This design comes from an exercise in tuning for a short achievable clock period and few clock cycles per item on the open sky130 flow, not from production work. Where RTL was checked, it was by simulation tests only, not by an equivalence proof against the original. Some runs may be left out. An edit can pass the tests and still lose a function that they never use. Only the layout flow was run in run 2; the RTL was not checked for function there. Power and IR drop assume default switching activity.

Figure 1. Power grid (run 1).
The bar under the picture is 100 microns long. Pins as bars on the die edge.
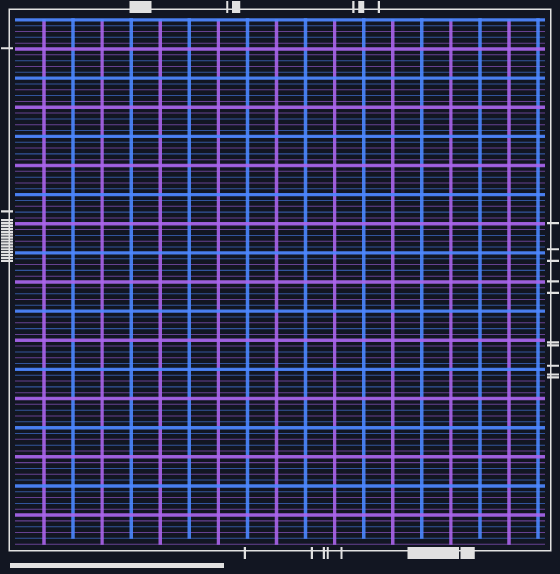
Figure 2. Wires at chosen ports, followed through buffers (run 1).
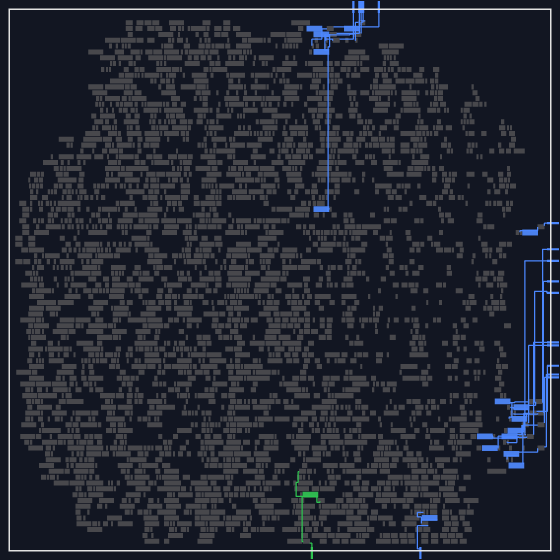
Figure 3. Cell density map (run 1).
The die is cut into 25 by 25 equal tiles; black is low, pale yellow is high, 0 to 100% covered.
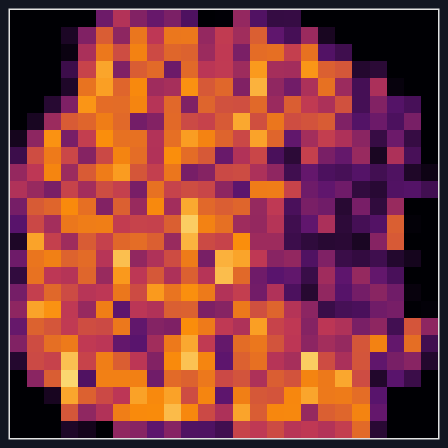
Figure 4. Finished layout with every layer on (run 1).
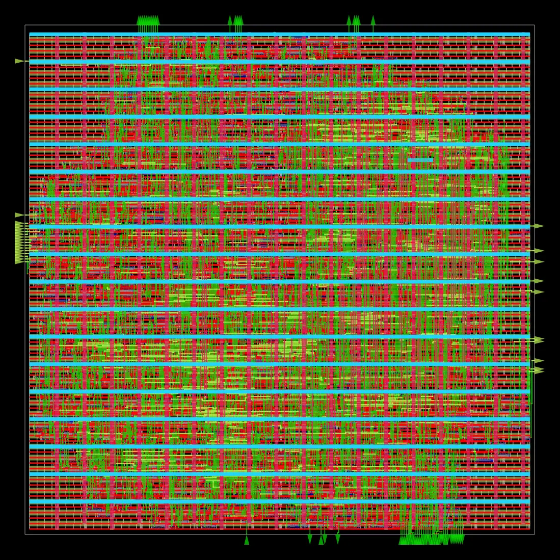
`constraint.sdc`:
```
create_clock -name core_clock -period 10.0 [get_ports {clk}]
set_input_delay 2.0000 -clock core_clock [delete_from_list [all_inputs] [get_ports {clk}]]
set_output_delay 2.0000 -clock core_clock [all_outputs]
set_load 0.01 [all_outputs]
```
`config.mk`:
```
export PLATFORM = sky130hd
export DESIGN_NAME = wisc_pipe
export DESIGN_NICKNAME = wisc_pipe
export VERILOG_FILES = /design/flow/design.v
export SDC_FILE = /design/flow/constraint.sdc
export NUM_CORES = 4
export LEC_CHECK = 0
export CAP_MARGIN = 20
export CORE_MARGIN = 2
export CORE_UTILIZATION = 40
export SLEW_MARGIN = 20
```
`design.v`:
```
module add2(Pc, PcPrime);
   input [15:0] Pc;
   output [15:0] PcPrime;
   wire 	 foo;    
   adder16 a16(.A(Pc), .B (16'd2), .Cin(1'b0), .S(PcPrime), .Cout(foo));
endmodule  
module adder1(A, B, Cin, S, Cout);
   input A, B, Cin;
   output S, Cout;
   assign S = (A ^ B) ^ Cin;
   assign Cout = (A & B) | (B & Cin) | (A & Cin);
endmodule  
module adder16(A, B, Cin, S, Cout);
   input [15:0] A, B;
   input 	Cin;
   output [15:0] S;
   output 	 Cout;
   wire [3:0] 	 G, P;
   wire [2:0] 	 C;
   fourbitlookahead f1(A[3:0], B[3:0], G[0], P[0]);
   fourbitlookahead f2(A[7:4], B[7:4], G[1], P[1]);
   fourbitlookahead f3(A[11:8], B[11:8], G[2], P[2]);
   fourbitlookahead f4(A[15:12], B[15:12], G[3], P[3]);
   assign C[0] = G[0] | (P[0] & Cin);
   assign C[1] = G[1] | (P[1] & G[0]) | (P[1] & P[0] & Cin);
   assign C[2] = G[2] | (P[2] & G[1]) | (P[2] & P[1] & G[0]) | (P[2] & P[1] & P[0] & Cin);
   assign Cout = G[3] | (P[3] & G[2]) | (P[3] & P[2] & G[1]) | (P[3] & P[2] & P[1] & G[0]) | (P[3] & P[2] & P[1] & P[0] & Cin);
   adder4 a1(A[3:0], B[3:0], Cin, S[3:0]);
   adder4 a2(A[7:4], B[7:4], C[0], S[7:4]);
   adder4 a3(A[11:8], B[11:8], C[1], S[11:8]);
   adder4 a4(A[15:12], B[15:12], C[2], S[15:12]);
endmodule
module adder4(A, B, Cin, S);
   input [3:0] A, B;
   input       Cin;
   output [3:0] S;
   wire [3:0] 	C;
   adder1 a1(A[0], B[0], Cin, S[0], C[0]);
   adder1 a2(A[1], B[1], C[0], S[1], C[1]);
   adder1 a3(A[2], B[2], C[1], S[2], C[2]);
   adder1 a4(A[3], B[3], C[2], S[3], C[3]);
endmodule
module alu (A, B, Cin, Op, invA, invB, sign, Out, Ofl, Z, Cout, resultSign, pcPlusTwo);
   input [15:0] A;
   input [15:0] B;
   input 	Cin;
   input [3:0]	Op;
   input 	invA;
   input 	invB;
   input 	sign;
   input [15:0] pcPlusTwo;
   output [15:0] Out;
   output 	 Ofl;
   output 	 Z;
   output	resultSign;
	output Cout;
   wire     PG, GG, CintoMSB, sub_ofl;
   wire SignedOverflow;
   wire overflow;
   wire [15:0] out_shift, out_add, out_or, out_xor, 
                  out_and, mux4_out, out_btr, out_sub,
	       out_slbi, mux2_slbi_out;
   wire [15:0] A_new, B_new;  
   assign A_new = invA? ~A: A;
   assign B_new = invB? ~B: B;
   cla16b adder(.A(A_new), .B(B_new), .Cin(Cin), .Sum(out_add), .Cout(Cout),
                         .PG(PG), .GG(GG), .CintoMSB(CintoMSB));
   sub16b subtractor(.A(A_new), .B(B_new), .Out(out_sub), .ofl(sub_ofl));
   slbi slbi0(.Rs(A), .Imm(B), .Out(out_slbi));
  btr16b btr(.In(A_new), .Out(out_btr));
   assign out_xor = A ^ B;
   assign out_and = A & (~B);  
   shifter shift1(.In(A_new), .Cnt(B_new[3:0]), .Op(Op[1:0]), 
                      .Out(out_shift));
   mux16b4_1 muxlogic (.InA(out_add), .InB(out_sub), .InC(out_xor),
                        .InD(out_and), .S(Op[1:0]), .Out(mux4_out));
   mux16b4_1 muxlogic1 (.InA(B_new), .InB(16'b0), .InC(out_slbi), .InD(pcPlusTwo), .S(Op[1:0]), .Out(mux2_slbi_out));
   mux16b4_1 muxshift (.InA(out_shift), .InB(mux4_out), .InC(out_btr), 
          .InD(mux2_slbi_out), .S(Op[3:2]), .Out(Out));
	assign resultSign = Out[15];	 
   assign SignedOverflow = Cout ^ CintoMSB;
   assign overflow = (~sign & Cout) | (sign & SignedOverflow);
   reg oflResult;                    
   always @(*)begin
	case(Op)
	  4'b0100: oflResult = overflow;
	  4'b0101: oflResult = sub_ofl;
	  default: oflResult = 1'b0;
	endcase
   end
   assign Ofl = oflResult;
   assign Z = ~|(Out);
endmodule
module branchlogic(branchCode, A, Out);
	input [2:0] branchCode;
	input [15:0] A;
	output Out;
	reg    OutTemp;
	wire zero;
	assign zero = (|A) ? 1'b0: 1'b1;		 
	always @(*)begin
		casex(branchCode)
			3'b100: OutTemp = zero;				 
			3'b101: OutTemp = ~zero;			 
			3'b110: OutTemp = (A[15]) ? 1'b1: 1'b0;		 
			3'b111: OutTemp = (~A[15]) ? 1'b1: 1'b0;	 
			default: OutTemp = 1'b0;
		endcase
	end
   assign Out = OutTemp;
endmodule
module btr16b(In, Out);
  input [15:0] In;
  output [15:0] Out;
  assign Out = {In[0], In[1], In[2], In[3], In[4], In[5], In[6], In[7], In[8], In[9], In[10], In[11], In[12], In[13], In[14], In[15]};
endmodule
module cla16b(A, B, Cin, Sum, Cout, PG, GG, CintoMSB);
  input [15:0] A, B;
  input Cin;
  output [15:0] Sum;
  output Cout, PG, GG, CintoMSB;
  wire c4, c8, c12;
  wire [2:0] cMSB;
  wire p0, g0, p4, g4, p8, g8, p12, g12;
  assign c4 = g0 | (p0 & Cin);
  assign c8 = g4 | (p4 & c4);
  assign c12 = g8 | (p8 & c8);
  assign Cout = g12 | (p12 & c12);
  cla4b add0 (.A(A[3:0]), .B(B[3:0]), .Cin(Cin), .Sum(Sum[3:0]), 
                      .PG(p0), .GG(g0), .CintoMSB(cMSB[0]));
  cla4b add1 (.A(A[7:4]), .B(B[7:4]), .Cin(c4), .Sum(Sum[7:4]), 
                      .PG(p4), .GG(g4), .CintoMSB(cMSB[1]));
  cla4b add2 (.A(A[11:8]), .B(B[11:8]), .Cin(c8), .Sum(Sum[11:8]), 
                      .PG(p8), .GG(g8), .CintoMSB(cMSB[2]));
  cla4b add3 (.A(A[15:12]), .B(B[15:12]), .Cin(c12), .Sum(Sum[15:12]), 
                      .PG(p12), .GG(g12), .CintoMSB(CintoMSB));   
  assign PG = p0 & p4 & p8 & p12;
  assign GG = g12 | (g8 & p12) | (g4 & p12 & p8) | (g0 & p12 & p8 & p4);
endmodule
module  cla4b(A, B, Cin, Sum, PG, GG, CintoMSB);
  input [3:0] A, B;
  input Cin;
  output [3:0] Sum;
  output PG, GG, CintoMSB;
  wire c1, c2, c3;
  wire [3:0] Cout;
  wire p0, g0, p1, g1, p2, g2, p3, g3;
  assign p0 = A[0] ^ B[0];
  assign p1 = A[1] ^ B[1];
  assign p2 = A[2] ^ B[2];
  assign p3 = A[3] ^ B[3];
  assign g0 = A[0] & B[0];
  assign g1 = A[1] & B[1];
  assign g2 = A[2] & B[2];
  assign g3 = A[3] & B[3];
  assign c1 = g0 | (p0 & Cin);
  assign c2 = g1 | (p1 & c1);
  assign c3 = g2 | (p2 & c2);
  fulladder1 add0(.A(A[0]), .B(B[0]), .Cin(Cin), .S(Sum[0]), .Cout(Cout[0]));
  fulladder1 add1(.A(A[1]), .B(B[1]), .Cin(c1), .S(Sum[1]), .Cout(Cout[1]));
  fulladder1 add2(.A(A[2]), .B(B[2]), .Cin(c2), .S(Sum[2]), .Cout(Cout[2]));
  fulladder1 add3(.A(A[3]), .B(B[3]), .Cin(c3), .S(Sum[3]), .Cout(Cout[3]));
  assign PG = p0 & p1 & p2 & p3;
  assign GG = (g3 | (g2 & p3) | (g1 & p3 & p2) | (g0 & p3 & p2 & p1));
  assign CintoMSB = c3;
endmodule
module cond_set(In, Control, Zero, Ofl, Cout, Sign, Out);
   input [15:0] In;
   input [2:0] 	Control;
   input 	Zero, Ofl, Sign, Cout;
   output [15:0] Out;
   reg [15:0] 	 outTemp;
	wire lessThan;
	assign lessThan = (((~Sign) & (~Ofl)) | (Sign & Ofl)) & ~Zero;
   always @* 
	casex (Control)
      default: outTemp = In;
      3'b100: outTemp = {15'b0, Zero};
      3'b101: outTemp = {15'b0, lessThan};
      3'b110: outTemp = {15'b0, (Zero | lessThan)};
      3'b111: outTemp = {15'b0, Cout};
   endcase
   assign Out = outTemp;
endmodule  
module control(instruction, RegDst, RegWrite, ALUSrc, MemRead, MemWrite, RType,
                     MemToReg, ALUOpcode, Immediate, SetCode, BranchCode, isJump, isJumpRegister, err);
  input [15:0] instruction;
  wire [4:0] opcode;
  output reg ALUSrc, MemRead, MemWrite, MemToReg, RegWrite;
  output reg [3:0] ALUOpcode;
  output reg [1:0] RegDst;
  output reg [2:0] BranchCode;
  output reg [2:0] SetCode;
  output reg [15:0] Immediate;
  output reg isJump;
  output reg isJumpRegister;
  output reg err;
  output reg RType;
  assign opcode = instruction[15:11];
  always@(*)begin
     err = 0;
     RType = 1'b0;
     RegDst = 2'b00;
     RegWrite = 1'b0;
     ALUSrc = 1'b0;
     MemWrite = 1'b0;
     MemRead = 1'b0;
     MemToReg = 1'b0;
     Immediate = 16'b0;
     ALUOpcode = 4'b0000;
     SetCode = 3'b000;
     BranchCode = 3'b000;
     isJump = 1'b0;
     isJumpRegister = 1'b0;
    casex(opcode)
      5'b00000:begin
		RType = 1'b0;
	 	RegWrite = 1'b0;
    	 	MemWrite = 1'b0;
	 	SetCode = 3'b000;
	 	BranchCode = 3'b000;
		isJump = 1'b0;
		isJumpRegister = 1'b0;
	 MemRead = 1'b0;
      end
      5'b00001:begin
		RType = 1'b0;
	 	RegWrite = 1'b0;
        	MemWrite = 1'b0;
       	 	MemRead = 1'b0;
		SetCode = 3'b000;
		BranchCode = 3'b000;
		isJump = 1'b0;
		isJumpRegister = 1'b0;
      end
      5'b0100x:begin
		RType = 1'b0;
        	RegDst = 2'b01;
        	RegWrite = 1'b1;
        	ALUSrc = 1'b1;
        	MemWrite = 1'b0;
        	MemRead = 1'b0;
        	MemToReg = 1'b0;
        	Immediate = {{11{instruction[4]}}, instruction[4:0]};
        	ALUOpcode = {2'b01, opcode[1:0]};
		SetCode = 3'b000;
		BranchCode = 3'b000;
		isJump = 1'b0;
		isJumpRegister = 1'b0;
      end
      5'b0101x:begin
		RType = 1'b0;
        	RegDst = 2'b01;
        	RegWrite = 1'b1;
        	ALUSrc = 1'b1;
        	MemWrite = 1'b0;
        	MemRead = 1'b0;
        	MemToReg = 1'b0;
        	Immediate = {11'b0, instruction[4:0]};
        	ALUOpcode = {2'b01, opcode[1:0]};
		SetCode = 3'b000;
		BranchCode = 3'b000;
		isJump = 1'b0;
		isJumpRegister = 1'b0;
      end
      5'b101xx:begin
		RType = 1'b0;
        	RegDst = 2'b01;
        	RegWrite = 1'b1;
        	ALUSrc = 1'b1;
        	MemWrite = 1'b0;
        	MemRead = 1'b0;
        	MemToReg = 1'b0;
        	Immediate = {12'b0, instruction[3:0]};
        	ALUOpcode = {2'b00, opcode[1:0]};
		SetCode = 3'b000;
		BranchCode = 3'b000;
		isJump = 1'b0;
		isJumpRegister = 1'b0;
      end
      5'b10000:begin
		RType = 1'b1;
        	RegWrite = 1'b0;
        	ALUSrc = 1'b1;
        	MemWrite = 1'b1;
        	MemRead = 1'b0;
        	MemToReg = 1'b0;
        	Immediate = {{11{instruction[4]}}, instruction[4:0]};
        	ALUOpcode = 4'b0100;
		SetCode = 3'b000;
		BranchCode = 3'b000;
		isJump = 1'b0;
		isJumpRegister = 1'b0;	  
	  end
      5'b10001:begin
		RType = 1'b0;
		RegDst = 2'b01;
        	RegWrite = 1'b1;
        	ALUSrc = 1'b1;
        	MemWrite = 1'b0;
        	MemRead = 1'b1;
        	MemToReg = 1'b1;
        	Immediate = {{11{instruction[4]}}, instruction[4:0]};
        	ALUOpcode = 4'b0100;
		SetCode = 3'b000;
		BranchCode = 3'b000;
		isJump = 1'b0;
		isJumpRegister = 1'b0;
	 end
      5'b10011:begin
		RType = 1'b1;
		RegDst = 2'b00;
        	RegWrite = 1'b1;
        	ALUSrc = 1'b1;
        	MemWrite = 1'b1;
        	MemRead = 1'b0;
        	MemToReg = 1'b0;
        	Immediate = {{11{instruction[4]}}, instruction[4:0]};
        	ALUOpcode = 4'b0100;
		SetCode = 3'b000;
		BranchCode = 3'b000;
		isJump = 1'b0;
		isJumpRegister = 1'b0;
	end
      5'b11001:begin
		RType = 1'b1;
        	RegDst = 2'b10;
		RegWrite = 1'b1;
        	MemWrite = 1'b0;
        	MemRead = 1'b0;
        	MemToReg = 1'b0;
		ALUOpcode = 4'b1000;
		SetCode = 3'b000;
		BranchCode = 3'b000;
		isJump = 1'b0;
		isJumpRegister = 1'b0;
      end
      5'b11011:begin
		RType = 1'b1;
        	RegDst = 2'b10;
        	RegWrite = 1'b1;
        	ALUSrc = 1'b0;
        	MemWrite = 1'b0;
        	MemRead = 1'b0;
        	MemToReg = 1'b0;
        	ALUOpcode = {2'b01, instruction[1:0]};
		SetCode = 3'b000;
		BranchCode = 3'b000;
		isJump = 1'b0;
		isJumpRegister = 1'b0;
      end
      5'b11010:begin
		RType = 1'b1;
        	RegDst = 2'b10;
        	RegWrite = 1'b1;
        	ALUSrc = 1'b0;
        	MemWrite = 1'b0;
        	MemRead = 1'b0;
        	MemToReg = 1'b0;
        	ALUOpcode = {2'b00, instruction[1:0]};
		SetCode = 3'b000;
		BranchCode = 3'b000;
		isJump = 1'b0;
		isJumpRegister = 1'b0;
      end
	  5'b111x0:begin
		RType = 1'b1;
		RegDst = 2'b10;
		RegWrite = 1'b1;
        	ALUSrc = 1'b0;
        	MemWrite = 1'b0;
        	MemRead = 1'b0;
        	MemToReg = 1'b0;
		SetCode = instruction[13:11];	 
        	ALUOpcode = 4'b0101;	 
		BranchCode = 3'b000;
		isJump = 1'b0;
		isJumpRegister = 1'b0;
	  end
	  5'b11101:begin
		RType = 1'b1;
		RegDst = 2'b10;
		RegWrite = 1'b1;
        	ALUSrc = 1'b0;
        	MemWrite = 1'b0;
        	MemRead = 1'b0;
        	MemToReg = 1'b0;
		SetCode = instruction[13:11];	 
        	ALUOpcode = 4'b0101;	 
		BranchCode = 3'b000;
		isJump = 1'b0;
		isJumpRegister = 1'b0;
	  end
	  5'b11111:begin
		RType = 1'b1;
		RegDst = 2'b10;
		RegWrite = 1'b1;
        	ALUSrc = 1'b0;
        	MemWrite = 1'b0;
        	MemRead = 1'b0;
        	MemToReg = 1'b0;
		SetCode = instruction[13:11];	 
        	ALUOpcode = 4'b0100;	 
		BranchCode = 3'b000;
		isJump = 1'b0;
		isJumpRegister = 1'b0;
	  end
	  	5'b011xx:begin
		RType = 1'b0;
		RegWrite = 1'b0;
        	MemWrite = 1'b0;
       	 	MemRead = 1'b0;
                Immediate = {{8{instruction[7]}}, instruction[7:0]};
		SetCode = 3'b000;
		BranchCode = opcode[2:0];
		isJump = 1'b0;
		isJumpRegister = 1'b0;
	  end
	  5'b11000:begin
		RType = 1'b0;
		RegDst = 2'b00;
		RegWrite = 1'b1;
        	ALUSrc = 1'b1;
        	MemWrite = 1'b0;
        	MemRead = 1'b0;
        	MemToReg = 1'b0;
                Immediate = {{8{instruction[7]}}, instruction[7:0]};
        	ALUOpcode = 4'b1100;
		SetCode = 3'b000;
		BranchCode = 3'b000;
		isJump = 1'b0;
		isJumpRegister = 1'b0;
	  end
	  5'b10010:begin
		RType = 1'b0;
	     RegDst = 2'b00;
	     RegWrite = 1'b1;
	     ALUSrc = 1'b1;
	     MemWrite = 1'b0;
	     MemRead = 1'b0;
             MemToReg = 1'b0;
             Immediate = {{8{instruction[7]}}, instruction[7:0]};
             ALUOpcode = 4'b1110;
	     SetCode = 3'b000;
	     BranchCode = 3'b000;
		isJump = 1'b0;
		isJumpRegister = 1'b0;
	  end
	5'b001x0:begin
		RType = 1'b0;
		RegDst = 2'b11;
		RegWrite = instruction[12];
		ALUSrc = 1'b1;
		MemWrite = 1'b0;
		MemRead = 1'b0;
		MemToReg = 1'b0;
		Immediate = {{5{instruction[10]}}, instruction[10:0]};
		ALUOpcode = 4'b1111;
		SetCode = 3'b000;
		BranchCode = 3'b000;
		isJump = 1'b1;
		isJumpRegister = 1'b0;
	end
	5'b001x1:begin
		RType = 1'b0;
		RegDst = 2'b11;
		RegWrite = instruction[12];
		ALUSrc = 1'b1;
		MemWrite = 1'b0;
		MemRead = 1'b0;
		MemToReg = 1'b0;
		Immediate = {{8{instruction[7]}}, instruction[7:0]};
		ALUOpcode = 4'b1111;
		SetCode = 3'b000;
		BranchCode = 3'b000;
		isJump = 1'b1;
		isJumpRegister = 1'b1;
	end
      default:begin
        err = 1'b1;
      end
    endcase
  end  
endmodule
module control_ff(input [35:0] control_in,
		  input [15:0] Inst_in,
		  input clk,
		  input rst,
		  input Stall,
		  input Halt_in,
		  input RType_in,
		  output [35:0] control_out,
		  output [15:0] Inst_out,
		  output Halt_out,
		  output RType_out);
   wire [9:0] 			foo;
   reg16 r0(.readdata(control_out[15:0]), .clk(clk), .rst(rst), .writedata(control_in[15:0]), .write(~Stall));
   reg16 r1(.readdata(control_out[31:16]), .clk(clk), .rst(rst), .writedata(control_in[31:16]), .write(~Stall));
   reg16 r2(.readdata({foo, RType_out, Halt_out, control_out[35:32]}), .clk(clk), .rst(rst), .writedata({10'b0, RType_in, Halt_in, control_in[35:32]}), .write(~Stall));
   reg16 r3(.readdata(Inst_out[15:0]), .clk(clk), .rst(rst), .writedata(Inst_in[15:0]), .write(~Stall));   
endmodule  
module control_ff2(input [35:0] control_in,
		  input [15:0] Inst_in,
		  input clk,
		  input rst,
		  input Stall,
		  input Halt_in,
		  output [35:0] control_out,
		  output [15:0] Inst_out,
		  output Halt_out);
   wire [10:0] 			foo;
   reg16 r0(.readdata(control_out[15:0]), .clk(clk), .rst(rst), .writedata(control_in[15:0]), .write(~Stall));
   reg16 r1(.readdata(control_out[31:16]), .clk(clk), .rst(rst), .writedata(control_in[31:16]), .write(~Stall));
   reg16 r2(.readdata({foo, Halt_out, control_out[35:32]}), .clk(clk), .rst(rst), .writedata({11'b0, Halt_in, control_in[35:32]}), .write(~Stall));
   reg16 r3(.readdata(Inst_out[15:0]), .clk(clk), .rst(rst), .writedata(Inst_in[15:0]), .write(~Stall));   
endmodule  
module decode(Clk, Rst, Reg1, Reg2, Reg3, regToWriteTo, PcSrc, BranchCode,
		pc, imm, newPC, isJumpRegister,
	      RegWrite, RegDest, WriteData, RegVal1, RegVal2, nxtRegToWriteTo);
	wire err;
   input Clk, Rst, RegWrite;
   input [1:0] RegDest;
   input [2:0] Reg1, Reg2, Reg3;
   input [15:0] WriteData;
   input [2:0] BranchCode;
   input [15:0] pc, imm;
   input isJumpRegister;
   output [15:0] RegVal1, RegVal2;
   output [2:0]  nxtRegToWriteTo;
   output PcSrc;
   output [15:0] newPC;
   reg [2:0] 	 writeReg;
   input [2:0] 	 regToWriteTo;
	wire [15:0] JumpNewPc;
	wire [15:0] BranchNewPc;
   rf_bypass rf0(.read1data(RegVal1), .read2data(RegVal2), .clk(Clk), .rst(Rst),
		.read1regsel(Reg1), .read2regsel(Reg2), .err(err),
		.writeregsel(regToWriteTo), .writedata(WriteData), 
		.write(RegWrite)
                );
   always@(*) begin
      case(RegDest)
	2'b00:writeReg = Reg1;
	2'b01:writeReg = Reg2;
	2'b10:writeReg = Reg3;
	2'b11:writeReg = 3'b111;
      endcase
   end
   assign nxtRegToWriteTo = writeReg;
   branchlogic branchlogic0(.branchCode(BranchCode), 
			    .A(RegVal1), .Out(PcSrc));
   wire foo1, foo2, foo3, foo4;
   cla16b addjumpaddress(.A(imm), .B(RegVal1), .Cin(1'b0), .Sum(JumpNewPc), 
				.Cout(foo1), .PG(foo2), .GG(foo3), .CintoMSB(foo4));
   pc_plus2_plusimm calcbranchaddr(.pc(pc), .imm(imm), .branchAddr(BranchNewPc));
   assign newPC = isJumpRegister ? JumpNewPc : BranchNewPc;
endmodule  
module decode2execute(input [15:0] RegVal1, input[15:0] RegVal2, input[2:0] Reg2Write2, input [15:0] pcplustwoin,
		      input Clk, input Rst, input Stall, input [2:0] Reg1Sel, input [2:0] Reg2Sel,
		      output[15:0] nextRV1, output[15:0] nextRV2, output[2:0] nxtReg2Write2,
		      output [2:0] nextReg1Sel, output [2:0] nextReg2Sel, output [15:0] pcplustwoout);
      wire [6:0] foo;
     reg16 pcplus(.readdata(pcplustwoout), .clk(Clk), .rst(Rst), .writedata(pcplustwoin), .write(~Stall));
     reg16 r0(.readdata(nextRV1), .clk(Clk), .rst(Rst), .writedata(RegVal1), .write(~Stall));
     reg16 r1(.readdata(nextRV2), .clk(Clk), .rst(Rst), .writedata(RegVal2), .write(~Stall));
     reg16 r2(.readdata({foo, nextReg1Sel, nextReg2Sel, nxtReg2Write2}), .clk(Clk), .rst(Rst), .writedata({7'b0, Reg1Sel, Reg2Sel, Reg2Write2}), .write(~Stall));
endmodule  
module dff (q, d, clk, rst);
    output         q;
    input          d;
    input          clk;
    input          rst;
    reg            state;
    assign q = state;
    always @(posedge clk) begin
      state <= rst? 1'b0 : d;
    end
endmodule
module execute(Clk, Rst, Reg1, Reg2, Imm, AluSrc, AluOp, CondOp, Output, pcPlusTwo);
   input Clk, Rst;
   input [15:0] Reg1, Reg2;
   input [15:0] Imm;
   input 	AluSrc;
   input [3:0] 	AluOp;
   input [2:0] 	CondOp;
   input [15:0] pcPlusTwo;
   wire Cout;
   output [15:0] Output;
   wire [15:0] 	 aluInput2, aluOut;
   wire 	 ofl, z, resultSign;
   assign aluInput2 = AluSrc ? Imm : Reg2;
   alu alu0(.A(Reg1), .B(aluInput2), .Cin(1'b0), .Op(AluOp), 
	    .invA(1'b0), .invB(1'b0), .sign(1'b1), .Out(aluOut), 
	    .Ofl(ofl), .Z(z), .Cout(Cout), .resultSign(resultSign),
		.pcPlusTwo(pcPlusTwo));
   cond_set cond_set0(.In(aluOut), .Control(CondOp), .Zero(z), .Ofl(ofl), .Cout(Cout), .Sign(resultSign), 
			.Out(Output));
endmodule  
module execute2memory(input [15:0] AluOut, input [15:0] RegVal1, input [15:0] RegVal2,
		      input [2:0] Reg2Write2, input Clk, input Rst, input Stall,
		      output[15:0] nxtAluOut, output[15:0] nxtRV1, output[15:0] nxtRV2,
		      output[2:0] nxtReg2Write2);
   wire [12:0] 			   foo;
   reg16 r0(.readdata(nxtAluOut), .clk(Clk), .rst(Rst), .writedata(AluOut), .write(~Stall));
   reg16 r1(.readdata({foo, nxtReg2Write2}), .clk(Clk), .rst(Rst), .writedata({13'b0, Reg2Write2}), .write(~Stall));
   reg16 r2(.readdata(nxtRV1), .clk(Clk), .rst(Rst), .writedata(RegVal1), .write(~Stall));
   reg16 r3(.readdata(nxtRV2), .clk(Clk), .rst(Rst), .writedata(RegVal2), .write(~Stall));
endmodule  
module fetch(Clk, Rst, PcSrc, Immediate, Instruction, pcPlusTwo, regRS, isJumpRegister, newPC, pc, Stall, StallOut,
	     ImemAddr, ImemData, ImemReady);
   input Clk, Rst, PcSrc;
	input [15:0]	Immediate;
	input isJumpRegister, Stall;
	input [15:0]	regRS;
	input [15:0] newPC;
	output [15:0]	Instruction;
	output [15:0] pcPlusTwo;	 
	output StallOut;
	output [15:0] ImemAddr;
	input [15:0] ImemData;
	input ImemReady;
   output [15:0] pc;            
   wire [15:0] nextPc;   
   wire [15:0] realPC;
   assign realPC = PcSrc ? newPC: pc;
   assign ImemAddr = realPC;
   assign Instruction = ImemData;
   assign StallOut = ~ImemReady;
   add2 pcIncrementer(.Pc (realPC), .PcPrime (pcPlusTwo));
   assign nextPc = PcSrc ? newPC : pcPlusTwo;
   reg16 r16(.readdata(pc), .clk(Clk), .rst(Rst), .writedata(nextPc), .write(~Stall));
endmodule  
module fetch2decode(Clk, Rst,
		    RegDestIn, Reg1In, Reg2In, Reg3In,
		    Stall, Instruction, pcIn, immIn, pcplustwoin,
		    RegDestOut, Reg1Out, Reg2Out, Reg3Out,
			pcOut, immOut, pcplustwoout
		    );
   input Clk, Rst, Stall;
   input [1:0] RegDestIn;
   input [2:0] Reg1In, Reg2In, Reg3In;
   input [15:0] Instruction;
   input [15:0] pcIn;
   input [15:0] immIn;
   input [15:0] pcplustwoin;
   output [15:0] pcplustwoout;
   output [15:0] immOut;
   output [15:0] pcOut;
   output [1:0] RegDestOut;
   output [2:0] Reg1Out, Reg2Out, Reg3Out;
   wire [4:0] 	foo;
   wire [15:0] 	nextInstruction;   
   reg16 pcpls(.writedata(pcplustwoin), .readdata(pcplustwoout), .write(~Stall), .clk(Clk), .rst(Rst));
   reg16 pcreg(.writedata(pcIn), .readdata(pcOut), .write(~Stall), .clk(Clk), .rst(Rst));
   reg16 immreg(.writedata(immIn), .readdata(immOut), .write(~Stall), .clk(Clk), .rst(Rst));
   reg16 controlSignals(
			.writedata({5'b0, RegDestIn, Reg1In, Reg2In, Reg3In}), 
			.clk(Clk), .rst(Rst), 
			.readdata({foo, RegDestOut, Reg1Out, Reg2Out, Reg3Out}), 
			.write(~Stall));
   reg16 instruction(.readdata(nextInstruction), .clk(Clk), .rst(Rst), .writedata(Instruction), .write(~Stall));
endmodule  
module forwarder(MRd, WRd, XRs, XRt, MRegWrite, WRegWrite,
		 XRegVal1, XRegVal2, MRegVal, WRegVal,
		 RegVal1, RegVal2);
   input [2:0] MRd, WRd, XRs, XRt;
   input [15:0] XRegVal1, XRegVal2, MRegVal, WRegVal;
   input 	MRegWrite, WRegWrite;
   output reg [15:0] RegVal1, RegVal2;
   wire [1:0] ForwardA, ForwardB;
   assign ForwardA =  
		     (MRegWrite & MRd == XRs) ? 2'b10 :
		     (WRegWrite &   WRd == XRs) ? 2'b01 :
		     2'b00;
   assign ForwardB =  
		     (MRegWrite &   MRd == XRt) ? 2'b10 :
		     (WRegWrite &   WRd == XRt) ? 2'b01 :
		     2'b00;
   always @(*) begin
      case (ForwardA)
	2'b00: RegVal1 = XRegVal1;
	2'b01: RegVal1 = WRegVal;
	2'b10: RegVal1 = MRegVal;
	2'b11: RegVal1 = XRegVal1;
      endcase  
   end
   always @(*) begin
      case (ForwardB)
	2'b00: RegVal2 = XRegVal2;
	2'b01: RegVal2 = WRegVal;
	2'b10: RegVal2 = MRegVal;
	2'b11: RegVal2 = XRegVal2;
      endcase  
   end
endmodule  
module fourbitlookahead (A, B, G, P);
   input[3:0] A, B;
   output     G, P;
   wire [3:0] gPartial, pPartial;
   onebitlookahead o1(A[0], B[0], gPartial[0], pPartial[0]);
   onebitlookahead o2(A[1], B[1], gPartial[1], pPartial[1]);
   onebitlookahead o3(A[2], B[2], gPartial[2], pPartial[2]);
   onebitlookahead o4(A[3], B[3], gPartial[3], pPartial[3]);
   assign P = pPartial[0] & pPartial[1] & pPartial[2] & pPartial[3];
   assign G = gPartial[3] | (gPartial[2] & pPartial[3]) | (gPartial[1] & pPartial[2] & pPartial[3]) | (gPartial[0] & pPartial[1] & pPartial[2] & pPartial[3]);
endmodule
module fulladder1( A, B, Cin, S, Cout);
    input A, B, Cin;
    output S, Cout;
    wire x1_out, n1_out, n2_out;   
    xor2 x1(.in1(A), .in2(B), .out(x1_out));
    xor2 x2(.in1(x1_out), .in2(Cin), .out(S));
    nand2 n3(.in1(n2_out), .in2(n1_out), .out(Cout));
    nand2 n1(.in1(A), .in2(B), .out(n1_out));
    nand2 n2(.in1(x1_out), .in2(Cin), .out(n2_out));
endmodule
module hazarddetector(XMemRead, XRt, DRs, DRt, MRd, XRd,MRegWrite, XRegWrite, RType, IsNOP, Stall);
   input XMemRead, MRegWrite, XRegWrite, RType, IsNOP;
   input [2:0] XRt, DRs, DRt, MRd, XRd;
   output Stall;
   wire   fmem, fex;
   assign fex = XRegWrite & (XRd == DRs | (XRd == DRt && RType));
   assign fmem= MRegWrite & (MRd == DRs | (MRd == DRt && RType));
   assign Stall = ~IsNOP & ((XMemRead & (XRt == DRs | (XRt == DRt && RType))) | fex | fmem);
endmodule  
module memory(Clk, Rst, Addr, Data, MemWrite, MemRead, ReadData, Stall, Err, CacheHit,
	      DmemAddr, DmemWData, DmemRd, DmemWr, DmemRData, DmemReady);
   input Clk, Rst;
   input [15:0] Addr, Data;
   input 	MemWrite, MemRead;
   output [15:0] ReadData;
   output 	 Stall, Err, CacheHit;
   output [15:0] DmemAddr, DmemWData;
   output 	 DmemRd, DmemWr;
   input [15:0]  DmemRData;
   input 	 DmemReady;
   wire [15:0] 	 readTemp;
   wire 	 Done, readOK, writeOK;
   wire 	 laststall, lastDone;
   wire 	 actuallyDoWrite, actuallyDoRead, memStall;
   assign DmemAddr = Addr;
   assign DmemWData = Data;
   assign DmemRd = MemRead;
   assign DmemWr = MemWrite;
   assign readTemp = DmemRData;
   assign Done = (MemWrite | MemRead) & DmemReady;
   assign Stall = (MemWrite | MemRead) & ~DmemReady;
   assign CacheHit = 1'b0;
   assign Err = Done & Addr[0];
   assign ReadData = readTemp;
   assign readOK = MemRead & Done;
   assign writeOK = MemWrite & Done;
   onebitreg r0( 
		.readdata		(laststall),
		.clk			(Clk),
		.rst			(Rst),
		.writedata		(Stall),
		.write			(1'b1));
   onebitreg r1( 
		.readdata		(lastDone),
		.clk			(Clk),
		.rst			(Rst),
		.writedata		(Done),
		.write			(1'b1));
endmodule  
module memory2writeback(Clk, Rst, 
			RegWriteIn, ReadDataIn, ALUResultIn, DestRegIn, MemToRegIn, InstructionIn, Stall,
			RegWriteOut, ReadDataOut, ALUResultOut, DestRegOut, MemToRegOut, InstructionOut);
	input Clk, Rst, RegWriteIn, MemToRegIn;
	input [15:0] ReadDataIn, ALUResultIn, InstructionIn;
	input [2:0] DestRegIn;
	input Stall;
	output RegWriteOut, MemToRegOut;
	output [15:0] ReadDataOut, ALUResultOut, InstructionOut;
	output [2:0] DestRegOut;
   wire [10:0] 	     garbage;
	reg16 readData(.clk(Clk), .rst(Rst), .write(~Stall), .readdata(ReadDataOut), .writedata(ReadDataIn));
	reg16 ALUData(.clk(Clk), .rst(Rst), .write(~Stall), .readdata(ALUResultOut), .writedata(ALUResultIn));
	reg16 instruction(.clk(Clk), .rst(Rst), .write(~Stall), .readdata(InstructionOut), .writedata(InstructionIn));
	reg16 writeAndDest(.clk(Clk), .rst(Rst), .write(~Stall), 
				.readdata({garbage, MemToRegOut, DestRegOut, RegWriteOut}),
				.writedata({11'b0, MemToRegIn, DestRegIn, RegWriteIn}));
endmodule
module mux16b2_1(InA, InB, S, Out);
    input [15:0] InA, InB;
    input S;
    output [15:0] Out;
    mux4b2_1 mux0(.InA(InA[3:0]), .InB(InB[3:0]),
                    .S(S), .Out(Out[3:0]));
    mux4b2_1 mux1(.InA(InA[7:4]), .InB(InB[7:4]),
                    .S(S), .Out(Out[7:4]));
    mux4b2_1 mux2(.InA(InA[11:8]), .InB(InB[11:8]),
                    .S(S), .Out(Out[11:8]));
    mux4b2_1 mux3(.InA(InA[15:12]), .InB(InB[15:12]),
                    .S(S), .Out(Out[15:12]));
endmodule
module mux16b4_1(InA, InB, InC, InD, S, Out);
    input [15:0] InA, InB, InC, InD;
    input [1:0] S;
    output [15:0] Out;
    quadmux4_1 mux0(.InA(InA[3:0]), .InB(InB[3:0]), .InC(InC[3:0]), 
                  .InD(InD[3:0]), .S(S[1:0]), .Out(Out[3:0]));
    quadmux4_1 mux1(.InA(InA[7:4]), .InB(InB[7:4]), .InC(InC[7:4]), 
                  .InD(InD[7:4]), .S(S[1:0]), .Out(Out[7:4]));
    quadmux4_1 mux2(.InA(InA[11:8]), .InB(InB[11:8]), .InC(InC[11:8]), 
                  .InD(InD[11:8]), .S(S[1:0]), .Out(Out[11:8]));
    quadmux4_1 mux3(.InA(InA[15:12]), .InB(InB[15:12]), .InC(InC[15:12]), 
                  .InD(InD[15:12]), .S(S[1:0]), .Out(Out[15:12]));
endmodule
module mux2_1( InA, InB, S, Out);
input InA, InB, S;
output Out;
wire n3_in1, n3_in2, s_n;
not1 not_s(.in1(S), .out(s_n));
nand2 nand_1(.in1(InA), .in2(s_n), .out(n3_in1));
nand2 nand_2(.in1(InB), .in2(S), .out(n3_in2));
nand2 nand_3(.in1(n3_in1), .in2(n3_in2), .out(Out));
endmodule
module mux4_1(InA, InB, InC, InD, S, Out);
    input InA, InB, InC, InD;
    input [1:0] S;
    output Out;
    wire mux3_in1, mux3_in2;
    mux2_1 mux1(.InA(InA), .InB(InB), .S(S[0]), .Out(mux3_in1));
    mux2_1 mux2(.InA(InC), .InB(InD), .S(S[0]), .Out(mux3_in2));
    mux2_1 mux3(.InA(mux3_in1), .InB(mux3_in2), .S(S[1]), .Out(Out));
endmodule
module mux4b2_1(InA, InB, S, Out);
    input [3:0] InA, InB;
    input S;
    output [3:0] Out;
    mux2_1 mux0(.InA(InA[0]), .InB(InB[0]),
                    .S(S), .Out(Out[0]));
    mux2_1 mux1(.InA(InA[1]), .InB(InB[1]),
                    .S(S), .Out(Out[1]));
    mux2_1 mux2(.InA(InA[2]), .InB(InB[2]), 
                    .S(S), .Out(Out[2]));
    mux2_1 mux3(.InA(InA[3]), .InB(InB[3]), 
                    .S(S), .Out(Out[3]));
endmodule
module nand2 (in1,in2,out);
input in1,in2;
output out;
assign out = ~(in1 & in2);
endmodule
module not1 (in1,out);
input in1;
output out;
assign out = ~in1;
endmodule
module onebitlookahead (A, B, G, P);
	input A, B;
	output G, P;
	assign G = A & B;
	assign P = A ^ B;
endmodule
module onebitreg(readdata, clk, rst, writedata, write);
   output readdata;
   input  clk, rst, writedata, write;
   wire   actualWrite;
   assign actualWrite = (write & writedata) | (~write & readdata);
   dff data(.q (readdata), .d(actualWrite), .clk (clk), .rst (rst));
endmodule  
module pc_plus2_plusimm(pc, imm, branchAddr);
	input [15:0] pc, imm;
	output [15:0] branchAddr;
	wire [15:0] between;
	wire foo1, foo2, foo3, foo4, foo5, foo6, foo7, foo8;
	cla16b add1(.A(pc), .B(16'd2), .Cin(1'b0), .Sum(between), .Cout(foo1), 
			.PG(foo2), .GG(foo3), .CintoMSB(foo4));
	cla16b add2(.A(between), .B(imm), .Cin(1'b0), .Sum(branchAddr), .Cout(foo5), 
			.PG(foo6), .GG(foo7), .CintoMSB(foo8));
endmodule
module quadmux4_1(InA, InB, InC, InD, S, Out);
    input [3:0] InA, InB, InC, InD;
    input [1:0] S;
    output [3:0] Out;
    mux4_1 mux0(.InA(InA[0]), .InB(InB[0]), .InC(InC[0]), 
                  .InD(InD[0]), .S(S[1:0]), .Out(Out[0]));
    mux4_1 mux1(.InA(InA[1]), .InB(InB[1]), .InC(InC[1]), 
                  .InD(InD[1]), .S(S[1:0]), .Out(Out[1]));
    mux4_1 mux2(.InA(InA[2]), .InB(InB[2]), .InC(InC[2]), 
                  .InD(InD[2]), .S(S[1:0]), .Out(Out[2]));
    mux4_1 mux3(.InA(InA[3]), .InB(InB[3]), .InC(InC[3]), 
                  .InD(InD[3]), .S(S[1:0]), .Out(Out[3]));
endmodule
module reg16(readdata, clk, rst, writedata, write);
   output [15:0] readdata;
   input 	clk, rst, write;
   input [15:0] writedata;
   onebitreg r0 (.readdata(readdata[0]), .clk(clk), .rst(rst), .writedata(writedata[0]), .write(write));
   onebitreg r1 (.readdata(readdata[1]), .clk(clk), .rst(rst), .writedata(writedata[1]), .write(write));
   onebitreg r2 (.readdata(readdata[2]), .clk(clk), .rst(rst), .writedata(writedata[2]), .write(write));
   onebitreg r3 (.readdata(readdata[3]), .clk(clk), .rst(rst), .writedata(writedata[3]), .write(write));
   onebitreg r4 (.readdata(readdata[4]), .clk(clk), .rst(rst), .writedata(writedata[4]), .write(write));
   onebitreg r5 (.readdata(readdata[5]), .clk(clk), .rst(rst), .writedata(writedata[5]), .write(write));
   onebitreg r6 (.readdata(readdata[6]), .clk(clk), .rst(rst), .writedata(writedata[6]), .write(write));
   onebitreg r7 (.readdata(readdata[7]), .clk(clk), .rst(rst), .writedata(writedata[7]), .write(write));
   onebitreg r8 (.readdata(readdata[8]), .clk(clk), .rst(rst), .writedata(writedata[8]), .write(write));
   onebitreg r9 (.readdata(readdata[9]), .clk(clk), .rst(rst), .writedata(writedata[9]), .write(write));
   onebitreg r10(.readdata(readdata[10]), .clk(clk), .rst(rst), .writedata(writedata[10]), .write(write));
   onebitreg r11(.readdata(readdata[11]), .clk(clk), .rst(rst), .writedata(writedata[11]), .write(write));
   onebitreg r12(.readdata(readdata[12]), .clk(clk), .rst(rst), .writedata(writedata[12]), .write(write));
   onebitreg r13(.readdata(readdata[13]), .clk(clk), .rst(rst), .writedata(writedata[13]), .write(write));
   onebitreg r14(.readdata(readdata[14]), .clk(clk), .rst(rst), .writedata(writedata[14]), .write(write));
   onebitreg r15(.readdata(readdata[15]), .clk(clk), .rst(rst), .writedata(writedata[15]), .write(write));
endmodule  
module rf (
           read1data, read2data, err,
           clk, rst, read1regsel, read2regsel, writeregsel, writedata, write
           );
   input clk, rst;
   input [2:0] read1regsel;
   input [2:0] read2regsel;
   input [2:0] writeregsel;
   input [15:0] writedata;
   input        write;
   output [15:0] read1data;
   output [15:0] read2data;
   output        err;
   assign err = 1'b0;
   wire[127:0] readDatas;
   wire [7:0] 	 writeEnable;
   reg [15:0] 	 readDataReg1, readDataReg2;
   assign writeEnable[0] = write & (3'b000 == writeregsel);
   assign writeEnable[1] = write & (3'b001 == writeregsel);
   assign writeEnable[2] = write & (3'b010 == writeregsel);
   assign writeEnable[3] = write & (3'b011 == writeregsel);
   assign writeEnable[4] = write & (3'b100 == writeregsel);
   assign writeEnable[5] = write & (3'b101 == writeregsel);
   assign writeEnable[6] = write & (3'b110 == writeregsel);
   assign writeEnable[7] = write & (3'b111 == writeregsel);
   reg16 r0(.readdata(readDatas[15:0]), .clk(clk), .rst(rst), .writedata(writedata), .write(writeEnable[0]));
   reg16 r1(.readdata(readDatas[31:16]), .clk(clk), .rst(rst), .writedata(writedata), .write(writeEnable[1]));
   reg16 r2(.readdata(readDatas[47:32]), .clk(clk), .rst(rst), .writedata(writedata), .write(writeEnable[2]));
   reg16 r3(.readdata(readDatas[63:48]), .clk(clk), .rst(rst), .writedata(writedata), .write(writeEnable[3]));
   reg16 r4(.readdata(readDatas[79:64]), .clk(clk), .rst(rst), .writedata(writedata), .write(writeEnable[4]));
   reg16 r5(.readdata(readDatas[95:80]), .clk(clk), .rst(rst), .writedata(writedata), .write(writeEnable[5]));
   reg16 r6(.readdata(readDatas[111:96]), .clk(clk), .rst(rst), .writedata(writedata), .write(writeEnable[6]));
   reg16 r7(.readdata(readDatas[127:112]), .clk(clk), .rst(rst), .writedata(writedata), .write(writeEnable[7]));
   always @* case (read1regsel)
	       3'b000: readDataReg1 = readDatas[15:0];
	       3'b001: readDataReg1 = readDatas[31:16];
	       3'b010: readDataReg1 = readDatas[47:32];
	       3'b011: readDataReg1 = readDatas[63:48];
	       3'b100: readDataReg1 = readDatas[79:64];
	       3'b101: readDataReg1 = readDatas[95:80];
	       3'b110: readDataReg1 = readDatas[111:96];
	       3'b111: readDataReg1 = readDatas[127:112];
	     endcase  
   always @* case (read2regsel)
	       3'b000: readDataReg2 = readDatas[15:0];
	       3'b001: readDataReg2 = readDatas[31:16];
	       3'b010: readDataReg2 = readDatas[47:32];
	       3'b011: readDataReg2 = readDatas[63:48];
	       3'b100: readDataReg2 = readDatas[79:64];
	       3'b101: readDataReg2 = readDatas[95:80];
	       3'b110: readDataReg2 = readDatas[111:96];
	       3'b111: readDataReg2 = readDatas[127:112];
	     endcase  
   assign read1data = readDataReg1;
   assign read2data = readDataReg2;
endmodule
module rf_bypass (
           read1data, read2data, err,
           clk, rst, read1regsel, read2regsel, writeregsel, writedata, write
           );
   input clk, rst, write;   
   input [2:0] read1regsel, read2regsel, writeregsel;
   input [15:0] writedata;
   wire [15:0] 	read1temp, read2temp;
   output [15:0] read1data, read2data;
   output        err;
   rf rf0(.read1data (read1temp), .read2data(read2temp), .err(err), .clk(clk), .rst(rst), .read1regsel (read1regsel), .read2regsel(read2regsel), .writeregsel(writeregsel), .writedata(writedata), .write(write));
   assign read1data = (read1regsel == writeregsel) && write ? writedata : read1temp;
   assign read2data = (read2regsel == writeregsel) && write ? writedata : read2temp;
endmodule  
module shifter (In, Cnt, Op, Out);
   input [15:0] In;
   input [3:0]  Cnt;
   input [1:0]  Op;
   output [15:0] Out;
   wire [15:0] S0, S1, S2;   
   wire [15:0] mux4a_in1, mux4a_in2, mux4a_in3, mux4a_in4, mux4a_out;
   wire [15:0] mux4b_in1, mux4b_in2, mux4b_in3, mux4b_in4, mux4b_out;
   wire [15:0] mux4c_in1, mux4c_in2, mux4c_in3, mux4c_in4, mux4c_out;
   wire [15:0] mux4d_in1, mux4d_in2, mux4d_in3, mux4d_in4, mux4d_out;
   assign mux4a_in1 = {In[14:0], In[15]};
   assign mux4a_in2 = {In[14:0], 1'b0};
   assign mux4a_in3 = {In[0], In[15:1]};                   
   assign mux4a_in4 = {1'b0, In[15:1]};
   mux16b4_1 muxa(.InA(mux4a_in1), .InB(mux4a_in2), .InC(mux4a_in3),
                    .InD(mux4a_in4), .S(Op), .Out(mux4a_out));
   mux16b2_1 muxa2(.InA(In[15:0]), .InB(mux4a_out[15:0]), .S(Cnt[0]),
                    .Out(S0));      
   assign mux4b_in1 = {S0[13:0], S0[15:14]};
   assign mux4b_in2 = {S0[13:0], 2'b00};
   assign mux4b_in3 = {S0[1:0], S0[15:2]};                   
   assign mux4b_in4 = {2'b00, S0[15:2]}; 
   mux16b4_1 muxb(.InA(mux4b_in1), .InB(mux4b_in2), .InC(mux4b_in3),
                    .InD(mux4b_in4), .S(Op), .Out(mux4b_out));
   mux16b2_1 muxb2(.InA(S0[15:0]), .InB(mux4b_out[15:0]), .S(Cnt[1]),
                    .Out(S1));
   assign mux4c_in1 = {S1[11:0], S1[15:12]};	 
   assign mux4c_in2 = {S1[11:0], 4'b0000};		 
   assign mux4c_in3 = {S1[3:0], S1[15:4]};       
   assign mux4c_in4 = {4'b0000, S1[15:4]};  	 
   mux16b4_1 muxc(.InA(mux4c_in1), .InB(mux4c_in2), .InC(mux4c_in3),
                    .InD(mux4c_in4), .S(Op), .Out(mux4c_out));
   mux16b2_1 muxc2(.InA(S1[15:0]), .InB(mux4c_out[15:0]), .S(Cnt[2]),
                    .Out(S2)); 
   assign mux4d_in1 = {S2[7:0], S2[15:8]};
   assign mux4d_in2 = {S2[7:0], 8'b0000_0000};
   assign mux4d_in3 = {S2[7:0], S2[15:8]};                   
   assign mux4d_in4 = {8'b0000_0000, S2[15:8]};
   mux16b4_1 muxd(.InA(mux4d_in1), .InB(mux4d_in2), .InC(mux4d_in3),
                    .InD(mux4d_in4), .S(Op), .Out(mux4d_out));
   mux16b2_1 muxd2(.InA(S2[15:0]), .InB(mux4d_out[15:0]), .S(Cnt[3]),
                    .Out(Out));                                 
endmodule
module slbi(Rs, Imm, Out);
   input [15:0] Rs;
   input [15:0] 	Imm;
   output [15:0] Out;
   wire [15:0] 	 extImm;
   assign extImm = {8'b0, Imm[7:0]};   
   assign Out = (Rs << 4'd8) | extImm;
endmodule  
module sub16b(A, B, Out, ofl);
  input [15:0] A, B;
  output [15:0] Out;
  output ofl;
  wire foo, foo1;
  wire cout, cintomsb;
  cla16b adder1(.A(~A), .B(B), .Cin(1'b1), .Sum(Out), .Cout(cout), .PG(foo), .GG(foo1), .CintoMSB(cintomsb));
  assign ofl = cout ^ cintomsb;
endmodule
module wisc_pipe (
   imem_addr, dmem_addr, dmem_wdata, dmem_rd, dmem_wr, halt,
   clk, rst, imem_rdata, dmem_rdata, mem_ready
   );
   input clk;
   input rst;
   output [15:0] imem_addr;
   input [15:0]  imem_rdata;
   output [15:0] dmem_addr;
   output [15:0] dmem_wdata;
   output        dmem_rd;
   output        dmem_wr;
   input [15:0]  dmem_rdata;
   input         mem_ready;
   output        halt;
   wire [15:0] pcfromfetch;
   wire [15:0] pcF2D;
   wire [15:0] immF2D;
   wire [15:0] newPCfromdecode;
   wire [15:0] instrOrNop;
   wire [15:0] pcplustwof2d;
   wire [15:0] pcplustwod2e;
   wire [2:0]  ctlBranchCode;
   wire        ctlRegWrite;
   wire [1:0]  ctlRegDest;
   wire 	ctlAluSrc;
   wire [3:0] 	ctlAluOp;
   wire [2:0] 	ctlCondOp;
   wire		isJump;
   wire		isJumpRegister;
   wire 	ctlMemWrite;
   wire 	ctlMemRead;
   wire	[15:0]	pcPlusTwo;
   wire 	ctlMemToReg;
   wire [15:0] instruction;
   wire [15:0] readData1, readData2,
	       immExtend;
   wire [15:0] aluResult;
   wire        pcSrc;
   wire [15:0] memReadData;
   wire [15:0] regWriteData;
   wire Stall;
   wire [1:0] ctlRegDestNext;
   wire [2:0] ctlReg1Next, ctlReg2Next, ctlReg3Next, xReg1Sel, xReg2Sel;
   wire [35:0] controlSignals, ctlF2D, ctlD2E, ctlE2M;
   wire [31:0] d2ewire, d2mwire;
   wire [15:0] aluwire, fRegVal1, fRegVal2;
   wire        pcSrcWire, stallFD;
   wire [2:0]  reg2write2de, reg2write2em, reg2write2mw, reg2write2wd;
   wire [15:0] ALUResultm2wb, ReadDatam2wb, Instructionm2wb;
   wire 	RegWritem2wb, MemToRegm2wb, haltfd, haltde, haltem, haltmw;
   wire [15:0] instfd, instde, instem, instmw;
   wire        rtypefd, rtypede, rtypeem, rtypemw;  
   wire        stallMem, stallFetch, cacheHitMem, cacheHitFetch;
   wire        dmemErr, ctlErrWB;
   assign Stall = stallMem | stallFetch;
   assign halt = haltmw;
   fetch fetch0(.Clk(clk), .Rst(rst), .pcPlusTwo(pcPlusTwo), .pc(pcfromfetch), .StallOut(stallFetch),
		.Instruction(instruction), .Immediate(immExtend), .newPC(newPCfromdecode),
		.PcSrc(pcSrcWire|ctlF2D[34]), .regRS(readData1), .Stall(stallFD | Stall),
		.isJumpRegister(isJumpRegister),
		.ImemAddr(imem_addr), .ImemData(imem_rdata), .ImemReady(mem_ready));
   control control0(.instruction(instrOrNop), 
	   .RegDst(controlSignals[1:0]), 
	   .RegWrite(controlSignals[2]), 
	   .ALUSrc(controlSignals[3]), 
	   .MemRead(controlSignals[4]), 
	   .MemWrite(controlSignals[5]),
	   .MemToReg(controlSignals[6]), 
	   .ALUOpcode(controlSignals[10:7]), 
	   .Immediate(controlSignals[26:11]), 
	   .SetCode(controlSignals[29:27]),
           .BranchCode(controlSignals[32:30]),
	   .isJumpRegister(controlSignals[33]),
	   .isJump(controlSignals[34]),
	   .err(controlSignals[35]),
	   .RType(rtypefd));
	mux16b2_1 instrNopMux(.InA(instruction), .InB(16'b0000100000000000), 
			.S(pcSrcWire|ctlF2D[34]), .Out(instrOrNop)); 
   fetch2decode f2d(.Clk(clk), .Rst(rst), .pcIn(pcfromfetch), .pcOut(pcF2D), .pcplustwoin(pcPlusTwo),
		    .RegDestIn(controlSignals[1:0]), .immIn(controlSignals[26:11]), .immOut(immF2D),
		    .Reg1In(instruction[10:8]), .Reg2In(instruction[7:5]), .Reg3In(instruction[4:2]),
		    .Stall(stallFD | Stall), .Instruction(instrOrNop),
		    .RegDestOut(ctlRegDestNext), .pcplustwoout(pcplustwof2d),
		    .Reg1Out(ctlReg1Next), .Reg2Out(ctlReg2Next), .Reg3Out(ctlReg3Next)
		    );
   control_ff control_ff0(.control_in(controlSignals), .Inst_in(instrOrNop),
			  .clk(clk), .rst(rst), .Stall(stallFD | Stall), .Halt_in(instruction[15:11] == 5'b0),
			  .RType_in(rtypefd),
			  .control_out(ctlF2D), .Inst_out(instfd), .Halt_out(haltfd),
			  .RType_out(rtypede));
   decode decode0(.Clk(clk), .Rst(rst), .isJumpRegister(ctlF2D[33]),
		 .Reg1(ctlReg1Next), .Reg2(ctlReg2Next), .Reg3(ctlReg3Next),
		 .regToWriteTo(reg2write2wd),
		 .RegWrite(ctlRegWrite), .RegDest(ctlRegDestNext),
		 .WriteData(regWriteData),
		 .RegVal1(d2ewire[15:0]),
		 .RegVal2(d2ewire[31:16]),
		 .nxtRegToWriteTo(reg2write2de),
		 .BranchCode(ctlF2D[32:30]),
		 .PcSrc(pcSrcWire), .pc(pcF2D),
		 .imm(immF2D), .newPC(newPCfromdecode));
   decode2execute d2e(.RegVal1(d2ewire[15:0]), .RegVal2(d2ewire[31:16]), .Reg2Write2(reg2write2de),
		      .Reg1Sel(ctlReg1Next), .Reg2Sel(ctlReg2Next), .pcplustwoin(pcplustwof2d),
		      .Clk(clk), .Rst(rst), .Stall(stallFD | Stall),
		      .nextRV1(d2mwire[15:0]), .nextRV2(d2mwire[31:16]), .nxtReg2Write2(reg2write2em),
		      .nextReg1Sel(xReg1Sel), .nextReg2Sel(xReg2Sel), .pcplustwoout(pcplustwod2e));
   control_ff2 control_ff1(.control_in({36{~stallFD}} & ctlF2D), .clk(clk), .rst(rst), .Stall(Stall),
			  .Inst_in(instfd), .Halt_in(haltfd), 
			  .control_out(ctlD2E), .Inst_out(instde), .Halt_out(haltde));
   forwarder forwarder0(.MRd(reg2write2mw), .WRd(reg2write2wd), .XRs(xReg1Sel), .XRt(xReg2Sel), 
			.MRegWrite(ctlE2M[2]), .WRegWrite(ctlRegWrite),
			.XRegVal1(d2mwire[15:0]), .XRegVal2(d2mwire[31:16]), .MRegVal(aluResult), 
			.WRegVal(regWriteData), .RegVal1(fRegVal1), .RegVal2(fRegVal2));
   hazarddetector hazarddetector0(.XMemRead(ctlD2E[4]), .XRt(xReg2Sel), .DRs(ctlReg1Next),			  
				  .DRt(ctlReg2Next), .MRd(reg2write2mw), .XRd(reg2write2em), 
				  .MRegWrite(ctlE2M[2]), .XRegWrite(ctlD2E[2]), .RType(rtypede), .IsNOP(1'b0),
				  .Stall(stallFD));
   execute execute0(.Clk(clk), .Rst(rst), 
		    .Reg1(fRegVal1),
		    .Reg2(fRegVal2), 
		    .Imm(ctlD2E[26:11]),
		    .AluSrc(ctlD2E[3]), 
		    .AluOp(ctlD2E[10:7]),    
		    .CondOp(ctlD2E[29:27]),  
		    .Output(aluwire),
		    .pcPlusTwo(pcplustwod2e));
   execute2memory e2m0(.AluOut(aluwire), .RegVal1(fRegVal1), .RegVal2(fRegVal2),   
		       .Reg2Write2(reg2write2em), .Clk(clk), .Rst(rst), .Stall(Stall),
		       .nxtAluOut(aluResult), .nxtRV1(readData1), .nxtRV2(readData2),
		       .nxtReg2Write2(reg2write2mw));
   control_ff2 control_ff2(.control_in(ctlD2E), .clk(clk), .rst(rst),
			  .Inst_in(instde), .Stall(Stall), .Halt_in(haltde),
			  .control_out(ctlE2M), .Halt_out(haltem), .Inst_out(instem));
   memory memory0(.Clk(clk), .Rst(rst), 
		  .Addr(aluResult), 
		  .Data(readData2), 
		  .MemWrite((ctlE2M[5])&(~haltmw)), 
		  .MemRead(ctlE2M[4]), 
		  .ReadData(memReadData),
		  .Stall(stallMem),
		  .Err(dmemErr),
		  .CacheHit(cacheHitMem),
		  .DmemAddr(dmem_addr), .DmemWData(dmem_wdata), .DmemRd(dmem_rd),
		  .DmemWr(dmem_wr), .DmemRData(dmem_rdata), .DmemReady(mem_ready));
   control_ff2 control_ff3(.control_in(ctlE2M), .clk(clk), .rst(rst),
			  .Inst_in(instem), .Stall(Stall), .Halt_in(haltem),
			  .control_out({ctlErrWB,
					isJump,
					isJumpRegister,
					ctlBranchCode,
					ctlCondOp,
					immExtend,
					ctlAluOp,
					ctlMemToReg,
					ctlMemWrite,
					ctlMemRead,
					ctlAluSrc,
					ctlRegWrite,
					ctlRegDest}),
			   .Inst_out(instmw), .Halt_out(haltmw)					
			   );
    memory2writeback m2wb (.Clk(clk), .Rst(rst), .Stall(Stall),
            .RegWriteIn(ctlRegWrite), .ReadDataIn(memReadData), .ALUResultIn(aluResult),
            .DestRegIn(reg2write2mw), .MemToRegIn(ctlMemToReg), .InstructionIn(instmw),
            .RegWriteOut(RegWritem2wb), .ReadDataOut(ReadDatam2wb),
            .ALUResultOut(ALUResultm2wb), .DestRegOut(reg2write2wd),
            .MemToRegOut(MemToRegm2wb), .InstructionOut(Instructionm2wb));
   writeback writeback0(.AluData(ALUResultm2wb), 
			.MemoryData(ReadDatam2wb), 
			.MemToReg(ctlMemToReg),
			.Halt(haltmw),
			.WriteData(regWriteData));
endmodule  
module writeback(AluData, MemoryData, MemToReg, Halt, WriteData);
   input [15:0] AluData, MemoryData;
   input 	MemToReg;
   input 	Halt;    
   output 	[15:0] WriteData;
   assign WriteData = MemToReg ? MemoryData : AluData;
endmodule
module xor2 (in1,in2,out);
input in1,in2;
output out;
assign out = in1 ^ in2;
endmodule
```
`run.sh`:
```
#!/bin/bash
# synth_recipe.tcl (not shown) runs the flow's synth.tcl, then flattens the netlist and writes it again
# the make line also repeats each setting of config.mk as NAME=value (left out here)
make -C /OpenROAD-flow-scripts/flow DESIGN_CONFIG=/design/flow/config.mk WORK_HOME=/design/flow/orfs CLKGATE_MAP_FILE= SYNTH_SCRIPT=/design/flow/synth_recipe.tcl finish
```
==> flow_metrics.env, run 1 <==
export IMPL_antenna_cells=1
export IMPL_top_layer="met5"
export IMPL_grt_busiest_layer="met2"
export IMPL_dr_wl_met3_microns=6774
export IMPL_nMultiInputCombCells=2200
export IMPL_ant_nets=0
export IMPL_ys_async_sr_fraction_pct=0
export IMPL_cts_htree_levels=2
export IMPL_wl_per_cell_microns=26.39
export IMPL_antenna_found_initial=1
export IMPL_synth_top_cell_area_share_pct=30.16
export IMPL_finalClockSkew_ns=0.03554
export IMPL_crit_type="register to output port"
export IMPL_multi_input_area_share_pct=56.51
export IMPL_status="timing/DRC/antenna clean"
export IMPL_p_leak_nw=9.838
export IMPL_clock_sinks=371
export IMPL_synth_seq_cells=371
export IMPL_final_max_slew_viol_count=0
export IMPL_post_cts_setup_buffers=0
export IMPL_cts_buffer_depth=3
export IMPL_vias=23143
export IMPL_max_clock_freq_mhz=109.1
export IMPL_start_kind="register"
export IMPL_met1Wirelength_microns=41270
Testbench counts for the RTL of run 1, summed over its fixed seeds: cycles 62,453, instrs 39,926.
Notes on Figure 1 above:
- purple: VSS
- blue: VDD
- rows: 90
- met4 straps: 18
- met5 straps: 18
- signal pins: 86
- met1 rails: 91
Max IR drop VDD: 122.8 uV
Core ar.: 60580 sq um
Die Ht: 252.1 microns
DIE WIDTH: 252.1 microns

Notes on Figure 2 above:
- green: dmem_rd (bits 1; direction output; edge bottom; end cells 1; buffers 1; wire 52.9 microns)
- blue: dmem_wdata (bits 16; direction output; edge 10 right, 5 top, 1 bottom; end cells 16; buffers 16; wire 900 microns)
I/O pin cnt: 86
IO Port Bufs: 85

Notes on Figure 3 above:
- nearly empty tiles: 13%
- tiles over 75% full: 6.7%
- fullest tile: 91%
final core occ: 45.03%
initial core utilization: 40.65%

Notes on Figure 4 above:
Final Cell Area: 27280 sq um
Die Footprint: 63570 sq um
Non-Filler Instances: 3706

## run 1: where the power goes
group / internal, mW / switching [mW] / total (mW)
registers: 1.53 / 0.0646 / 1.59
logic: 0.311 / 0.553 / 0.864
clock network: 1.10 / 0.705 / 1.81
total: 2.94 / 1.32 / 4.26
## run 1: metrics by stage
step	cell area (sq um)	power (mW)	cells	hold WS (ns)	util, %
final	27280	4.262	3706	0.4558	45.03
after global routing	27280	4.414	3705	0.4730	45.02
after CTS	27280	4.273	3705	0.4550	45.02
after detailed placement	25640	2.467	3623	0.4472	42.32
after global placement	25630	2.457	3623	0.4416	42.30
after floorplan	24630	2.157	3002	0.4320	-
## run 1: final timing paths
path | from | to | cells after the start
worst max-delay path | register | imem_addr[15] | 22
worst min-delay path | register | register | 2
worst max register to register | register | register | 25
worst min register to register | register | register | 2
## run 1: kinds of logic (layout without fill, tap and decap cells)
logic type	after synthesis	in the layout	share of synthesized area [%]
compound gates	912	912	25.87
xor+xnor	64	64	2.429
fa+ha+maj	135	135	8.200
buf+inv	431	352	7.616
flops	371	371	30.16
mux	174	174	9.404
other cells	0	1	0
simple gates	915	915	16.33
==> run 2: a larger rewrite; changed files in full <==
==> design.v <==
module wisc_pipe (
   imem_addr, dmem_addr, dmem_wdata, dmem_rd, dmem_wr, halt,
   clk, rst, imem_rdata, dmem_rdata, mem_ready
   );
   input clk;
   input rst;
   output [15:0] imem_addr;
   input [15:0]  imem_rdata;
   output [15:0] dmem_addr;
   output [15:0] dmem_wdata;
   output        dmem_rd;
   output        dmem_wr;
   input [15:0]  dmem_rdata;
   input         mem_ready;
   output        halt;
   reg [15:0] pc;
   reg        stopped;           
   reg        halt_q;
   reg        d_v;               
   reg [15:0] d_ir;
   reg [15:0] d_pc2;             
   reg        d_pt;              
   reg        x_v;               
   reg        x_we;
   reg [2:0]  x_dst;
   reg        x_rd, x_wr;
   reg [15:0] x_a, x_b, x_imm, x_addr, x_eval;
   reg        x_useimm, x_inva, x_invb;
   reg        x_early;           
   reg        x_addt;            
   reg        r_add, r_xor, r_andn, r_rol, r_sll, r_ror, r_srl, r_btr,
              r_seq, r_slt, r_sle, r_sco, r_slbi, r_ev, r_ld;
   reg [15:0] rf [0:7];
   wire [15:0] xop  = x_useimm ? x_imm : x_b;
   wire [15:0] xa   = x_a ^ {16{x_inva}};
   wire [15:0] xb   = xop ^ {16{x_invb}};
   wire        xcin = x_inva | x_invb;
   wire [16:0] xsum = {1'b0, xa} + {1'b0, xb} + {16'b0, xcin};
   wire [3:0]  xsh  = xop[3:0];
   wire [31:0] rol2 = {x_a, x_a} << xsh;
   wire [31:0] ror2 = {x_a, x_a} >> xsh;
   wire        xeq  = (x_a == x_b);
   wire        xlt  = (x_a[15] ^ x_b[15]) ? x_a[15] : xsum[15];
   reg  [15:0] xbtr;
   integer     k;
   always @(*) for (k = 0; k < 16; k = k + 1) xbtr[k] = x_a[15-k];
   wire [15:0] x_res =
        ({16{r_add}}  & xsum[15:0])
      | ({16{r_xor}}  & (x_a ^ xop))
      | ({16{r_andn}} & (x_a & ~xop))
      | ({16{r_rol}}  & rol2[31:16])
      | ({16{r_sll}}  & (x_a << xsh))
      | ({16{r_ror}}  & ror2[15:0])
      | ({16{r_srl}}  & (x_a >> xsh))
      | ({16{r_btr}}  & xbtr)
      | ({16{r_seq}}  & {15'b0, xeq})
      | ({16{r_slt}}  & {15'b0, xlt})
      | ({16{r_sle}}  & {15'b0, xlt | xeq})
      | ({16{r_sco}}  & {15'b0, xsum[16]})
      | ({16{r_slbi}} & {x_a[7:0], x_imm[7:0]})
      | ({16{r_ev}}   & x_eval)
      | ({16{r_ld}}   & dmem_rdata);
   wire [15:0] xp = xa ^ xb;
   wire [15:0] xo = xa | xb;
   wire        xsum_zero = (xp[0] == xcin) & (xp[15:1] == xo[14:0]);
   wire x_mem   = x_rd | x_wr;
   wire stall_x = x_mem & ~mem_ready;
   wire [4:0] op  = d_ir[15:11];
   wire [2:0] rs  = d_ir[10:8];
   wire [2:0] rt  = d_ir[7:5];
   wire [2:0] rdr = d_ir[4:2];
   wire [15:0] s5 = {{11{d_ir[4]}}, d_ir[4:0]};
   wire [15:0] z5 = {11'b0, d_ir[4:0]};
   wire [15:0] s8 = {{8{d_ir[7]}}, d_ir[7:0]};
   wire i_halt  = (op == 5'b00000);
   wire i_addi  = (op == 5'b01000);
   wire i_subi  = (op == 5'b01001);
   wire i_xori  = (op == 5'b01010);
   wire i_andni = (op == 5'b01011);
   wire i_shi   = (op[4:2] == 3'b101);
   wire i_st    = (op == 5'b10000);
   wire i_ld    = (op == 5'b10001);
   wire i_stu   = (op == 5'b10011);
   wire i_btr   = (op == 5'b11001);
   wire i_arith = (op == 5'b11011);
   wire i_shr   = (op == 5'b11010);
   wire i_set   = (op[4:2] == 3'b111);
   wire i_br    = (op[4:2] == 3'b011);
   wire i_lbi   = (op == 5'b11000);
   wire i_slbi  = (op == 5'b10010);
   wire i_jal   = (op == 5'b00110);
   wire i_jr    = (op == 5'b00101);
   wire i_jalr  = (op == 5'b00111);
   wire i_mem   = i_st | i_ld | i_stu;
   wire i_jreg  = i_jr | i_jalr;
   wire i_link  = i_jal | i_jalr;
   wire use_rs = i_addi | i_subi | i_xori | i_andni | i_shi | i_mem | i_btr |
                 i_arith | i_shr | i_set | i_br | i_slbi | i_jreg;
   wire use_rt = i_st | i_stu | i_arith | i_shr | i_set;
   reg        d_we;
   reg [2:0]  d_dst;
   always @(*) begin
      d_we  = 1'b0;
      d_dst = rt;
      if (i_addi | i_subi | i_xori | i_andni | i_shi | i_ld) begin
         d_we = 1'b1; d_dst = rt;
      end else if (i_btr | i_arith | i_shr | i_set) begin
         d_we = 1'b1; d_dst = rdr;
      end else if (i_stu | i_lbi | i_slbi) begin
         d_we = 1'b1; d_dst = rs;
      end else if (i_link) begin
         d_we = 1'b1; d_dst = 3'd7;
      end
   end
   wire xw    = x_v & x_we;
   wire xw_rs = xw & (x_dst == rs);
   wire xw_rt = xw & (x_dst == rt);
   wire [15:0] rf_rs = rf[rs];
   wire [15:0] rf_rt = rf[rt];
   wire [15:0] rsv   = xw_rs ? x_eval : rf_rs;    
   wire br_eqne  = ~op[1];                         
   wire rs_zero  = (xw_rs & ~x_early) ? xsum_zero : (rsv == 16'h0000);
   wire rs_neg   = rsv[15];
   reg  br_taken;
   always @(*) begin
      case (op[1:0])
         2'b00: br_taken = rs_zero;
         2'b01: br_taken = ~rs_zero;
         2'b10: br_taken = rs_neg;
         default: br_taken = ~rs_neg;
      endcase
   end
   wire rs_late = xw_rs & ~x_early;
   wire haz_d   = d_v & rs_late &
                  (i_mem | i_jreg | (i_br & ~(br_eqne & x_addt)));
   wire [15:0] agu     = rsv + s5;
   wire [15:0] jr_tgt  = rsv + s8;
   wire [15:0] br_tgt  = d_pc2 + s8;
   wire        br_miss = i_br & (br_taken != d_pt) & (d_ir[7:0] != 8'h00);
   wire        redir_d = d_v & ~rs_late & (br_miss | i_jreg) |
                         d_v & rs_late & i_br & br_eqne & x_addt & br_miss;
   wire [15:0] tgt_d   = i_jreg ? jr_tgt : (br_taken ? br_tgt : d_pc2);
   wire hold_d = haz_d | stall_x;
   wire [15:0] iw   = imem_rdata;
   wire [15:0] pc2  = pc + 16'd2;
   wire        f_j  = (iw[15:13] == 3'b001) & ~iw[11];    
   wire        f_br = (iw[15:13] == 3'b011);
   wire        f_pt = f_j | (f_br & (iw[7] | iw[11]));
   wire [15:0] f_tj = pc2 + {{5{iw[10]}}, iw[10:0]};
   wire [15:0] f_tb = pc2 + {{8{iw[7]}}, iw[7:0]};
   wire [15:0] f_tgt = f_j ? f_tj : f_tb;
   wire f_go = ~stopped & ~haz_d & mem_ready;     
   always @(posedge clk) begin
      if (rst) begin
         pc      <= 16'h0000;
         stopped <= 1'b0;
         halt_q  <= 1'b0;
         d_v     <= 1'b0;
         d_pt    <= 1'b0;
      end else begin
         if (redir_d)
            pc <= tgt_d;
         else if (f_go)
            pc <= f_pt ? f_tgt : pc2;
         if (~hold_d) begin
            d_v  <= mem_ready & ~redir_d & ~stopped & ~(d_v & i_halt);
            d_ir <= iw;
            d_pc2 <= pc2;
            d_pt <= f_pt;
            if (d_v & i_halt) begin
               stopped <= 1'b1;
               halt_q  <= 1'b1;
            end
         end
      end
   end
   always @(posedge clk) begin
      if (rst) begin
         x_v  <= 1'b0;
         x_we <= 1'b0;
         x_rd <= 1'b0;
         x_wr <= 1'b0;
         x_early <= 1'b0;
         x_addt <= 1'b0;
      end else if (~stall_x) begin
         x_v  <= d_v & ~haz_d;
         x_we <= d_v & ~haz_d & d_we;
         x_rd <= d_v & ~haz_d & i_ld;
         x_wr <= d_v & ~haz_d & (i_st | i_stu);
         x_early <= i_lbi | i_link | i_stu;
         x_addt  <= i_addi | i_subi | i_arith & (d_ir[1:0] == 2'b00 || d_ir[1:0] == 2'b01);
      end
   end
   always @(posedge clk) begin
      if (~stall_x) begin
         x_dst  <= d_dst;
         x_a    <= xw_rs ? x_res : rf_rs;
         x_b    <= xw_rt ? x_res : rf_rt;
         x_addr <= agu;
         x_eval <= i_lbi ? s8 : i_link ? d_pc2 : agu;
         x_imm  <= i_shi ? {12'b0, d_ir[3:0]} :
                   (i_xori | i_andni) ? z5 :
                   i_slbi ? {8'b0, d_ir[7:0]} : s5;
         x_useimm <= ~(i_arith | i_shr | i_set);
         x_inva <= i_subi | (i_arith & d_ir[1:0] == 2'b01);
         x_invb <= i_set & (op[1:0] != 2'b11);
         r_add  <= i_addi | i_subi | (i_arith & ~d_ir[1]);
         r_xor  <= i_xori | (i_arith & d_ir[1:0] == 2'b10);
         r_andn <= i_andni | (i_arith & d_ir[1:0] == 2'b11);
         r_rol  <= (i_shi & op[1:0] == 2'b00) | (i_shr & d_ir[1:0] == 2'b00);
         r_sll  <= (i_shi & op[1:0] == 2'b01) | (i_shr & d_ir[1:0] == 2'b01);
         r_ror  <= (i_shi & op[1:0] == 2'b10) | (i_shr & d_ir[1:0] == 2'b10);
         r_srl  <= (i_shi & op[1:0] == 2'b11) | (i_shr & d_ir[1:0] == 2'b11);
         r_btr  <= i_btr;
         r_seq  <= i_set & op[1:0] == 2'b00;
         r_slt  <= i_set & op[1:0] == 2'b01;
         r_sle  <= i_set & op[1:0] == 2'b10;
         r_sco  <= i_set & op[1:0] == 2'b11;
         r_slbi <= i_slbi;
         r_ev   <= i_lbi | i_link | i_stu;
         r_ld   <= i_ld;
      end
   end
   always @(posedge clk) begin
      if (x_we)
         rf[x_dst] <= x_res;
   end
   assign imem_addr  = pc;
   assign dmem_addr  = x_addr;
   assign dmem_wdata = x_b;
   assign dmem_rd    = x_rd;
   assign dmem_wr    = x_wr;
   assign halt       = halt_q;
endmodule
==> run 2 against run 1 <==
Still clean on timing, DRC and antenna. Synthesized area is 19% lower. Worst setup slack better by 3.8 ns. Clock-buffer cell count decreased by 17. Via count fell by 30%. Hold slack better by 0.017 ns. Critical endpoint is now rf[6][0]$_DFFE_PP_. Largest cell class unchanged.
==> flow_metrics.env, run 2 <==
export IMPL_io_buffers=85
export IMPL_vias=16114
export IMPL_wl_per_cell_microns=24.60
export IMPL_reg2regPathDepth=15
export IMPL_pg_seq_mw=1.65
export IMPL_crit_start="x_useimm$_DFFE_PN_"
export IMPL_status="timing/DRC/antenna clean"
export IMPL_dpl_worst_slack_ns=4.231
export IMPL_dieArea_sq_um=51550
export IMPL_synth_top_cell_area_share_pct=38.33
export IMPL_boundaryPins=86
export IMPL_pg_comb_mw=1.20
export IMPL_holdPathEnd="x_addt$_SDFFE_PP0N_"
export IMPL_power_group_top="registers"
export IMPL_max_clock_freq_mhz=185.4
export IMPL_start_kind="register"
export IMPL_crit_end="rf[6][0]$_DFFE_PP_"
export IMPL_grt_usage_pct=25.43
export IMPL_power_mw=4.046
export IMPL_post_cts_setup_buffers=0
export IMPL_stdcell_area_sq_um=22480
export IMPL_synthFlopType="edfxtp_1"
export IMPL_antenna_cells=0
export IMPL_coreArea_sq_um=49050
export IMPL_dpl_cell_area_sq_um=21390
export IMPL_p_comb_share_pct=29.6
export IMPL_final_max_slew_viol_count=0
export IMPL_finalClockSkew_ns=0.01247
export IMPL_seq_power_share_pct=40.7
export IMPL_clkSlewWorstSetupHoldPaths_ns=0.06
export IMPL_p_leak_nw=8.763
export IMPL_ys_async_sr_fraction_pct=0
export IMPL_swShare_pct=34.13
export IMPL_ant_nets=0
export IMPL_ir_drop_uv=188.8
export IMPL_p_switching_mw=1.381
export IMPL_clock_sinks=285
export IMPL_crit_type="register to register"
export IMPL_clk_power_mw=1.20
export IMPL_synth_seq_cells=285
export IMPL_largest_register_ffs=128
export IMPL_fin_util_pct=45.83
export IMPL_cts_buffer_depth=3
export IMPL_r2r_end="rf[6][0]$_DFFE_PP_"
export IMPL_syn_to_final_growth_pct=12.97
export IMPL_initial_core_util_pct=40.57
export IMPL_reg2reg_from="x_useimm$_DFFE_PN_"
export IMPL_hold_depth=2
export IMPL_p_int_mw=2.665
export IMPL_dp_cells=2634
export IMPL_hold_ws_ns=0.4723
run 2: logic make-up (layout without fill, tap and decap cells):
logic type	Yosys count	after routing	synth area share [%]
DFF	285	285	41.45
xor gates and xnor gates	141	141	6.206
AOI/OAI and AO/OA	477	477	15.56
buffers and inverters	189	245	3.854
and+or+nand+nor	564	564	12.98
muxes	207	207	13.05
adders and majority gates	107	107	6.904
run 2: worst max-delay path, delay by kind of cell (launching register included):
family / cells / cell delay [ns]
multiplexers: 1 / 0.30
AO/OA/AOI/OAI: 8 / 1.98
buffers and inverters: 2 / 0.77
flip-flops: 1 / 0.66
adder cells (fa/ha/maj): 2 / 0.99
XOR/XNOR: 1 / 0.20
AND/OR/NAND/NOR: 1 / 0.14
run 2: final cells by class:
class,count,area share [%]
repair buffers,119,4.920
flip-flops and latches,285,36.71
clock buffers,39,3.718
inverters,70,1.180
multi-input cells,1496,48.71
clock inverters,17,1.069
well taps,664,3.696
run 2: layer usage:
metal,up-vias,track usage [%],wire [microns]
met4,0,8.686,2335
met1,7982,33.96,28090
met2,565,42.98,31710
met3,130,2.917,4029
met5,-,0,0
li1,7437,-,-
Figure 5. Finished layout with every layer on (run 2).
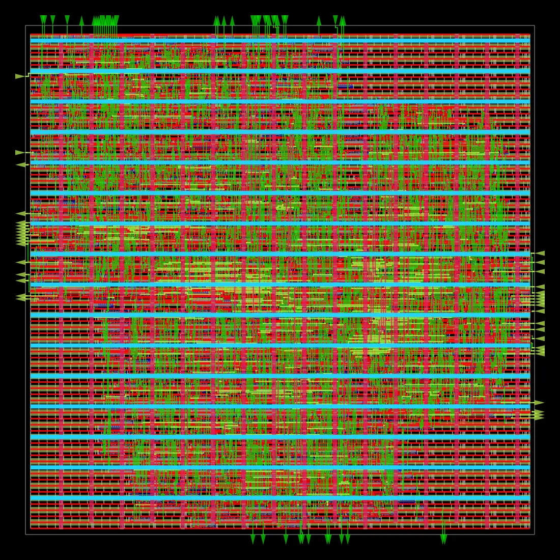
DIE WIDTH: 227.0 microns
row count: 81

Figure 6. Wires at chosen ports, followed through buffers (run 2).
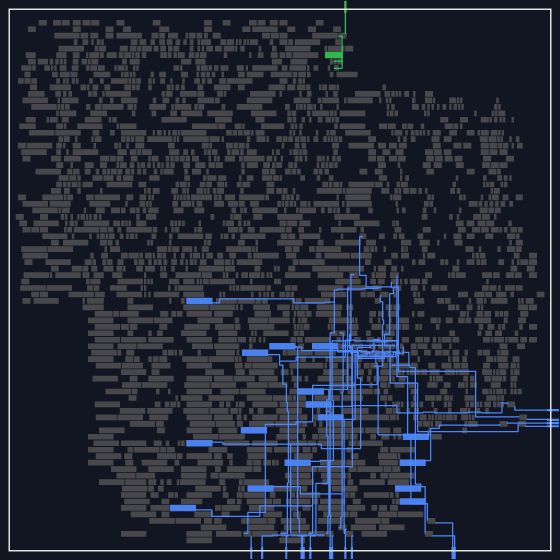
- green: dmem_rd (bits 1; direction output; edge top; end cells 1; buffers 1; wire 32.2 microns)
- blue: dmem_wdata (bits 16; direction output; edge 12 bottom, 4 right; end cells 16; buffers 16; wire 2400 microns)

Figure 7. Logic cells by family (run 2).
The bar under the picture is 50 microns long.
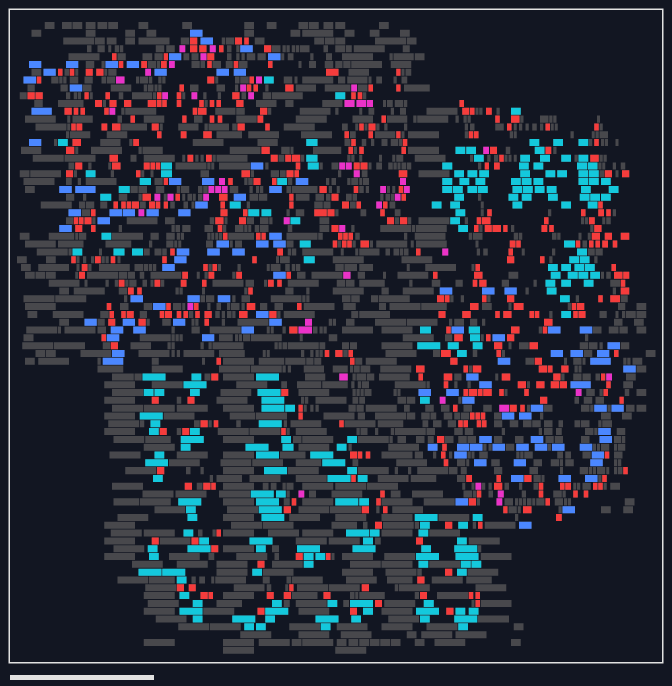
- blue: adder and majority cells (cells 107; most used ha_1)
- cyan: multiplexers (cells 207; most used mux2i_1; where all over the die)
- magenta: AND and OR gates (cells 49; most used and3_1)
- red: inverting AOI/OAI gates (cells 420; most used a21oi_1)
Non-Filler Instances: 2690
fraction of area in multi-input gates: 48.71%
most common cell after layout, fill and taps aside: edfxtp_1

Figure 8. Power grid (run 2).
The bar under the picture is 50 microns long. Pins as bars on the die edge.
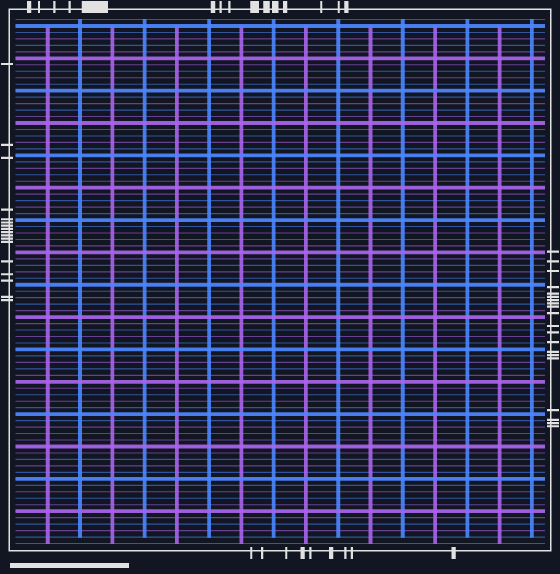
- blue: VDD
- purple: VSS
- met1 rails: 82
- signal pins: 86

## Run 3: files that changed since run 2, shown whole
removed: run.sh
==> design.v <==
module wisc_pipe (
   imem_addr, dmem_addr, dmem_wdata, dmem_rd, dmem_wr, halt,
   clk, rst, imem_rdata, dmem_rdata, mem_ready
   );
   input clk;
   input rst;
   output [15:0] imem_addr;
   input [15:0]  imem_rdata;
   output [15:0] dmem_addr;
   output [15:0] dmem_wdata;
   output        dmem_rd;
   output        dmem_wr;
   input [15:0]  dmem_rdata;
   input         mem_ready;
   output        halt;
   function [11:0] pdec;
      input [15:0] w;
      reg we, br, ld, st, stu, jreg, hlt, lbi, link;
      reg [2:0] dst;
      reg [4:0] o;
      begin
         o    = w[15:11];
         br   = (o[4:2] == 3'b011);
         ld   = (o == 5'b10001);
         st   = (o == 5'b10000) | (o == 5'b10011);
         stu  = (o == 5'b10011);
         jreg = (o == 5'b00101) | (o == 5'b00111);
         hlt  = (o == 5'b00000);
         lbi  = (o == 5'b11000);
         link = (o == 5'b00110) | (o == 5'b00111);
         we   = 1'b0;
         dst  = w[7:5];
         if ((o[4:2] == 3'b010) | (o[4:2] == 3'b101) | ld) begin
            we = 1'b1; dst = w[7:5];
         end else if ((o == 5'b11001) | (o[4:1] == 4'b1101) | (o[4:2] == 3'b111)) begin
            we = 1'b1; dst = w[4:2];
         end else if (stu | lbi | (o == 5'b10010)) begin
            we = 1'b1; dst = w[10:8];
         end else if (link) begin
            we = 1'b1; dst = 3'd7;
         end
         pdec = {we, dst, br, ld, st, stu, jreg, hlt, lbi, link};
      end
   endfunction
   reg [15:0] pc;
   reg        stopped;           
   reg        halt_q;
   reg        d_v;               
   reg [15:0] d_ir;
   reg [15:0] d_pc2;             
   reg        d_pt;              
   reg        d_we, d_br, d_ld, d_st, d_stu, d_jreg, d_halt, d_lbi, d_link;
   reg [2:0]  d_dst;
   reg [7:0]  d_rs_oh, d_rt_oh;  
   reg        d_fxrs, d_fxrt;    
   reg        x_v;               
   reg        x_we;
   reg [2:0]  x_dst;
   reg        x_rd, x_wr;
   reg [15:0] x_a, x_b, x_sd, x_imm, x_addr, x_eval;
   reg        x_useimm, x_inva, x_invb;
   reg        x_early;           
   reg        x_addt;            
   reg        r_add, r_xor, r_andn, r_rol, r_sll, r_ror, r_srl, r_btr,
              r_seq, r_slt, r_sle, r_sco, r_slbi, r_ev, r_ld;
   reg [15:0] rf [0:7];
   wire [15:0] xop  = x_useimm ? x_imm : x_b;
   wire [15:0] xa   = x_a ^ {16{x_inva}};
   wire [15:0] xb   = xop ^ {16{x_invb}};
   wire        xcin = x_inva | x_invb;
   wire [16:0] xsum = {1'b0, xa} + {1'b0, xb} + {16'b0, xcin};
   wire [3:0]  xsh  = xop[3:0];
   wire [31:0] rol2 = {x_a, x_a} << xsh;
   wire [31:0] ror2 = {x_a, x_a} >> xsh;
   wire        xeq  = (x_a == x_b);
   wire        xlt  = (x_a[15] ^ x_b[15]) ? x_a[15] : xsum[15];
   reg  [15:0] xbtr;
   integer     k;
   always @(*) for (k = 0; k < 16; k = k + 1) xbtr[k] = x_a[15-k];
   wire [15:0] x_res =
        ({16{r_add}}  & xsum[15:0])
      | ({16{r_xor}}  & (x_a ^ xop))
      | ({16{r_andn}} & (x_a & ~xop))
      | ({16{r_rol}}  & rol2[31:16])
      | ({16{r_sll}}  & (x_a << xsh))
      | ({16{r_ror}}  & ror2[15:0])
      | ({16{r_srl}}  & (x_a >> xsh))
      | ({16{r_btr}}  & xbtr)
      | ({16{r_seq}}  & {15'b0, xeq})
      | ({16{r_slt}}  & {15'b0, xlt})
      | ({16{r_sle}}  & {15'b0, xlt | xeq})
      | ({16{r_sco}}  & {15'b0, xsum[16]})
      | ({16{r_slbi}} & {x_a[7:0], x_imm[7:0]})
      | ({16{r_ev}}   & x_eval)
      | ({16{r_ld}}   & dmem_rdata);
   wire [15:0] xp = xa ^ xb;
   wire [15:0] xo = xa | xb;
   wire        xsum_zero = (xp[0] == xcin) & (xp[15:1] == xo[14:0]);
   wire x_mem   = x_rd | x_wr;
   wire stall_x = x_mem & ~mem_ready;
   wire [4:0] op  = d_ir[15:11];
   wire [15:0] s5 = {{11{d_ir[4]}}, d_ir[4:0]};
   wire [15:0] z5 = {11'b0, d_ir[4:0]};
   wire [15:0] s8 = {{8{d_ir[7]}}, d_ir[7:0]};
   wire i_addi  = (op == 5'b01000);
   wire i_subi  = (op == 5'b01001);
   wire i_xori  = (op == 5'b01010);
   wire i_andni = (op == 5'b01011);
   wire i_shi   = (op[4:2] == 3'b101);
   wire i_btr   = (op == 5'b11001);
   wire i_arith = (op == 5'b11011);
   wire i_shr   = (op == 5'b11010);
   wire i_set   = (op[4:2] == 3'b111);
   wire i_slbi  = (op == 5'b10010);
   reg [15:0] rf_rs, rf_rt;
   integer j;
   always @(*) begin
      rf_rs = 16'h0000;
      rf_rt = 16'h0000;
      for (j = 0; j < 8; j = j + 1) begin
         rf_rs = rf_rs | (rf[j] & {16{d_rs_oh[j]}});
         rf_rt = rf_rt | (rf[j] & {16{d_rt_oh[j]}});
      end
   end
   wire [15:0] rsv = d_fxrs ? x_eval : rf_rs;    
   wire rs_late    = d_fxrs & ~x_early;
   wire br_eqne  = ~op[1];                         
   wire rs_zero  = rs_late ? xsum_zero : (rsv == 16'h0000);
   wire rs_neg   = rsv[15];
   reg  br_taken;
   always @(*) begin
      case (op[1:0])
         2'b00: br_taken = rs_zero;
         2'b01: br_taken = ~rs_zero;
         2'b10: br_taken = rs_neg;
         default: br_taken = ~rs_neg;
      endcase
   end
   wire haz_d = d_v & rs_late &
                (d_ld | d_st | d_jreg | (d_br & ~(br_eqne & x_addt)));
   wire [5:0]  agu_lo  = {1'b0, rsv[4:0]} + {1'b0, d_ir[4:0]};
   wire [10:0] agu_hi  = (agu_lo[5] & ~d_ir[4]) ? rsv[15:5] + 11'd1 :
                         (~agu_lo[5] & d_ir[4]) ? rsv[15:5] - 11'd1 :
                         rsv[15:5];
   wire [15:0] agu     = {agu_hi, agu_lo[4:0]};
   wire [8:0]  jr_lo   = {1'b0, rsv[7:0]} + {1'b0, d_ir[7:0]};
   wire [7:0]  jr_hi   = (jr_lo[8] & ~d_ir[7]) ? rsv[15:8] + 8'd1 :
                         (~jr_lo[8] & d_ir[7]) ? rsv[15:8] - 8'd1 :
                         rsv[15:8];
   wire [15:0] jr_tgt  = {jr_hi, jr_lo[7:0]};
   wire [15:0] br_tgt  = d_pc2 + s8;
   wire        br_miss = d_br & (br_taken != d_pt) & (d_ir[7:0] != 8'h00);
   wire        redir_d = d_v & ~rs_late & (br_miss | d_jreg) |
                         d_v & rs_late & d_br & br_eqne & x_addt & br_miss;
   wire [15:0] tgt_d   = d_jreg ? jr_tgt : (br_taken ? br_tgt : d_pc2);
   wire hold_d = haz_d | stall_x;
   wire [15:0] iw   = imem_rdata;
   wire [11:0] f_dec = pdec(iw);
   wire [15:0] pc2  = pc + 16'd2;
   wire        f_j  = (iw[15:13] == 3'b001) & ~iw[11];    
   wire        f_br = (iw[15:13] == 3'b011);
   wire        f_pt = f_j | (f_br & (iw[7] | iw[11]));
   wire [8:0]  fb_lo = {1'b0, pc2[7:0]} + {1'b0, iw[7:0]};
   wire [7:0]  fb_hi = (fb_lo[8] & ~iw[7]) ? pc2[15:8] + 8'd1 :
                       (~fb_lo[8] & iw[7]) ? pc2[15:8] - 8'd1 :
                       pc2[15:8];
   wire [11:0] fj_lo = {1'b0, pc2[10:0]} + {1'b0, iw[10:0]};
   wire [4:0]  fj_hi = (fj_lo[11] & ~iw[10]) ? pc2[15:11] + 5'd1 :
                       (~fj_lo[11] & iw[10]) ? pc2[15:11] - 5'd1 :
                       pc2[15:11];
   wire [15:0] f_tgt = f_j ? {fj_hi, fj_lo[10:0]} : {fb_hi, fb_lo[7:0]};
   wire f_go = ~stopped & ~haz_d & mem_ready;     
   always @(posedge clk) begin
      if (rst) begin
         pc      <= 16'h0000;
         stopped <= 1'b0;
         halt_q  <= 1'b0;
         d_v     <= 1'b0;
         d_fxrs  <= 1'b0;
         d_fxrt  <= 1'b0;
      end else begin
         if (redir_d)
            pc <= tgt_d;
         else if (f_go)
            pc <= f_pt ? f_tgt : pc2;
         if (~hold_d) begin
            d_v  <= mem_ready & ~redir_d & ~stopped & ~(d_v & d_halt);
            if (d_v & d_halt) begin
               stopped <= 1'b1;
               halt_q  <= 1'b1;
            end
         end
         if (~stall_x) begin
            d_fxrs <= ~haz_d & d_v & d_we & (d_dst == iw[10:8]);
            d_fxrt <= ~haz_d & d_v & d_we & (d_dst == iw[7:5]);
         end
      end
   end
   always @(posedge clk) begin
      if (~hold_d) begin
         d_ir  <= iw;
         d_pc2 <= pc2;
         d_pt  <= f_pt;
         {d_we, d_dst, d_br, d_ld, d_st, d_stu, d_jreg, d_halt, d_lbi, d_link} <= f_dec;
         d_rs_oh <= 8'b1 << iw[10:8];
         d_rt_oh <= 8'b1 << iw[7:5];
      end
   end
   always @(posedge clk) begin
      if (rst) begin
         x_v  <= 1'b0;
         x_we <= 1'b0;
         x_rd <= 1'b0;
         x_wr <= 1'b0;
         x_early <= 1'b0;
         x_addt <= 1'b0;
      end else if (~stall_x) begin
         x_v  <= d_v & ~haz_d;
         x_we <= d_v & ~haz_d & d_we;
         x_rd <= d_v & ~haz_d & d_ld;
         x_wr <= d_v & ~haz_d & d_st;
         x_early <= d_lbi | d_link | d_stu;
         x_addt  <= i_addi | i_subi | i_arith & ~d_ir[1];
      end
   end
   always @(posedge clk) begin
      if (~stall_x) begin
         x_dst  <= d_dst;
         x_a    <= d_fxrs ? x_res : rf_rs;
         x_b    <= d_fxrt ? x_res : rf_rt;
         x_addr <= agu;
         x_eval <= d_lbi ? s8 : d_link ? d_pc2 : agu;
         x_imm  <= i_shi ? {12'b0, d_ir[3:0]} :
                   (i_xori | i_andni) ? z5 :
                   i_slbi ? {8'b0, d_ir[7:0]} : s5;
         x_useimm <= ~(i_arith | i_shr | i_set);
         x_inva <= i_subi | (i_arith & d_ir[1:0] == 2'b01);
         x_invb <= i_set & (op[1:0] != 2'b11);
         r_add  <= i_addi | i_subi | (i_arith & ~d_ir[1]);
         r_xor  <= i_xori | (i_arith & d_ir[1:0] == 2'b10);
         r_andn <= i_andni | (i_arith & d_ir[1:0] == 2'b11);
         r_rol  <= (i_shi & op[1:0] == 2'b00) | (i_shr & d_ir[1:0] == 2'b00);
         r_sll  <= (i_shi & op[1:0] == 2'b01) | (i_shr & d_ir[1:0] == 2'b01);
         r_ror  <= (i_shi & op[1:0] == 2'b10) | (i_shr & d_ir[1:0] == 2'b10);
         r_srl  <= (i_shi & op[1:0] == 2'b11) | (i_shr & d_ir[1:0] == 2'b11);
         r_btr  <= i_btr;
         r_seq  <= i_set & op[1:0] == 2'b00;
         r_slt  <= i_set & op[1:0] == 2'b01;
         r_sle  <= i_set & op[1:0] == 2'b10;
         r_sco  <= i_set & op[1:0] == 2'b11;
         r_slbi <= i_slbi;
         r_ev   <= d_lbi | d_link | d_stu;
         r_ld   <= d_ld;
      end
   end
   always @(posedge clk) begin
      if (~stall_x & d_st)
         x_sd <= d_fxrt ? x_res : rf_rt;
   end
   always @(posedge clk) begin
      if (x_we)
         rf[x_dst] <= x_res;
   end
   assign imem_addr  = pc;
   assign dmem_addr  = x_addr;
   assign dmem_wdata = x_sd;
   assign dmem_rd    = x_rd;
   assign dmem_wr    = x_wr;
   assign halt       = halt_q;
endmodule
==> flow/run.sh <==
#!/bin/bash
set -euo pipefail
bash standard.sh SETUP_SLACK_MARGIN=${MARGIN:-7} TNS_END_PERCENT=100 finish > standard_finish.log 2>&1
==> standard.sh <==
#!/bin/bash
# synth_recipe.tcl (not shown) runs the flow's synth.tcl, then flattens the netlist and writes it again
# the make line also repeats each setting of config.mk as NAME=value (left out here)
make -C /OpenROAD-flow-scripts/flow DESIGN_CONFIG=/design/flow/config.mk WORK_HOME=/design/flow/orfs CLKGATE_MAP_FILE= SYNTH_SCRIPT=/design/flow/synth_recipe.tcl "${@:-finish}"
Figure 9. Logic cells by family (run 3).
The bar under the picture is 50 microns long.
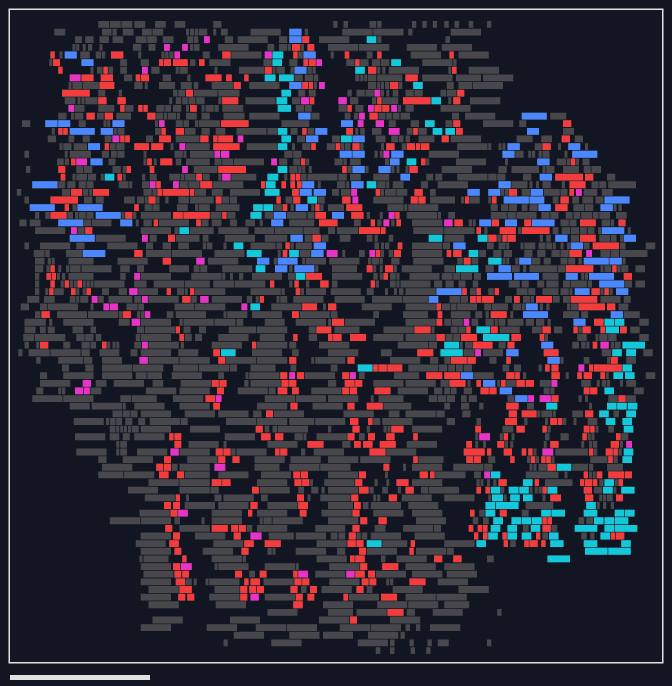
- blue: adder and majority cells (cells 98; most used ha_1)
- magenta: AND and OR gates (cells 81; most used and3_1)
- red: inverting AOI/OAI gates (cells 503; most used a22oi_1; where all over the die)
- cyan: multiplexers (cells 117; most used mux2i_1)

Figure 10. Wires at chosen ports, followed through buffers (run 3).
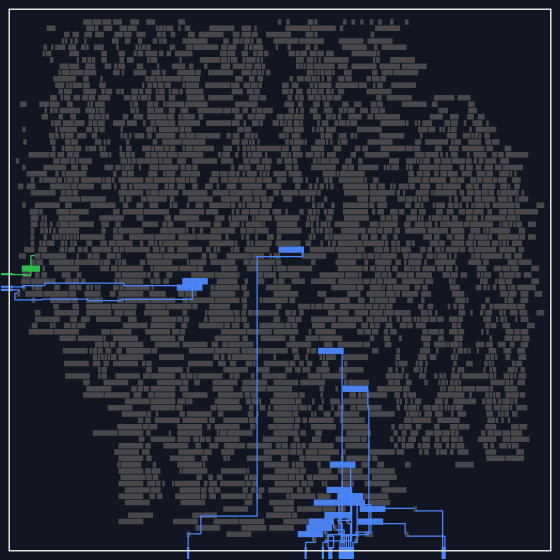
- green: dmem_rd (bits 1; direction output; edge left; end cells 1; buffers 1; wire 23.6 microns)
- blue: dmem_wdata (bits 16; direction output; edge 14 bottom, 2 left; end cells 16; buffers 16; wire 830 microns)

Figure 11. Power grid (run 3).
The bar under the picture is 50 microns long. Pins as bars on the die edge.
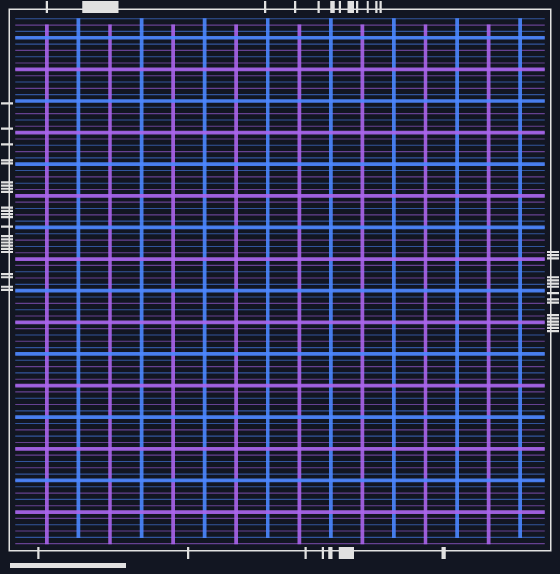
- blue: VDD
- purple: VSS
- met4 straps: 16
- met5 straps: 16
- met1 rails: 84
DIE WIDTH: 232.3 microns
Max IR drop VDD: 149.4 uV
Core ar.: 51410 sq um
Die Ht: 232.3 microns

Figure 12. Cell density map (run 3).
The die is cut into 23 by 23 equal tiles; black is low, pale yellow is high, 0 to 100% covered.
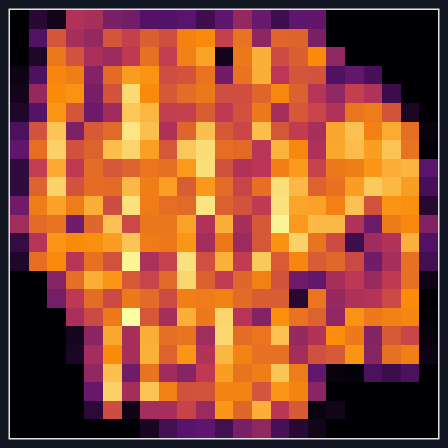
- emptiest ninth of the die: bottom left
- tiles over 75% full: 19%
- mean over tiles: 49%
- fullest tile: 100%
- densest ninth of the die: middle
- nearly empty tiles: 15%

==> run 3 against run 2 <==
Still clean on timing, DRC and antenna. Register-to-register slack gained 1.2 ns. Final area up 20%. Wire length up 19%. Die area increased by 4.6%. Clock-buffer cell count decreased by 3. Via count rose by 14%. Critical path type is now primary input to register. Largest cell class unchanged.
==> flow_metrics.env, run 3 <==
export IMPL_r2r_end="rf[0][14]$_DFFE_PP_"
export IMPL_seq_power_share_pct=37.1
export IMPL_synth_top_family_by_area="compound AO/OA/AOI/OAI gates"
export IMPL_finalClockSkew_ns=0.03276
export IMPL_synth_seq_cells=321
export IMPL_reg2reg_from="x_useimm$_DFFE_PN_"
export IMPL_ys_async_sr_fraction_pct=0
export IMPL_crit_start="imem_rdata[0]"
export IMPL_syn_to_final_growth_pct=29.65
export IMPL_stdcell_count=2924
export IMPL_clkPwrFrac_pct=27.9
export IMPL_cts_htree_levels=1
export IMPL_hold_ws_ns=0.4648
export IMPL_wl_per_cell_microns=26.95
export IMPL_yosys_area_share_xor_xnor_pct=6.376
export IMPL_reg2regPathDepth=18
export IMPL_synthFlopType="edfxtp_1"
export IMPL_hp_start="x_addt$_SDFFE_PP0N_"
export IMPL_final_max_slew_viol_count=0
export IMPL_post_cts_setup_buffers=124
export IMPL_initial_core_util_pct=40.54
export IMPL_boundaryPins=86
export IMPL_num_rows=83
export IMPL_hold_violations=0
export IMPL_cts_buffers=31
export IMPL_io_buffers=85
export IMPL_synthAdderAreaFrac_pct=6.028
export IMPL_clkSlewWorstSetupHoldPaths_ns=0.07
export IMPL_worst_path_stages=16
export IMPL_dpl_cell_area_sq_um=22600
export IMPL_synth_compound_area_share_pct=19.07
export IMPL_holdPathEnd="x_addt$_SDFFE_PP0N_"
export IMPL_fin_util_pct=52.56
export IMPL_synth_top_cell_area_share_pct=42.65
export IMPL_dieArea_sq_um=53940
export IMPL_dp_cells=2691
export IMPL_hold_depth=2
export IMPL_path_buf_inv=4
export IMPL_grt_usage_pct=28.03
export IMPL_critPathTopFamily="compound AO/OA/AOI/OAI gates"
export IMPL_ant_nets=0
export IMPL_dpl_worst_slack_ns=4.387
export IMPL_max_clock_freq_mhz=236.5
export IMPL_start_kind="primary input"
export IMPL_synthMuxAreaShare_pct=5.614
export IMPL_p_switching_mw=1.635
export IMPL_stdcell_area_sq_um=27020
export IMPL_largest_register_ffs=128
export IMPL_antenna_found_initial=0
export IMPL_status="timing/DRC/antenna clean"
export IMPL_mostFrequentLayoutCell="edfxtp_1"
export IMPL_antenna_cells=0
export IMPL_p_int_mw=3.174
export IMPL_p_comb_share_pct=34.9
Testbench counts for the RTL of run 3, summed over its fixed seeds: cycles 42,736, instrs 39,926.
-- run 3: power by group through the flow --
stage / Combinational [mW] / Sequential (mW) / Clock (mW)
6_report: 1.68 / 1.78 / 1.34
4_1_cts: 1.49 / 1.77 / 1.36
3_3_place_gp: 1.20 / 1.81 / 0
3_5_place_dp: 1.21 / 1.81 / 0
5_1_grt: 1.78 / 1.78 / 1.41
2_1_floorplan: 0.872 / 1.70 / 0
-- run 3: layer usage --
| metal | global-route usage (%) | wire (microns) | part of all wire [%] | vias to the layer above |
|---|---|---|---|---|
| met4 | 13.78 | 4345 | 5.5 | 0 |
| met3 | 3.696 | 7029 | 8.9 | 223 |
| met5 | 0 | 0 | 0 | - |
| met2 | 43.21 | 35180 | 45 | 1103 |
| li1 | - | - | - | 8072 |
| met1 | 38.77 | 32240 | 41 | 8938 |
-- run 3: area by class of cell --
type | count | area share (%)
multi-input combinational | 1485 | 45.86
sequential | 321 | 34.94
timing repair buffer | 287 | 10.07
tap | 680 | 3.149
clock buffer | 36 | 3.135
inverter | 92 | 1.551
clock inverter | 22 | 1.255
timing repair inverter | 1 | 0.03242
Figure 13. Finished layout with every layer on (run 3).
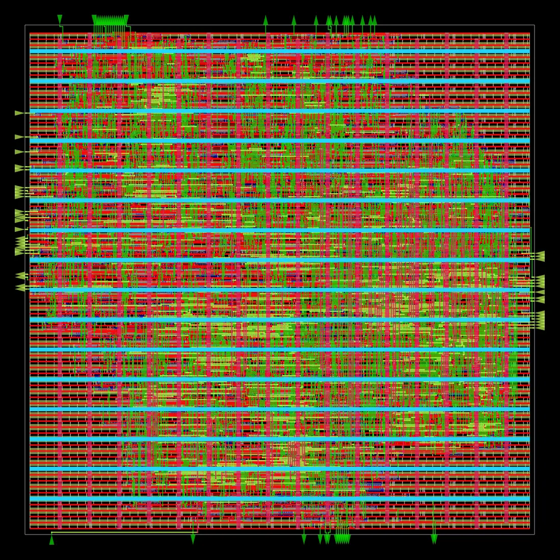

==> run 3 -> run 4 <==
==> run.sh (new file) <==
#!/bin/bash
# synth_recipe.tcl (not shown) runs the flow's synth.tcl, then flattens the netlist and writes it again
# the make line also repeats each setting of config.mk as NAME=value (left out here)
make -C /OpenROAD-flow-scripts/flow DESIGN_CONFIG=/design/flow/config.mk WORK_HOME=/design/flow/orfs CLKGATE_MAP_FILE= SYNTH_SCRIPT=/design/flow/synth_recipe.tcl finish
--- a/config.mk
+++ b/config.mk
@@ -8,4 +8,5 @@
 export CAP_MARGIN = 20
 export CORE_MARGIN = 2
 export CORE_UTILIZATION = 40
+export SETUP_SLACK_MARGIN = 5
 export SLEW_MARGIN = 20
removed: flow/run.sh
removed: standard.sh
Figure 14. Finished layout with every layer on (run 4).
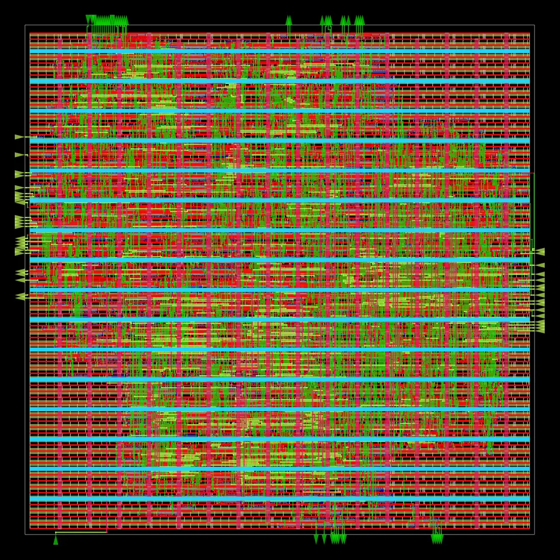
Die Footprint: 53940 sq um
row count: 83
final core occ: 45.50%

Figure 15. Power grid (run 4).
The bar under the picture is 50 microns long. Pins as bars on the die edge.
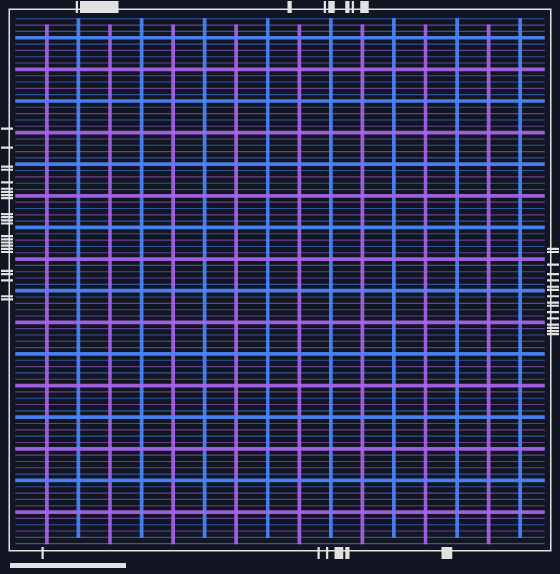
- purple: VSS
- blue: VDD
- met5 straps: 16
- signal pins: 86
- rows: 83

Figure 16. Logic cells by family (run 4).
The bar under the picture is 50 microns long.
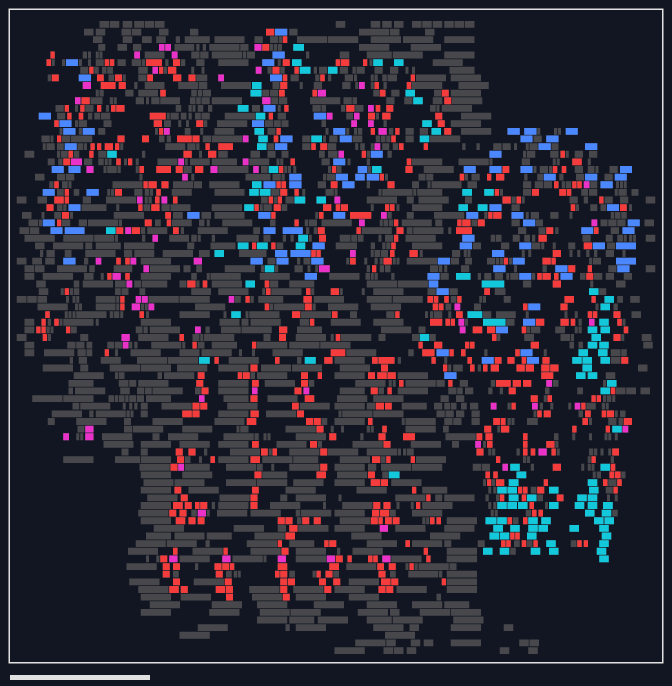
- red: inverting AOI/OAI gates (cells 503; most used o21ai_0; where all over the die)
- cyan: multiplexers (cells 115; most used mux2i_1)
- blue: adder and majority cells (cells 98; most used ha_1)
- magenta: AND and OR gates (cells 81; most used and3_1)

Figure 17. Cell density map (run 4).
The die is cut into 23 by 23 equal tiles; black is low, pale yellow is high, 0 to 100% covered.
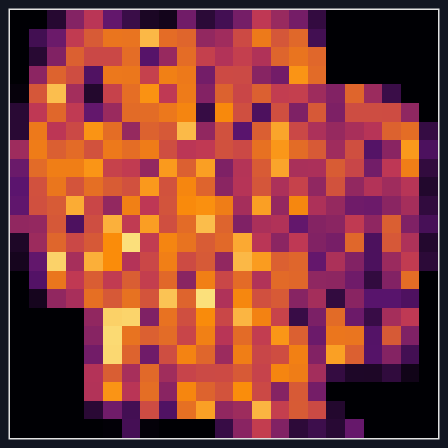
- nearly empty tiles: 17%
- densest ninth of the die: middle
- fullest tile: 93%
- mean over tiles: 42%
initial core utilization: 40.54%

==> run 4 against run 3 <==
Still clean on timing, DRC and antenna. Maximum frequency decreased by 14%. Worst setup slack got worse by 0.69 ns. Global-route usage decreased by 1.8 points. Sequential power about the same. Flip-flop and latch count unchanged. Synthesized cell count unchanged. Critical path depth increased by 1. Clock skew decreased by 0.022 ns. Clock-buffer cell count increased by 1. Register-to-register slack got worse by 0.71 ns. Wire length decreased by 8.2%. Sequential share of layout area increased by 5.2 points. Largest cell class unchanged. Highest routed layer unchanged.
==> flow_metrics.env, run 4 <==
export IMPL_status="timing/DRC/antenna clean"
export IMPL_clock_sinks=321
export IMPL_power_group_top="registers"
export IMPL_final_max_slew_viol_count=0
export IMPL_crit_start="x_useimm$_DFFE_PN_"
export IMPL_pg_seq_mw=1.78
export IMPL_ys_async_sr_fraction_pct=0
export IMPL_sh_seq_area_pct=40.14
export IMPL_cts_buffer_depth=3
export IMPL_tap_cells=680
export IMPL_buffers=129
export IMPL_vias=17210
export IMPL_io_buffers=85
export IMPL_swShare_pct=34.00
export IMPL_clkPwrFrac_pct=28.0
export IMPL_die_h_microns=232.3
export IMPL_synthFlopType="edfxtp_1"
export IMPL_hold_violations=0
export IMPL_ir_drop_uv=159.4
export IMPL_seq_cell_count=321
export IMPL_finalClockSkew_ns=0.01085
export IMPL_cts_htree_levels=1
export IMPL_clk_share_pct=4.258
export IMPL_reg2reg_from="x_useimm$_DFFE_PN_"
export IMPL_dp_cells=2695
export IMPL_mostFrequentLayoutCell="edfxtp_1"
export IMPL_largest_register_ffs=128
export IMPL_p_int_mw=2.738
export IMPL_boundaryPins=86
export IMPL_ant_nets=0
export IMPL_start_kind="register"
export IMPL_coreArea_sq_um=51410
export IMPL_path_buf_inv=4
export IMPL_synth_seq_cells=321
export IMPL_cts_buffers=31
export IMPL_max_clock_freq_mhz=203.5
export IMPL_stdcell_count=2761
export IMPL_buf_share_pct=5.130
export IMPL_pg_comb_mw=1.21
export IMPL_antenna_cells=0
export IMPL_p_comb_share_pct=29.1
export IMPL_p_leak_nw=8.815
export IMPL_syn_to_final_growth_pct=12.24
export IMPL_hold_ws_ns=0.4697
export IMPL_clk_power_mw=1.16
export IMPL_antenna_found_initial=0
-- run 4: cell counts after synthesis --
No cell type changed its count.
-- run 4: routing by layer --
metal,track usage (%),vias up,routed length [microns]
li1,-,7743,-
met1,36.89,8354,30970
met2,40.36,952,31940
met3,3.193,161,5907
met4,12.10,0,3534
met5,0,-,0
-- run 4: cell families after synthesis --
logic type | after synthesis | share of synthesized area (%)
xor gates and xnor gates | 148 | 6.376
AOI/OAI and AO/OA | 575 | 19.07
DFF | 321 | 45.05
muxes | 115 | 5.614
buffers and inverters | 235 | 4.623
adders and majority gates | 98 | 6.028
and+or+nand+nor | 546 | 13.23
-- run 4: timing repair --
action | CTS | global route
pin swaps | 1 | 1
setup buffers | 7 | 2
setup endpoints to repair | 80 | 68
resized for setup | 6 | 15
-- run 4: path summary, 6_finish.rpt --
check | to | cells after the start
max | rf[2][14]$_DFFE_PP_ | 17
min | x_addt$_SDFFE_PP0N_ | 2
max reg2reg | rf[2][14]$_DFFE_PP_ | 17
min reg2reg | x_addt$_SDFFE_PP0N_ | 2
## Run 5: files that changed since run 4, shown whole
removed: run.sh
==> design.v <==
module wisc_pipe (
   imem_addr, dmem_addr, dmem_wdata, dmem_rd, dmem_wr, halt,
   clk, rst, imem_rdata, dmem_rdata, mem_ready
   );
   input clk;
   input rst;
   output [15:0] imem_addr;
   input [15:0]  imem_rdata;
   output [15:0] dmem_addr;
   output [15:0] dmem_wdata;
   output        dmem_rd;
   output        dmem_wr;
   input [15:0]  dmem_rdata;
   input         mem_ready;
   output        halt;
   function [11:0] pdec;
      input [15:0] w;
      reg we, br, ld, st, stu, jreg, hlt, lbi, link;
      reg [2:0] dst;
      reg [4:0] o;
      begin
         o    = w[15:11];
         br   = (o[4:2] == 3'b011);
         ld   = (o == 5'b10001);
         st   = (o == 5'b10000) | (o == 5'b10011);
         stu  = (o == 5'b10011);
         jreg = (o == 5'b00101) | (o == 5'b00111);
         hlt  = (o == 5'b00000);
         lbi  = (o == 5'b11000);
         link = (o == 5'b00110) | (o == 5'b00111);
         we   = 1'b0;
         dst  = w[7:5];
         if ((o[4:2] == 3'b010) | (o[4:2] == 3'b101) | ld) begin
            we = 1'b1; dst = w[7:5];
         end else if ((o == 5'b11001) | (o[4:1] == 4'b1101) | (o[4:2] == 3'b111)) begin
            we = 1'b1; dst = w[4:2];
         end else if (stu | lbi | (o == 5'b10010)) begin
            we = 1'b1; dst = w[10:8];
         end else if (link) begin
            we = 1'b1; dst = 3'd7;
         end
         pdec = {we, dst, br, ld, st, stu, jreg, hlt, lbi, link};
      end
   endfunction
   function [12:0] ksadd12;
      input [11:0] a, b;
      reg [11:0] g, p, gn, pn;
      integer i, d;
      begin
         g = a & b;
         p = a ^ b;
         for (d = 1; d < 12; d = d * 2) begin
            gn = g; pn = p;
            for (i = d; i < 12; i = i + 1) begin
               gn[i] = g[i] | (p[i] & g[i-d]);
               pn[i] = p[i] & p[i-d];
            end
            g = gn; p = pn;
         end
         ksadd12 = {g[11], (a ^ b) ^ {g[10:0], 1'b0}};
      end
   endfunction
   reg [15:0] pc;
   reg        stopped;           
   reg        halt_q;
   reg        d_v;               
   reg [15:0] d_ir;
   reg [15:0] d_pc2;             
   reg        d_pt;              
   reg        d_we, d_br, d_ld, d_st, d_stu, d_jreg, d_halt, d_lbi, d_link;
   reg [2:0]  d_dst;
   reg [7:0]  d_rs_oh, d_rt_oh;  
   reg        d_fxrs, d_fxrt;    
   reg        d_fwrs, d_fwrt;    
   reg        w_we;              
   reg [2:0]  w_dst;
   reg [15:0] w_val;
   reg        x_v;               
   reg        x_we;
   reg [2:0]  x_dst;
   reg        x_rd, x_wr;
   reg [15:0] x_a, x_b, x_sd, x_addr, x_eval;
   reg        x_early;           
   reg        x_addt;            
   reg        r_add, r_sub, r_xor, r_andn, r_rol, r_sll, r_ror, r_srl, r_btr,
              r_seq, r_slt, r_sle, r_sco, r_slbi, r_ev, r_ld;
   reg [15:0] rf [0:7];
   wire [16:0] xs_add = {1'b0, x_a} + {1'b0, x_b};
   wire [15:0] xs_dif = x_a + ~x_b + 16'd1;
   wire [15:0] xs_sub = ~(x_a + ~x_b);
   wire [3:0]  xsh  = x_b[3:0];
   wire [31:0] rol2 = {x_a, x_a} << xsh;
   wire [31:0] ror2 = {x_a, x_a} >> xsh;
   wire        xeq  = (x_a == x_b);
   wire        xlt  = (x_a[15] ^ x_b[15]) ? x_a[15] : xs_dif[15];
   reg  [15:0] xbtr;
   integer     k;
   always @(*) for (k = 0; k < 16; k = k + 1) xbtr[k] = x_a[15-k];
   wire [15:0] x_res =
        ({16{r_add}}  & xs_add[15:0])
      | ({16{r_sub}}  & xs_sub)
      | ({16{r_xor}}  & (x_a ^ x_b))
      | ({16{r_andn}} & (x_a & ~x_b))
      | ({16{r_rol}}  & rol2[31:16])
      | ({16{r_sll}}  & (x_a << xsh))
      | ({16{r_ror}}  & ror2[15:0])
      | ({16{r_srl}}  & (x_a >> xsh))
      | ({16{r_btr}}  & xbtr)
      | ({16{r_seq}}  & {15'b0, xeq})
      | ({16{r_slt}}  & {15'b0, xlt})
      | ({16{r_sle}}  & {15'b0, xlt | xeq})
      | ({16{r_sco}}  & {15'b0, xs_add[16]})
      | ({16{r_slbi}} & {x_a[7:0], x_b[7:0]})
      | ({16{r_ev}}   & x_eval)
      | ({16{r_ld}}   & dmem_rdata);
   wire [15:0] xp = x_a ^ x_b;
   wire [15:0] xo = x_a | x_b;
   wire        xsum_zero = r_sub ? xeq : (~xp[0] & (xp[15:1] == xo[14:0]));
   wire x_mem   = x_rd | x_wr;
   wire stall_x = x_mem & ~mem_ready;
   wire [4:0] op  = d_ir[15:11];
   wire [15:0] s5 = {{11{d_ir[4]}}, d_ir[4:0]};
   wire [15:0] z5 = {11'b0, d_ir[4:0]};
   wire [15:0] s8 = {{8{d_ir[7]}}, d_ir[7:0]};
   wire i_addi  = (op == 5'b01000);
   wire i_subi  = (op == 5'b01001);
   wire i_xori  = (op == 5'b01010);
   wire i_andni = (op == 5'b01011);
   wire i_shi   = (op[4:2] == 3'b101);
   wire i_btr   = (op == 5'b11001);
   wire i_arith = (op == 5'b11011);
   wire i_shr   = (op == 5'b11010);
   wire i_set   = (op[4:2] == 3'b111);
   wire i_slbi  = (op == 5'b10010);
   reg [15:0] rf_rs, rf_rt;
   integer j;
   always @(*) begin
      rf_rs = 16'h0000;
      rf_rt = 16'h0000;
      for (j = 0; j < 8; j = j + 1) begin
         rf_rs = rf_rs | (rf[j] & {16{d_rs_oh[j]}});
         rf_rt = rf_rt | (rf[j] & {16{d_rt_oh[j]}});
      end
   end
   wire [15:0] rs_rw = d_fwrs ? w_val : rf_rs;
   wire [15:0] rt_rw = d_fwrt ? w_val : rf_rt;
   wire [15:0] rsv = d_fxrs ? x_eval : rs_rw;    
   wire rs_late    = d_fxrs & ~x_early;
   wire br_eqne  = ~op[1];                         
   wire rs_zero  = rs_late ? xsum_zero : (rsv == 16'h0000);
   wire rs_neg   = rsv[15];
   reg  br_taken;
   always @(*) begin
      case (op[1:0])
         2'b00: br_taken = rs_zero;
         2'b01: br_taken = ~rs_zero;
         2'b10: br_taken = rs_neg;
         default: br_taken = ~rs_neg;
      endcase
   end
   wire haz_d = d_v & rs_late &
                (d_ld | d_st | d_jreg | (d_br & ~(br_eqne & x_addt)));
   wire [5:0]  agu_lo  = {1'b0, rsv[4:0]} + {1'b0, d_ir[4:0]};
   wire [10:0] agu_hi  = (agu_lo[5] & ~d_ir[4]) ? rsv[15:5] + 11'd1 :
                         (~agu_lo[5] & d_ir[4]) ? rsv[15:5] - 11'd1 :
                         rsv[15:5];
   wire [15:0] agu     = {agu_hi, agu_lo[4:0]};
   wire [8:0]  jr_lo   = {1'b0, rsv[7:0]} + {1'b0, d_ir[7:0]};
   wire [7:0]  jr_hi   = (jr_lo[8] & ~d_ir[7]) ? rsv[15:8] + 8'd1 :
                         (~jr_lo[8] & d_ir[7]) ? rsv[15:8] - 8'd1 :
                         rsv[15:8];
   wire [15:0] jr_tgt  = {jr_hi, jr_lo[7:0]};
   wire [15:0] br_tgt  = d_pc2 + s8;
   wire        br_miss = d_br & (br_taken != d_pt) & (d_ir[7:0] != 8'h00);
   wire        redir_d = d_v & ~rs_late & (br_miss | d_jreg) |
                         d_v & rs_late & d_br & br_eqne & x_addt & br_miss;
   wire [15:0] tgt_d   = d_jreg ? jr_tgt : (br_taken ? br_tgt : d_pc2);
   wire hold_d = haz_d | stall_x;
   wire [15:0] iw   = imem_rdata;
   wire [11:0] f_dec = pdec(iw);
   wire [15:0] pc2  = pc + 16'd2;
   wire        f_j  = (iw[15:13] == 3'b001) & ~iw[11];    
   wire        f_br = (iw[15:13] == 3'b011);
   wire        f_pt = f_j | (f_br & (iw[7] | iw[11]));
   wire [12:0] fb_s  = ksadd12({4'b0, pc2[7:0]}, {4'b0, iw[7:0]});
   wire [8:0]  fb_lo = fb_s[8:0];
   wire [7:0]  fb_hi = (fb_lo[8] & ~iw[7]) ? pc2[15:8] + 8'd1 :
                       (~fb_lo[8] & iw[7]) ? pc2[15:8] - 8'd1 :
                       pc2[15:8];
   wire [12:0] fj_s  = ksadd12({1'b0, pc2[10:0]}, {1'b0, iw[10:0]});
   wire [11:0] fj_lo = fj_s[11:0];
   wire [4:0]  fj_hi = (fj_lo[11] & ~iw[10]) ? pc2[15:11] + 5'd1 :
                       (~fj_lo[11] & iw[10]) ? pc2[15:11] - 5'd1 :
                       pc2[15:11];
   wire [15:0] f_tgt = f_j ? {fj_hi, fj_lo[10:0]} : {fb_hi, fb_lo[7:0]};
   wire f_go = ~stopped & ~haz_d & mem_ready;     
   always @(posedge clk) begin
      if (rst) begin
         pc      <= 16'h0000;
         stopped <= 1'b0;
         halt_q  <= 1'b0;
         d_v     <= 1'b0;
         d_fxrs  <= 1'b0;
         d_fxrt  <= 1'b0;
         d_fwrs  <= 1'b0;
         d_fwrt  <= 1'b0;
      end else begin
         if (redir_d)
            pc <= tgt_d;
         else if (f_go)
            pc <= f_pt ? f_tgt : pc2;
         if (~hold_d) begin
            d_v  <= mem_ready & ~redir_d & ~stopped & ~(d_v & d_halt);
            if (d_v & d_halt) begin
               stopped <= 1'b1;
               halt_q  <= 1'b1;
            end
         end
         if (stall_x) begin
            d_fwrs <= 1'b0;
            d_fwrt <= 1'b0;
         end else if (haz_d) begin
            d_fxrs <= 1'b0;
            d_fxrt <= 1'b0;
            d_fwrs <= d_fxrs;
            d_fwrt <= d_fxrt;
         end else begin
            d_fxrs <= d_v & d_we & (d_dst == iw[10:8]);
            d_fxrt <= d_v & d_we & (d_dst == iw[7:5]);
            d_fwrs <= x_v & x_we & (x_dst == iw[10:8]);
            d_fwrt <= x_v & x_we & (x_dst == iw[7:5]);
         end
      end
   end
   always @(posedge clk) begin
      if (~hold_d) begin
         d_ir  <= iw;
         d_pc2 <= pc2;
         d_pt  <= f_pt;
         {d_we, d_dst, d_br, d_ld, d_st, d_stu, d_jreg, d_halt, d_lbi, d_link} <= f_dec;
         d_rs_oh <= 8'b1 << iw[10:8];
         d_rt_oh <= 8'b1 << iw[7:5];
      end
   end
   always @(posedge clk) begin
      if (rst) begin
         x_v  <= 1'b0;
         x_we <= 1'b0;
         x_rd <= 1'b0;
         x_wr <= 1'b0;
         x_early <= 1'b0;
         x_addt <= 1'b0;
      end else if (~stall_x) begin
         x_v  <= d_v & ~haz_d;
         x_we <= d_v & ~haz_d & d_we;
         x_rd <= d_v & ~haz_d & d_ld;
         x_wr <= d_v & ~haz_d & d_st;
         x_early <= d_lbi | d_link | d_stu;
         x_addt  <= i_addi | i_subi | i_arith & ~d_ir[1];
      end
   end
   always @(posedge clk) begin
      if (~stall_x) begin
         x_dst  <= d_dst;
         x_addr <= agu;
         x_eval <= d_lbi ? s8 : d_link ? d_pc2 : agu;
         r_add  <= i_addi | (i_arith & d_ir[1:0] == 2'b00);
         r_sub  <= i_subi | (i_arith & d_ir[1:0] == 2'b01);
         r_xor  <= i_xori | (i_arith & d_ir[1:0] == 2'b10);
         r_andn <= i_andni | (i_arith & d_ir[1:0] == 2'b11);
         r_rol  <= (i_shi & op[1:0] == 2'b00) | (i_shr & d_ir[1:0] == 2'b00);
         r_sll  <= (i_shi & op[1:0] == 2'b01) | (i_shr & d_ir[1:0] == 2'b01);
         r_ror  <= (i_shi & op[1:0] == 2'b10) | (i_shr & d_ir[1:0] == 2'b10);
         r_srl  <= (i_shi & op[1:0] == 2'b11) | (i_shr & d_ir[1:0] == 2'b11);
         r_btr  <= i_btr;
         r_seq  <= i_set & op[1:0] == 2'b00;
         r_slt  <= i_set & op[1:0] == 2'b01;
         r_sle  <= i_set & op[1:0] == 2'b10;
         r_sco  <= i_set & op[1:0] == 2'b11;
         r_slbi <= i_slbi;
         r_ev   <= d_lbi | d_link | d_stu;
         r_ld   <= d_ld;
      end
   end
   always @(posedge clk) begin
      x_a <= d_fxrs ? x_res : rs_rw;
      x_b <= i_shi ? {12'b0, d_ir[3:0]} :
             (i_xori | i_andni) ? z5 :
             i_slbi ? {8'b0, d_ir[7:0]} :
             (i_addi | i_subi) ? s5 :
             d_fxrt ? x_res : rt_rw;
   end
   always @(posedge clk) begin
      if (~stall_x & d_st)
         x_sd <= d_fxrt ? x_res : rt_rw;
   end
   always @(posedge clk) begin
      if (rst)
         w_we <= 1'b0;
      else
         w_we <= x_we & ~stall_x;
      w_dst <= x_dst;
      w_val <= x_res;
      if (w_we)
         rf[w_dst] <= w_val;
   end
   assign imem_addr  = pc;
   assign dmem_addr  = x_addr;
   assign dmem_wdata = x_sd;
   assign dmem_rd    = x_rd;
   assign dmem_wr    = x_wr;
   assign halt       = halt_q;
endmodule
==> flow/run.sh <==
#!/bin/bash
# The standard layout (standard.sh: standard synthesis and ORFS steps),
# with two knobs changed for a faster layout; the SDC is unchanged:
#  - the port buffers are buf_4 cells (the default choice is a weak
#    delay buffer, slow on the output paths).
set -euo pipefail
bash standard.sh SETUP_SLACK_MARGIN=7 TNS_END_PERCENT=100 \
  "BUFFER_PORTS_ARGS=-buffer_cell sky130_fd_sc_hd__buf_4" finish > standard_finish.log 2>&1
==> standard.sh <==
#!/bin/bash
# synth_recipe.tcl (not shown) runs the flow's synth.tcl, then flattens the netlist and writes it again
# the make line also repeats each setting of config.mk as NAME=value (left out here)
make -C /OpenROAD-flow-scripts/flow DESIGN_CONFIG=/design/flow/config.mk WORK_HOME=/design/flow/orfs CLKGATE_MAP_FILE= SYNTH_SCRIPT=/design/flow/synth_recipe.tcl "${@:-finish}"
==> config.mk <==
export PLATFORM = sky130hd
export DESIGN_NAME = wisc_pipe
export DESIGN_NICKNAME = wisc_pipe
export VERILOG_FILES = /design/flow/design.v
export SDC_FILE = /design/flow/constraint.sdc
export NUM_CORES = 4
export LEC_CHECK = 0
export CAP_MARGIN = 20
export CORE_MARGIN = 2
export CORE_UTILIZATION = 40
export SLEW_MARGIN = 20
Figure 18. Wires at chosen ports, followed through buffers (run 5).
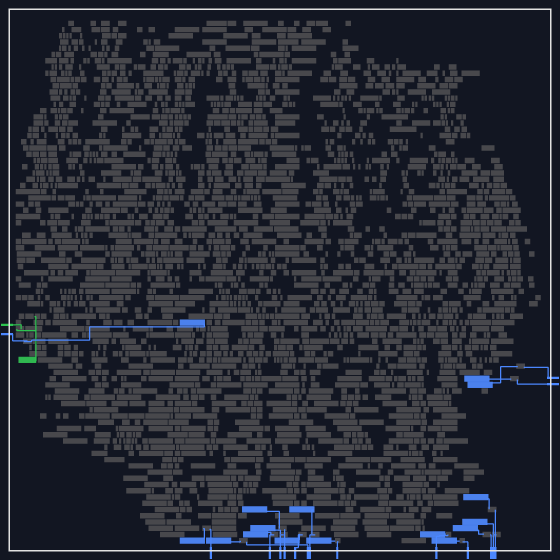
- green: dmem_rd (bits 1; direction output; edge left; end cells 1; buffers 1; wire 35.5 microns)
- blue: dmem_wdata (bits 16; direction output; edge 13 bottom, 2 right, 1 left; end cells 16; buffers 16; wire 354 microns)

Figure 19. Power grid (run 5).
The bar under the picture is 50 microns long. Pins as bars on the die edge.
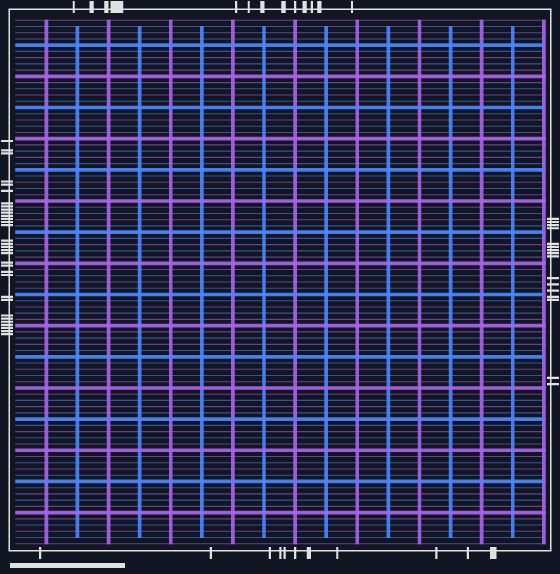
- purple: VSS
- blue: VDD
- met5 straps: 16
- met1 rails: 85
- signal pins: 86

==> run 5 against run 4 <==
Flip-flop and latch count grew 12. Sequential power increased by 3%. Largest cell class unchanged. Wire length up 17%. Global-route usage grew 3.3 points. Clock-buffer cell count up 14. Sequential share of layout area down 7.3 points. Hold slack got worse by 0.0076 ns. Via count increased by 16%. Critical path depth fell by 1.
==> flow_metrics.env, run 5 <==
export IMPL_holdPathEnd="w_dst[0]$_DFF_P_"
export IMPL_wl_met2_microns=38450
export IMPL_clock_sinks=333
export IMPL_dp_cells=2853
export IMPL_boundaryPins=86
export IMPL_ant_nets=0
export IMPL_cts_resized=406
export IMPL_crit_start="imem_rdata[0]"
export IMPL_buf_share_pct=11.97
export IMPL_hold_depth=0
export IMPL_coreArea_sq_um=52760
export IMPL_clkPwrFrac_pct=26.9
export IMPL_clkSlewWorstSetupHoldPaths_ns=0.06
export IMPL_ir_drop_uv=139.0
export IMPL_synth_top_family_by_area="compound AO/OA/AOI/OAI gates"
export IMPL_grt_use_met3_pct=5.429
export IMPL_nMultiInputCombCells=1617
export IMPL_status="timing/DRC/antenna clean"
export IMPL_p_comb_share_pct=36.9
export IMPL_use_met2_pct=47.21
export IMPL_multi_input_area_share_pct=46.39
export IMPL_yosys_area_share_simple_pct=14.54
export IMPL_hp_start="x_dst[0]$_DFFE_PN_"
export IMPL_tap_cells=688
export IMPL_ys_async_sr_fraction_pct=0
export IMPL_synthFlopType="edfxtp_1"
export IMPL_pg_seq_mw=1.84
export IMPL_final_max_slew_viol_count=0
export IMPL_cts_htree_levels=2
export IMPL_wl_per_cell_microns=26.89
export IMPL_antenna_found_initial=1
export IMPL_grt_busiest_layer="met2"
export IMPL_pg_comb_mw=1.88
export IMPL_sh_seq_area_pct=32.87
export IMPL_reg2reg_from="d_rs_oh[0]$_SDFFCE_PP0N_"
export IMPL_synth_compound_area_share_pct=21.30
export IMPL_swShare_pct=35.30
export IMPL_stdcell_count=3158
export IMPL_start_kind="primary input"
export IMPL_buffers=352
export IMPL_p_leak_nw=10.77
export IMPL_largest_register_ffs=128
export IMPL_yosys_area_share_xor_xnor_pct=4.592
export IMPL_r2r_end="pc[13]$_SDFFE_PP0P_"
export IMPL_met1Wirelength_microns=34190
export IMPL_cts_buffers=37
export IMPL_crit_type="primary input to register"
export IMPL_largest_cell_class="multi-input gates"
export IMPL_dr_wl_met3_microns=7546
export IMPL_p_switching_mw=1.799
export IMPL_crit_end="pc[13]$_SDFFE_PP0P_"
export IMPL_grt_usage_pct=29.60
export IMPL_io_buffers=85
export IMPL_hold_violations=0
export IMPL_synthMuxAreaShare_pct=5.956
export IMPL_top_layer="met5"
export IMPL_syn_to_final_growth_pct=32.16
export IMPL_power_group_top="combinational cells"
Testbench counts for the RTL of run 5, summed over its fixed seeds: cycles 42,736, instrs 39,926.
Figure 20. Cell density map (run 5).
The die is cut into 24 by 24 equal tiles; black is low, pale yellow is high, 0 to 100% covered.
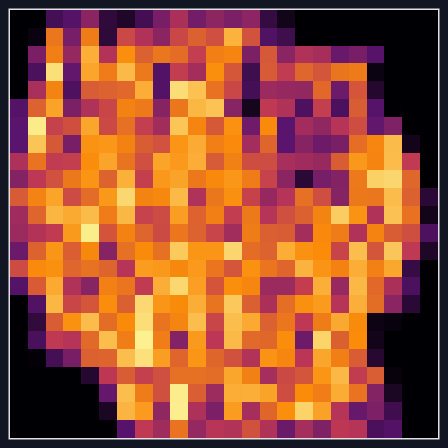
- tiles over 75% full: 21%
- fullest tile: 97%
- mean over tiles: 50%
- nearly empty tiles: 14%

Figure 21. Finished layout with every layer on (run 5).
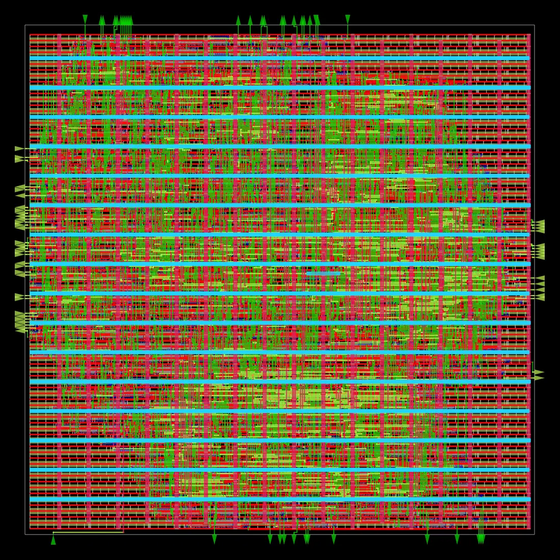
row count: 84
DIE WIDTH: 235.7 microns
Die Footprint: 55540 sq um
drt total wl: 84930 microns
final core occ: 53.78%

-- run 5: cell count changes after synthesis, moves of 11 or more --
cell	before	now
a21oi_1	116	149
mux4_2	0	16
mux2i_1	100	76
nor3_1	31	45
dfxtp_1	25	80
a31oi_1	5	20
nand2_1	148	165
o21ai_0	118	100
a22oi_1	107	149
a21o_1	20	31
edfxtp_1	296	253
nor2_1	129	157
xnor2_1	88	62
-- run 5: critical path: stages --
cell,delay (ns)
buf_8,0.10
ha_4,0.15
fa_2,0.34
a21oi_2,0.17
nand4b_1,0.16
and3_4,0.23
buf_4,0.12
o21ai_2,0.06
o22a_1,0.23
buf_4,0.14
buf_4,0.13
nor3_1,0.13
a21oi_1,0.09
xnor2_1,0.18
o211ai_1,0.16
a21oi_1,0.09
-- run 5: per-stage QoR --
step / total power, mW / area [sq um] / setup WS, ns / util, %
2_1_floorplan: 2.694 / 22170 / 5.746 / -
5_1_grt: 5.263 / 28370 / 5.802 / 53.78
4_1_cts: 4.950 / 27700 / 6.028 / 52.49
3_3_place_gp: 3.112 / 23070 / 5.026 / 43.73
3_5_place_dp: 3.119 / 23070 / 4.893 / 43.73
6_report: 5.096 / 28370 / 5.951 / 53.78
==> run 6: a larger rewrite; changed files in full <==
==> design.v <==
module wisc_pipe (
   imem_addr, dmem_addr, dmem_wdata, dmem_rd, dmem_wr, halt,
   clk, rst, imem_rdata, dmem_rdata, mem_ready
   );
   input clk;
   input rst;
   output [15:0] imem_addr;
   input [15:0]  imem_rdata;
   output [15:0] dmem_addr;
   output [15:0] dmem_wdata;
   output        dmem_rd;
   output        dmem_wr;
   input [15:0]  dmem_rdata;
   input         mem_ready;
   output        halt;
   function [11:0] pdec;
      input [15:0] w;
      reg we, br, ld, st, stu, jreg, hlt, lbi, link;
      reg [2:0] dst;
      reg [4:0] o;
      begin
         o    = w[15:11];
         br   = (o[4:2] == 3'b011);
         ld   = (o == 5'b10001);
         st   = (o == 5'b10000) | (o == 5'b10011);
         stu  = (o == 5'b10011);
         jreg = (o == 5'b00101) | (o == 5'b00111);
         hlt  = (o == 5'b00000);
         lbi  = (o == 5'b11000);
         link = (o == 5'b00110) | (o == 5'b00111);
         we   = 1'b0;
         dst  = w[7:5];
         if ((o[4:2] == 3'b010) | (o[4:2] == 3'b101) | ld) begin
            we = 1'b1; dst = w[7:5];
         end else if ((o == 5'b11001) | (o[4:1] == 4'b1101) | (o[4:2] == 3'b111)) begin
            we = 1'b1; dst = w[4:2];
         end else if (stu | lbi | (o == 5'b10010)) begin
            we = 1'b1; dst = w[10:8];
         end else if (link) begin
            we = 1'b1; dst = 3'd7;
         end
         pdec = {we, dst, br, ld, st, stu, jreg, hlt, lbi, link};
      end
   endfunction
   reg [15:0] pc;
   reg        stopped;           
   reg        halt_q;
   reg        d_v;               
   reg [15:0] d_ir;
   reg [15:0] d_pc2;             
   reg        d_pt;              
   reg [15:0] d_btgt;            
   reg        d_we, d_br, d_ld, d_st, d_stu, d_jreg, d_halt, d_lbi, d_link;
   reg [2:0]  d_dst;
   reg [7:0]  d_rs_oh, d_rt_oh;  
   reg        d_fxrs, d_fxrt;    
   reg        d_fwrs, d_fwrt;    
   reg        w_we;              
   reg [2:0]  w_dst;
   reg [15:0] w_val;
   reg        x_v;               
   reg        x_we;
   reg [2:0]  x_dst;
   reg        x_rd, x_wr;
   reg [15:0] x_a, x_b, x_sd, x_addr, x_eval;
   reg        x_early;           
   reg        x_jr;              
   reg [15:0] x_jt;
   reg        x_addt;            
   reg        r_add, r_sub, r_xor, r_andn, r_rol, r_sll, r_ror, r_srl, r_btr,
              r_seq, r_slt, r_sle, r_sco, r_slbi, r_ev, r_stu, r_ld;
   reg [15:0] rf [0:7];
   wire [16:0] xs_add, xs_dif_c, xs_sub_c;
   wp_add16 u_xadd (.a(x_a), .b(x_b),  .ci(1'b0), .s(xs_add));
   wp_add16 u_xdif (.a(x_a), .b(~x_b), .ci(1'b1), .s(xs_dif_c));
   wp_add16 u_xsub (.a(x_a), .b(~x_b), .ci(1'b0), .s(xs_sub_c));
   wire [15:0] xs_dif = xs_dif_c[15:0];
   wire [15:0] xs_sub = ~xs_sub_c[15:0];
   wire [3:0]  xsh  = x_b[3:0];
   wire [31:0] rol2 = {x_a, x_a} << xsh;
   wire [31:0] ror2 = {x_a, x_a} >> xsh;
   wire        xeq  = (x_a == x_b);
   wire        xlt  = (x_a[15] ^ x_b[15]) ? x_a[15] : xs_dif[15];
   reg  [15:0] xbtr;
   integer     k;
   always @(*) for (k = 0; k < 16; k = k + 1) xbtr[k] = x_a[15-k];
   wire [15:0] x_res =
        ({16{r_add}}  & xs_add[15:0])
      | ({16{r_sub}}  & xs_sub)
      | ({16{r_xor}}  & (x_a ^ x_b))
      | ({16{r_andn}} & (x_a & ~x_b))
      | ({16{r_rol}}  & rol2[31:16])
      | ({16{r_sll}}  & (x_a << xsh))
      | ({16{r_ror}}  & ror2[15:0])
      | ({16{r_srl}}  & (x_a >> xsh))
      | ({16{r_btr}}  & xbtr)
      | ({16{r_seq}}  & {15'b0, xeq})
      | ({16{r_slt}}  & {15'b0, xlt})
      | ({16{r_sle}}  & {15'b0, xlt | xeq})
      | ({16{r_sco}}  & {15'b0, xs_add[16]})
      | ({16{r_slbi}} & {x_a[7:0], x_b[7:0]})
      | ({16{r_ev}}   & x_eval)
      | ({16{r_stu}}  & x_addr)
      | ({16{r_ld}}   & dmem_rdata);
   wire [15:0] xp = x_a ^ x_b;
   wire [15:0] xo = x_a | x_b;
   wire        xsum_zero = r_sub ? xeq : (~xp[0] & (xp[15:1] == xo[14:0]));
   wire x_mem   = x_rd | x_wr;
   wire stall_x = x_mem & ~mem_ready;
   wire [4:0] op  = d_ir[15:11];
   wire [15:0] s5 = {{11{d_ir[4]}}, d_ir[4:0]};
   wire [15:0] z5 = {11'b0, d_ir[4:0]};
   wire [15:0] s8 = {{8{d_ir[7]}}, d_ir[7:0]};
   wire i_addi  = (op == 5'b01000);
   wire i_subi  = (op == 5'b01001);
   wire i_xori  = (op == 5'b01010);
   wire i_andni = (op == 5'b01011);
   wire i_shi   = (op[4:2] == 3'b101);
   wire i_btr   = (op == 5'b11001);
   wire i_arith = (op == 5'b11011);
   wire i_shr   = (op == 5'b11010);
   wire i_set   = (op[4:2] == 3'b111);
   wire i_slbi  = (op == 5'b10010);
   reg [15:0] rf_rs, rf_rt;
   integer j;
   always @(*) begin
      rf_rs = 16'h0000;
      rf_rt = 16'h0000;
      for (j = 0; j < 8; j = j + 1) begin
         rf_rs = rf_rs | (rf[j] & {16{d_rs_oh[j]}});
         rf_rt = rf_rt | (rf[j] & {16{d_rt_oh[j]}});
      end
   end
   wire [15:0] rs_rw = d_fwrs ? w_val : rf_rs;
   wire [15:0] rt_rw = d_fwrt ? w_val : rf_rt;
   wire [15:0] x_early_val = r_stu ? x_addr : x_eval;
   wire [15:0] rsv = d_fxrs ? x_early_val : rs_rw;    
   wire rs_late    = d_fxrs & ~x_early;
   wire br_eqne  = ~op[1];                         
   wire rs_zero  = rs_late ? xsum_zero : (rsv == 16'h0000);
   wire rs_neg   = rsv[15];
   reg  br_taken;
   always @(*) begin
      case (op[1:0])
         2'b00: br_taken = rs_zero;
         2'b01: br_taken = ~rs_zero;
         2'b10: br_taken = rs_neg;
         default: br_taken = ~rs_neg;
      endcase
   end
   wire haz_d = d_v & rs_late &
                (d_ld | d_st | d_jreg | (d_br & ~(br_eqne & x_addt)));
   wire [15:0] agu, jr_tgt;
   wp_adds5 u_agu (.b(rsv), .i(d_ir[4:0]), .s(agu));
   wp_adds8 u_jrt (.b(rsv), .i(d_ir[7:0]), .s(jr_tgt));
   wire [15:0] br_tgt  = d_btgt;
   wire        i_j     = (op == 5'b00100) | (op == 5'b00110);    
   wire [16:0] j_sum;
   wp_add16 u_jt (.a(d_pc2), .b({{5{d_ir[10]}}, d_ir[10:0]}), .ci(1'b0), .s(j_sum));
   wire [15:0] j_tgt   = j_sum[15:0];
   wire        br_miss = d_br & (br_taken != d_pt) & (d_ir[7:0] != 8'h00);
   wire        redir_x = x_v & x_jr;
   wire        redir_d = ~redir_x & d_v & i_j |
                         ~redir_x & d_v & ~rs_late & br_miss |
                         ~redir_x & d_v & rs_late & d_br & br_eqne & x_addt & br_miss;
   wire [15:0] tgt_d   = i_j ? j_tgt : (br_taken ? br_tgt : d_pc2);
   wire hold_d = haz_d | stall_x;
   wire [15:0] iw   = imem_rdata;
   wire [11:0] f_dec = pdec(iw);
   wire [15:0] pc2  = pc + 16'd2;
   wire        f_br = (iw[15:13] == 3'b011);
   wire        f_pt = f_br & (iw[7] | iw[11]);
   wire [15:0] f_tgt;
   wire [7:0]  ph_p1 = pc2[15:8] + 8'd1;
   wire [7:0]  ph_m1 = pc2[15:8] - 8'd1;
   wp_btgt u_ftgt (.lo(pc2[7:0]), .hi(pc2[15:8]), .hip(ph_p1), .him(ph_m1),
                   .i(iw[7:0]), .s(f_tgt));
   wire f_go = ~stopped & ~haz_d & mem_ready;     
   always @(posedge clk) begin
      if (rst) begin
         pc      <= 16'h0000;
         stopped <= 1'b0;
         halt_q  <= 1'b0;
         d_v     <= 1'b0;
         d_fxrs  <= 1'b0;
         d_fxrt  <= 1'b0;
         d_fwrs  <= 1'b0;
         d_fwrt  <= 1'b0;
      end else begin
         if (redir_x)
            pc <= x_jt;
         else if (redir_d)
            pc <= tgt_d;
         else if (f_go)
            pc <= f_pt ? f_tgt : pc2;
         if (redir_x)
            d_v  <= 1'b0;
         else if (~hold_d) begin
            d_v  <= mem_ready & ~redir_d & ~stopped & ~(d_v & d_halt);
            if (d_v & d_halt) begin
               stopped <= 1'b1;
               halt_q  <= 1'b1;
            end
         end
         if (stall_x) begin
            d_fwrs <= 1'b0;
            d_fwrt <= 1'b0;
         end else if (haz_d) begin
            d_fxrs <= 1'b0;
            d_fxrt <= 1'b0;
            d_fwrs <= d_fxrs;
            d_fwrt <= d_fxrt;
         end else begin
            d_fxrs <= d_v & d_we & (d_dst == iw[10:8]);
            d_fxrt <= d_v & d_we & (d_dst == iw[7:5]);
            d_fwrs <= x_v & x_we & (x_dst == iw[10:8]);
            d_fwrt <= x_v & x_we & (x_dst == iw[7:5]);
         end
      end
   end
   always @(posedge clk) begin
      if (~hold_d) begin
         d_ir  <= iw;
         d_pc2 <= pc2;
         d_pt  <= f_pt;
         d_btgt <= f_tgt;
         {d_we, d_dst, d_br, d_ld, d_st, d_stu, d_jreg, d_halt, d_lbi, d_link} <= f_dec;
         d_rs_oh <= 8'b1 << iw[10:8];
         d_rt_oh <= 8'b1 << iw[7:5];
      end
   end
   always @(posedge clk) begin
      if (rst) begin
         x_v  <= 1'b0;
         x_we <= 1'b0;
         x_rd <= 1'b0;
         x_wr <= 1'b0;
         x_early <= 1'b0;
         x_addt <= 1'b0;
         x_jr <= 1'b0;
      end else if (~stall_x) begin
         x_v  <= d_v & ~haz_d & ~redir_x;
         x_we <= d_v & ~haz_d & ~redir_x & d_we;
         x_rd <= d_v & ~haz_d & ~redir_x & d_ld;
         x_wr <= d_v & ~haz_d & ~redir_x & d_st;
         x_jr <= d_v & ~haz_d & ~redir_x & d_jreg;
         x_early <= d_lbi | d_link | d_stu;
         x_addt  <= i_addi | i_subi | i_arith & ~d_ir[1];
      end
   end
   always @(posedge clk) begin
      if (~stall_x) begin
         x_dst  <= d_dst;
         x_addr <= agu;
         x_jt   <= jr_tgt;
         x_eval <= d_lbi ? s8 : d_pc2;
         r_add  <= i_addi | (i_arith & d_ir[1:0] == 2'b00);
         r_sub  <= i_subi | (i_arith & d_ir[1:0] == 2'b01);
         r_xor  <= i_xori | (i_arith & d_ir[1:0] == 2'b10);
         r_andn <= i_andni | (i_arith & d_ir[1:0] == 2'b11);
         r_rol  <= (i_shi & op[1:0] == 2'b00) | (i_shr & d_ir[1:0] == 2'b00);
         r_sll  <= (i_shi & op[1:0] == 2'b01) | (i_shr & d_ir[1:0] == 2'b01);
         r_ror  <= (i_shi & op[1:0] == 2'b10) | (i_shr & d_ir[1:0] == 2'b10);
         r_srl  <= (i_shi & op[1:0] == 2'b11) | (i_shr & d_ir[1:0] == 2'b11);
         r_btr  <= i_btr;
         r_seq  <= i_set & op[1:0] == 2'b00;
         r_slt  <= i_set & op[1:0] == 2'b01;
         r_sle  <= i_set & op[1:0] == 2'b10;
         r_sco  <= i_set & op[1:0] == 2'b11;
         r_slbi <= i_slbi;
         r_ev   <= d_lbi | d_link;
         r_stu  <= d_stu;
         r_ld   <= d_ld;
      end
   end
   always @(posedge clk) begin
      x_a <= d_fxrs ? x_res : rs_rw;
      x_b <= i_shi ? {12'b0, d_ir[3:0]} :
             (i_xori | i_andni) ? z5 :
             i_slbi ? {8'b0, d_ir[7:0]} :
             (i_addi | i_subi) ? s5 :
             d_fxrt ? x_res : rt_rw;
   end
   always @(posedge clk) begin
      if (~stall_x & d_st)
         x_sd <= d_fxrt ? x_res : rt_rw;
   end
   always @(posedge clk) begin
      if (rst)
         w_we <= 1'b0;
      else
         w_we <= x_we & ~stall_x;
      w_dst <= x_dst;
      w_val <= x_res;
      if (w_we)
         rf[w_dst] <= w_val;
   end
   assign imem_addr  = pc;
   assign dmem_addr  = x_addr;
   assign dmem_wdata = x_sd;
   assign dmem_rd    = x_rd;
   assign dmem_wr    = x_wr;
   assign halt       = halt_q;
endmodule
module wp_add16 (a, b, ci, s);
   input [15:0] a, b;
   input        ci;
   output [16:0] s;
   assign s = {1'b0, a} + {1'b0, b} + {16'b0, ci};
endmodule
module wp_adds5 (b, i, s);
   input [15:0] b;
   input [4:0]  i;
   output [15:0] s;
   wire [5:0] lo = {1'b0, b[4:0]} + {1'b0, i};
   wire up = lo[5] & ~i[4];
   wire dn = ~lo[5] & i[4];
   wire [10:0] hp = b[15:5] + 11'd1;
   wire [10:0] hm = b[15:5] - 11'd1;
   assign s = {({11{up}} & hp) | ({11{dn}} & hm) | ({11{~up & ~dn}} & b[15:5]),
               lo[4:0]};
endmodule
module wp_adds8 (b, i, s);
   input [15:0] b;
   input [7:0]  i;
   output [15:0] s;
   wire [8:0] lo = {1'b0, b[7:0]} + {1'b0, i};
   wire up = lo[8] & ~i[7];
   wire dn = ~lo[8] & i[7];
   wire [7:0] hp = b[15:8] + 8'd1;
   wire [7:0] hm = b[15:8] - 8'd1;
   assign s = {({8{up}} & hp) | ({8{dn}} & hm) | ({8{~up & ~dn}} & b[15:8]),
               lo[7:0]};
endmodule
module wp_btgt (lo, hi, hip, him, i, s);
   input [7:0] lo, hi, hip, him, i;
   output [15:0] s;
   wire [8:0] l = {1'b0, lo} + {1'b0, i};
   wire up = l[8] & ~i[7];
   wire dn = ~l[8] & i[7];
   assign s = {({8{up}} & hip) | ({8{dn}} & him) | ({8{~up & ~dn}} & hi), l[7:0]};
endmodule
==> flow/run.sh <==
#!/bin/bash
# The standard layout (standard.sh), with knobs changed for a faster
# layout; the SDC is unchanged:
#  - synthesis maps adders with ABC like the rest of the logic instead of
#    extracting full/half-adder cells (ADDER_MAP_FILE empty); registers are
#    the standard synthesis's;
#  - the port buffers are buf_4 cells (the default choice is a weak
#    delay buffer, slow on the output paths).
set -euo pipefail
bash standard.sh ADDER_MAP_FILE= SETUP_SLACK_MARGIN=7 TNS_END_PERCENT=100 \
  "BUFFER_PORTS_ARGS=-buffer_cell sky130_fd_sc_hd__buf_4" finish > standard_finish.log 2>&1
==> config.mk <==
export PLATFORM = sky130hd
export DESIGN_NAME = wisc_pipe
export DESIGN_NICKNAME = wisc_pipe
export VERILOG_FILES = /design/flow/design.v
export SDC_FILE = /design/flow/constraint.sdc
export NUM_CORES = 4
export LEC_CHECK = 0
export CAP_MARGIN = 20
export CORE_MARGIN = 2
export CORE_UTILIZATION = 40
export SLEW_MARGIN = 20
export SYNTH_HIERARCHICAL = 1
Figure 22. Power grid (run 6).
The bar under the picture is 50 microns long. Pins as bars on the die edge.
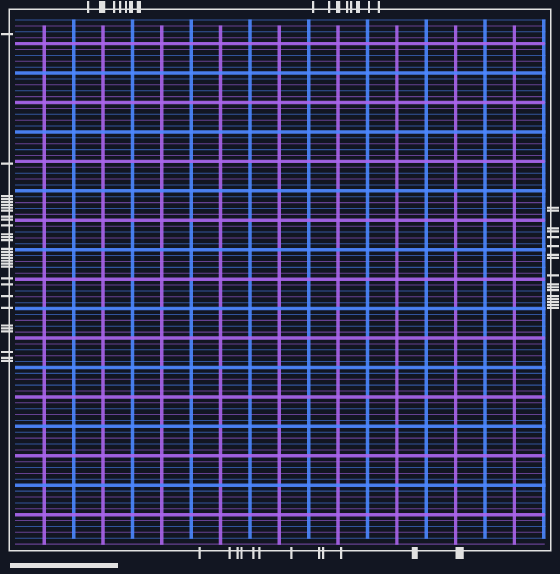
- blue: VDD
- purple: VSS
- met1 rails: 90
- met5 straps: 17

Figure 23. Logic cells by family (run 6).
The bar under the picture is 50 microns long.
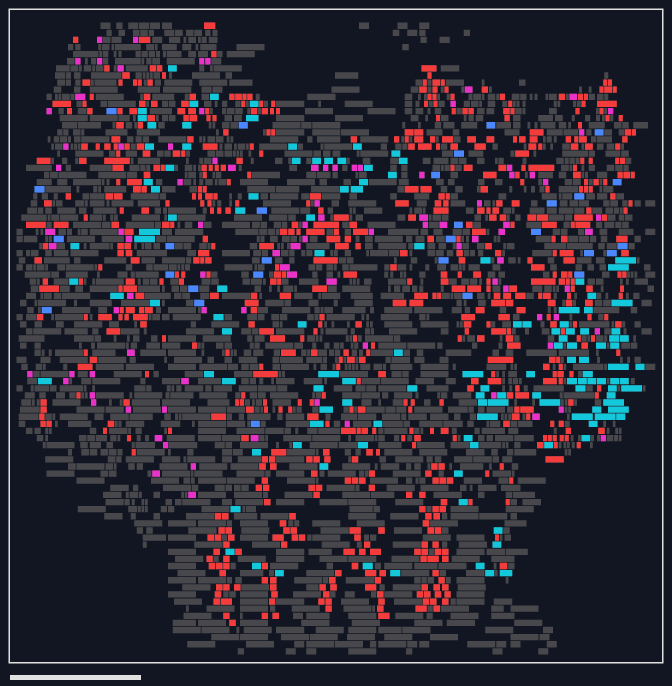
- magenta: AND and OR gates (cells 93; most used and2_1)
- cyan: multiplexers (cells 130; most used mux2i_1)
- blue: adder and majority cells (cells 29; most used maj3_2)
- red: inverting AOI/OAI gates (cells 630; most used a22oi_1; where all over the die)
fraction of area in multi-input gates: 46.64%
Non-Filler Instances: 3508

Figure 24. Wires at chosen ports, followed through buffers (run 6).
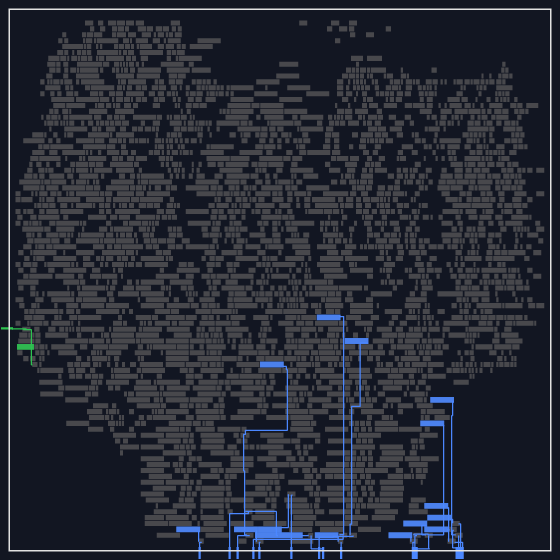
- green: dmem_rd (bits 1; direction output; edge left; end cells 1; buffers 1; wire 28.2 microns)
- blue: dmem_wdata (bits 16; direction output; edge bottom; end cells 16; buffers 16; wire 739 microns)

Figure 25. Finished layout with every layer on (run 6).
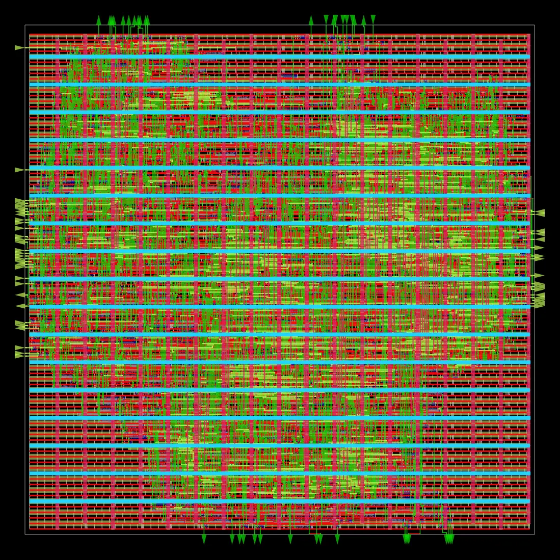
DIE WIDTH: 249.5 microns
Final Cell Area: 31010 sq um

==> run 6 against run 5 <==
Sequential share of layout area is 0.72 points higher. Power is 6.6% higher. Die area is 12% higher. Still clean on timing, DRC and antenna. Critical path depth is 7 lower. Largest power group is now registers. Critical path type unchanged. Synthesized cell count is 14% higher.
==> flow_metrics.env, run 6 <==
export IMPL_max_clock_freq_mhz=256.6
export IMPL_finalClockSkew_ns=0.05224
export IMPL_post_route_period_util_pct=38.98
export IMPL_ir_drop_uv=107.5
export IMPL_dieArea_sq_um=62230
export IMPL_wl_met2_microns=43890
export IMPL_start_kind="primary input"
export IMPL_min_path_type="register to register"
export IMPL_dpl_cell_area_sq_um=25530
export IMPL_ant_nets=0
export IMPL_hold_depth=0
export IMPL_met1Wirelength_microns=37690
export IMPL_status="timing/DRC/antenna clean"
export IMPL_cts_buffer_depth=3
export IMPL_hold_violations=0
export IMPL_reg2reg_from="x_a[0]$_DFF_P_"
export IMPL_power_mw=5.434
export IMPL_crit_chain="buf_6, a222oi_1, o2111ai_1, a311oi_1, o311ai_1, a221oi_2, buf_4, a21oi_4, mux2_4"
export IMPL_max_cap_violations=0
export IMPL_cpPeakStageDelay_ns=0.74
export IMPL_reg2regPathDepth=14
export IMPL_routed_wl_microns=96320
export IMPL_cp_slowest_cell="a222oi_1"
export IMPL_coreArea_sq_um=59240
export IMPL_worst_path_stages=9
export IMPL_dp_cells=3213
export IMPL_p_leak_nw=11.24
export IMPL_crit_type="primary input to register"
export IMPL_finalWorstSetupSlack_ns=6.102
export IMPL_r2r_end="x_b[9]$_SDFF_PP0_"
export IMPL_crit_start="dmem_rdata[2]"
export IMPL_wl_per_cell_microns=27.46
export IMPL_holdPathEnd="w_dst[0]$_DFF_P_"
export IMPL_clkSlewWorstSetupHoldPaths_ns=0.06
export IMPL_boundaryPins=86
export IMPL_hp_start="x_dst[0]$_DFFE_PN_"
export IMPL_cts_buffers=40
export IMPL_cp_required_ns=10.44
export IMPL_path_buf_inv=2
export IMPL_cp_arrival_ns=4.34
export IMPL_largest_register_ffs=128
export IMPL_top_layer="met4"
export IMPL_syn_to_final_growth_pct=28.67
export IMPL_dr_wl_met3_microns=9921
export IMPL_num_rows=89
export IMPL_clock_sinks=370
export IMPL_crit_end="x_b[2]$_DFF_P_"
export IMPL_mostFrequentLayoutCell="edfxtp_1"
export IMPL_vias=22814
export IMPL_antenna_found_initial=0
export IMPL_dpl_worst_slack_ns=5.021
export IMPL_final_max_slew_viol_count=0
export IMPL_critPathTopFamily="compound AO/OA/AOI/OAI gates"
export IMPL_grt_usage_pct=29.47
export IMPL_io_buffers=85
export IMPL_cts_htree_levels=2
Testbench counts for the RTL of run 6, summed over its fixed seeds: cycles 43,926, instrs 39,926.
[run 6: cell type report]
class                   instances  area, sq um  area share (%)
clock buffers                  55         1087           3.506
repair buffers                337         3503           11.30
well taps                     773        967.2           3.119
clock inverters                19        232.7          0.7505
flip-flops and latches        370        10420           33.59
multi-input cells            1880        14460           46.64
inverters                      73        332.8           1.073
repair inverters                1        5.005         0.01614
[run 6: layer usage]
metal  vias up  track usage, %
met2      1518           46.65
met4         0           12.87
met5         -               0
met3       298           4.850
met1     11101           39.84
li1       9897               -
[run 6: repair_timing]
action                     in CTS  in global routing
setup endpoints to repair     252                162
cloned                         16                  4
gates resized for setup       329                141
pin swaps                      93                 77
buffers inserted              158                 43
[run 6: power by group]
part / leakage (nW) / total (mW) / switching (mW) / internal, mW
Sequential: 3.65 / 2.09 / 0.244 / 1.84
Combinational: 6.96 / 1.85 / 1.03 / 0.824
Clock: 0.623 / 1.50 / 0.645 / 0.851
Total: 11.2 / 5.43 / 1.92 / 3.52
[run 6: through the flow]
step                util (%)  hold WS [ns]
finish                 52.34        0.4384
global route           52.34        0.4536
CTS                    50.54        0.4418
detailed placement     43.10        0.4288
global placement       43.09        0.4292
floorplan                  -        0.4075
==> run 6 -> run 7 <==
--- a/design.v
+++ b/design.v
@@ -70,38 +70,23 @@
    reg        r_add, r_sub, r_xor, r_andn, r_rol, r_sll, r_ror, r_srl, r_btr,
               r_seq, r_slt, r_sle, r_sco, r_slbi, r_ev, r_stu, r_ld;
    reg [15:0] rf [0:7];
-   wire [16:0] xs_add, xs_dif_c, xs_sub_c;
-   wp_add16 u_xadd (.a(x_a), .b(x_b),  .ci(1'b0), .s(xs_add));
-   wp_add16 u_xdif (.a(x_a), .b(~x_b), .ci(1'b1), .s(xs_dif_c));
-   wp_add16 u_xsub (.a(x_a), .b(~x_b), .ci(1'b0), .s(xs_sub_c));
-   wire [15:0] xs_dif = xs_dif_c[15:0];
-   wire [15:0] xs_sub = ~xs_sub_c[15:0];
-   wire [3:0]  xsh  = x_b[3:0];
-   wire [31:0] rol2 = {x_a, x_a} << xsh;
-   wire [31:0] ror2 = {x_a, x_a} >> xsh;
-   wire        xeq  = (x_a == x_b);
-   wire        xlt  = (x_a[15] ^ x_b[15]) ? x_a[15] : xs_dif[15];
-   reg  [15:0] xbtr;
-   integer     k;
-   always @(*) for (k = 0; k < 16; k = k + 1) xbtr[k] = x_a[15-k];
-   wire [15:0] x_res =
-        ({16{r_add}}  & xs_add[15:0])
-      | ({16{r_sub}}  & xs_sub)
-      | ({16{r_xor}}  & (x_a ^ x_b))
-      | ({16{r_andn}} & (x_a & ~x_b))
-      | ({16{r_rol}}  & rol2[31:16])
-      | ({16{r_sll}}  & (x_a << xsh))
-      | ({16{r_ror}}  & ror2[15:0])
-      | ({16{r_srl}}  & (x_a >> xsh))
-      | ({16{r_btr}}  & xbtr)
-      | ({16{r_seq}}  & {15'b0, xeq})
-      | ({16{r_slt}}  & {15'b0, xlt})
-      | ({16{r_sle}}  & {15'b0, xlt | xeq})
-      | ({16{r_sco}}  & {15'b0, xs_add[16]})
-      | ({16{r_slbi}} & {x_a[7:0], x_b[7:0]})
-      | ({16{r_ev}}   & x_eval)
-      | ({16{r_stu}}  & x_addr)
-      | ({16{r_ld}}   & dmem_rdata);
+   wire [15:0] alu_res;
+   wire        xeq;
+   wp_alu u_alu (.a(x_a), .b(x_b),
+                 .r_add(r_add), .r_sub(r_sub), .r_xor(r_xor), .r_andn(r_andn),
+                 .r_rol(r_rol), .r_sll(r_sll), .r_ror(r_ror), .r_srl(r_srl),
+                 .r_btr(r_btr), .r_seq(r_seq), .r_slt(r_slt), .r_sle(r_sle),
+                 .r_sco(r_sco), .r_slbi(r_slbi), .res(alu_res), .eq(xeq));
+   wire [15:0] x_res, xa_n, xb_n, xsd_n;
+   wire        b_useimm = i_shi | i_xori | i_andni | i_slbi | i_addi | i_subi;
+   wire [15:0] b_imm = i_shi ? {12'b0, d_ir[3:0]} :
+                       (i_xori | i_andni) ? z5 :
+                       i_slbi ? {8'b0, d_ir[7:0]} : s5;
+   wp_xnext u_xnext (.alu_res(alu_res), .x_eval(x_eval), .x_addr(x_addr),
+                     .ld_data(dmem_rdata), .r_ev(r_ev), .r_stu(r_stu), .r_ld(r_ld),
+                     .rs_rw(rs_rw), .rt_rw(rt_rw), .fxrs(d_fxrs), .fxrt(d_fxrt),
+                     .b_useimm(b_useimm), .b_imm(b_imm),
+                     .res(x_res), .a_n(xa_n), .b_n(xb_n), .sd_n(xsd_n));
    wire [15:0] xp = x_a ^ x_b;
    wire [15:0] xo = x_a | x_b;
    wire        xsum_zero = r_sub ? xeq : (~xp[0] & (xp[15:1] == xo[14:0]));
@@ -160,7 +145,7 @@
    wire [15:0] j_tgt   = j_sum[15:0];
    wire        br_miss = d_br & (br_taken != d_pt) & (d_ir[7:0] != 8'h00);
    wire        redir_x = x_v & x_jr;
-   wire        redir_d = ~redir_x & d_v & i_j |
+   wire        redir_d = ~redir_x & d_v & i_j & ~d_pt |
                          ~redir_x & d_v & ~rs_late & br_miss |
                          ~redir_x & d_v & rs_late & d_br & br_eqne & x_addt & br_miss;
    wire [15:0] tgt_d   = i_j ? j_tgt : (br_taken ? br_tgt : d_pc2);
@@ -169,12 +154,16 @@
    wire [11:0] f_dec = pdec(iw);
    wire [15:0] pc2  = pc + 16'd2;
    wire        f_br = (iw[15:13] == 3'b011);
-   wire        f_pt = f_br & (iw[7] | iw[11]);
+   wire        f_j  = (iw[15:13] == 3'b001) & ~iw[11];    
+   wire        f_pt = f_j | (f_br & (iw[7] | iw[11]));
    wire [15:0] f_tgt;
-   wire [7:0]  ph_p1 = pc2[15:8] + 8'd1;
-   wire [7:0]  ph_m1 = pc2[15:8] - 8'd1;
-   wp_btgt u_ftgt (.lo(pc2[7:0]), .hi(pc2[15:8]), .hip(ph_p1), .him(ph_m1),
-                   .i(iw[7:0]), .s(f_tgt));
+   wire [7:0]  ph = pc2[15:8];
+   wire [7:0]  ph_m4 = ph - 8'd4, ph_m3 = ph - 8'd3, ph_m2 = ph - 8'd2,
+               ph_m1 = ph - 8'd1, ph_p1 = ph + 8'd1, ph_p2 = ph + 8'd2,
+               ph_p3 = ph + 8'd3, ph_p4 = ph + 8'd4;
+   wp_ftgt u_ftgt (.lo(pc2[7:0]), .ph(ph), .ph_p1(ph_p1), .ph_p2(ph_p2),
+                   .ph_p3(ph_p3), .ph_p4(ph_p4), .ph_m1(ph_m1), .ph_m2(ph_m2),
+                   .ph_m3(ph_m3), .ph_m4(ph_m4), .iw(iw), .tgt(f_tgt));
    wire f_go = ~stopped & ~haz_d & mem_ready;     
    always @(posedge clk) begin
       if (rst) begin
@@ -274,16 +263,12 @@
       end
    end
    always @(posedge clk) begin
-      x_a <= d_fxrs ? x_res : rs_rw;
-      x_b <= i_shi ? {12'b0, d_ir[3:0]} :
-             (i_xori | i_andni) ? z5 :
-             i_slbi ? {8'b0, d_ir[7:0]} :
-             (i_addi | i_subi) ? s5 :
-             d_fxrt ? x_res : rt_rw;
+      x_a <= xa_n;
+      x_b <= xb_n;
    end
    always @(posedge clk) begin
       if (~stall_x & d_st)
-         x_sd <= d_fxrt ? x_res : rt_rw;
+         x_sd <= xsd_n;
    end
    always @(posedge clk) begin
       if (rst)
@@ -340,3 +325,72 @@
    wire dn = ~l[8] & i[7];
    assign s = {({8{up}} & hip) | ({8{dn}} & him) | ({8{~up & ~dn}} & hi), l[7:0]};
 endmodule
+module wp_alu (a, b, r_add, r_sub, r_xor, r_andn, r_rol, r_sll, r_ror, r_srl,
+               r_btr, r_seq, r_slt, r_sle, r_sco, r_slbi, res, eq);
+   input [15:0] a, b;
+   input r_add, r_sub, r_xor, r_andn, r_rol, r_sll, r_ror, r_srl,
+         r_btr, r_seq, r_slt, r_sle, r_sco, r_slbi;
+   output [15:0] res;
+   output eq;
+   wire [16:0] xs_add, xs_dif_c, xs_sub_c;
+   wp_add16 u_xadd (.a(a), .b(b),  .ci(1'b0), .s(xs_add));
+   wp_add16 u_xdif (.a(a), .b(~b), .ci(1'b1), .s(xs_dif_c));
+   wp_add16 u_xsub (.a(a), .b(~b), .ci(1'b0), .s(xs_sub_c));
+   wire [15:0] xs_dif = xs_dif_c[15:0];
+   wire [15:0] xs_sub = ~xs_sub_c[15:0];
+   wire [3:0]  xsh  = b[3:0];
+   wire [31:0] rol2 = {a, a} << xsh;
+   wire [31:0] ror2 = {a, a} >> xsh;
+   assign eq = (a == b);
+   wire        xlt  = (a[15] ^ b[15]) ? a[15] : xs_dif[15];
+   reg  [15:0] xbtr;
+   integer     k;
+   always @(*) for (k = 0; k < 16; k = k + 1) xbtr[k] = a[15-k];
+   assign res =
+        ({16{r_add}}  & xs_add[15:0])
+      | ({16{r_sub}}  & xs_sub)
+      | ({16{r_xor}}  & (a ^ b))
+      | ({16{r_andn}} & (a & ~b))
+      | ({16{r_rol}}  & rol2[31:16])
+      | ({16{r_sll}}  & (a << xsh))
+      | ({16{r_ror}}  & ror2[15:0])
+      | ({16{r_srl}}  & (a >> xsh))
+      | ({16{r_btr}}  & xbtr)
+      | ({16{r_seq}}  & {15'b0, eq})
+      | ({16{r_slt}}  & {15'b0, xlt})
+      | ({16{r_sle}}  & {15'b0, xlt | eq})
+      | ({16{r_sco}}  & {15'b0, xs_add[16]})
+      | ({16{r_slbi}} & {a[7:0], b[7:0]})
+;
+endmodule
+module wp_xnext (alu_res, x_eval, x_addr, ld_data, r_ev, r_stu, r_ld,
+                 rs_rw, rt_rw, fxrs, fxrt, b_useimm, b_imm,
+                 res, a_n, b_n, sd_n);
+   input [15:0] alu_res, x_eval, x_addr, ld_data, rs_rw, rt_rw, b_imm;
+   input r_ev, r_stu, r_ld, fxrs, fxrt, b_useimm;
+   output [15:0] res, a_n, b_n, sd_n;
+   assign res = alu_res | ({16{r_ev}} & x_eval) | ({16{r_stu}} & x_addr) |
+                ({16{r_ld}} & ld_data);
+   assign a_n  = fxrs ? res : rs_rw;
+   assign sd_n = fxrt ? res : rt_rw;
+   assign b_n  = b_useimm ? b_imm : sd_n;
+endmodule
+module wp_ftgt (lo, ph, ph_p1, ph_p2, ph_p3, ph_p4, ph_m1, ph_m2, ph_m3, ph_m4,
+                iw, tgt);
+   input [7:0] lo, ph, ph_p1, ph_p2, ph_p3, ph_p4, ph_m1, ph_m2, ph_m3, ph_m4;
+   input [15:0] iw;
+   output [15:0] tgt;
+   wire        f_j  = (iw[15:13] == 3'b001) & ~iw[11];
+   wire [8:0]  l    = {1'b0, lo} + {1'b0, iw[7:0]};
+   wire [2:0]  hk   = f_j ? iw[10:8] : {3{iw[7]}};
+   wire [7:0]  hs   = 8'b1 << hk;
+   wire [7:0]  hi0 = ({8{hs[0]}} & ph)    | ({8{hs[1]}} & ph_p1) |
+                     ({8{hs[2]}} & ph_p2) | ({8{hs[3]}} & ph_p3) |
+                     ({8{hs[4]}} & ph_m4) | ({8{hs[5]}} & ph_m3) |
+                     ({8{hs[6]}} & ph_m2) | ({8{hs[7]}} & ph_m1);
+   wire [7:0]  hi1 = ({8{hs[0]}} & ph_p1) | ({8{hs[1]}} & ph_p2) |
+                     ({8{hs[2]}} & ph_p3) | ({8{hs[3]}} & ph_p4) |
+                     ({8{hs[4]}} & ph_m3) | ({8{hs[5]}} & ph_m2) |
+                     ({8{hs[6]}} & ph_m1) | ({8{hs[7]}} & ph);
+   assign tgt = {({8{l[8]}} & hi1) | ({8{~l[8]}} & hi0), l[7:0]};
+endmodule
Figure 26. Logic cells by family (run 7).
The bar under the picture is 100 microns long.
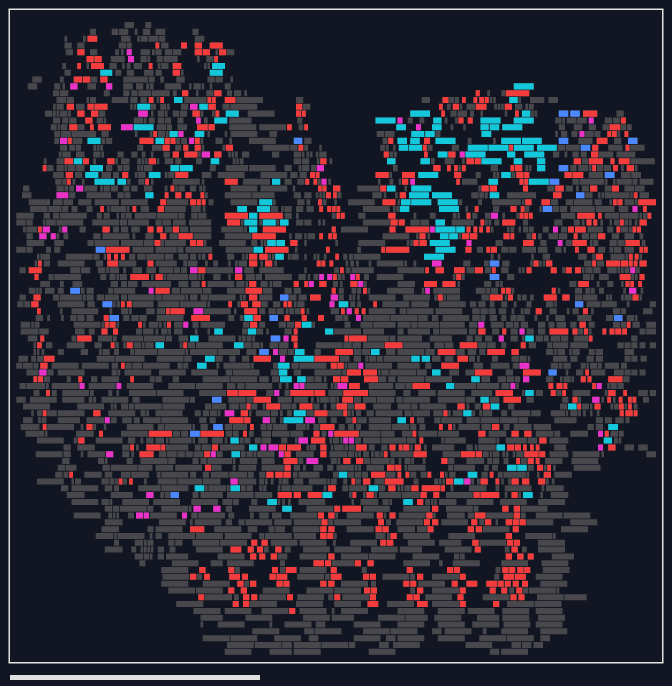
- cyan: multiplexers (cells 146; most used mux2i_1)
- magenta: AND and OR gates (cells 93; most used or2_2)
- red: inverting AOI/OAI gates (cells 687; most used a22oi_1; where all over the die)
- blue: adder and majority cells (cells 28; most used maj3_2)
fraction of area in multi-input gates: 48.91%
Non-Filler Instances: 3909

Figure 27. Cell density map (run 7).
The die is cut into 26 by 26 equal tiles; black is low, pale yellow is high, 0 to 100% covered.
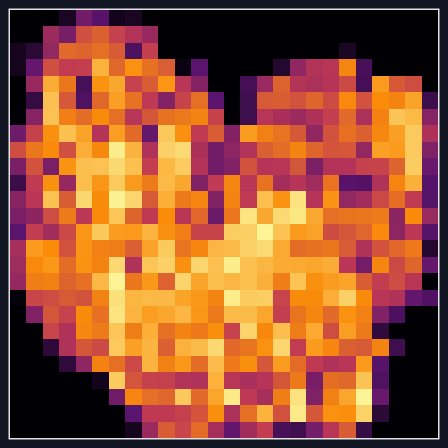
- fullest tile: 98%
- tiles over 75% full: 25%
- nearly empty tiles: 19%
- emptiest ninth of the die: top middle
- mean over tiles: 50%
Core ar.: 64700 sq um
initial core utilization: 40.62%
final core occ: 53.63%

Figure 28. Finished layout with every layer on (run 7).
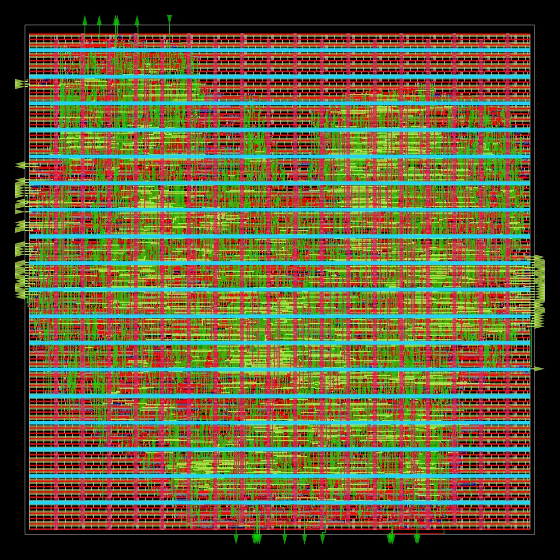
Die Ht: 260.3 microns
Final Cell Area: 34700 sq um
row count: 93

Figure 29. Power grid (run 7).
The bar under the picture is 100 microns long. Pins as bars on the die edge.
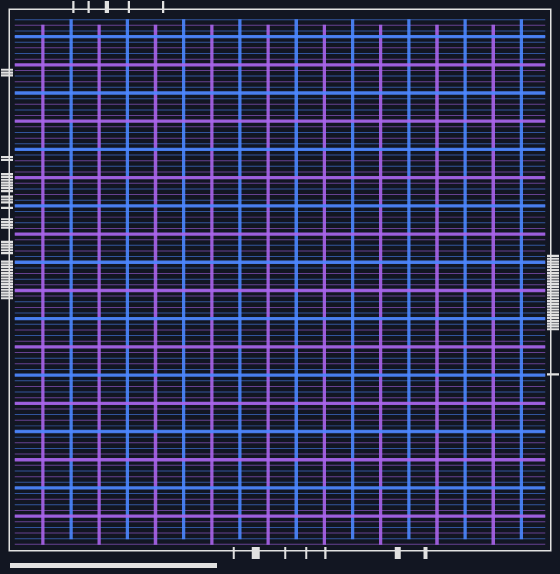
- blue: VDD
- purple: VSS
- met5 straps: 18
- signal pins: 86
- met1 rails: 94
DIE WIDTH: 260.3 microns
Max IR drop VDD: 109.0 uV

==> run 7 against run 6 <==
Flip-flop and latch count unchanged. Final area up 12%. Clock power up 6%. Clock skew down 0.014 ns. Combinational power up 21%. Register-to-register slack worse by 0.23 ns. Synthesized cell count up 9.3%.
==> flow_metrics.env, run 7 <==
export IMPL_status="timing/DRC/antenna clean"
export IMPL_reg2regPathDepth=13
export IMPL_boundaryPins=86
export IMPL_crit_end="pc[13]$_SDFFE_PP0P_"
export IMPL_seq_power_share_pct=35.4
export IMPL_cp_slowest_cell="nor3_1"
export IMPL_pg_seq_mw=2.09
export IMPL_crit_start="imem_rdata[8]"
export IMPL_mostFrequentLayoutCell="edfxtp_1"
export IMPL_clock_sinks=370
export IMPL_io_buffers=85
export IMPL_cp_arrival_ns=4.65
export IMPL_post_route_period_util_pct=41.45
export IMPL_use_met2_pct=45.76
export IMPL_power_mw=5.911
export IMPL_syn_to_final_growth_pct=32.02
export IMPL_dpl_cell_area_sq_um=27760
export IMPL_p_int_mw=3.786
export IMPL_critPathTopFamily="compound AO/OA/AOI/OAI gates"
export IMPL_p_leak_nw=12.52
export IMPL_power_group_top="combinational cells"
export IMPL_cts_resized=398
export IMPL_swShare_pct=35.96
export IMPL_final_max_slew_viol_count=0
export IMPL_antenna_cells=0
export IMPL_grtUsageMet1_pct=40.90
export IMPL_cpPeakStageDelay_ns=0.67
export IMPL_antenna_found_initial=0
export IMPL_hold_ws_ns=0.4595
export IMPL_p_comb_share_pct=37.8
export IMPL_clkPwrFrac_pct=26.8
export IMPL_dp_cells=3530
export IMPL_crit_chain="buf_6, nor3_1, mux2_4, buf_4, a222oi_1, o21a_1, mux2i_2, nor2_1, a21oi_1, o211ai_1, o211ai_1, a32o_1"
export IMPL_cp_common_cell="o211ai_1"
export IMPL_post_cts_setup_buffers=186
export IMPL_seqCellArea_sq_um=10430
export IMPL_finalWorstSetupSlack_ns=5.855
export IMPL_crit_type="primary input to register"
Testbench counts for the RTL of run 7, summed over its fixed seeds: cycles 43,182, instrs 39,926.
-- run 7: cell types whose count changed in the layout (fill, tap and decap cells not counted), moves of 19 or more --
| cell | before | now |
|---|---|---|
| buf_6 | 92 | 129 |
| a32o_1 | 4 | 23 |
| xnor2_1 | 111 | 151 |
| buf_4 | 207 | 250 |
| a21oi_2 | 12 | 34 |
| mux2i_1 | 80 | 56 |
-- run 7: worst min path at each step --
| stage | from | endpoint | depth (start not counted) |
|---|---|---|---|
| floorplan | x_dst[1]$_DFFE_PN_ | w_dst[1]$_DFF_P_ | 0 |
| global placement | x_dst[1]$_DFFE_PN_ | w_dst[1]$_DFF_P_ | 0 |
| detailed placement | x_dst[2]$_DFFE_PN_ | w_dst[2]$_DFF_P_ | 0 |
| CTS | x_dst[2]$_DFFE_PN_ | w_dst[2]$_DFF_P_ | 0 |
| global route | x_dst[1]$_DFFE_PN_ | w_dst[1]$_DFF_P_ | 0 |
| finish | x_dst[0]$_DFFE_PN_ | w_dst[0]$_DFF_P_ | 0 |
-- run 7: layout make-up --
type,count,share of cell area (%)
multi-input combinational,2080,48.91
inverter,99,1.284
timing repair buffer,429,12.56
clock buffer,52,3.346
sequential,370,30.06
clock inverter,24,0.7536
tap,855,3.083
Figure 30. Wires at chosen ports, followed through buffers (run 7).
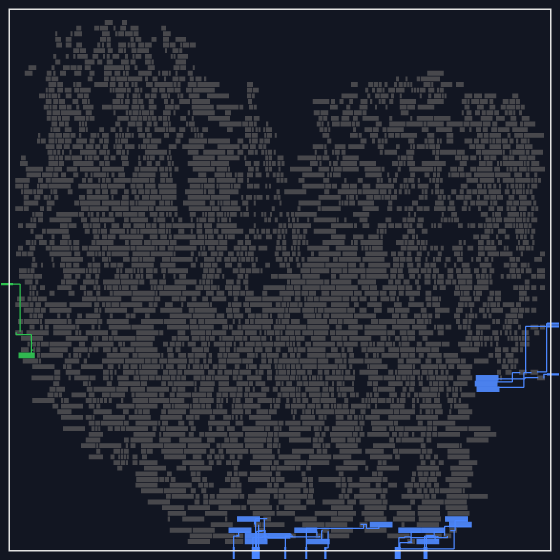

==> run 7 -> run 8 <==
--- a/design.v
+++ b/design.v
@@ -152,15 +152,16 @@
    wire hold_d = haz_d | stall_x;
    wire [15:0] iw   = imem_rdata;
    wire [11:0] f_dec = pdec(iw);
-   wire [15:0] pc2  = pc + 16'd2;
+   wire [15:0] pc2;
+   wire [7:0]  ph, ph_m4, ph_m3, ph_m2, ph_m1, ph_p1, ph_p2, ph_p3, ph_p4;
+   wp_pcinc u_pcinc (.pc(pc), .pc2(pc2), .ph_m4(ph_m4), .ph_m3(ph_m3),
+                     .ph_m2(ph_m2), .ph_m1(ph_m1), .ph_p1(ph_p1), .ph_p2(ph_p2),
+                     .ph_p3(ph_p3), .ph_p4(ph_p4));
+   assign ph = pc2[15:8];
    wire        f_br = (iw[15:13] == 3'b011);
    wire        f_j  = (iw[15:13] == 3'b001) & ~iw[11];    
    wire        f_pt = f_j | (f_br & (iw[7] | iw[11]));
    wire [15:0] f_tgt;
-   wire [7:0]  ph = pc2[15:8];
-   wire [7:0]  ph_m4 = ph - 8'd4, ph_m3 = ph - 8'd3, ph_m2 = ph - 8'd2,
-               ph_m1 = ph - 8'd1, ph_p1 = ph + 8'd1, ph_p2 = ph + 8'd2,
-               ph_p3 = ph + 8'd3, ph_p4 = ph + 8'd4;
    wp_ftgt u_ftgt (.lo(pc2[7:0]), .ph(ph), .ph_p1(ph_p1), .ph_p2(ph_p2),
                    .ph_p3(ph_p3), .ph_p4(ph_p4), .ph_m1(ph_m1), .ph_m2(ph_m2),
                    .ph_m3(ph_m3), .ph_m4(ph_m4), .iw(iw), .tgt(f_tgt));
@@ -338,30 +339,17 @@
    wp_add16 u_xsub (.a(a), .b(~b), .ci(1'b0), .s(xs_sub_c));
    wire [15:0] xs_dif = xs_dif_c[15:0];
    wire [15:0] xs_sub = ~xs_sub_c[15:0];
-   wire [3:0]  xsh  = b[3:0];
-   wire [31:0] rol2 = {a, a} << xsh;
-   wire [31:0] ror2 = {a, a} >> xsh;
    assign eq = (a == b);
    wire        xlt  = (a[15] ^ b[15]) ? a[15] : xs_dif[15];
-   reg  [15:0] xbtr;
-   integer     k;
-   always @(*) for (k = 0; k < 16; k = k + 1) xbtr[k] = a[15-k];
-   assign res =
-        ({16{r_add}}  & xs_add[15:0])
+   wire [15:0] misc;
+   wp_misc u_misc (.a(a), .b(b), .r_xor(r_xor), .r_andn(r_andn), .r_rol(r_rol),
+                   .r_sll(r_sll), .r_ror(r_ror), .r_srl(r_srl), .r_btr(r_btr),
+                   .r_slbi(r_slbi), .res(misc));
+   assign res = misc
+      | ({16{r_add}}  & xs_add[15:0])
       | ({16{r_sub}}  & xs_sub)
-      | ({16{r_xor}}  & (a ^ b))
-      | ({16{r_andn}} & (a & ~b))
-      | ({16{r_rol}}  & rol2[31:16])
-      | ({16{r_sll}}  & (a << xsh))
-      | ({16{r_ror}}  & ror2[15:0])
-      | ({16{r_srl}}  & (a >> xsh))
-      | ({16{r_btr}}  & xbtr)
-      | ({16{r_seq}}  & {15'b0, eq})
-      | ({16{r_slt}}  & {15'b0, xlt})
-      | ({16{r_sle}}  & {15'b0, xlt | eq})
-      | ({16{r_sco}}  & {15'b0, xs_add[16]})
-      | ({16{r_slbi}} & {a[7:0], b[7:0]})
-;
+      | {15'b0, (r_seq & eq) | (r_slt & xlt) | (r_sle & (xlt | eq)) |
+                (r_sco & xs_add[16])};
 endmodule
 module wp_xnext (alu_res, x_eval, x_addr, ld_data, r_ev, r_stu, r_ld,
                  rs_rw, rt_rw, fxrs, fxrt, b_useimm, b_imm,
@@ -394,3 +382,39 @@
                      ({8{hs[6]}} & ph_m1) | ({8{hs[7]}} & ph);
    assign tgt = {({8{l[8]}} & hi1) | ({8{~l[8]}} & hi0), l[7:0]};
 endmodule
+module wp_misc (a, b, r_xor, r_andn, r_rol, r_sll, r_ror, r_srl, r_btr, r_slbi,
+                res);
+   input [15:0] a, b;
+   input r_xor, r_andn, r_rol, r_sll, r_ror, r_srl, r_btr, r_slbi;
+   output [15:0] res;
+   wire [3:0]  xsh  = b[3:0];
+   wire [31:0] rol2 = {a, a} << xsh;
+   wire [31:0] ror2 = {a, a} >> xsh;
+   reg  [15:0] xbtr;
+   integer     k;
+   always @(*) for (k = 0; k < 16; k = k + 1) xbtr[k] = a[15-k];
+   assign res =
+        ({16{r_xor}}  & (a ^ b))
+      | ({16{r_andn}} & (a & ~b))
+      | ({16{r_rol}}  & rol2[31:16])
+      | ({16{r_sll}}  & (a << xsh))
+      | ({16{r_ror}}  & ror2[15:0])
+      | ({16{r_srl}}  & (a >> xsh))
+      | ({16{r_btr}}  & xbtr)
+      | ({16{r_slbi}} & {a[7:0], b[7:0]});
+endmodule
+module wp_pcinc (pc, pc2, ph_m4, ph_m3, ph_m2, ph_m1, ph_p1, ph_p2, ph_p3, ph_p4);
+   input [15:0] pc;
+   output [15:0] pc2;
+   output [7:0] ph_m4, ph_m3, ph_m2, ph_m1, ph_p1, ph_p2, ph_p3, ph_p4;
+   assign pc2 = pc + 16'd2;
+   wire [7:0] ph = pc2[15:8];
+   assign ph_m4 = ph - 8'd4;
+   assign ph_m3 = ph - 8'd3;
+   assign ph_m2 = ph - 8'd2;
+   assign ph_m1 = ph - 8'd1;
+   assign ph_p1 = ph + 8'd1;
+   assign ph_p2 = ph + 8'd2;
+   assign ph_p3 = ph + 8'd3;
+   assign ph_p4 = ph + 8'd4;
+endmodule
Figure 31. Wires at chosen ports, followed through buffers (run 8).
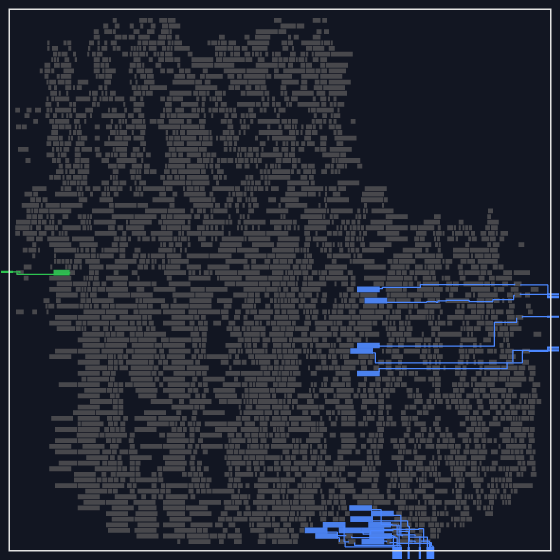
- green: dmem_rd (bits 1; direction output; edge left; end cells 1; buffers 1; wire 31.7 microns)
- blue: dmem_wdata (bits 16; direction output; edge 11 bottom, 5 right; end cells 16; buffers 16; wire 777 microns)

Figure 32. Logic cells by family (run 8).
The bar under the picture is 100 microns long.
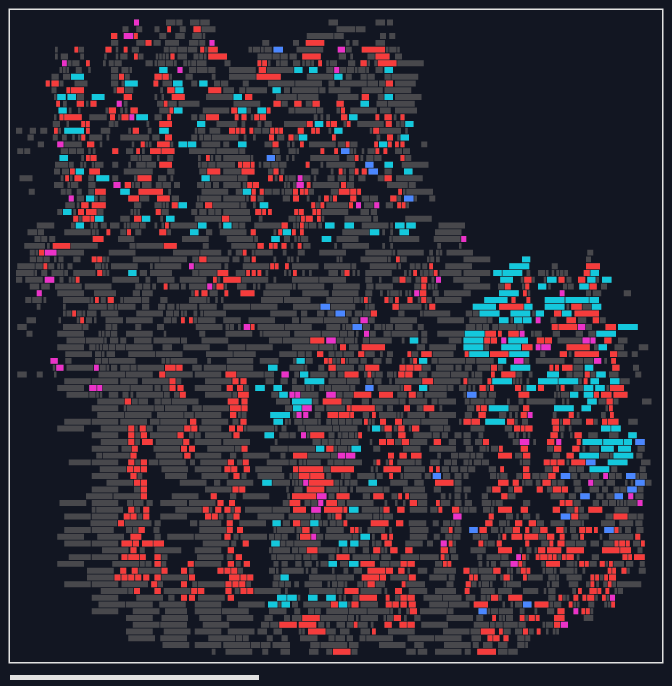
- cyan: multiplexers (cells 170; most used mux2i_1)
- magenta: AND and OR gates (cells 73; most used and3_1; where all over the die)
- blue: adder and majority cells (cells 25; most used maj3_2)
- red: inverting AOI/OAI gates (cells 744; most used a22oi_1; where all over the die)

Figure 33. Finished layout with every layer on (run 8).
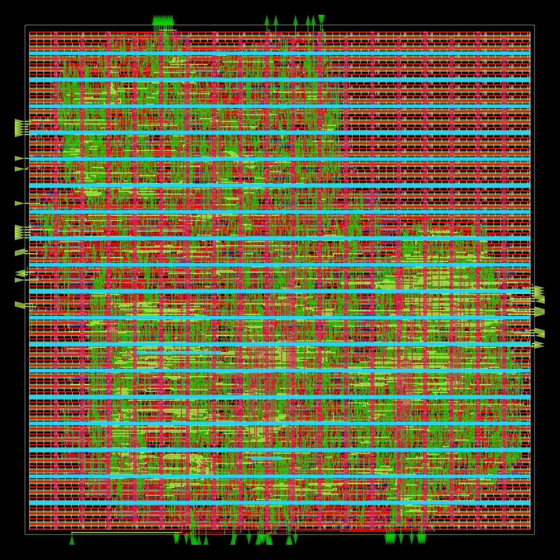
final core occ: 51.61%
drt total wl: 98990 microns

Figure 34. Cell density map (run 8).
The die is cut into 26 by 26 equal tiles; black is low, pale yellow is high, 0 to 100% covered.
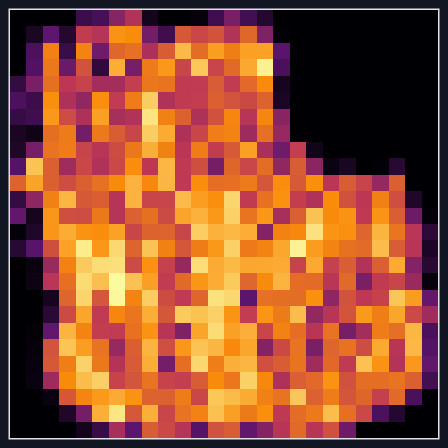
- mean over tiles: 48%
- emptiest ninth of the die: top right
- nearly empty tiles: 19%
- fullest tile: 99%
- tiles over 75% full: 22%
Core ar.: 65860 sq um
initial core utilization: 40.45%

==> run 8 against run 7 <==
Synthesized cell count increased by 0.69%. Clock power is essentially flat. Clock-buffer cell count shrank 7. Largest cell class unchanged. Die area rose by 1.4%. Synthesized area grew 1.4%. Sequential power up 7%. Largest power group unchanged. Utilization fell by 2.0 points. Register-to-register slack improved by 0.39 ns.
==> flow_metrics.env, run 8 <==
export IMPL_status="timing/DRC/antenna clean"
export IMPL_dieArea_sq_um=68690
export IMPL_wl_per_cell_microns=25.58
export IMPL_vias=24962
export IMPL_use_met2_pct=44.69
export IMPL_grtUsageMet1_pct=37.36
export IMPL_clkSlewWorstSetupHoldPaths_ns=0.06
export IMPL_io_buffers=85
export IMPL_dp_cells=3532
export IMPL_grt_usage_pct=27.57
export IMPL_post_route_period_util_pct=37.89
export IMPL_cts_resized=408
export IMPL_hold_depth=0
export IMPL_hold_violations=0
export IMPL_num_rows=94
export IMPL_boundaryPins=86
export IMPL_crit_start="imem_rdata[15]"
export IMPL_die_width_microns=262.1
export IMPL_p_leak_nw=12.19
export IMPL_post_cts_setup_buffers=189
export IMPL_antenna_found_initial=2
export IMPL_reg2reg_from="d_rs_oh[3]$_SDFFCE_PP0N_"
export IMPL_holdPathEnd="w_dst[0]$_DFF_P_"
export IMPL_final_max_slew_viol_count=0
export IMPL_max_cap_violations=0
export IMPL_seqCellArea_sq_um=10390
export IMPL_largest_register_ffs=128
export IMPL_r2r_end="pc[4]$_SDFFE_PP0P_"
export IMPL_ant_nets=0
export IMPL_cts_buffer_depth=3
export IMPL_mostFrequentLayoutCell="edfxtp_1"
export IMPL_cp_required_ns=10.41
export IMPL_grt_use_met3_pct=4.138
export IMPL_cts_htree_levels=2
export IMPL_cp_arrival_ns=4.20
export IMPL_min_path_type="register to register"
Testbench counts for the RTL of run 8, summed over its fixed seeds: cycles 43,182, instrs 39,926.
run 8: final cells by class:
cell class	count	area share, %
repair buffers	394	11.50
inverters	83	0.9755
multi-input cells	2085	49.60
diodes	2	0.01472
clock inverters	27	1.152
flip-flops and latches	370	30.58
clock buffers	45	3.000
well taps	864	3.180
run 8: stage by stage:
step	power, mW	setup slack [ns]	hold WS, ns	cell area, sq um
6_report	6.290	6.211	0.4549	33990
5_1_grt	6.526	6.109	0.4772	33990
4_1_cts	6.026	6.244	0.4502	32570
3_5_place_dp	4.015	5.037	0.4343	27780
3_3_place_gp	3.981	5.073	0.4447	27770
2_1_floorplan	3.481	5.734	0.4075	26960
run 8: worst max-delay path: stages:
cell	delay, ns
buf_12	0.10
nor4b_4	0.34
buf_12	0.17
mux2i_4	0.35
mux2_4	0.33
a222oi_1	0.29
and3_1	0.22
mux2i_2	0.08
mux2i_1	0.19
a311oi_2	0.12
run 8: routing by layer:
layer,wire (microns),vias to the layer above
li1,-,10895
met1,39700,12290
met2,46000,1497
met3,8961,276
met4,4265,4
met5,55,-
run 8: power breakdown:
part | internal [mW] | switching (mW)
combinational | 1.14 | 1.34
sequential | 1.91 | 0.323
clock | 0.932 | 0.648
total | 3.98 | 2.31
==> run 8 -> run 9 <==
--- a/design.v
+++ b/design.v
@@ -49,7 +49,6 @@
    reg [15:0] d_ir;
    reg [15:0] d_pc2;             
    reg        d_pt;              
-   reg [15:0] d_btgt;            
    reg        d_we, d_br, d_ld, d_st, d_stu, d_jreg, d_halt, d_lbi, d_link;
    reg [2:0]  d_dst;
    reg [7:0]  d_rs_oh, d_rt_oh;  
@@ -121,6 +120,10 @@
    wire [15:0] x_early_val = r_stu ? x_addr : x_eval;
    wire [15:0] rsv = d_fxrs ? x_early_val : rs_rw;    
    wire rs_late    = d_fxrs & ~x_early;
+   wire [15:0] zp_p = rsv ^ s5;
+   wire [15:0] zp_o = rsv | s5;
+   wire        zp_zero  = i_subi ? (rsv == s5) : (~zp_p[0] & (zp_p[15:1] == zp_o[14:0]));
+   wire        zp_valid = d_v & (i_addi | i_subi) & ~rs_late;
    wire br_eqne  = ~op[1];                         
    wire rs_zero  = rs_late ? xsum_zero : (rsv == 16'h0000);
    wire rs_neg   = rsv[15];
@@ -138,7 +141,8 @@
    wire [15:0] agu, jr_tgt;
    wp_adds5 u_agu (.b(rsv), .i(d_ir[4:0]), .s(agu));
    wp_adds8 u_jrt (.b(rsv), .i(d_ir[7:0]), .s(jr_tgt));
-   wire [15:0] br_tgt  = d_btgt;
+   wire [15:0] br_tgt;
+   wp_adds8 u_brt (.b(d_pc2), .i(d_ir[7:0]), .s(br_tgt));
    wire        i_j     = (op == 5'b00100) | (op == 5'b00110);    
    wire [16:0] j_sum;
    wp_add16 u_jt (.a(d_pc2), .b({{5{d_ir[10]}}, d_ir[10:0]}), .ci(1'b0), .s(j_sum));
@@ -160,7 +164,8 @@
    assign ph = pc2[15:8];
    wire        f_br = (iw[15:13] == 3'b011);
    wire        f_j  = (iw[15:13] == 3'b001) & ~iw[11];    
-   wire        f_pt = f_j | (f_br & (iw[7] | iw[11]));
+   wire        f_zp = zp_valid & (iw[15:12] == 4'b0110) & (iw[10:8] == d_ir[7:5]);
+   wire        f_pt = f_j | (f_br & (f_zp ? (iw[11] ^ zp_zero) : (iw[7] | iw[11])));
    wire [15:0] f_tgt;
    wp_ftgt u_ftgt (.lo(pc2[7:0]), .ph(ph), .ph_p1(ph_p1), .ph_p2(ph_p2),
                    .ph_p3(ph_p3), .ph_p4(ph_p4), .ph_m1(ph_m1), .ph_m2(ph_m2),
@@ -213,7 +218,6 @@
          d_ir  <= iw;
          d_pc2 <= pc2;
          d_pt  <= f_pt;
-         d_btgt <= f_tgt;
          {d_we, d_dst, d_br, d_ld, d_st, d_stu, d_jreg, d_halt, d_lbi, d_link} <= f_dec;
          d_rs_oh <= 8'b1 << iw[10:8];
          d_rt_oh <= 8'b1 << iw[7:5];
@@ -370,17 +374,24 @@
    output [15:0] tgt;
    wire        f_j  = (iw[15:13] == 3'b001) & ~iw[11];
    wire [8:0]  l    = {1'b0, lo} + {1'b0, iw[7:0]};
-   wire [2:0]  hk   = f_j ? iw[10:8] : {3{iw[7]}};
-   wire [7:0]  hs   = 8'b1 << hk;
-   wire [7:0]  hi0 = ({8{hs[0]}} & ph)    | ({8{hs[1]}} & ph_p1) |
-                     ({8{hs[2]}} & ph_p2) | ({8{hs[3]}} & ph_p3) |
-                     ({8{hs[4]}} & ph_m4) | ({8{hs[5]}} & ph_m3) |
-                     ({8{hs[6]}} & ph_m2) | ({8{hs[7]}} & ph_m1);
-   wire [7:0]  hi1 = ({8{hs[0]}} & ph_p1) | ({8{hs[1]}} & ph_p2) |
-                     ({8{hs[2]}} & ph_p3) | ({8{hs[3]}} & ph_p4) |
-                     ({8{hs[4]}} & ph_m3) | ({8{hs[5]}} & ph_m2) |
-                     ({8{hs[6]}} & ph_m1) | ({8{hs[7]}} & ph);
-   assign tgt = {({8{l[8]}} & hi1) | ({8{~l[8]}} & hi0), l[7:0]};
+   reg  [7:0]  hj0, hj1;
+   always @(*) begin
+      case (iw[10:8])
+         3'd0: begin hj0 = ph;    hj1 = ph_p1; end
+         3'd1: begin hj0 = ph_p1; hj1 = ph_p2; end
+         3'd2: begin hj0 = ph_p2; hj1 = ph_p3; end
+         3'd3: begin hj0 = ph_p3; hj1 = ph_p4; end
+         3'd4: begin hj0 = ph_m4; hj1 = ph_m3; end
+         3'd5: begin hj0 = ph_m3; hj1 = ph_m2; end
+         3'd6: begin hj0 = ph_m2; hj1 = ph_m1; end
+         default: begin hj0 = ph_m1; hj1 = ph; end
+      endcase
+   end
+   wire [7:0]  hb0 = iw[7] ? ph_m1 : ph;
+   wire [7:0]  hb1 = iw[7] ? ph : ph_p1;
+   wire [7:0]  hi0 = f_j ? hj0 : hb0;
+   wire [7:0]  hi1 = f_j ? hj1 : hb1;
+   assign tgt = {l[8] ? hi1 : hi0, l[7:0]};
 endmodule
 module wp_misc (a, b, r_xor, r_andn, r_rol, r_sll, r_ror, r_srl, r_btr, r_slbi,
                 res);
Figure 35. Wires at chosen ports, followed through buffers (run 9).
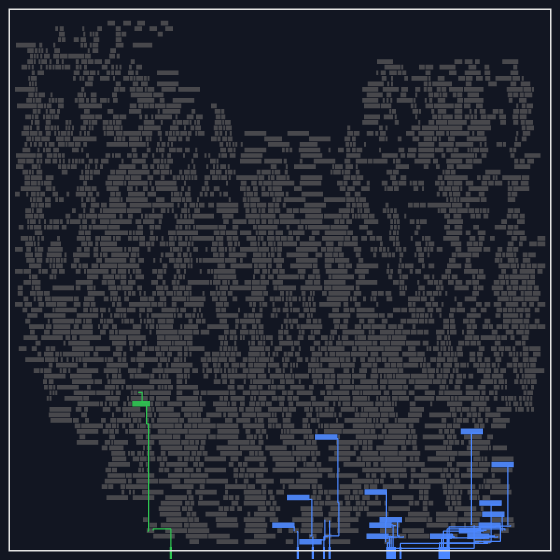
- blue: dmem_wdata (bits 16; direction output; edge bottom; end cells 16; buffers 16; wire 623 microns)
- green: dmem_rd (bits 1; direction output; edge bottom; end cells 1; buffers 1; wire 91.6 microns)

Figure 36. Power grid (run 9).
The bar under the picture is 100 microns long. Pins as bars on the die edge.
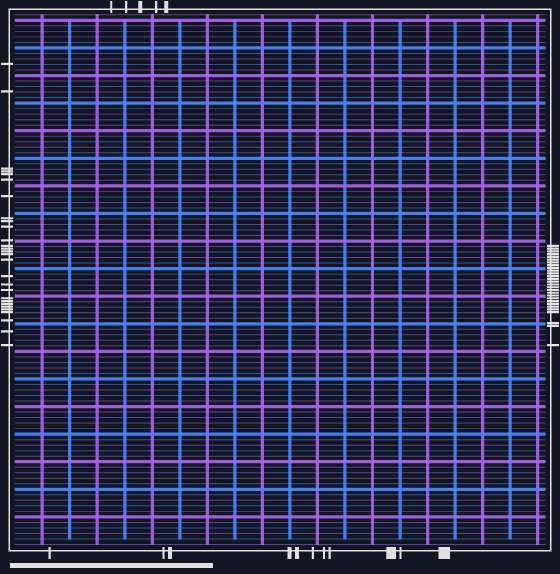
- purple: VSS
- blue: VDD
- met1 rails: 97
- rows: 96
- met4 straps: 19
- met5 straps: 19
- signal pins: 86
Max IR drop VDD: 158.6 uV
DIE WIDTH: 266.2 microns

==> run 9 against run 8 <==
Final area grew 4.2%. Utilization increased by 0.20 points. Power fell by 2.5%. Critical path depth up 5. Combinational power grew 2%. Hold slack worse by 0.014 ns. Die area is 3.2% higher. Sequential power fell by 8%. Register-to-register slack improved by 0.09 ns. Synthesized cell count grew 7.6%. Highest routed layer unchanged.
==> flow_metrics.env, run 9 <==
export IMPL_io_buffers=85
export IMPL_wl_met2_microns=51540
export IMPL_buf_share_pct=12.59
export IMPL_crit_type="register to register"
export IMPL_coreArea_sq_um=68350
export IMPL_vias=26995
export IMPL_dr_wl_met3_microns=11140
export IMPL_grt_use_met3_pct=5.296
export IMPL_mostFrequentLayoutCell="edfxtp_1"
export IMPL_antenna_found_initial=2
export IMPL_clk_share_pct=3.905
export IMPL_post_route_period_util_pct=36.39
export IMPL_cts_buffers=41
export IMPL_tap_cells=882
export IMPL_crit_start="r_stu$_DFFE_PN_"
export IMPL_finalClockSkew_ns=0.02256
export IMPL_hp_start="x_dst[0]$_DFFE_PN_"
export IMPL_n_all_inverters=122
export IMPL_dieArea_sq_um=70870
export IMPL_cp_slowest_cell="nor4_1"
export IMPL_met1Wirelength_microns=46270
export IMPL_wl_per_cell_microns=27.51
export IMPL_status="timing/DRC/antenna clean"
export IMPL_seqCellArea_sq_um=9946
export IMPL_clock_sinks=354
export IMPL_max_cap_violations=0
export IMPL_top_layer="met5"
export IMPL_hold_ws_ns=0.4413
export IMPL_seq_cell_count=354
export IMPL_syn_to_final_growth_pct=28.75
Testbench counts for the RTL of run 9, summed over its fixed seeds: cycles 41,729, instrs 39,926.
Figure 37. Finished layout with every layer on (run 9).
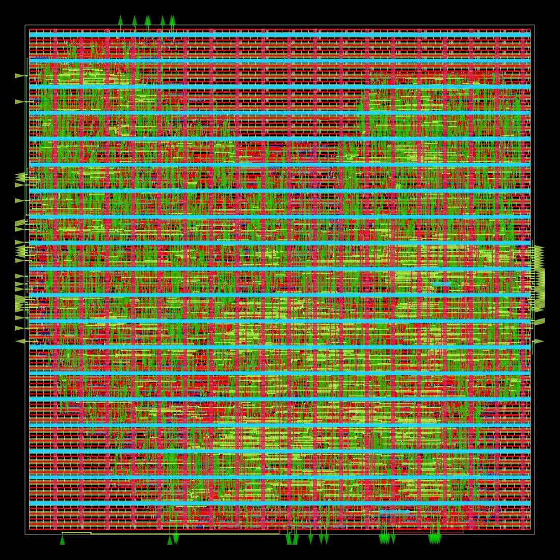
Non-Filler Instances: 4114
Final Cell Area: 35410 sq um

Figure 38. Logic cells by family (run 9).
The bar under the picture is 100 microns long.
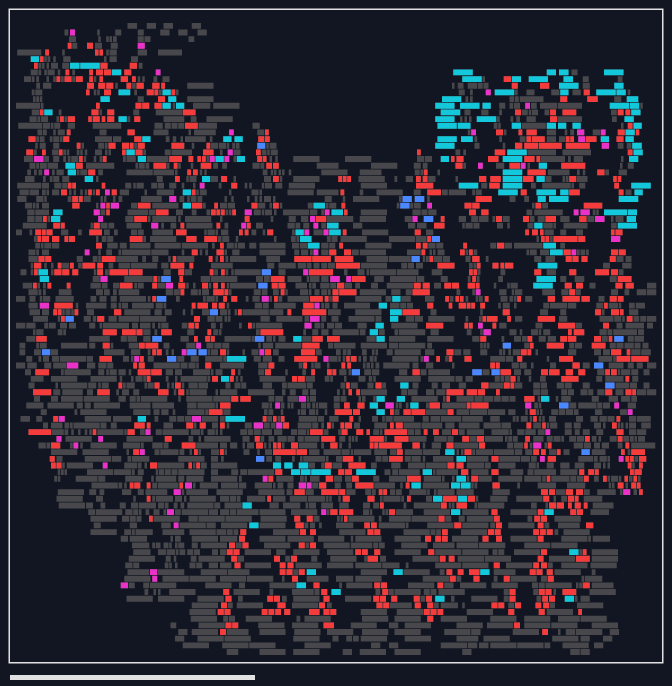
- blue: adder and majority cells (cells 29; most used maj3_2)
- cyan: multiplexers (cells 152; most used mux2i_1; where all over the die)
- magenta: AND and OR gates (cells 94; most used and3_1)
- red: inverting AOI/OAI gates (cells 796; most used a22oi_1; where all over the die)

run 9: cell types whose count changed in the layout (fill, tap and decap cells not counted), sizes merged, moves of 16 or more:
cell / delta
xor2: +17
inv: +35
edfxtp: -16
nand3: +17
a31oi: -17
o211ai: +29
mux2i: -23
nand2: +77
o21ai: +33
a22oi: -21
o22ai: +21
run 9: what timing repair did:
item	4_1_cts	5_1_grt
cloned	22	1
setup buffers	206	56
endpoints found under the setup margin	180	178
pin swaps	138	101
gates resized for setup	489	157
hold buffers	0	0
run 9: where the power goes:
part / switching [mW] / internal, mW
Combinational: 1.40 / 1.15
Sequential: 0.281 / 1.78
Clock: 0.646 / 0.887
Total: 2.33 / 3.81
run 9: metrics by stage:
step / instances / setup WS, ns / instance area [sq um] / power (mW)
6_report: 4114 / 6.361 / 35410 / 6.134
5_1_grt: 4114 / 6.205 / 35410 / 6.336
3_5_place_dp: 3753 / 5.357 / 28560 / 3.814
3_3_place_gp: 3753 / 5.439 / 28560 / 3.790
2_1_floorplan: 2972 / 6.220 / 27710 / 3.245
4_1_cts: 4057 / 6.543 / 34250 / 5.888
Figure 39. Cell density map (run 9).
The die is cut into 27 by 27 equal tiles; black is low, pale yellow is high, 0 to 100% covered.
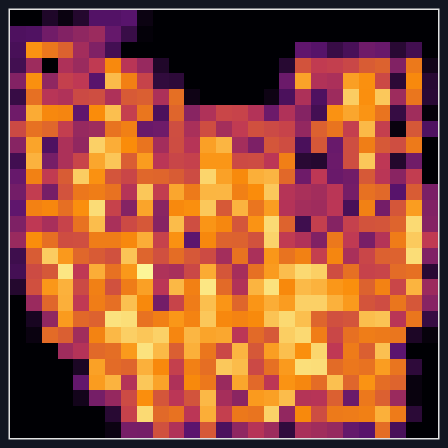

==> run 9 -> run 10 <==
--- a/design.v
+++ b/design.v
@@ -67,7 +67,7 @@
    reg [15:0] x_jt;
    reg        x_addt;            
    reg        r_add, r_sub, r_xor, r_andn, r_rol, r_sll, r_ror, r_srl, r_btr,
-              r_seq, r_slt, r_sle, r_sco, r_slbi, r_ev, r_stu, r_ld;
+              r_seq, r_slt, r_sle, r_sco, r_slbi, r_ev, r_ld;
    reg [15:0] rf [0:7];
    wire [15:0] alu_res;
    wire        xeq;
@@ -81,8 +81,8 @@
    wire [15:0] b_imm = i_shi ? {12'b0, d_ir[3:0]} :
                        (i_xori | i_andni) ? z5 :
                        i_slbi ? {8'b0, d_ir[7:0]} : s5;
-   wp_xnext u_xnext (.alu_res(alu_res), .x_eval(x_eval), .x_addr(x_addr),
-                     .ld_data(dmem_rdata), .r_ev(r_ev), .r_stu(r_stu), .r_ld(r_ld),
+   wp_xnext u_xnext (.alu_res(alu_res), .x_eval(x_eval),
+                     .ld_data(dmem_rdata), .r_ev(r_ev), .r_ld(r_ld),
                      .rs_rw(rs_rw), .rt_rw(rt_rw), .fxrs(d_fxrs), .fxrt(d_fxrt),
                      .b_useimm(b_useimm), .b_imm(b_imm),
                      .res(x_res), .a_n(xa_n), .b_n(xb_n), .sd_n(xsd_n));
@@ -117,8 +117,7 @@
    end
    wire [15:0] rs_rw = d_fwrs ? w_val : rf_rs;
    wire [15:0] rt_rw = d_fwrt ? w_val : rf_rt;
-   wire [15:0] x_early_val = r_stu ? x_addr : x_eval;
-   wire [15:0] rsv = d_fxrs ? x_early_val : rs_rw;    
+   wire [15:0] rsv = d_fxrs ? x_eval : rs_rw;    
    wire rs_late    = d_fxrs & ~x_early;
    wire [15:0] zp_p = rsv ^ s5;
    wire [15:0] zp_o = rsv | s5;
@@ -247,7 +246,7 @@
          x_dst  <= d_dst;
          x_addr <= agu;
          x_jt   <= jr_tgt;
-         x_eval <= d_lbi ? s8 : d_pc2;
+         x_eval <= d_stu ? agu : d_lbi ? s8 : d_pc2;
          r_add  <= i_addi | (i_arith & d_ir[1:0] == 2'b00);
          r_sub  <= i_subi | (i_arith & d_ir[1:0] == 2'b01);
          r_xor  <= i_xori | (i_arith & d_ir[1:0] == 2'b10);
@@ -262,8 +261,7 @@
          r_sle  <= i_set & op[1:0] == 2'b10;
          r_sco  <= i_set & op[1:0] == 2'b11;
          r_slbi <= i_slbi;
-         r_ev   <= d_lbi | d_link;
-         r_stu  <= d_stu;
+         r_ev   <= d_lbi | d_link | d_stu;
          r_ld   <= d_ld;
       end
    end
@@ -355,13 +353,13 @@
       | {15'b0, (r_seq & eq) | (r_slt & xlt) | (r_sle & (xlt | eq)) |
                 (r_sco & xs_add[16])};
 endmodule
-module wp_xnext (alu_res, x_eval, x_addr, ld_data, r_ev, r_stu, r_ld,
+module wp_xnext (alu_res, x_eval, ld_data, r_ev, r_ld,
                  rs_rw, rt_rw, fxrs, fxrt, b_useimm, b_imm,
                  res, a_n, b_n, sd_n);
-   input [15:0] alu_res, x_eval, x_addr, ld_data, rs_rw, rt_rw, b_imm;
-   input r_ev, r_stu, r_ld, fxrs, fxrt, b_useimm;
+   input [15:0] alu_res, x_eval, ld_data, rs_rw, rt_rw, b_imm;
+   input r_ev, r_ld, fxrs, fxrt, b_useimm;
    output [15:0] res, a_n, b_n, sd_n;
-   assign res = alu_res | ({16{r_ev}} & x_eval) | ({16{r_stu}} & x_addr) |
+   assign res = alu_res | ({16{r_ev}} & x_eval) |
                 ({16{r_ld}} & ld_data);
    assign a_n  = fxrs ? res : rs_rw;
    assign sd_n = fxrt ? res : rt_rw;
Figure 40. Cell density map (run 10).
The die is cut into 27 by 27 equal tiles; black is low, pale yellow is high, 0 to 100% covered.
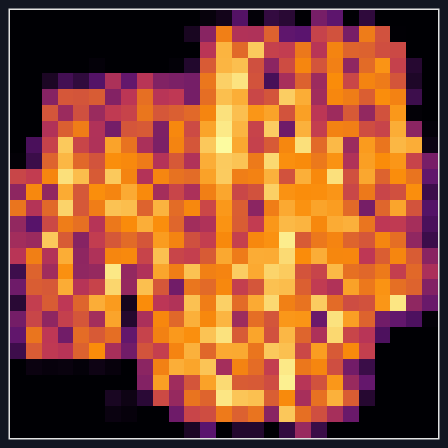
- nearly empty tiles: 20%
- tiles over 75% full: 21%
- densest ninth of the die: middle
initial core utilization: 40.41%
final core occ: 51.48%
Core ar.: 68710 sq um

Figure 41. Finished layout with every layer on (run 10).
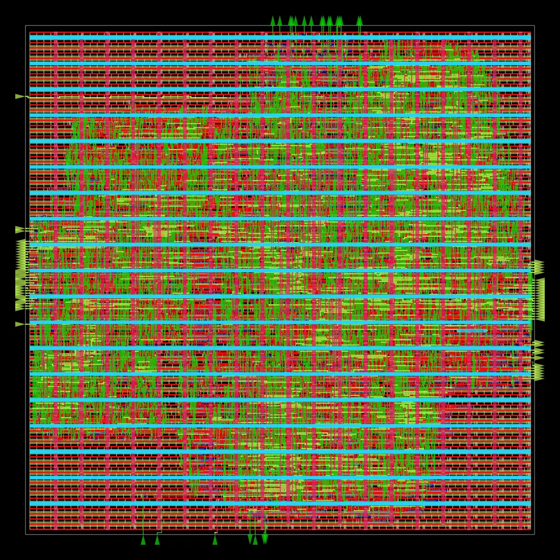
Final Cell Area: 35370 sq um
Non-Filler Instances: 4171
drt total wl: 107000 microns
Die Ht: 267.5 microns
DIE WIDTH: 267.5 microns

Figure 42. Power grid (run 10).
The bar under the picture is 100 microns long. Pins as bars on the die edge.
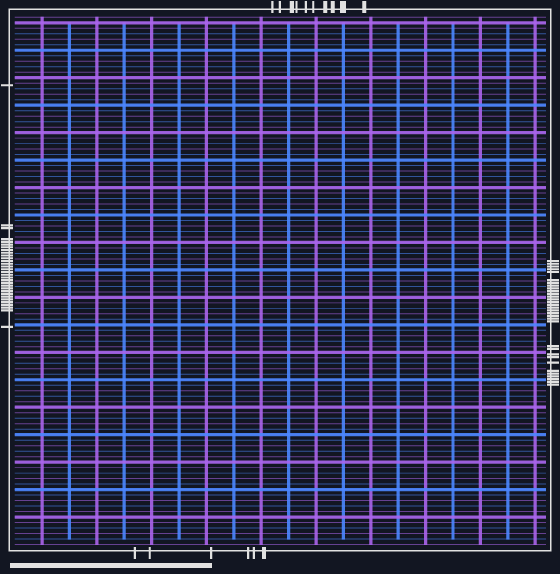
- purple: VSS
- blue: VDD
- signal pins: 86
- met5 straps: 19
Max IR drop VDD: 99.67 uV

Figure 43. Logic cells by family (run 10).
The bar under the picture is 100 microns long.
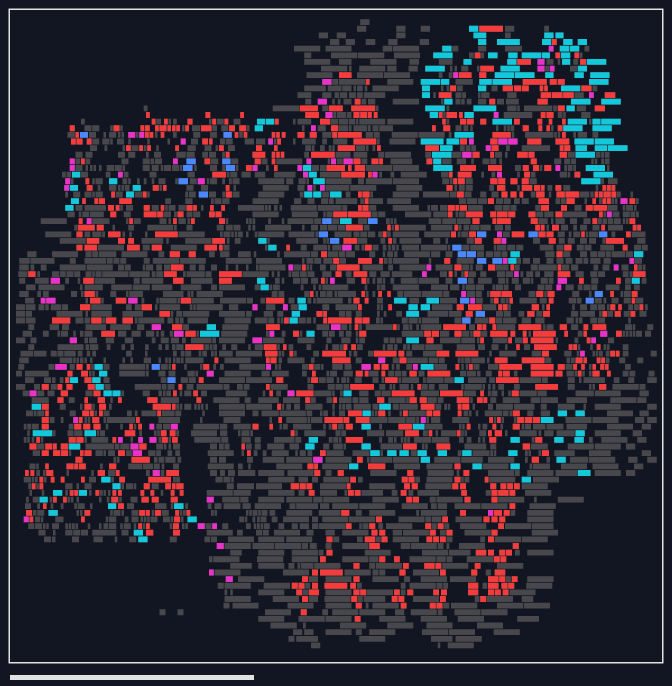
- cyan: multiplexers (cells 160; most used mux2i_1; where all over the die)
- magenta: AND and OR gates (cells 98; most used and3_1)
- red: inverting AOI/OAI gates (cells 784; most used a22oi_1; where all over the die)
- blue: adder and majority cells (cells 28; most used maj3_2)

==> run 10 against run 9 <==
Still clean. Die area is 0.94% higher. Cell count increased by 1.4%. Synthesized area is 0.95% higher. Combinational power decreased by 4%. Synthesized cell count is 1.0% higher. Critical path type unchanged. Largest power group unchanged.
==> flow_metrics.env, run 10 <==
export IMPL_crit_type="register to register"
export IMPL_wl_met2_microns=48920
export IMPL_start_kind="register"
export IMPL_status="timing/DRC/antenna clean"
export IMPL_dieArea_sq_um=71530
export IMPL_hp_start="x_dst[2]$_DFFE_PN_"
export IMPL_p_int_mw=3.664
export IMPL_finalClockSkew_ns=0.03667
export IMPL_cpPeakStageDelay_ns=0.48
export IMPL_reg2reg_from="d_rs_oh[7]$_SDFFCE_PN0N_"
export IMPL_clkSlewWorstSetupHoldPaths_ns=0.06
export IMPL_met1Wirelength_microns=43040
export IMPL_cp_arrival_ns=4.11
export IMPL_syn_to_final_growth_pct=27.39
export IMPL_cts_htree_levels=2
export IMPL_largest_register_ffs=128
export IMPL_max_clock_freq_mhz=274.9
export IMPL_path_buf_inv=3
export IMPL_p_switching_mw=2.248
export IMPL_cts_buffers=39
export IMPL_worst_path_stages=13
export IMPL_critPathTopFamily="simple AND/OR/NAND/NOR gates"
export IMPL_seq_power_share_pct=34.6
export IMPL_finalWorstSetupSlack_ns=6.362
export IMPL_top_layer="met5"
export IMPL_hold_depth=0
Testbench counts for the RTL of run 10, summed over its fixed seeds: cycles 41,729, instrs 39,926.
run 10: cell count changes in the layout (fill, tap and decap cells not counted), moves of 11 or more:
cell,change
nor2_1,+72
inv_1,-39
a22oi_1,-28
nand2_1,-26
xnor2_2,+19
a221oi_4,+16
a211o_1,+15
a22o_2,-14
buf_16,-13
a211oi_4,-12
a311oi_2,-12
nor3_1,+11
xnor2_1,-11
run 10: stage by stage:
step | util [%] | power [mW] | instances | cell area (sq um)
2_1_floorplan | - | 3.280 | 3002 | 28030
5_1_grt | 51.48 | 6.119 | 4171 | 35370
6_report | 51.48 | 5.912 | 4171 | 35370
4_1_cts | 49.26 | 5.644 | 4111 | 33840
3_3_place_gp | 42.23 | 3.774 | 3835 | 29020
3_5_place_dp | 42.23 | 3.805 | 3835 | 29020
run 10: layout make-up:
| cell class | count | share of cell area, % |
|---|---|---|
| sequential | 353 | 28.02 |
| clock buffer | 54 | 3.035 |
| inverter | 87 | 1.079 |
| tap | 931 | 3.294 |
| clock inverter | 18 | 0.5307 |
| multi-input combinational | 2331 | 52.86 |
| timing repair buffer | 396 | 11.18 |
| antenna | 1 | 0.007075 |
==> run 10 -> run 11 <==
--- a/config.mk
+++ b/config.mk
@@ -7,6 +7,6 @@
 export LEC_CHECK = 0
 export CAP_MARGIN = 20
 export CORE_MARGIN = 2
-export CORE_UTILIZATION = 40
+export CORE_UTILIZATION = 55
 export SLEW_MARGIN = 20
 export SYNTH_HIERARCHICAL = 1
Figure 44. Wires at chosen ports, followed through buffers (run 11).
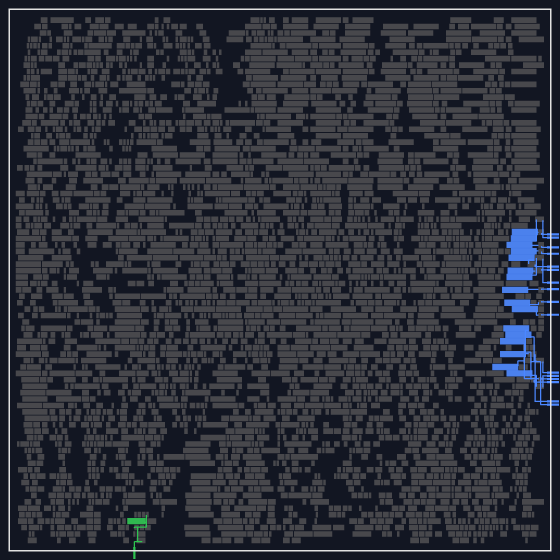
- blue: dmem_wdata (bits 16; direction output; edge right; end cells 16; buffers 16; wire 244 microns)
- green: dmem_rd (bits 1; direction output; edge bottom; end cells 1; buffers 1; wire 23.6 microns)

Figure 45. Logic cells by family (run 11).
The bar under the picture is 50 microns long.
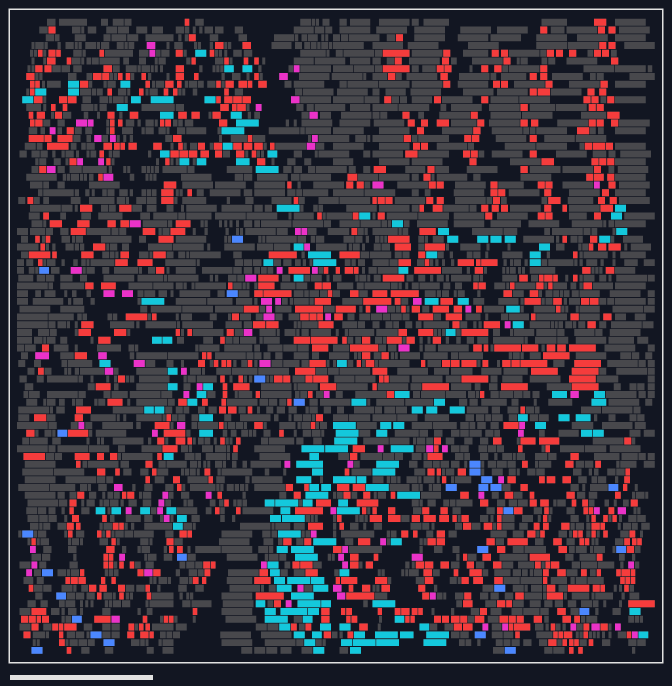
- red: inverting AOI/OAI gates (cells 783; most used a22oi_1; where all over the die)
- cyan: multiplexers (cells 160; most used mux2_2)
- blue: adder and majority cells (cells 28; most used maj3_2)
- magenta: AND and OR gates (cells 98; most used and3_1; where all over the die)

==> run 11 against run 10 <==
Still clean. Clock skew is 0.0014 ns higher. Clock power about the same. Sequential power about the same. Synthesized area is the same. Critical path depth increased by 2. Combinational power barely moved. Global-route usage grew 11 points.
==> flow_metrics.env, run 11 <==
export IMPL_status="timing/DRC/antenna clean"
export IMPL_sh_seq_area_pct=28.33
export IMPL_grtUsageMet1_pct=52.08
export IMPL_largest_cell_class="multi-input gates"
export IMPL_buffers=393
export IMPL_finalWorstSetupSlack_ns=6.226
export IMPL_grt_usage_pct=39.30
export IMPL_num_rows=82
export IMPL_n_all_inverters=88
export IMPL_buf_share_pct=11.45
export IMPL_start_kind="register"
export IMPL_p_switching_mw=2.257
export IMPL_critPathTopFamily="compound AO/OA/AOI/OAI gates"
export IMPL_cpPeakStageDelay_ns=0.46
export IMPL_io_buffers=85
export IMPL_seq_power_share_pct=34.8
export IMPL_final_max_slew_viol_count=0
export IMPL_syn_to_final_growth_pct=26.02
export IMPL_post_cts_setup_buffers=197
export IMPL_stdcell_area_sq_um=34990
export IMPL_p_int_mw=3.663
export IMPL_cp_slowest_cell="edfxtp_1"
export IMPL_clock_sinks=353
export IMPL_crit_chain="buf_12, a22oi_2, nand4_1, a2bb2oi_1, buf_4, a2111oi_4, nand4_1, o41ai_4, buf_6, o31ai_4, buf_12, buf_12, o211ai_1, o2111ai_1, a211oi_2"
export IMPL_fin_util_pct=70.02
export IMPL_use_met2_pct=62.42
export IMPL_multi_input_area_share_pct=53.18
export IMPL_path_buf_inv=5
export IMPL_clkPwrFrac_pct=24.1
export IMPL_nMultiInputCombCells=2329
export IMPL_cp_arrival_ns=4.25
export IMPL_dp_cells=3566
export IMPL_cp_common_cell="buf_12"
export IMPL_crit_end="pc[5]$_SDFFE_PP0P_"
export IMPL_seq_cell_count=353
export IMPL_hold_violations=0
export IMPL_initial_core_util_pct=55.57
Figure 46. Power grid (run 11).
The bar under the picture is 50 microns long. Pins as bars on the die edge.
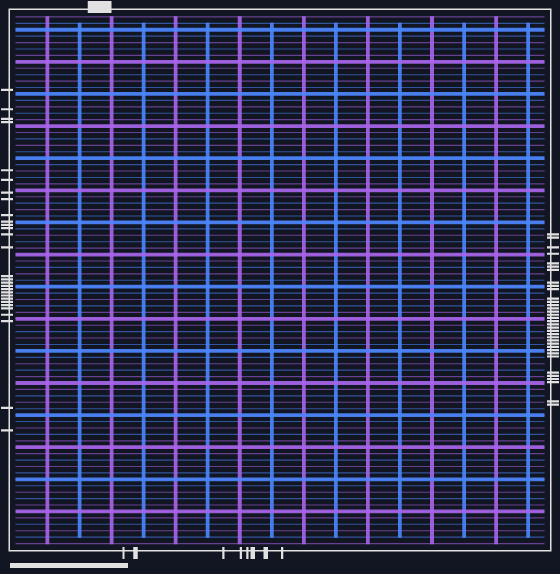
- purple: VSS
- blue: VDD
- met5 straps: 16
- met1 rails: 83
- met4 straps: 16
- rows: 82
Max IR drop VDD: 130.5 uV
DIE WIDTH: 228.7 microns
Core ar.: 49970 sq um

Figure 47. Finished layout with every layer on (run 11).
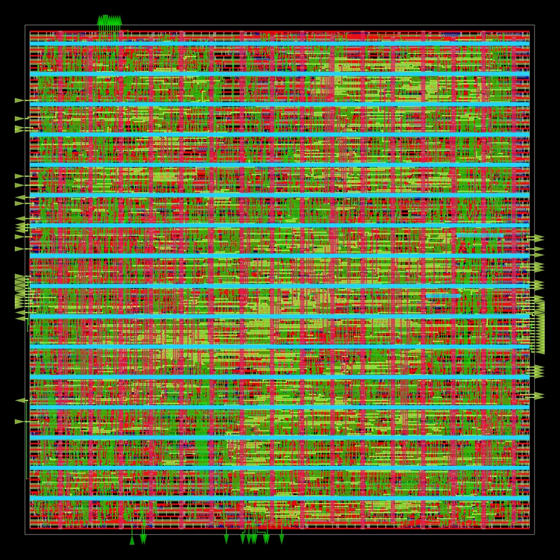
Die Footprint: 52290 sq um
drt total wl: 108800 microns

-- run 11: how the worst min path moves through the flow --
stage	start	end	slack (ns)	cells past startpoint
floorplan	x_dst[1]$_DFFE_PN_	w_dst[1]$_DFF_P_	0.41	0
global placement	x_addt$_SDFFE_PP0N_	x_addt$_SDFFE_PP0N_	0.45	2
detailed placement	x_addt$_SDFFE_PP0N_	x_addt$_SDFFE_PP0N_	0.45	2
CTS	x_dst[1]$_DFFE_PN_	w_dst[1]$_DFF_P_	0.45	0
global route	x_dst[1]$_DFFE_PN_	w_dst[1]$_DFF_P_	0.47	0
finish	x_dst[0]$_DFFE_PN_	w_dst[0]$_DFF_P_	0.46	0
-- run 11: power by group through the flow --
stage,registers (mW),logic [mW],clock network [mW]
2_1_floorplan,1.95,1.33,0
5_1_grt,2.07,2.56,1.49
6_report,2.06,2.43,1.43
4_1_cts,2.04,2.18,1.42
3_5_place_dp,2.11,1.69,0
3_3_place_gp,2.10,1.67,0
-- run 11: metal layers --
layer	vias up	wire [microns]
met1	13296	41330
met4	4	6083
li1	11757	-
met5	-	33
met2	1873	49360
met3	406	12010
==> run 11 -> run 12 <==
--- a/flow/run.sh
+++ b/flow/run.sh
@@ -7,5 +7,5 @@
 #  - the port buffers are buf_4 cells (the default choice is a weak
 #    delay buffer, slow on the output paths).
 set -euo pipefail
-bash standard.sh ADDER_MAP_FILE= SETUP_SLACK_MARGIN=7 TNS_END_PERCENT=100 \
+bash standard.sh ADDER_MAP_FILE= SETUP_SLACK_MARGIN=9 TNS_END_PERCENT=100 \
   "BUFFER_PORTS_ARGS=-buffer_cell sky130_fd_sc_hd__buf_4" finish > standard_finish.log 2>&1
--- a/config.mk
+++ b/config.mk
@@ -7,6 +7,6 @@
 export LEC_CHECK = 0
 export CAP_MARGIN = 20
 export CORE_MARGIN = 2
-export CORE_UTILIZATION = 55
+export CORE_UTILIZATION = 40
 export SLEW_MARGIN = 20
 export SYNTH_HIERARCHICAL = 1
Figure 48. Finished layout with every layer on (run 12).
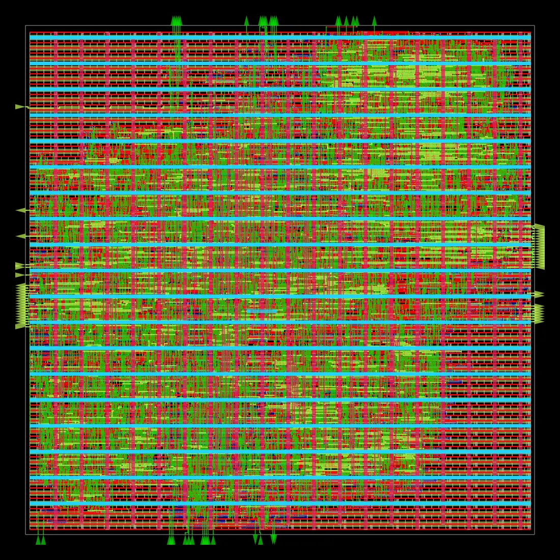
Final Cell Area: 39810 sq um
row count: 96

Figure 49. Power grid (run 12).
The bar under the picture is 100 microns long. Pins as bars on the die edge.
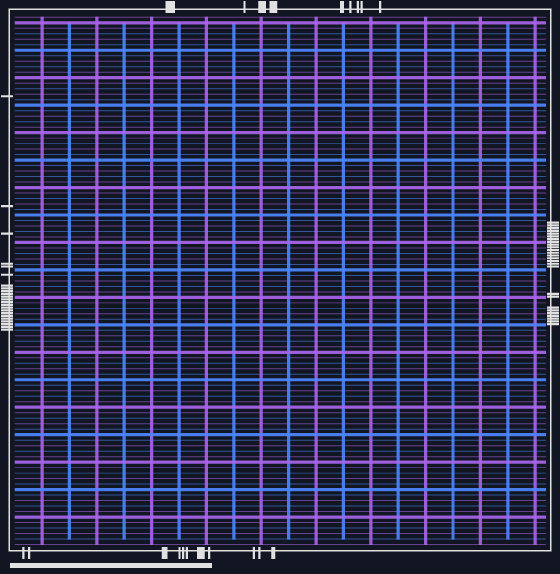
- blue: VDD
- purple: VSS
- met1 rails: 97
- signal pins: 86
- met5 straps: 19
DIE WIDTH: 267.5 microns
Core ar.: 68710 sq um
Max IR drop VDD: 123.0 uV

==> run 12 against run 11 <==
First-iteration DRC count up 2.9%. Clock power grew 6%. Synthesized cell count is the same. Cell count increased by 12%. Synthesized area did not move. Flip-flop and latch count did not move. Critical path depth grew 1. Power is 5.5% higher.
==> flow_metrics.env, run 12 <==
export IMPL_cp_required_ns=10.49
export IMPL_max_cap_violations=0
export IMPL_cts_htree_levels=2
export IMPL_final_max_slew_viol_count=0
export IMPL_crit_chain="buf_12, or4_1, a221oi_2, nand4b_1, nor4_4, buf_4, o21ai_1, o41ai_4, buf_4, o31ai_4, buf_4, buf_12, buf_16, o211ai_1, o2111ai_2, a211oi_2"
export IMPL_reg2reg_from="x_b[1]$_DFF_P_"
export IMPL_cts_buffers=41
export IMPL_r2r_end="pc[5]$_SDFFE_PP0P_"
export IMPL_syn_to_final_growth_pct=43.37
export IMPL_multi_input_area_sq_um=20010
export IMPL_tap_cells=931
export IMPL_holdPathEnd="x_addt$_SDFFE_PP0N_"
export IMPL_clkSlewWorstSetupHoldPaths_ns=0.06
export IMPL_start_kind="register"
export IMPL_hp_start="x_addt$_SDFFE_PP0N_"
export IMPL_vias=28345
export IMPL_boundaryPins=86
export IMPL_crit_type="register to register"
export IMPL_seq_cell_count=353
export IMPL_largest_register_ffs=128
export IMPL_sh_seq_area_pct=24.91
export IMPL_ant_nets=0
export IMPL_hold_depth=2
export IMPL_crit_start="x_b[1]$_DFF_P_"
export IMPL_routed_wl_microns=117800
export IMPL_clock_buffers=57
export IMPL_cpPeakStageDelay_ns=0.53
export IMPL_initial_core_util_pct=40.41
export IMPL_n_all_inverters=87
export IMPL_dieArea_sq_um=71530
export IMPL_p_leak_nw=14.65
export IMPL_buf_share_pct=17.62
export IMPL_dpl_cell_area_sq_um=29720
export IMPL_cp_common_cell="buf_4"
export IMPL_clock_sinks=353
export IMPL_cp_arrival_ns=4.18
export IMPL_antenna_cells=0
export IMPL_reg2regPathDepth=16
export IMPL_seqCellArea_sq_um=9917
export IMPL_cts_buffer_depth=3
export IMPL_hold_violations=0
export IMPL_wl_per_cell_microns=26.92
export IMPL_mostFrequentLayoutCell="buf_4"
export IMPL_nMultiInputCombCells=2331
export IMPL_multi_input_area_share_pct=50.26
export IMPL_max_clock_freq_mhz=271.1
export IMPL_finalClockSkew_ns=0.02499
export IMPL_crit_end="pc[5]$_SDFFE_PP0P_"
export IMPL_synth_area_sq_um=27760
export IMPL_io_buffers=85
export IMPL_status="timing/DRC/antenna clean"
export IMPL_largest_cell_class="multi-input gates"
export IMPL_cp_slowest_cell="or4_1"
export IMPL_clk_share_pct=3.335
export IMPL_post_route_period_util_pct=36.88
export IMPL_grt_usage_pct=31.05
export IMPL_antenna_found_initial=2
export IMPL_buffers=599
export IMPL_holdBufCountCts=0
Figure 50. Logic cells by family (run 12).
The bar under the picture is 100 microns long.
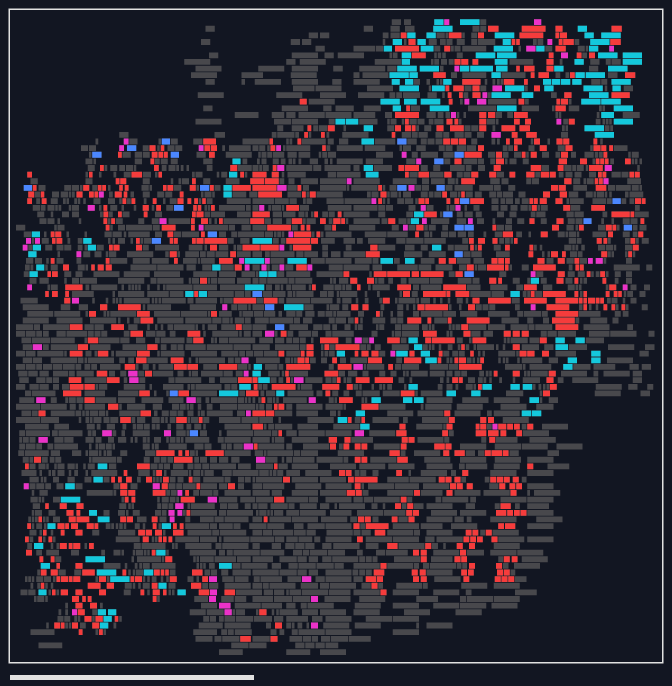
- cyan: multiplexers (cells 160; most used mux2_2; where all over the die)
- blue: adder and majority cells (cells 28; most used maj3_2)
- red: inverting AOI/OAI gates (cells 783; most used a22oi_1; where all over the die)
- magenta: AND and OR gates (cells 96; most used or2_2; where all over the die)

Figure 51. Cell density map (run 12).
The die is cut into 27 by 27 equal tiles; black is low, pale yellow is high, 0 to 100% covered.
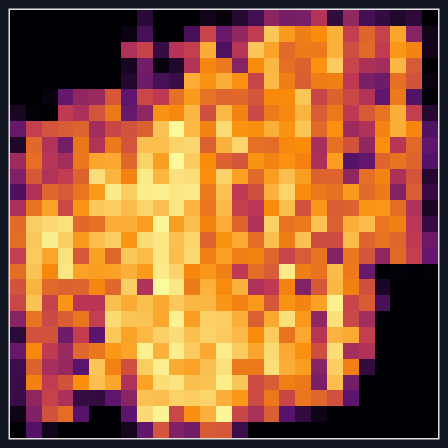
- nearly empty tiles: 15%
- emptiest ninth of the die: top left
- fullest tile: 99%
final core occ: 57.94%

[run 12: power by group]
part | leakage, nW | internal [mW] | switching [mW]
sequential | 3.45 | 1.77 | 0.295
clock | 0.642 | 0.861 | 0.649
combinational | 10.6 | 1.26 | 1.42
[run 12: per-stage QoR]
step                      hold slack (ns)  power (mW)  instances  setup slack, ns
final                              0.4772       6.248       4377            6.312
after global routing               0.5075       6.457       4377            6.214
after CTS                          0.4672       5.943       4254            6.393
after detailed placement           0.4541       3.866       3820            4.930
after global placement             0.4457       3.838       3820            5.074
after floorplan                    0.4068       3.353       3002            6.154
[run 12: per-layer routing]
layer	wire (microns)	share of wire, %	global-route usage, %	vias to the layer above
met5	13	0.011	0	-
met4	6365	5.4	13.66	2
met3	11370	9.7	5.305	345
met2	54620	46	50.33	1807
met1	45440	39	40.71	14014
li1	-	-	-	12177
[run 12: critical path: cells and delay by family, from the launching register on]
kind,cells,cell delay [ns]
buffers and inverters,6,0.97
DFF,1,0.35
AOI/OAI and AO/OA,7,1.30
and+or+nand+nor,3,0.97
[run 12: repair_timing]
item                       in CTS  in global routing
cloned                         39                  8
gates resized for setup       639                217
setup endpoints to repair     539                540
pin swaps                     218                165
buffers inserted              319                115
==> run 12 -> run 13 <==
--- a/design.v
+++ b/design.v
@@ -63,11 +63,9 @@
    reg        x_rd, x_wr;
    reg [15:0] x_a, x_b, x_sd, x_addr, x_eval;
    reg        x_early;           
-   reg        x_jr;              
-   reg [15:0] x_jt;
    reg        x_addt;            
    reg        r_add, r_sub, r_xor, r_andn, r_rol, r_sll, r_ror, r_srl, r_btr,
-              r_seq, r_slt, r_sle, r_sco, r_slbi, r_ev, r_ld;
+              r_seq, r_slt, r_sle, r_sco, r_slbi, r_ev, r_stu, r_ld;
    reg [15:0] rf [0:7];
    wire [15:0] alu_res;
    wire        xeq;
@@ -81,8 +79,8 @@
    wire [15:0] b_imm = i_shi ? {12'b0, d_ir[3:0]} :
                        (i_xori | i_andni) ? z5 :
                        i_slbi ? {8'b0, d_ir[7:0]} : s5;
-   wp_xnext u_xnext (.alu_res(alu_res), .x_eval(x_eval),
-                     .ld_data(dmem_rdata), .r_ev(r_ev), .r_ld(r_ld),
+   wp_xnext u_xnext (.alu_res(alu_res), .x_eval(x_eval), .x_addr(x_addr),
+                     .ld_data(dmem_rdata), .r_ev(r_ev), .r_stu(r_stu), .r_ld(r_ld),
                      .rs_rw(rs_rw), .rt_rw(rt_rw), .fxrs(d_fxrs), .fxrt(d_fxrt),
                      .b_useimm(b_useimm), .b_imm(b_imm),
                      .res(x_res), .a_n(xa_n), .b_n(xb_n), .sd_n(xsd_n));
@@ -117,12 +115,9 @@
    end
    wire [15:0] rs_rw = d_fwrs ? w_val : rf_rs;
    wire [15:0] rt_rw = d_fwrt ? w_val : rf_rt;
-   wire [15:0] rsv = d_fxrs ? x_eval : rs_rw;    
+   wire [15:0] x_early_val = r_stu ? x_addr : x_eval;
+   wire [15:0] rsv = d_fxrs ? x_early_val : rs_rw;    
    wire rs_late    = d_fxrs & ~x_early;
-   wire [15:0] zp_p = rsv ^ s5;
-   wire [15:0] zp_o = rsv | s5;
-   wire        zp_zero  = i_subi ? (rsv == s5) : (~zp_p[0] & (zp_p[15:1] == zp_o[14:0]));
-   wire        zp_valid = d_v & (i_addi | i_subi) & ~rs_late;
    wire br_eqne  = ~op[1];                         
    wire rs_zero  = rs_late ? xsum_zero : (rsv == 16'h0000);
    wire rs_neg   = rsv[15];
@@ -139,7 +134,23 @@
                 (d_ld | d_st | d_jreg | (d_br & ~(br_eqne & x_addt)));
    wire [15:0] agu, jr_tgt;
    wp_adds5 u_agu (.b(rsv), .i(d_ir[4:0]), .s(agu));
-   wp_adds8 u_jrt (.b(rsv), .i(d_ir[7:0]), .s(jr_tgt));
+   wire [15:0] jr_q [0:9];
+   genvar gq;
+   generate
+      for (gq = 0; gq < 8; gq = gq + 1) begin : g_jr
+         wp_adds8 u_jr (.b(rf[gq]), .i(d_ir[7:0]), .s(jr_q[gq]));
+      end
+   endgenerate
+   wp_adds8 u_jr_x (.b(x_early_val), .i(d_ir[7:0]), .s(jr_q[8]));
+   wp_adds8 u_jr_w (.b(w_val),       .i(d_ir[7:0]), .s(jr_q[9]));
+   reg  [15:0] jr_rf;
+   integer q;
+   always @(*) begin
+      jr_rf = 16'h0000;
+      for (q = 0; q < 8; q = q + 1)
+         jr_rf = jr_rf | (jr_q[q] & {16{d_rs_oh[q]}});
+   end
+   assign jr_tgt = d_fxrs ? jr_q[8] : d_fwrs ? jr_q[9] : jr_rf;
    wire [15:0] br_tgt;
    wp_adds8 u_brt (.b(d_pc2), .i(d_ir[7:0]), .s(br_tgt));
    wire        i_j     = (op == 5'b00100) | (op == 5'b00110);    
@@ -147,11 +158,10 @@
    wp_add16 u_jt (.a(d_pc2), .b({{5{d_ir[10]}}, d_ir[10:0]}), .ci(1'b0), .s(j_sum));
    wire [15:0] j_tgt   = j_sum[15:0];
    wire        br_miss = d_br & (br_taken != d_pt) & (d_ir[7:0] != 8'h00);
-   wire        redir_x = x_v & x_jr;
-   wire        redir_d = ~redir_x & d_v & i_j & ~d_pt |
-                         ~redir_x & d_v & ~rs_late & br_miss |
-                         ~redir_x & d_v & rs_late & d_br & br_eqne & x_addt & br_miss;
-   wire [15:0] tgt_d   = i_j ? j_tgt : (br_taken ? br_tgt : d_pc2);
+   wire        redir_d = d_v & i_j & ~d_pt |
+                         d_v & ~rs_late & (br_miss | d_jreg) |
+                         d_v & rs_late & d_br & br_eqne & x_addt & br_miss;
+   wire [15:0] tgt_d   = d_jreg ? jr_tgt : i_j ? j_tgt : (br_taken ? br_tgt : d_pc2);
    wire hold_d = haz_d | stall_x;
    wire [15:0] iw   = imem_rdata;
    wire [11:0] f_dec = pdec(iw);
@@ -163,8 +173,7 @@
    assign ph = pc2[15:8];
    wire        f_br = (iw[15:13] == 3'b011);
    wire        f_j  = (iw[15:13] == 3'b001) & ~iw[11];    
-   wire        f_zp = zp_valid & (iw[15:12] == 4'b0110) & (iw[10:8] == d_ir[7:5]);
-   wire        f_pt = f_j | (f_br & (f_zp ? (iw[11] ^ zp_zero) : (iw[7] | iw[11])));
+   wire        f_pt = f_j | (f_br & (iw[7] | iw[11]));
    wire [15:0] f_tgt;
    wp_ftgt u_ftgt (.lo(pc2[7:0]), .ph(ph), .ph_p1(ph_p1), .ph_p2(ph_p2),
                    .ph_p3(ph_p3), .ph_p4(ph_p4), .ph_m1(ph_m1), .ph_m2(ph_m2),
@@ -181,15 +190,11 @@
          d_fwrs  <= 1'b0;
          d_fwrt  <= 1'b0;
       end else begin
-         if (redir_x)
-            pc <= x_jt;
-         else if (redir_d)
+         if (redir_d)
             pc <= tgt_d;
          else if (f_go)
             pc <= f_pt ? f_tgt : pc2;
-         if (redir_x)
-            d_v  <= 1'b0;
-         else if (~hold_d) begin
+         if (~hold_d) begin
             d_v  <= mem_ready & ~redir_d & ~stopped & ~(d_v & d_halt);
             if (d_v & d_halt) begin
                stopped <= 1'b1;
@@ -230,13 +235,11 @@
          x_wr <= 1'b0;
          x_early <= 1'b0;
          x_addt <= 1'b0;
-         x_jr <= 1'b0;
       end else if (~stall_x) begin
-         x_v  <= d_v & ~haz_d & ~redir_x;
-         x_we <= d_v & ~haz_d & ~redir_x & d_we;
-         x_rd <= d_v & ~haz_d & ~redir_x & d_ld;
-         x_wr <= d_v & ~haz_d & ~redir_x & d_st;
-         x_jr <= d_v & ~haz_d & ~redir_x & d_jreg;
+         x_v  <= d_v & ~haz_d;
+         x_we <= d_v & ~haz_d & d_we;
+         x_rd <= d_v & ~haz_d & d_ld;
+         x_wr <= d_v & ~haz_d & d_st;
          x_early <= d_lbi | d_link | d_stu;
          x_addt  <= i_addi | i_subi | i_arith & ~d_ir[1];
       end
@@ -245,8 +248,7 @@
       if (~stall_x) begin
          x_dst  <= d_dst;
          x_addr <= agu;
-         x_jt   <= jr_tgt;
-         x_eval <= d_stu ? agu : d_lbi ? s8 : d_pc2;
+         x_eval <= d_lbi ? s8 : d_pc2;
          r_add  <= i_addi | (i_arith & d_ir[1:0] == 2'b00);
          r_sub  <= i_subi | (i_arith & d_ir[1:0] == 2'b01);
          r_xor  <= i_xori | (i_arith & d_ir[1:0] == 2'b10);
@@ -261,7 +263,8 @@
          r_sle  <= i_set & op[1:0] == 2'b10;
          r_sco  <= i_set & op[1:0] == 2'b11;
          r_slbi <= i_slbi;
-         r_ev   <= d_lbi | d_link | d_stu;
+         r_ev   <= d_lbi | d_link;
+         r_stu  <= d_stu;
          r_ld   <= d_ld;
       end
    end
@@ -353,13 +356,13 @@
       | {15'b0, (r_seq & eq) | (r_slt & xlt) | (r_sle & (xlt | eq)) |
                 (r_sco & xs_add[16])};
 endmodule
-module wp_xnext (alu_res, x_eval, ld_data, r_ev, r_ld,
+module wp_xnext (alu_res, x_eval, x_addr, ld_data, r_ev, r_stu, r_ld,
                  rs_rw, rt_rw, fxrs, fxrt, b_useimm, b_imm,
                  res, a_n, b_n, sd_n);
-   input [15:0] alu_res, x_eval, ld_data, rs_rw, rt_rw, b_imm;
-   input r_ev, r_ld, fxrs, fxrt, b_useimm;
+   input [15:0] alu_res, x_eval, x_addr, ld_data, rs_rw, rt_rw, b_imm;
+   input r_ev, r_stu, r_ld, fxrs, fxrt, b_useimm;
    output [15:0] res, a_n, b_n, sd_n;
-   assign res = alu_res | ({16{r_ev}} & x_eval) |
+   assign res = alu_res | ({16{r_ev}} & x_eval) | ({16{r_stu}} & x_addr) |
                 ({16{r_ld}} & ld_data);
    assign a_n  = fxrs ? res : rs_rw;
    assign sd_n = fxrt ? res : rt_rw;
--- a/flow/run.sh
+++ b/flow/run.sh
@@ -7,5 +7,5 @@
 #  - the port buffers are buf_4 cells (the default choice is a weak
 #    delay buffer, slow on the output paths).
 set -euo pipefail
-bash standard.sh ADDER_MAP_FILE= SETUP_SLACK_MARGIN=9 TNS_END_PERCENT=100 \
+bash standard.sh ADDER_MAP_FILE= SETUP_SLACK_MARGIN=7 TNS_END_PERCENT=100 \
   "BUFFER_PORTS_ARGS=-buffer_cell sky130_fd_sc_hd__buf_4" finish > standard_finish.log 2>&1
Figure 52. Cell density map (run 13).
The die is cut into 29 by 29 equal tiles; black is low, pale yellow is high, 0 to 100% covered.
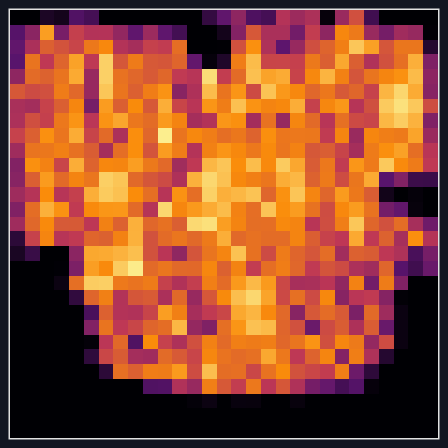
- fullest tile: 96%
- mean over tiles: 47%
- emptiest ninth of the die: bottom left
initial core utilization: 40.17%
final core occ: 50.17%
Core ar.: 83290 sq um

Figure 53. Wires at chosen ports, followed through buffers (run 13).
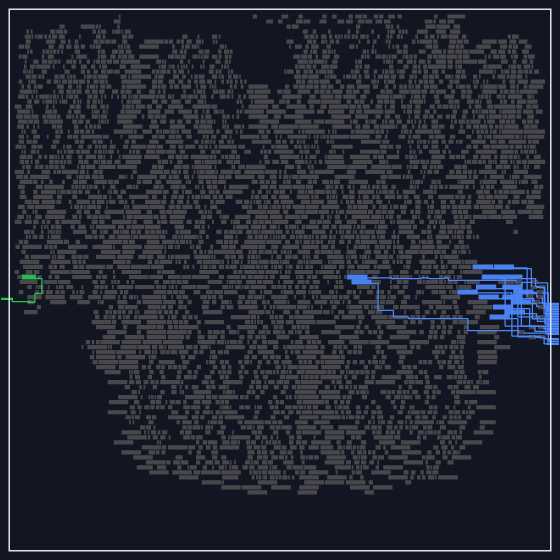
- green: dmem_rd (bits 1; direction output; edge left; end cells 1; buffers 1; wire 38.0 microns)
- blue: dmem_wdata (bits 16; direction output; edge right; end cells 16; buffers 16; wire 727 microns)

Figure 54. Finished layout with every layer on (run 13).
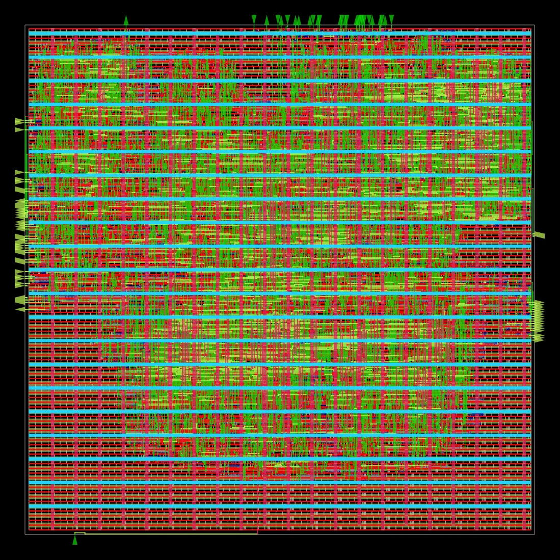
DIE WIDTH: 293.2 microns
drt total wl: 133600 microns

Figure 55. Logic cells by family (run 13).
The bar under the picture is 100 microns long.
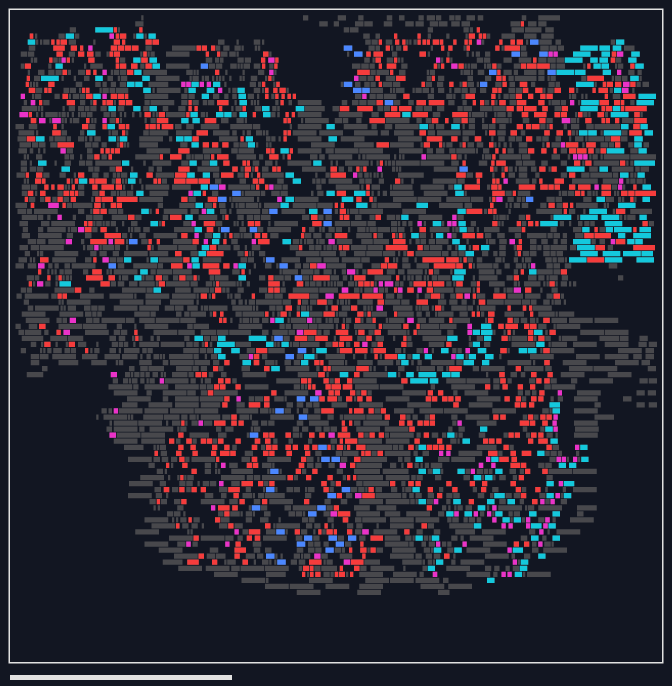
- cyan: multiplexers (cells 284; most used mux2i_1; where all over the die)
- red: inverting AOI/OAI gates (cells 949; most used a22oi_1; where all over the die)
- blue: adder and majority cells (cells 55; most used maj3_2)
- magenta: AND and OR gates (cells 158; most used and3_1; where all over the die)
most common cell after layout, fill and taps aside: xnor2_1
fraction of area in multi-input gates: 57.54%

==> run 13 against run 12 <==
Clock power up 8%. Flip-flop and latch count down 16. Sequential power down 6%. Synthesized area up 21%. Maximum frequency up 1.2%. Power up 0.25%. Final area up 5.0%. Critical path depth down 2. Utilization down 7.8 points. Non-clock buffer count down 189.
==> flow_metrics.env, run 13 <==
export IMPL_grt_usage_pct=29.72
export IMPL_clk_power_mw=1.63
export IMPL_cts_buffer_depth=3
export IMPL_cts_resized=487
export IMPL_pg_seq_mw=1.94
export IMPL_power_group_top="combinational cells"
export IMPL_cp_required_ns=10.51
export IMPL_grt_use_met3_pct=5.136
export IMPL_status="timing/DRC/antenna clean"
export IMPL_largest_register_ffs=128
export IMPL_swShare_pct=38.19
export IMPL_use_met2_pct=45.67
export IMPL_holdPathEnd="w_dst[2]$_DFF_P_"
export IMPL_post_route_period_util_pct=36.46
export IMPL_grt_busiest_layer="met2"
export IMPL_hold_depth=0
export IMPL_io_buffers=85
export IMPL_dieArea_sq_um=85980
export IMPL_num_rows=106
export IMPL_cts_buffers=40
export IMPL_crit_type="register to register"
export IMPL_reg2reg_from="d_ir[7]$_DFFE_PN_"
export IMPL_p_comb_share_pct=43.1
export IMPL_clkLatencyLatePin_ns=0.60
export IMPL_wl_met2_microns=58690
export IMPL_final_max_slew_viol_count=0
export IMPL_crit_end="pc[9]$_SDFFE_PP0P_"
export IMPL_finalClockSkew_ns=0.04538
export IMPL_p_int_mw=3.871
export IMPL_pg_comb_mw=2.70
export IMPL_boundaryPins=86
export IMPL_crit_start="d_ir[7]$_DFFE_PN_"
export IMPL_holdBufCountCts=0
export IMPL_hold_ws_ns=0.4472
export IMPL_dr_wl_met3_microns=13170
export IMPL_wl_per_cell_microns=26.59
export IMPL_grtUsageMet1_pct=40.83
export IMPL_post_cts_setup_buffers=178
export IMPL_cp_arrival_ns=4.15
export IMPL_min_path_type="register to register"
export IMPL_p_leak_nw=15.16
export IMPL_reg2regPathDepth=14
export IMPL_max_cap_violations=0
export IMPL_met1Wirelength_microns=54760
export IMPL_hp_start="x_dst[2]$_DFFE_PN_"
export IMPL_ant_nets=0
export IMPL_ir_drop_uv=101.5
Testbench counts for the RTL of run 13, summed over its fixed seeds: cycles 42,736, instrs 39,926.
run 13: worst max-delay path: stages (launching register included):
cell	delay, ns
edfxtp_1	0.37
buf_12	0.22
buf_16	0.20
xor2_1	0.22
or3b_1	0.42
o21ai_4	0.17
buf_12	0.15
mux2i_1	0.25
xnor2_1	0.16
a22oi_1	0.11
nand4_1	0.16
mux2i_1	0.16
o21ai_1	0.45
a2bb2oi_1	0.17
a221oi_2	0.30
run 13: metrics by stage:
| step | utilization, % | cells | worst slack, ns | cell area (sq um) | power (mW) |
|---|---|---|---|---|---|
| 2_1_floorplan | - | 3730 | 5.869 | 33630 | 3.329 |
| 3_3_place_gp | 41.60 | 4686 | 5.117 | 34650 | 3.902 |
| 3_5_place_dp | 41.60 | 4686 | 5.049 | 34650 | 3.917 |
| 4_1_cts | 48.62 | 4973 | 6.421 | 40500 | 6.038 |
| 5_1_grt | 50.17 | 5025 | 6.252 | 41790 | 6.475 |
| 6_report | 50.17 | 5025 | 6.354 | 41790 | 6.263 |
run 13: area by class of cell:
type                       instances  area, sq um
clock buffer                      51         1085
clock inverter                    21        332.8
fill                            7635        41500
inverter                         123        489.2
multi-input combinational       3003        24040
sequential                       337         9424
tap                             1080         1351
timing repair buffer             410         5060
==> run 13 -> run 14 <==
--- a/design.v
+++ b/design.v
@@ -118,6 +118,10 @@
    wire [15:0] x_early_val = r_stu ? x_addr : x_eval;
    wire [15:0] rsv = d_fxrs ? x_early_val : rs_rw;    
    wire rs_late    = d_fxrs & ~x_early;
+   wire [15:0] zp_p = rsv ^ s5;
+   wire [15:0] zp_o = rsv | s5;
+   wire        zp_zero  = i_subi ? (rsv == s5) : (~zp_p[0] & (zp_p[15:1] == zp_o[14:0]));
+   wire        zp_valid = d_v & (i_addi | i_subi) & ~rs_late;
    wire br_eqne  = ~op[1];                         
    wire rs_zero  = rs_late ? xsum_zero : (rsv == 16'h0000);
    wire rs_neg   = rsv[15];
@@ -173,7 +177,8 @@
    assign ph = pc2[15:8];
    wire        f_br = (iw[15:13] == 3'b011);
    wire        f_j  = (iw[15:13] == 3'b001) & ~iw[11];    
-   wire        f_pt = f_j | (f_br & (iw[7] | iw[11]));
+   wire        f_zp = zp_valid & (iw[15:12] == 4'b0110) & (iw[10:8] == d_ir[7:5]);
+   wire        f_pt = f_j | (f_br & (f_zp ? (iw[11] ^ zp_zero) : (iw[7] | iw[11])));
    wire [15:0] f_tgt;
    wp_ftgt u_ftgt (.lo(pc2[7:0]), .ph(ph), .ph_p1(ph_p1), .ph_p2(ph_p2),
                    .ph_p3(ph_p3), .ph_p4(ph_p4), .ph_m1(ph_m1), .ph_m2(ph_m2),
==> run 14 against run 13 <==
Maximum frequency decreased by 9.1%. Flip-flop and latch count unchanged. Non-clock buffer count increased by 91. Clock skew decreased by 0.019 ns. Final area increased by 2.5%. Combinational power increased by about 10%. Register-to-register slack got worse by 0.36 ns. Clock-buffer cell count decreased by 1. Critical path type unchanged.
==> flow_metrics.env, run 14 <==
export IMPL_clkSlewWorstSetupHoldPaths_ns=0.06
export IMPL_finalWorstSetupSlack_ns=5.990
export IMPL_crit_end="pc[7]$_SDFFE_PP0P_"
export IMPL_ant_nets=0
export IMPL_path_buf_inv=3
export IMPL_swShare_pct=39.06
export IMPL_cp_slowest_cell="edfxtp_1"
export IMPL_p_comb_share_pct=45.4
export IMPL_finalClockSkew_ns=0.02620
export IMPL_dr_wl_met3_microns=13310
export IMPL_crit_type="register to register"
export IMPL_met1Wirelength_microns=54340
export IMPL_ir_drop_uv=119.1
export IMPL_max_cap_violations=0
export IMPL_dpl_cell_area_sq_um=34640
export IMPL_boundaryPins=86
export IMPL_grt_busiest_layer="met2"
export IMPL_r2r_end="pc[7]$_SDFFE_PP0P_"
export IMPL_worst_path_stages=17
export IMPL_final_max_slew_viol_count=0
export IMPL_crit_chain="buf_12, buf_16, a221o_2, buf_6, o211ai_1, nand4_2, maj3_2, maj3_2, xor2_1, a22oi_1, nand4_1, mux2i_2, o211ai_1, o21ai_1, a211oi_2, o21ai_1, a31oi_1"
export IMPL_wl_per_cell_microns=26.96
export IMPL_grt_usage_pct=30.25
export IMPL_reg2reg_from="d_ir[2]$_DFFE_PN_"
export IMPL_cp_required_ns=10.47
export IMPL_routed_wl_microns=139300
export IMPL_clock_sinks=337
export IMPL_crit_start="d_ir[2]$_DFFE_PN_"
export IMPL_dpl_worst_slack_ns=4.909
export IMPL_use_met2_pct=47.51
export IMPL_hold_depth=0
export IMPL_cpPeakStageDelay_ns=0.43
export IMPL_wl_met2_microns=62230
export IMPL_hold_ws_ns=0.4498
export IMPL_vias=33840
export IMPL_reg2regPathDepth=17
export IMPL_coreArea_sq_um=83290
export IMPL_status="timing/DRC/antenna clean"
export IMPL_cts_htree_levels=2
export IMPL_max_clock_freq_mhz=249.4
export IMPL_grtUsageMet1_pct=39.48
export IMPL_clkPwrFrac_pct=23.9
export IMPL_top_layer="met5"
export IMPL_p_switching_mw=2.557
export IMPL_synth_area_sq_um=33470
export IMPL_p_leak_nw=15.56
export IMPL_start_kind="register"
export IMPL_cp_arrival_ns=4.48
export IMPL_antenna_found_initial=2
export IMPL_clkLatencyLatePin_ns=0.59
export IMPL_hold_violations=0
export IMPL_syn_to_final_growth_pct=27.92
export IMPL_seq_power_share_pct=30.7
Testbench counts for the RTL of run 14, summed over its fixed seeds: cycles 41,283, instrs 39,926.
[run 14: cell count changes in the layout (fill, tap and decap cells not counted), sizes merged, moves of 17 or more]
cell,before,now
a211oi,38,57
a31oi,34,70
buf,386,469
mux2i,181,131
nand3,42,61
o21ai,184,201
[run 14: repair_timing]
item	CTS	global route
cloned	27	10
pin swaps	156	166
endpoints found under the setup margin	232	160
resized for setup	465	271
hold buffers	0	0
setup buffers	196	123
[run 14: cell type report]
type | instances | area, sq um
fillers | 7455 | 40470
diodes | 1 | 2.502
repair buffers | 501 | 5873
well taps | 1080 | 1351
clock inverters | 19 | 299.0
multi-input cells | 3043 | 24260
inverters | 135 | 534.3
flip-flops and latches | 337 | 9429
clock buffers | 50 | 1069
[run 14: power groups by stage]
stage | Clock, mW | Sequential [mW] | Combinational (mW)
floorplan | 0 | 1.90 | 1.60
global placement | 0 | 2.04 | 2.11
detailed placement | 0 | 2.04 | 2.12
CTS | 1.58 | 1.99 | 2.64
global route | 1.63 | 2.02 | 3.13
finish | 1.56 | 2.01 | 2.97
Figure 56. Wires at chosen ports, followed through buffers (run 14).
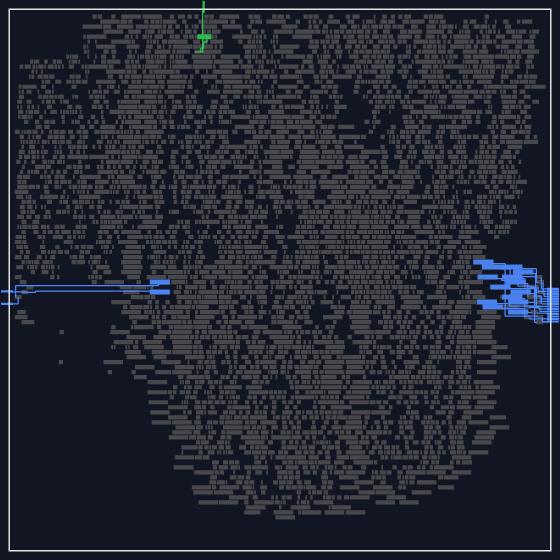
- blue: dmem_wdata (bits 16; direction output; edge 14 right, 2 left; end cells 16; buffers 16; wire 552 microns)
- green: dmem_rd (bits 1; direction output; edge top; end cells 1; buffers 1; wire 40.2 microns)

Figure 57. Finished layout with every layer on (run 14).
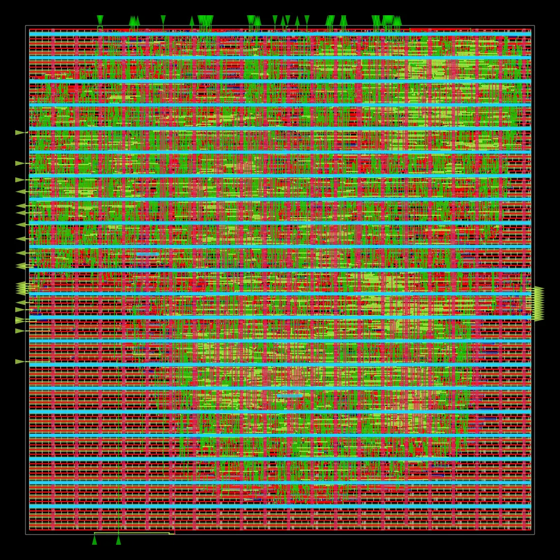
row count: 106
final core occ: 51.41%
DIE WIDTH: 293.3 microns
Die Footprint: 86010 sq um

Figure 58. Cell density map (run 14).
The die is cut into 29 by 29 equal tiles; black is low, pale yellow is high, 0 to 100% covered.
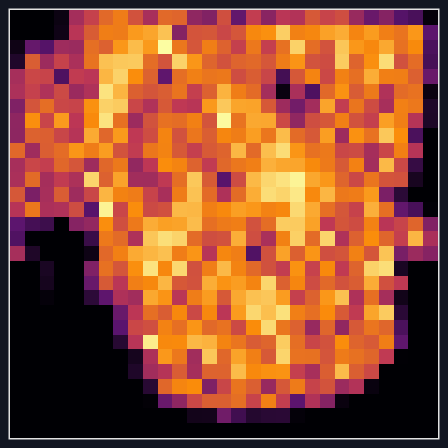
- fullest tile: 100%
- mean over tiles: 48%
- densest ninth of the die: middle
- nearly empty tiles: 20%
initial core utilization: 40.19%

Figure 59. Logic cells by family (run 14).
The bar under the picture is 100 microns long.
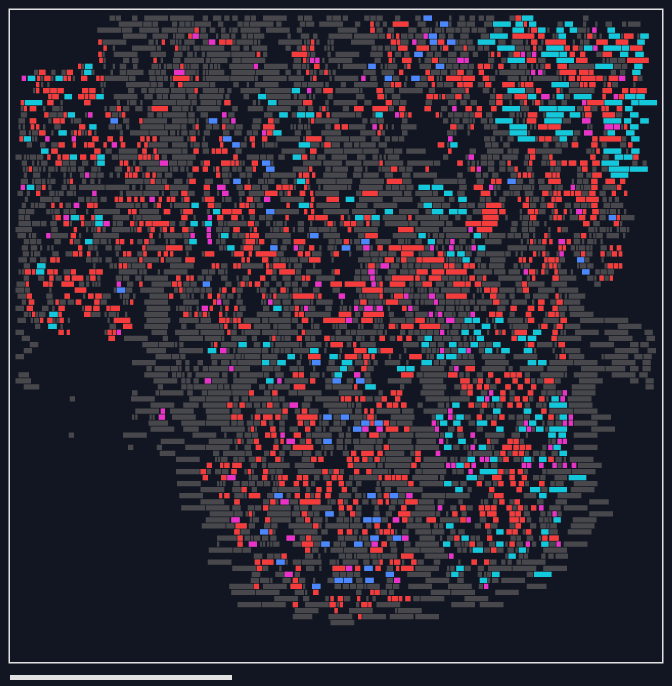
- blue: adder and majority cells (cells 55; most used maj3_2)
- red: inverting AOI/OAI gates (cells 1007; most used a22oi_1; where all over the die)
- cyan: multiplexers (cells 229; most used mux2i_1; where all over the die)
- magenta: AND and OR gates (cells 162; most used and3_1; where all over the die)
Non-Filler Instances: 5166
fraction of area in multi-input gates: 56.66%

-- port drivers added, routing unchanged --
How much do the figures lean on ideal ports? The routed layouts below were timed once more, with nothing changed but the port constraints.
Step 1 assumes that a clkbuf_16 drives the clock port and a buf_2 every other input.
Step 2 adds t to the input delays and takes it off the output delays; t is the mean of the earliest and latest rising clock arrival at the registers after step 1. Input paths then give back, and output paths get back, about the clock's delay inside the block.
Slacks: ideal / step 1 / step 2; pairs: ideal / step 1.
run | t, ns | setup slack, ns | worst slew at a driven data input, ns
run 1 | 0.644 | 0.837 / 0.776 / 1.420 | 0.05
run 2 | 0.637 | 4.607 / 4.607 / 4.200 | 0.04
run 3 | 0.635 | 5.771 / 5.791 / 5.156 | 0.05
run 4 | 0.639 | 5.085 / 5.085 / 4.549 | 0.05
run 5 | 0.609 | 5.951 / 5.966 / 5.357 | 0.06
run 6 | 0.625 | 6.102 / 6.107 / 5.498 | 0.19
run 7 | 0.655 | 5.855 / 5.878 / 5.235 | 0.06
run 8 | 0.617 | 6.211 / 6.217 / 5.600 | 0.06
run 9 | 0.637 | 6.361 / 6.361 / 5.764 | 0.17
run 10 | 0.635 | 6.362 / 6.362 / 5.782 | 0.10
run 11 | 0.643 | 6.226 / 6.226 / 5.758 | 0.05
run 12 | 0.639 | 6.312 / 6.312 / 5.725 | 0.31
run 13 | 0.636 | 6.354 / 6.354 / 5.728 | 0.08
run 14 | 0.639 | 5.990 / 5.990 / 5.674 | 0.07
After both steps every run listed still meets setup and hold. For run 13, which loses most, drivers alone change the setup slack by 0.000 ns; drivers and shift together by -0.626 ns.
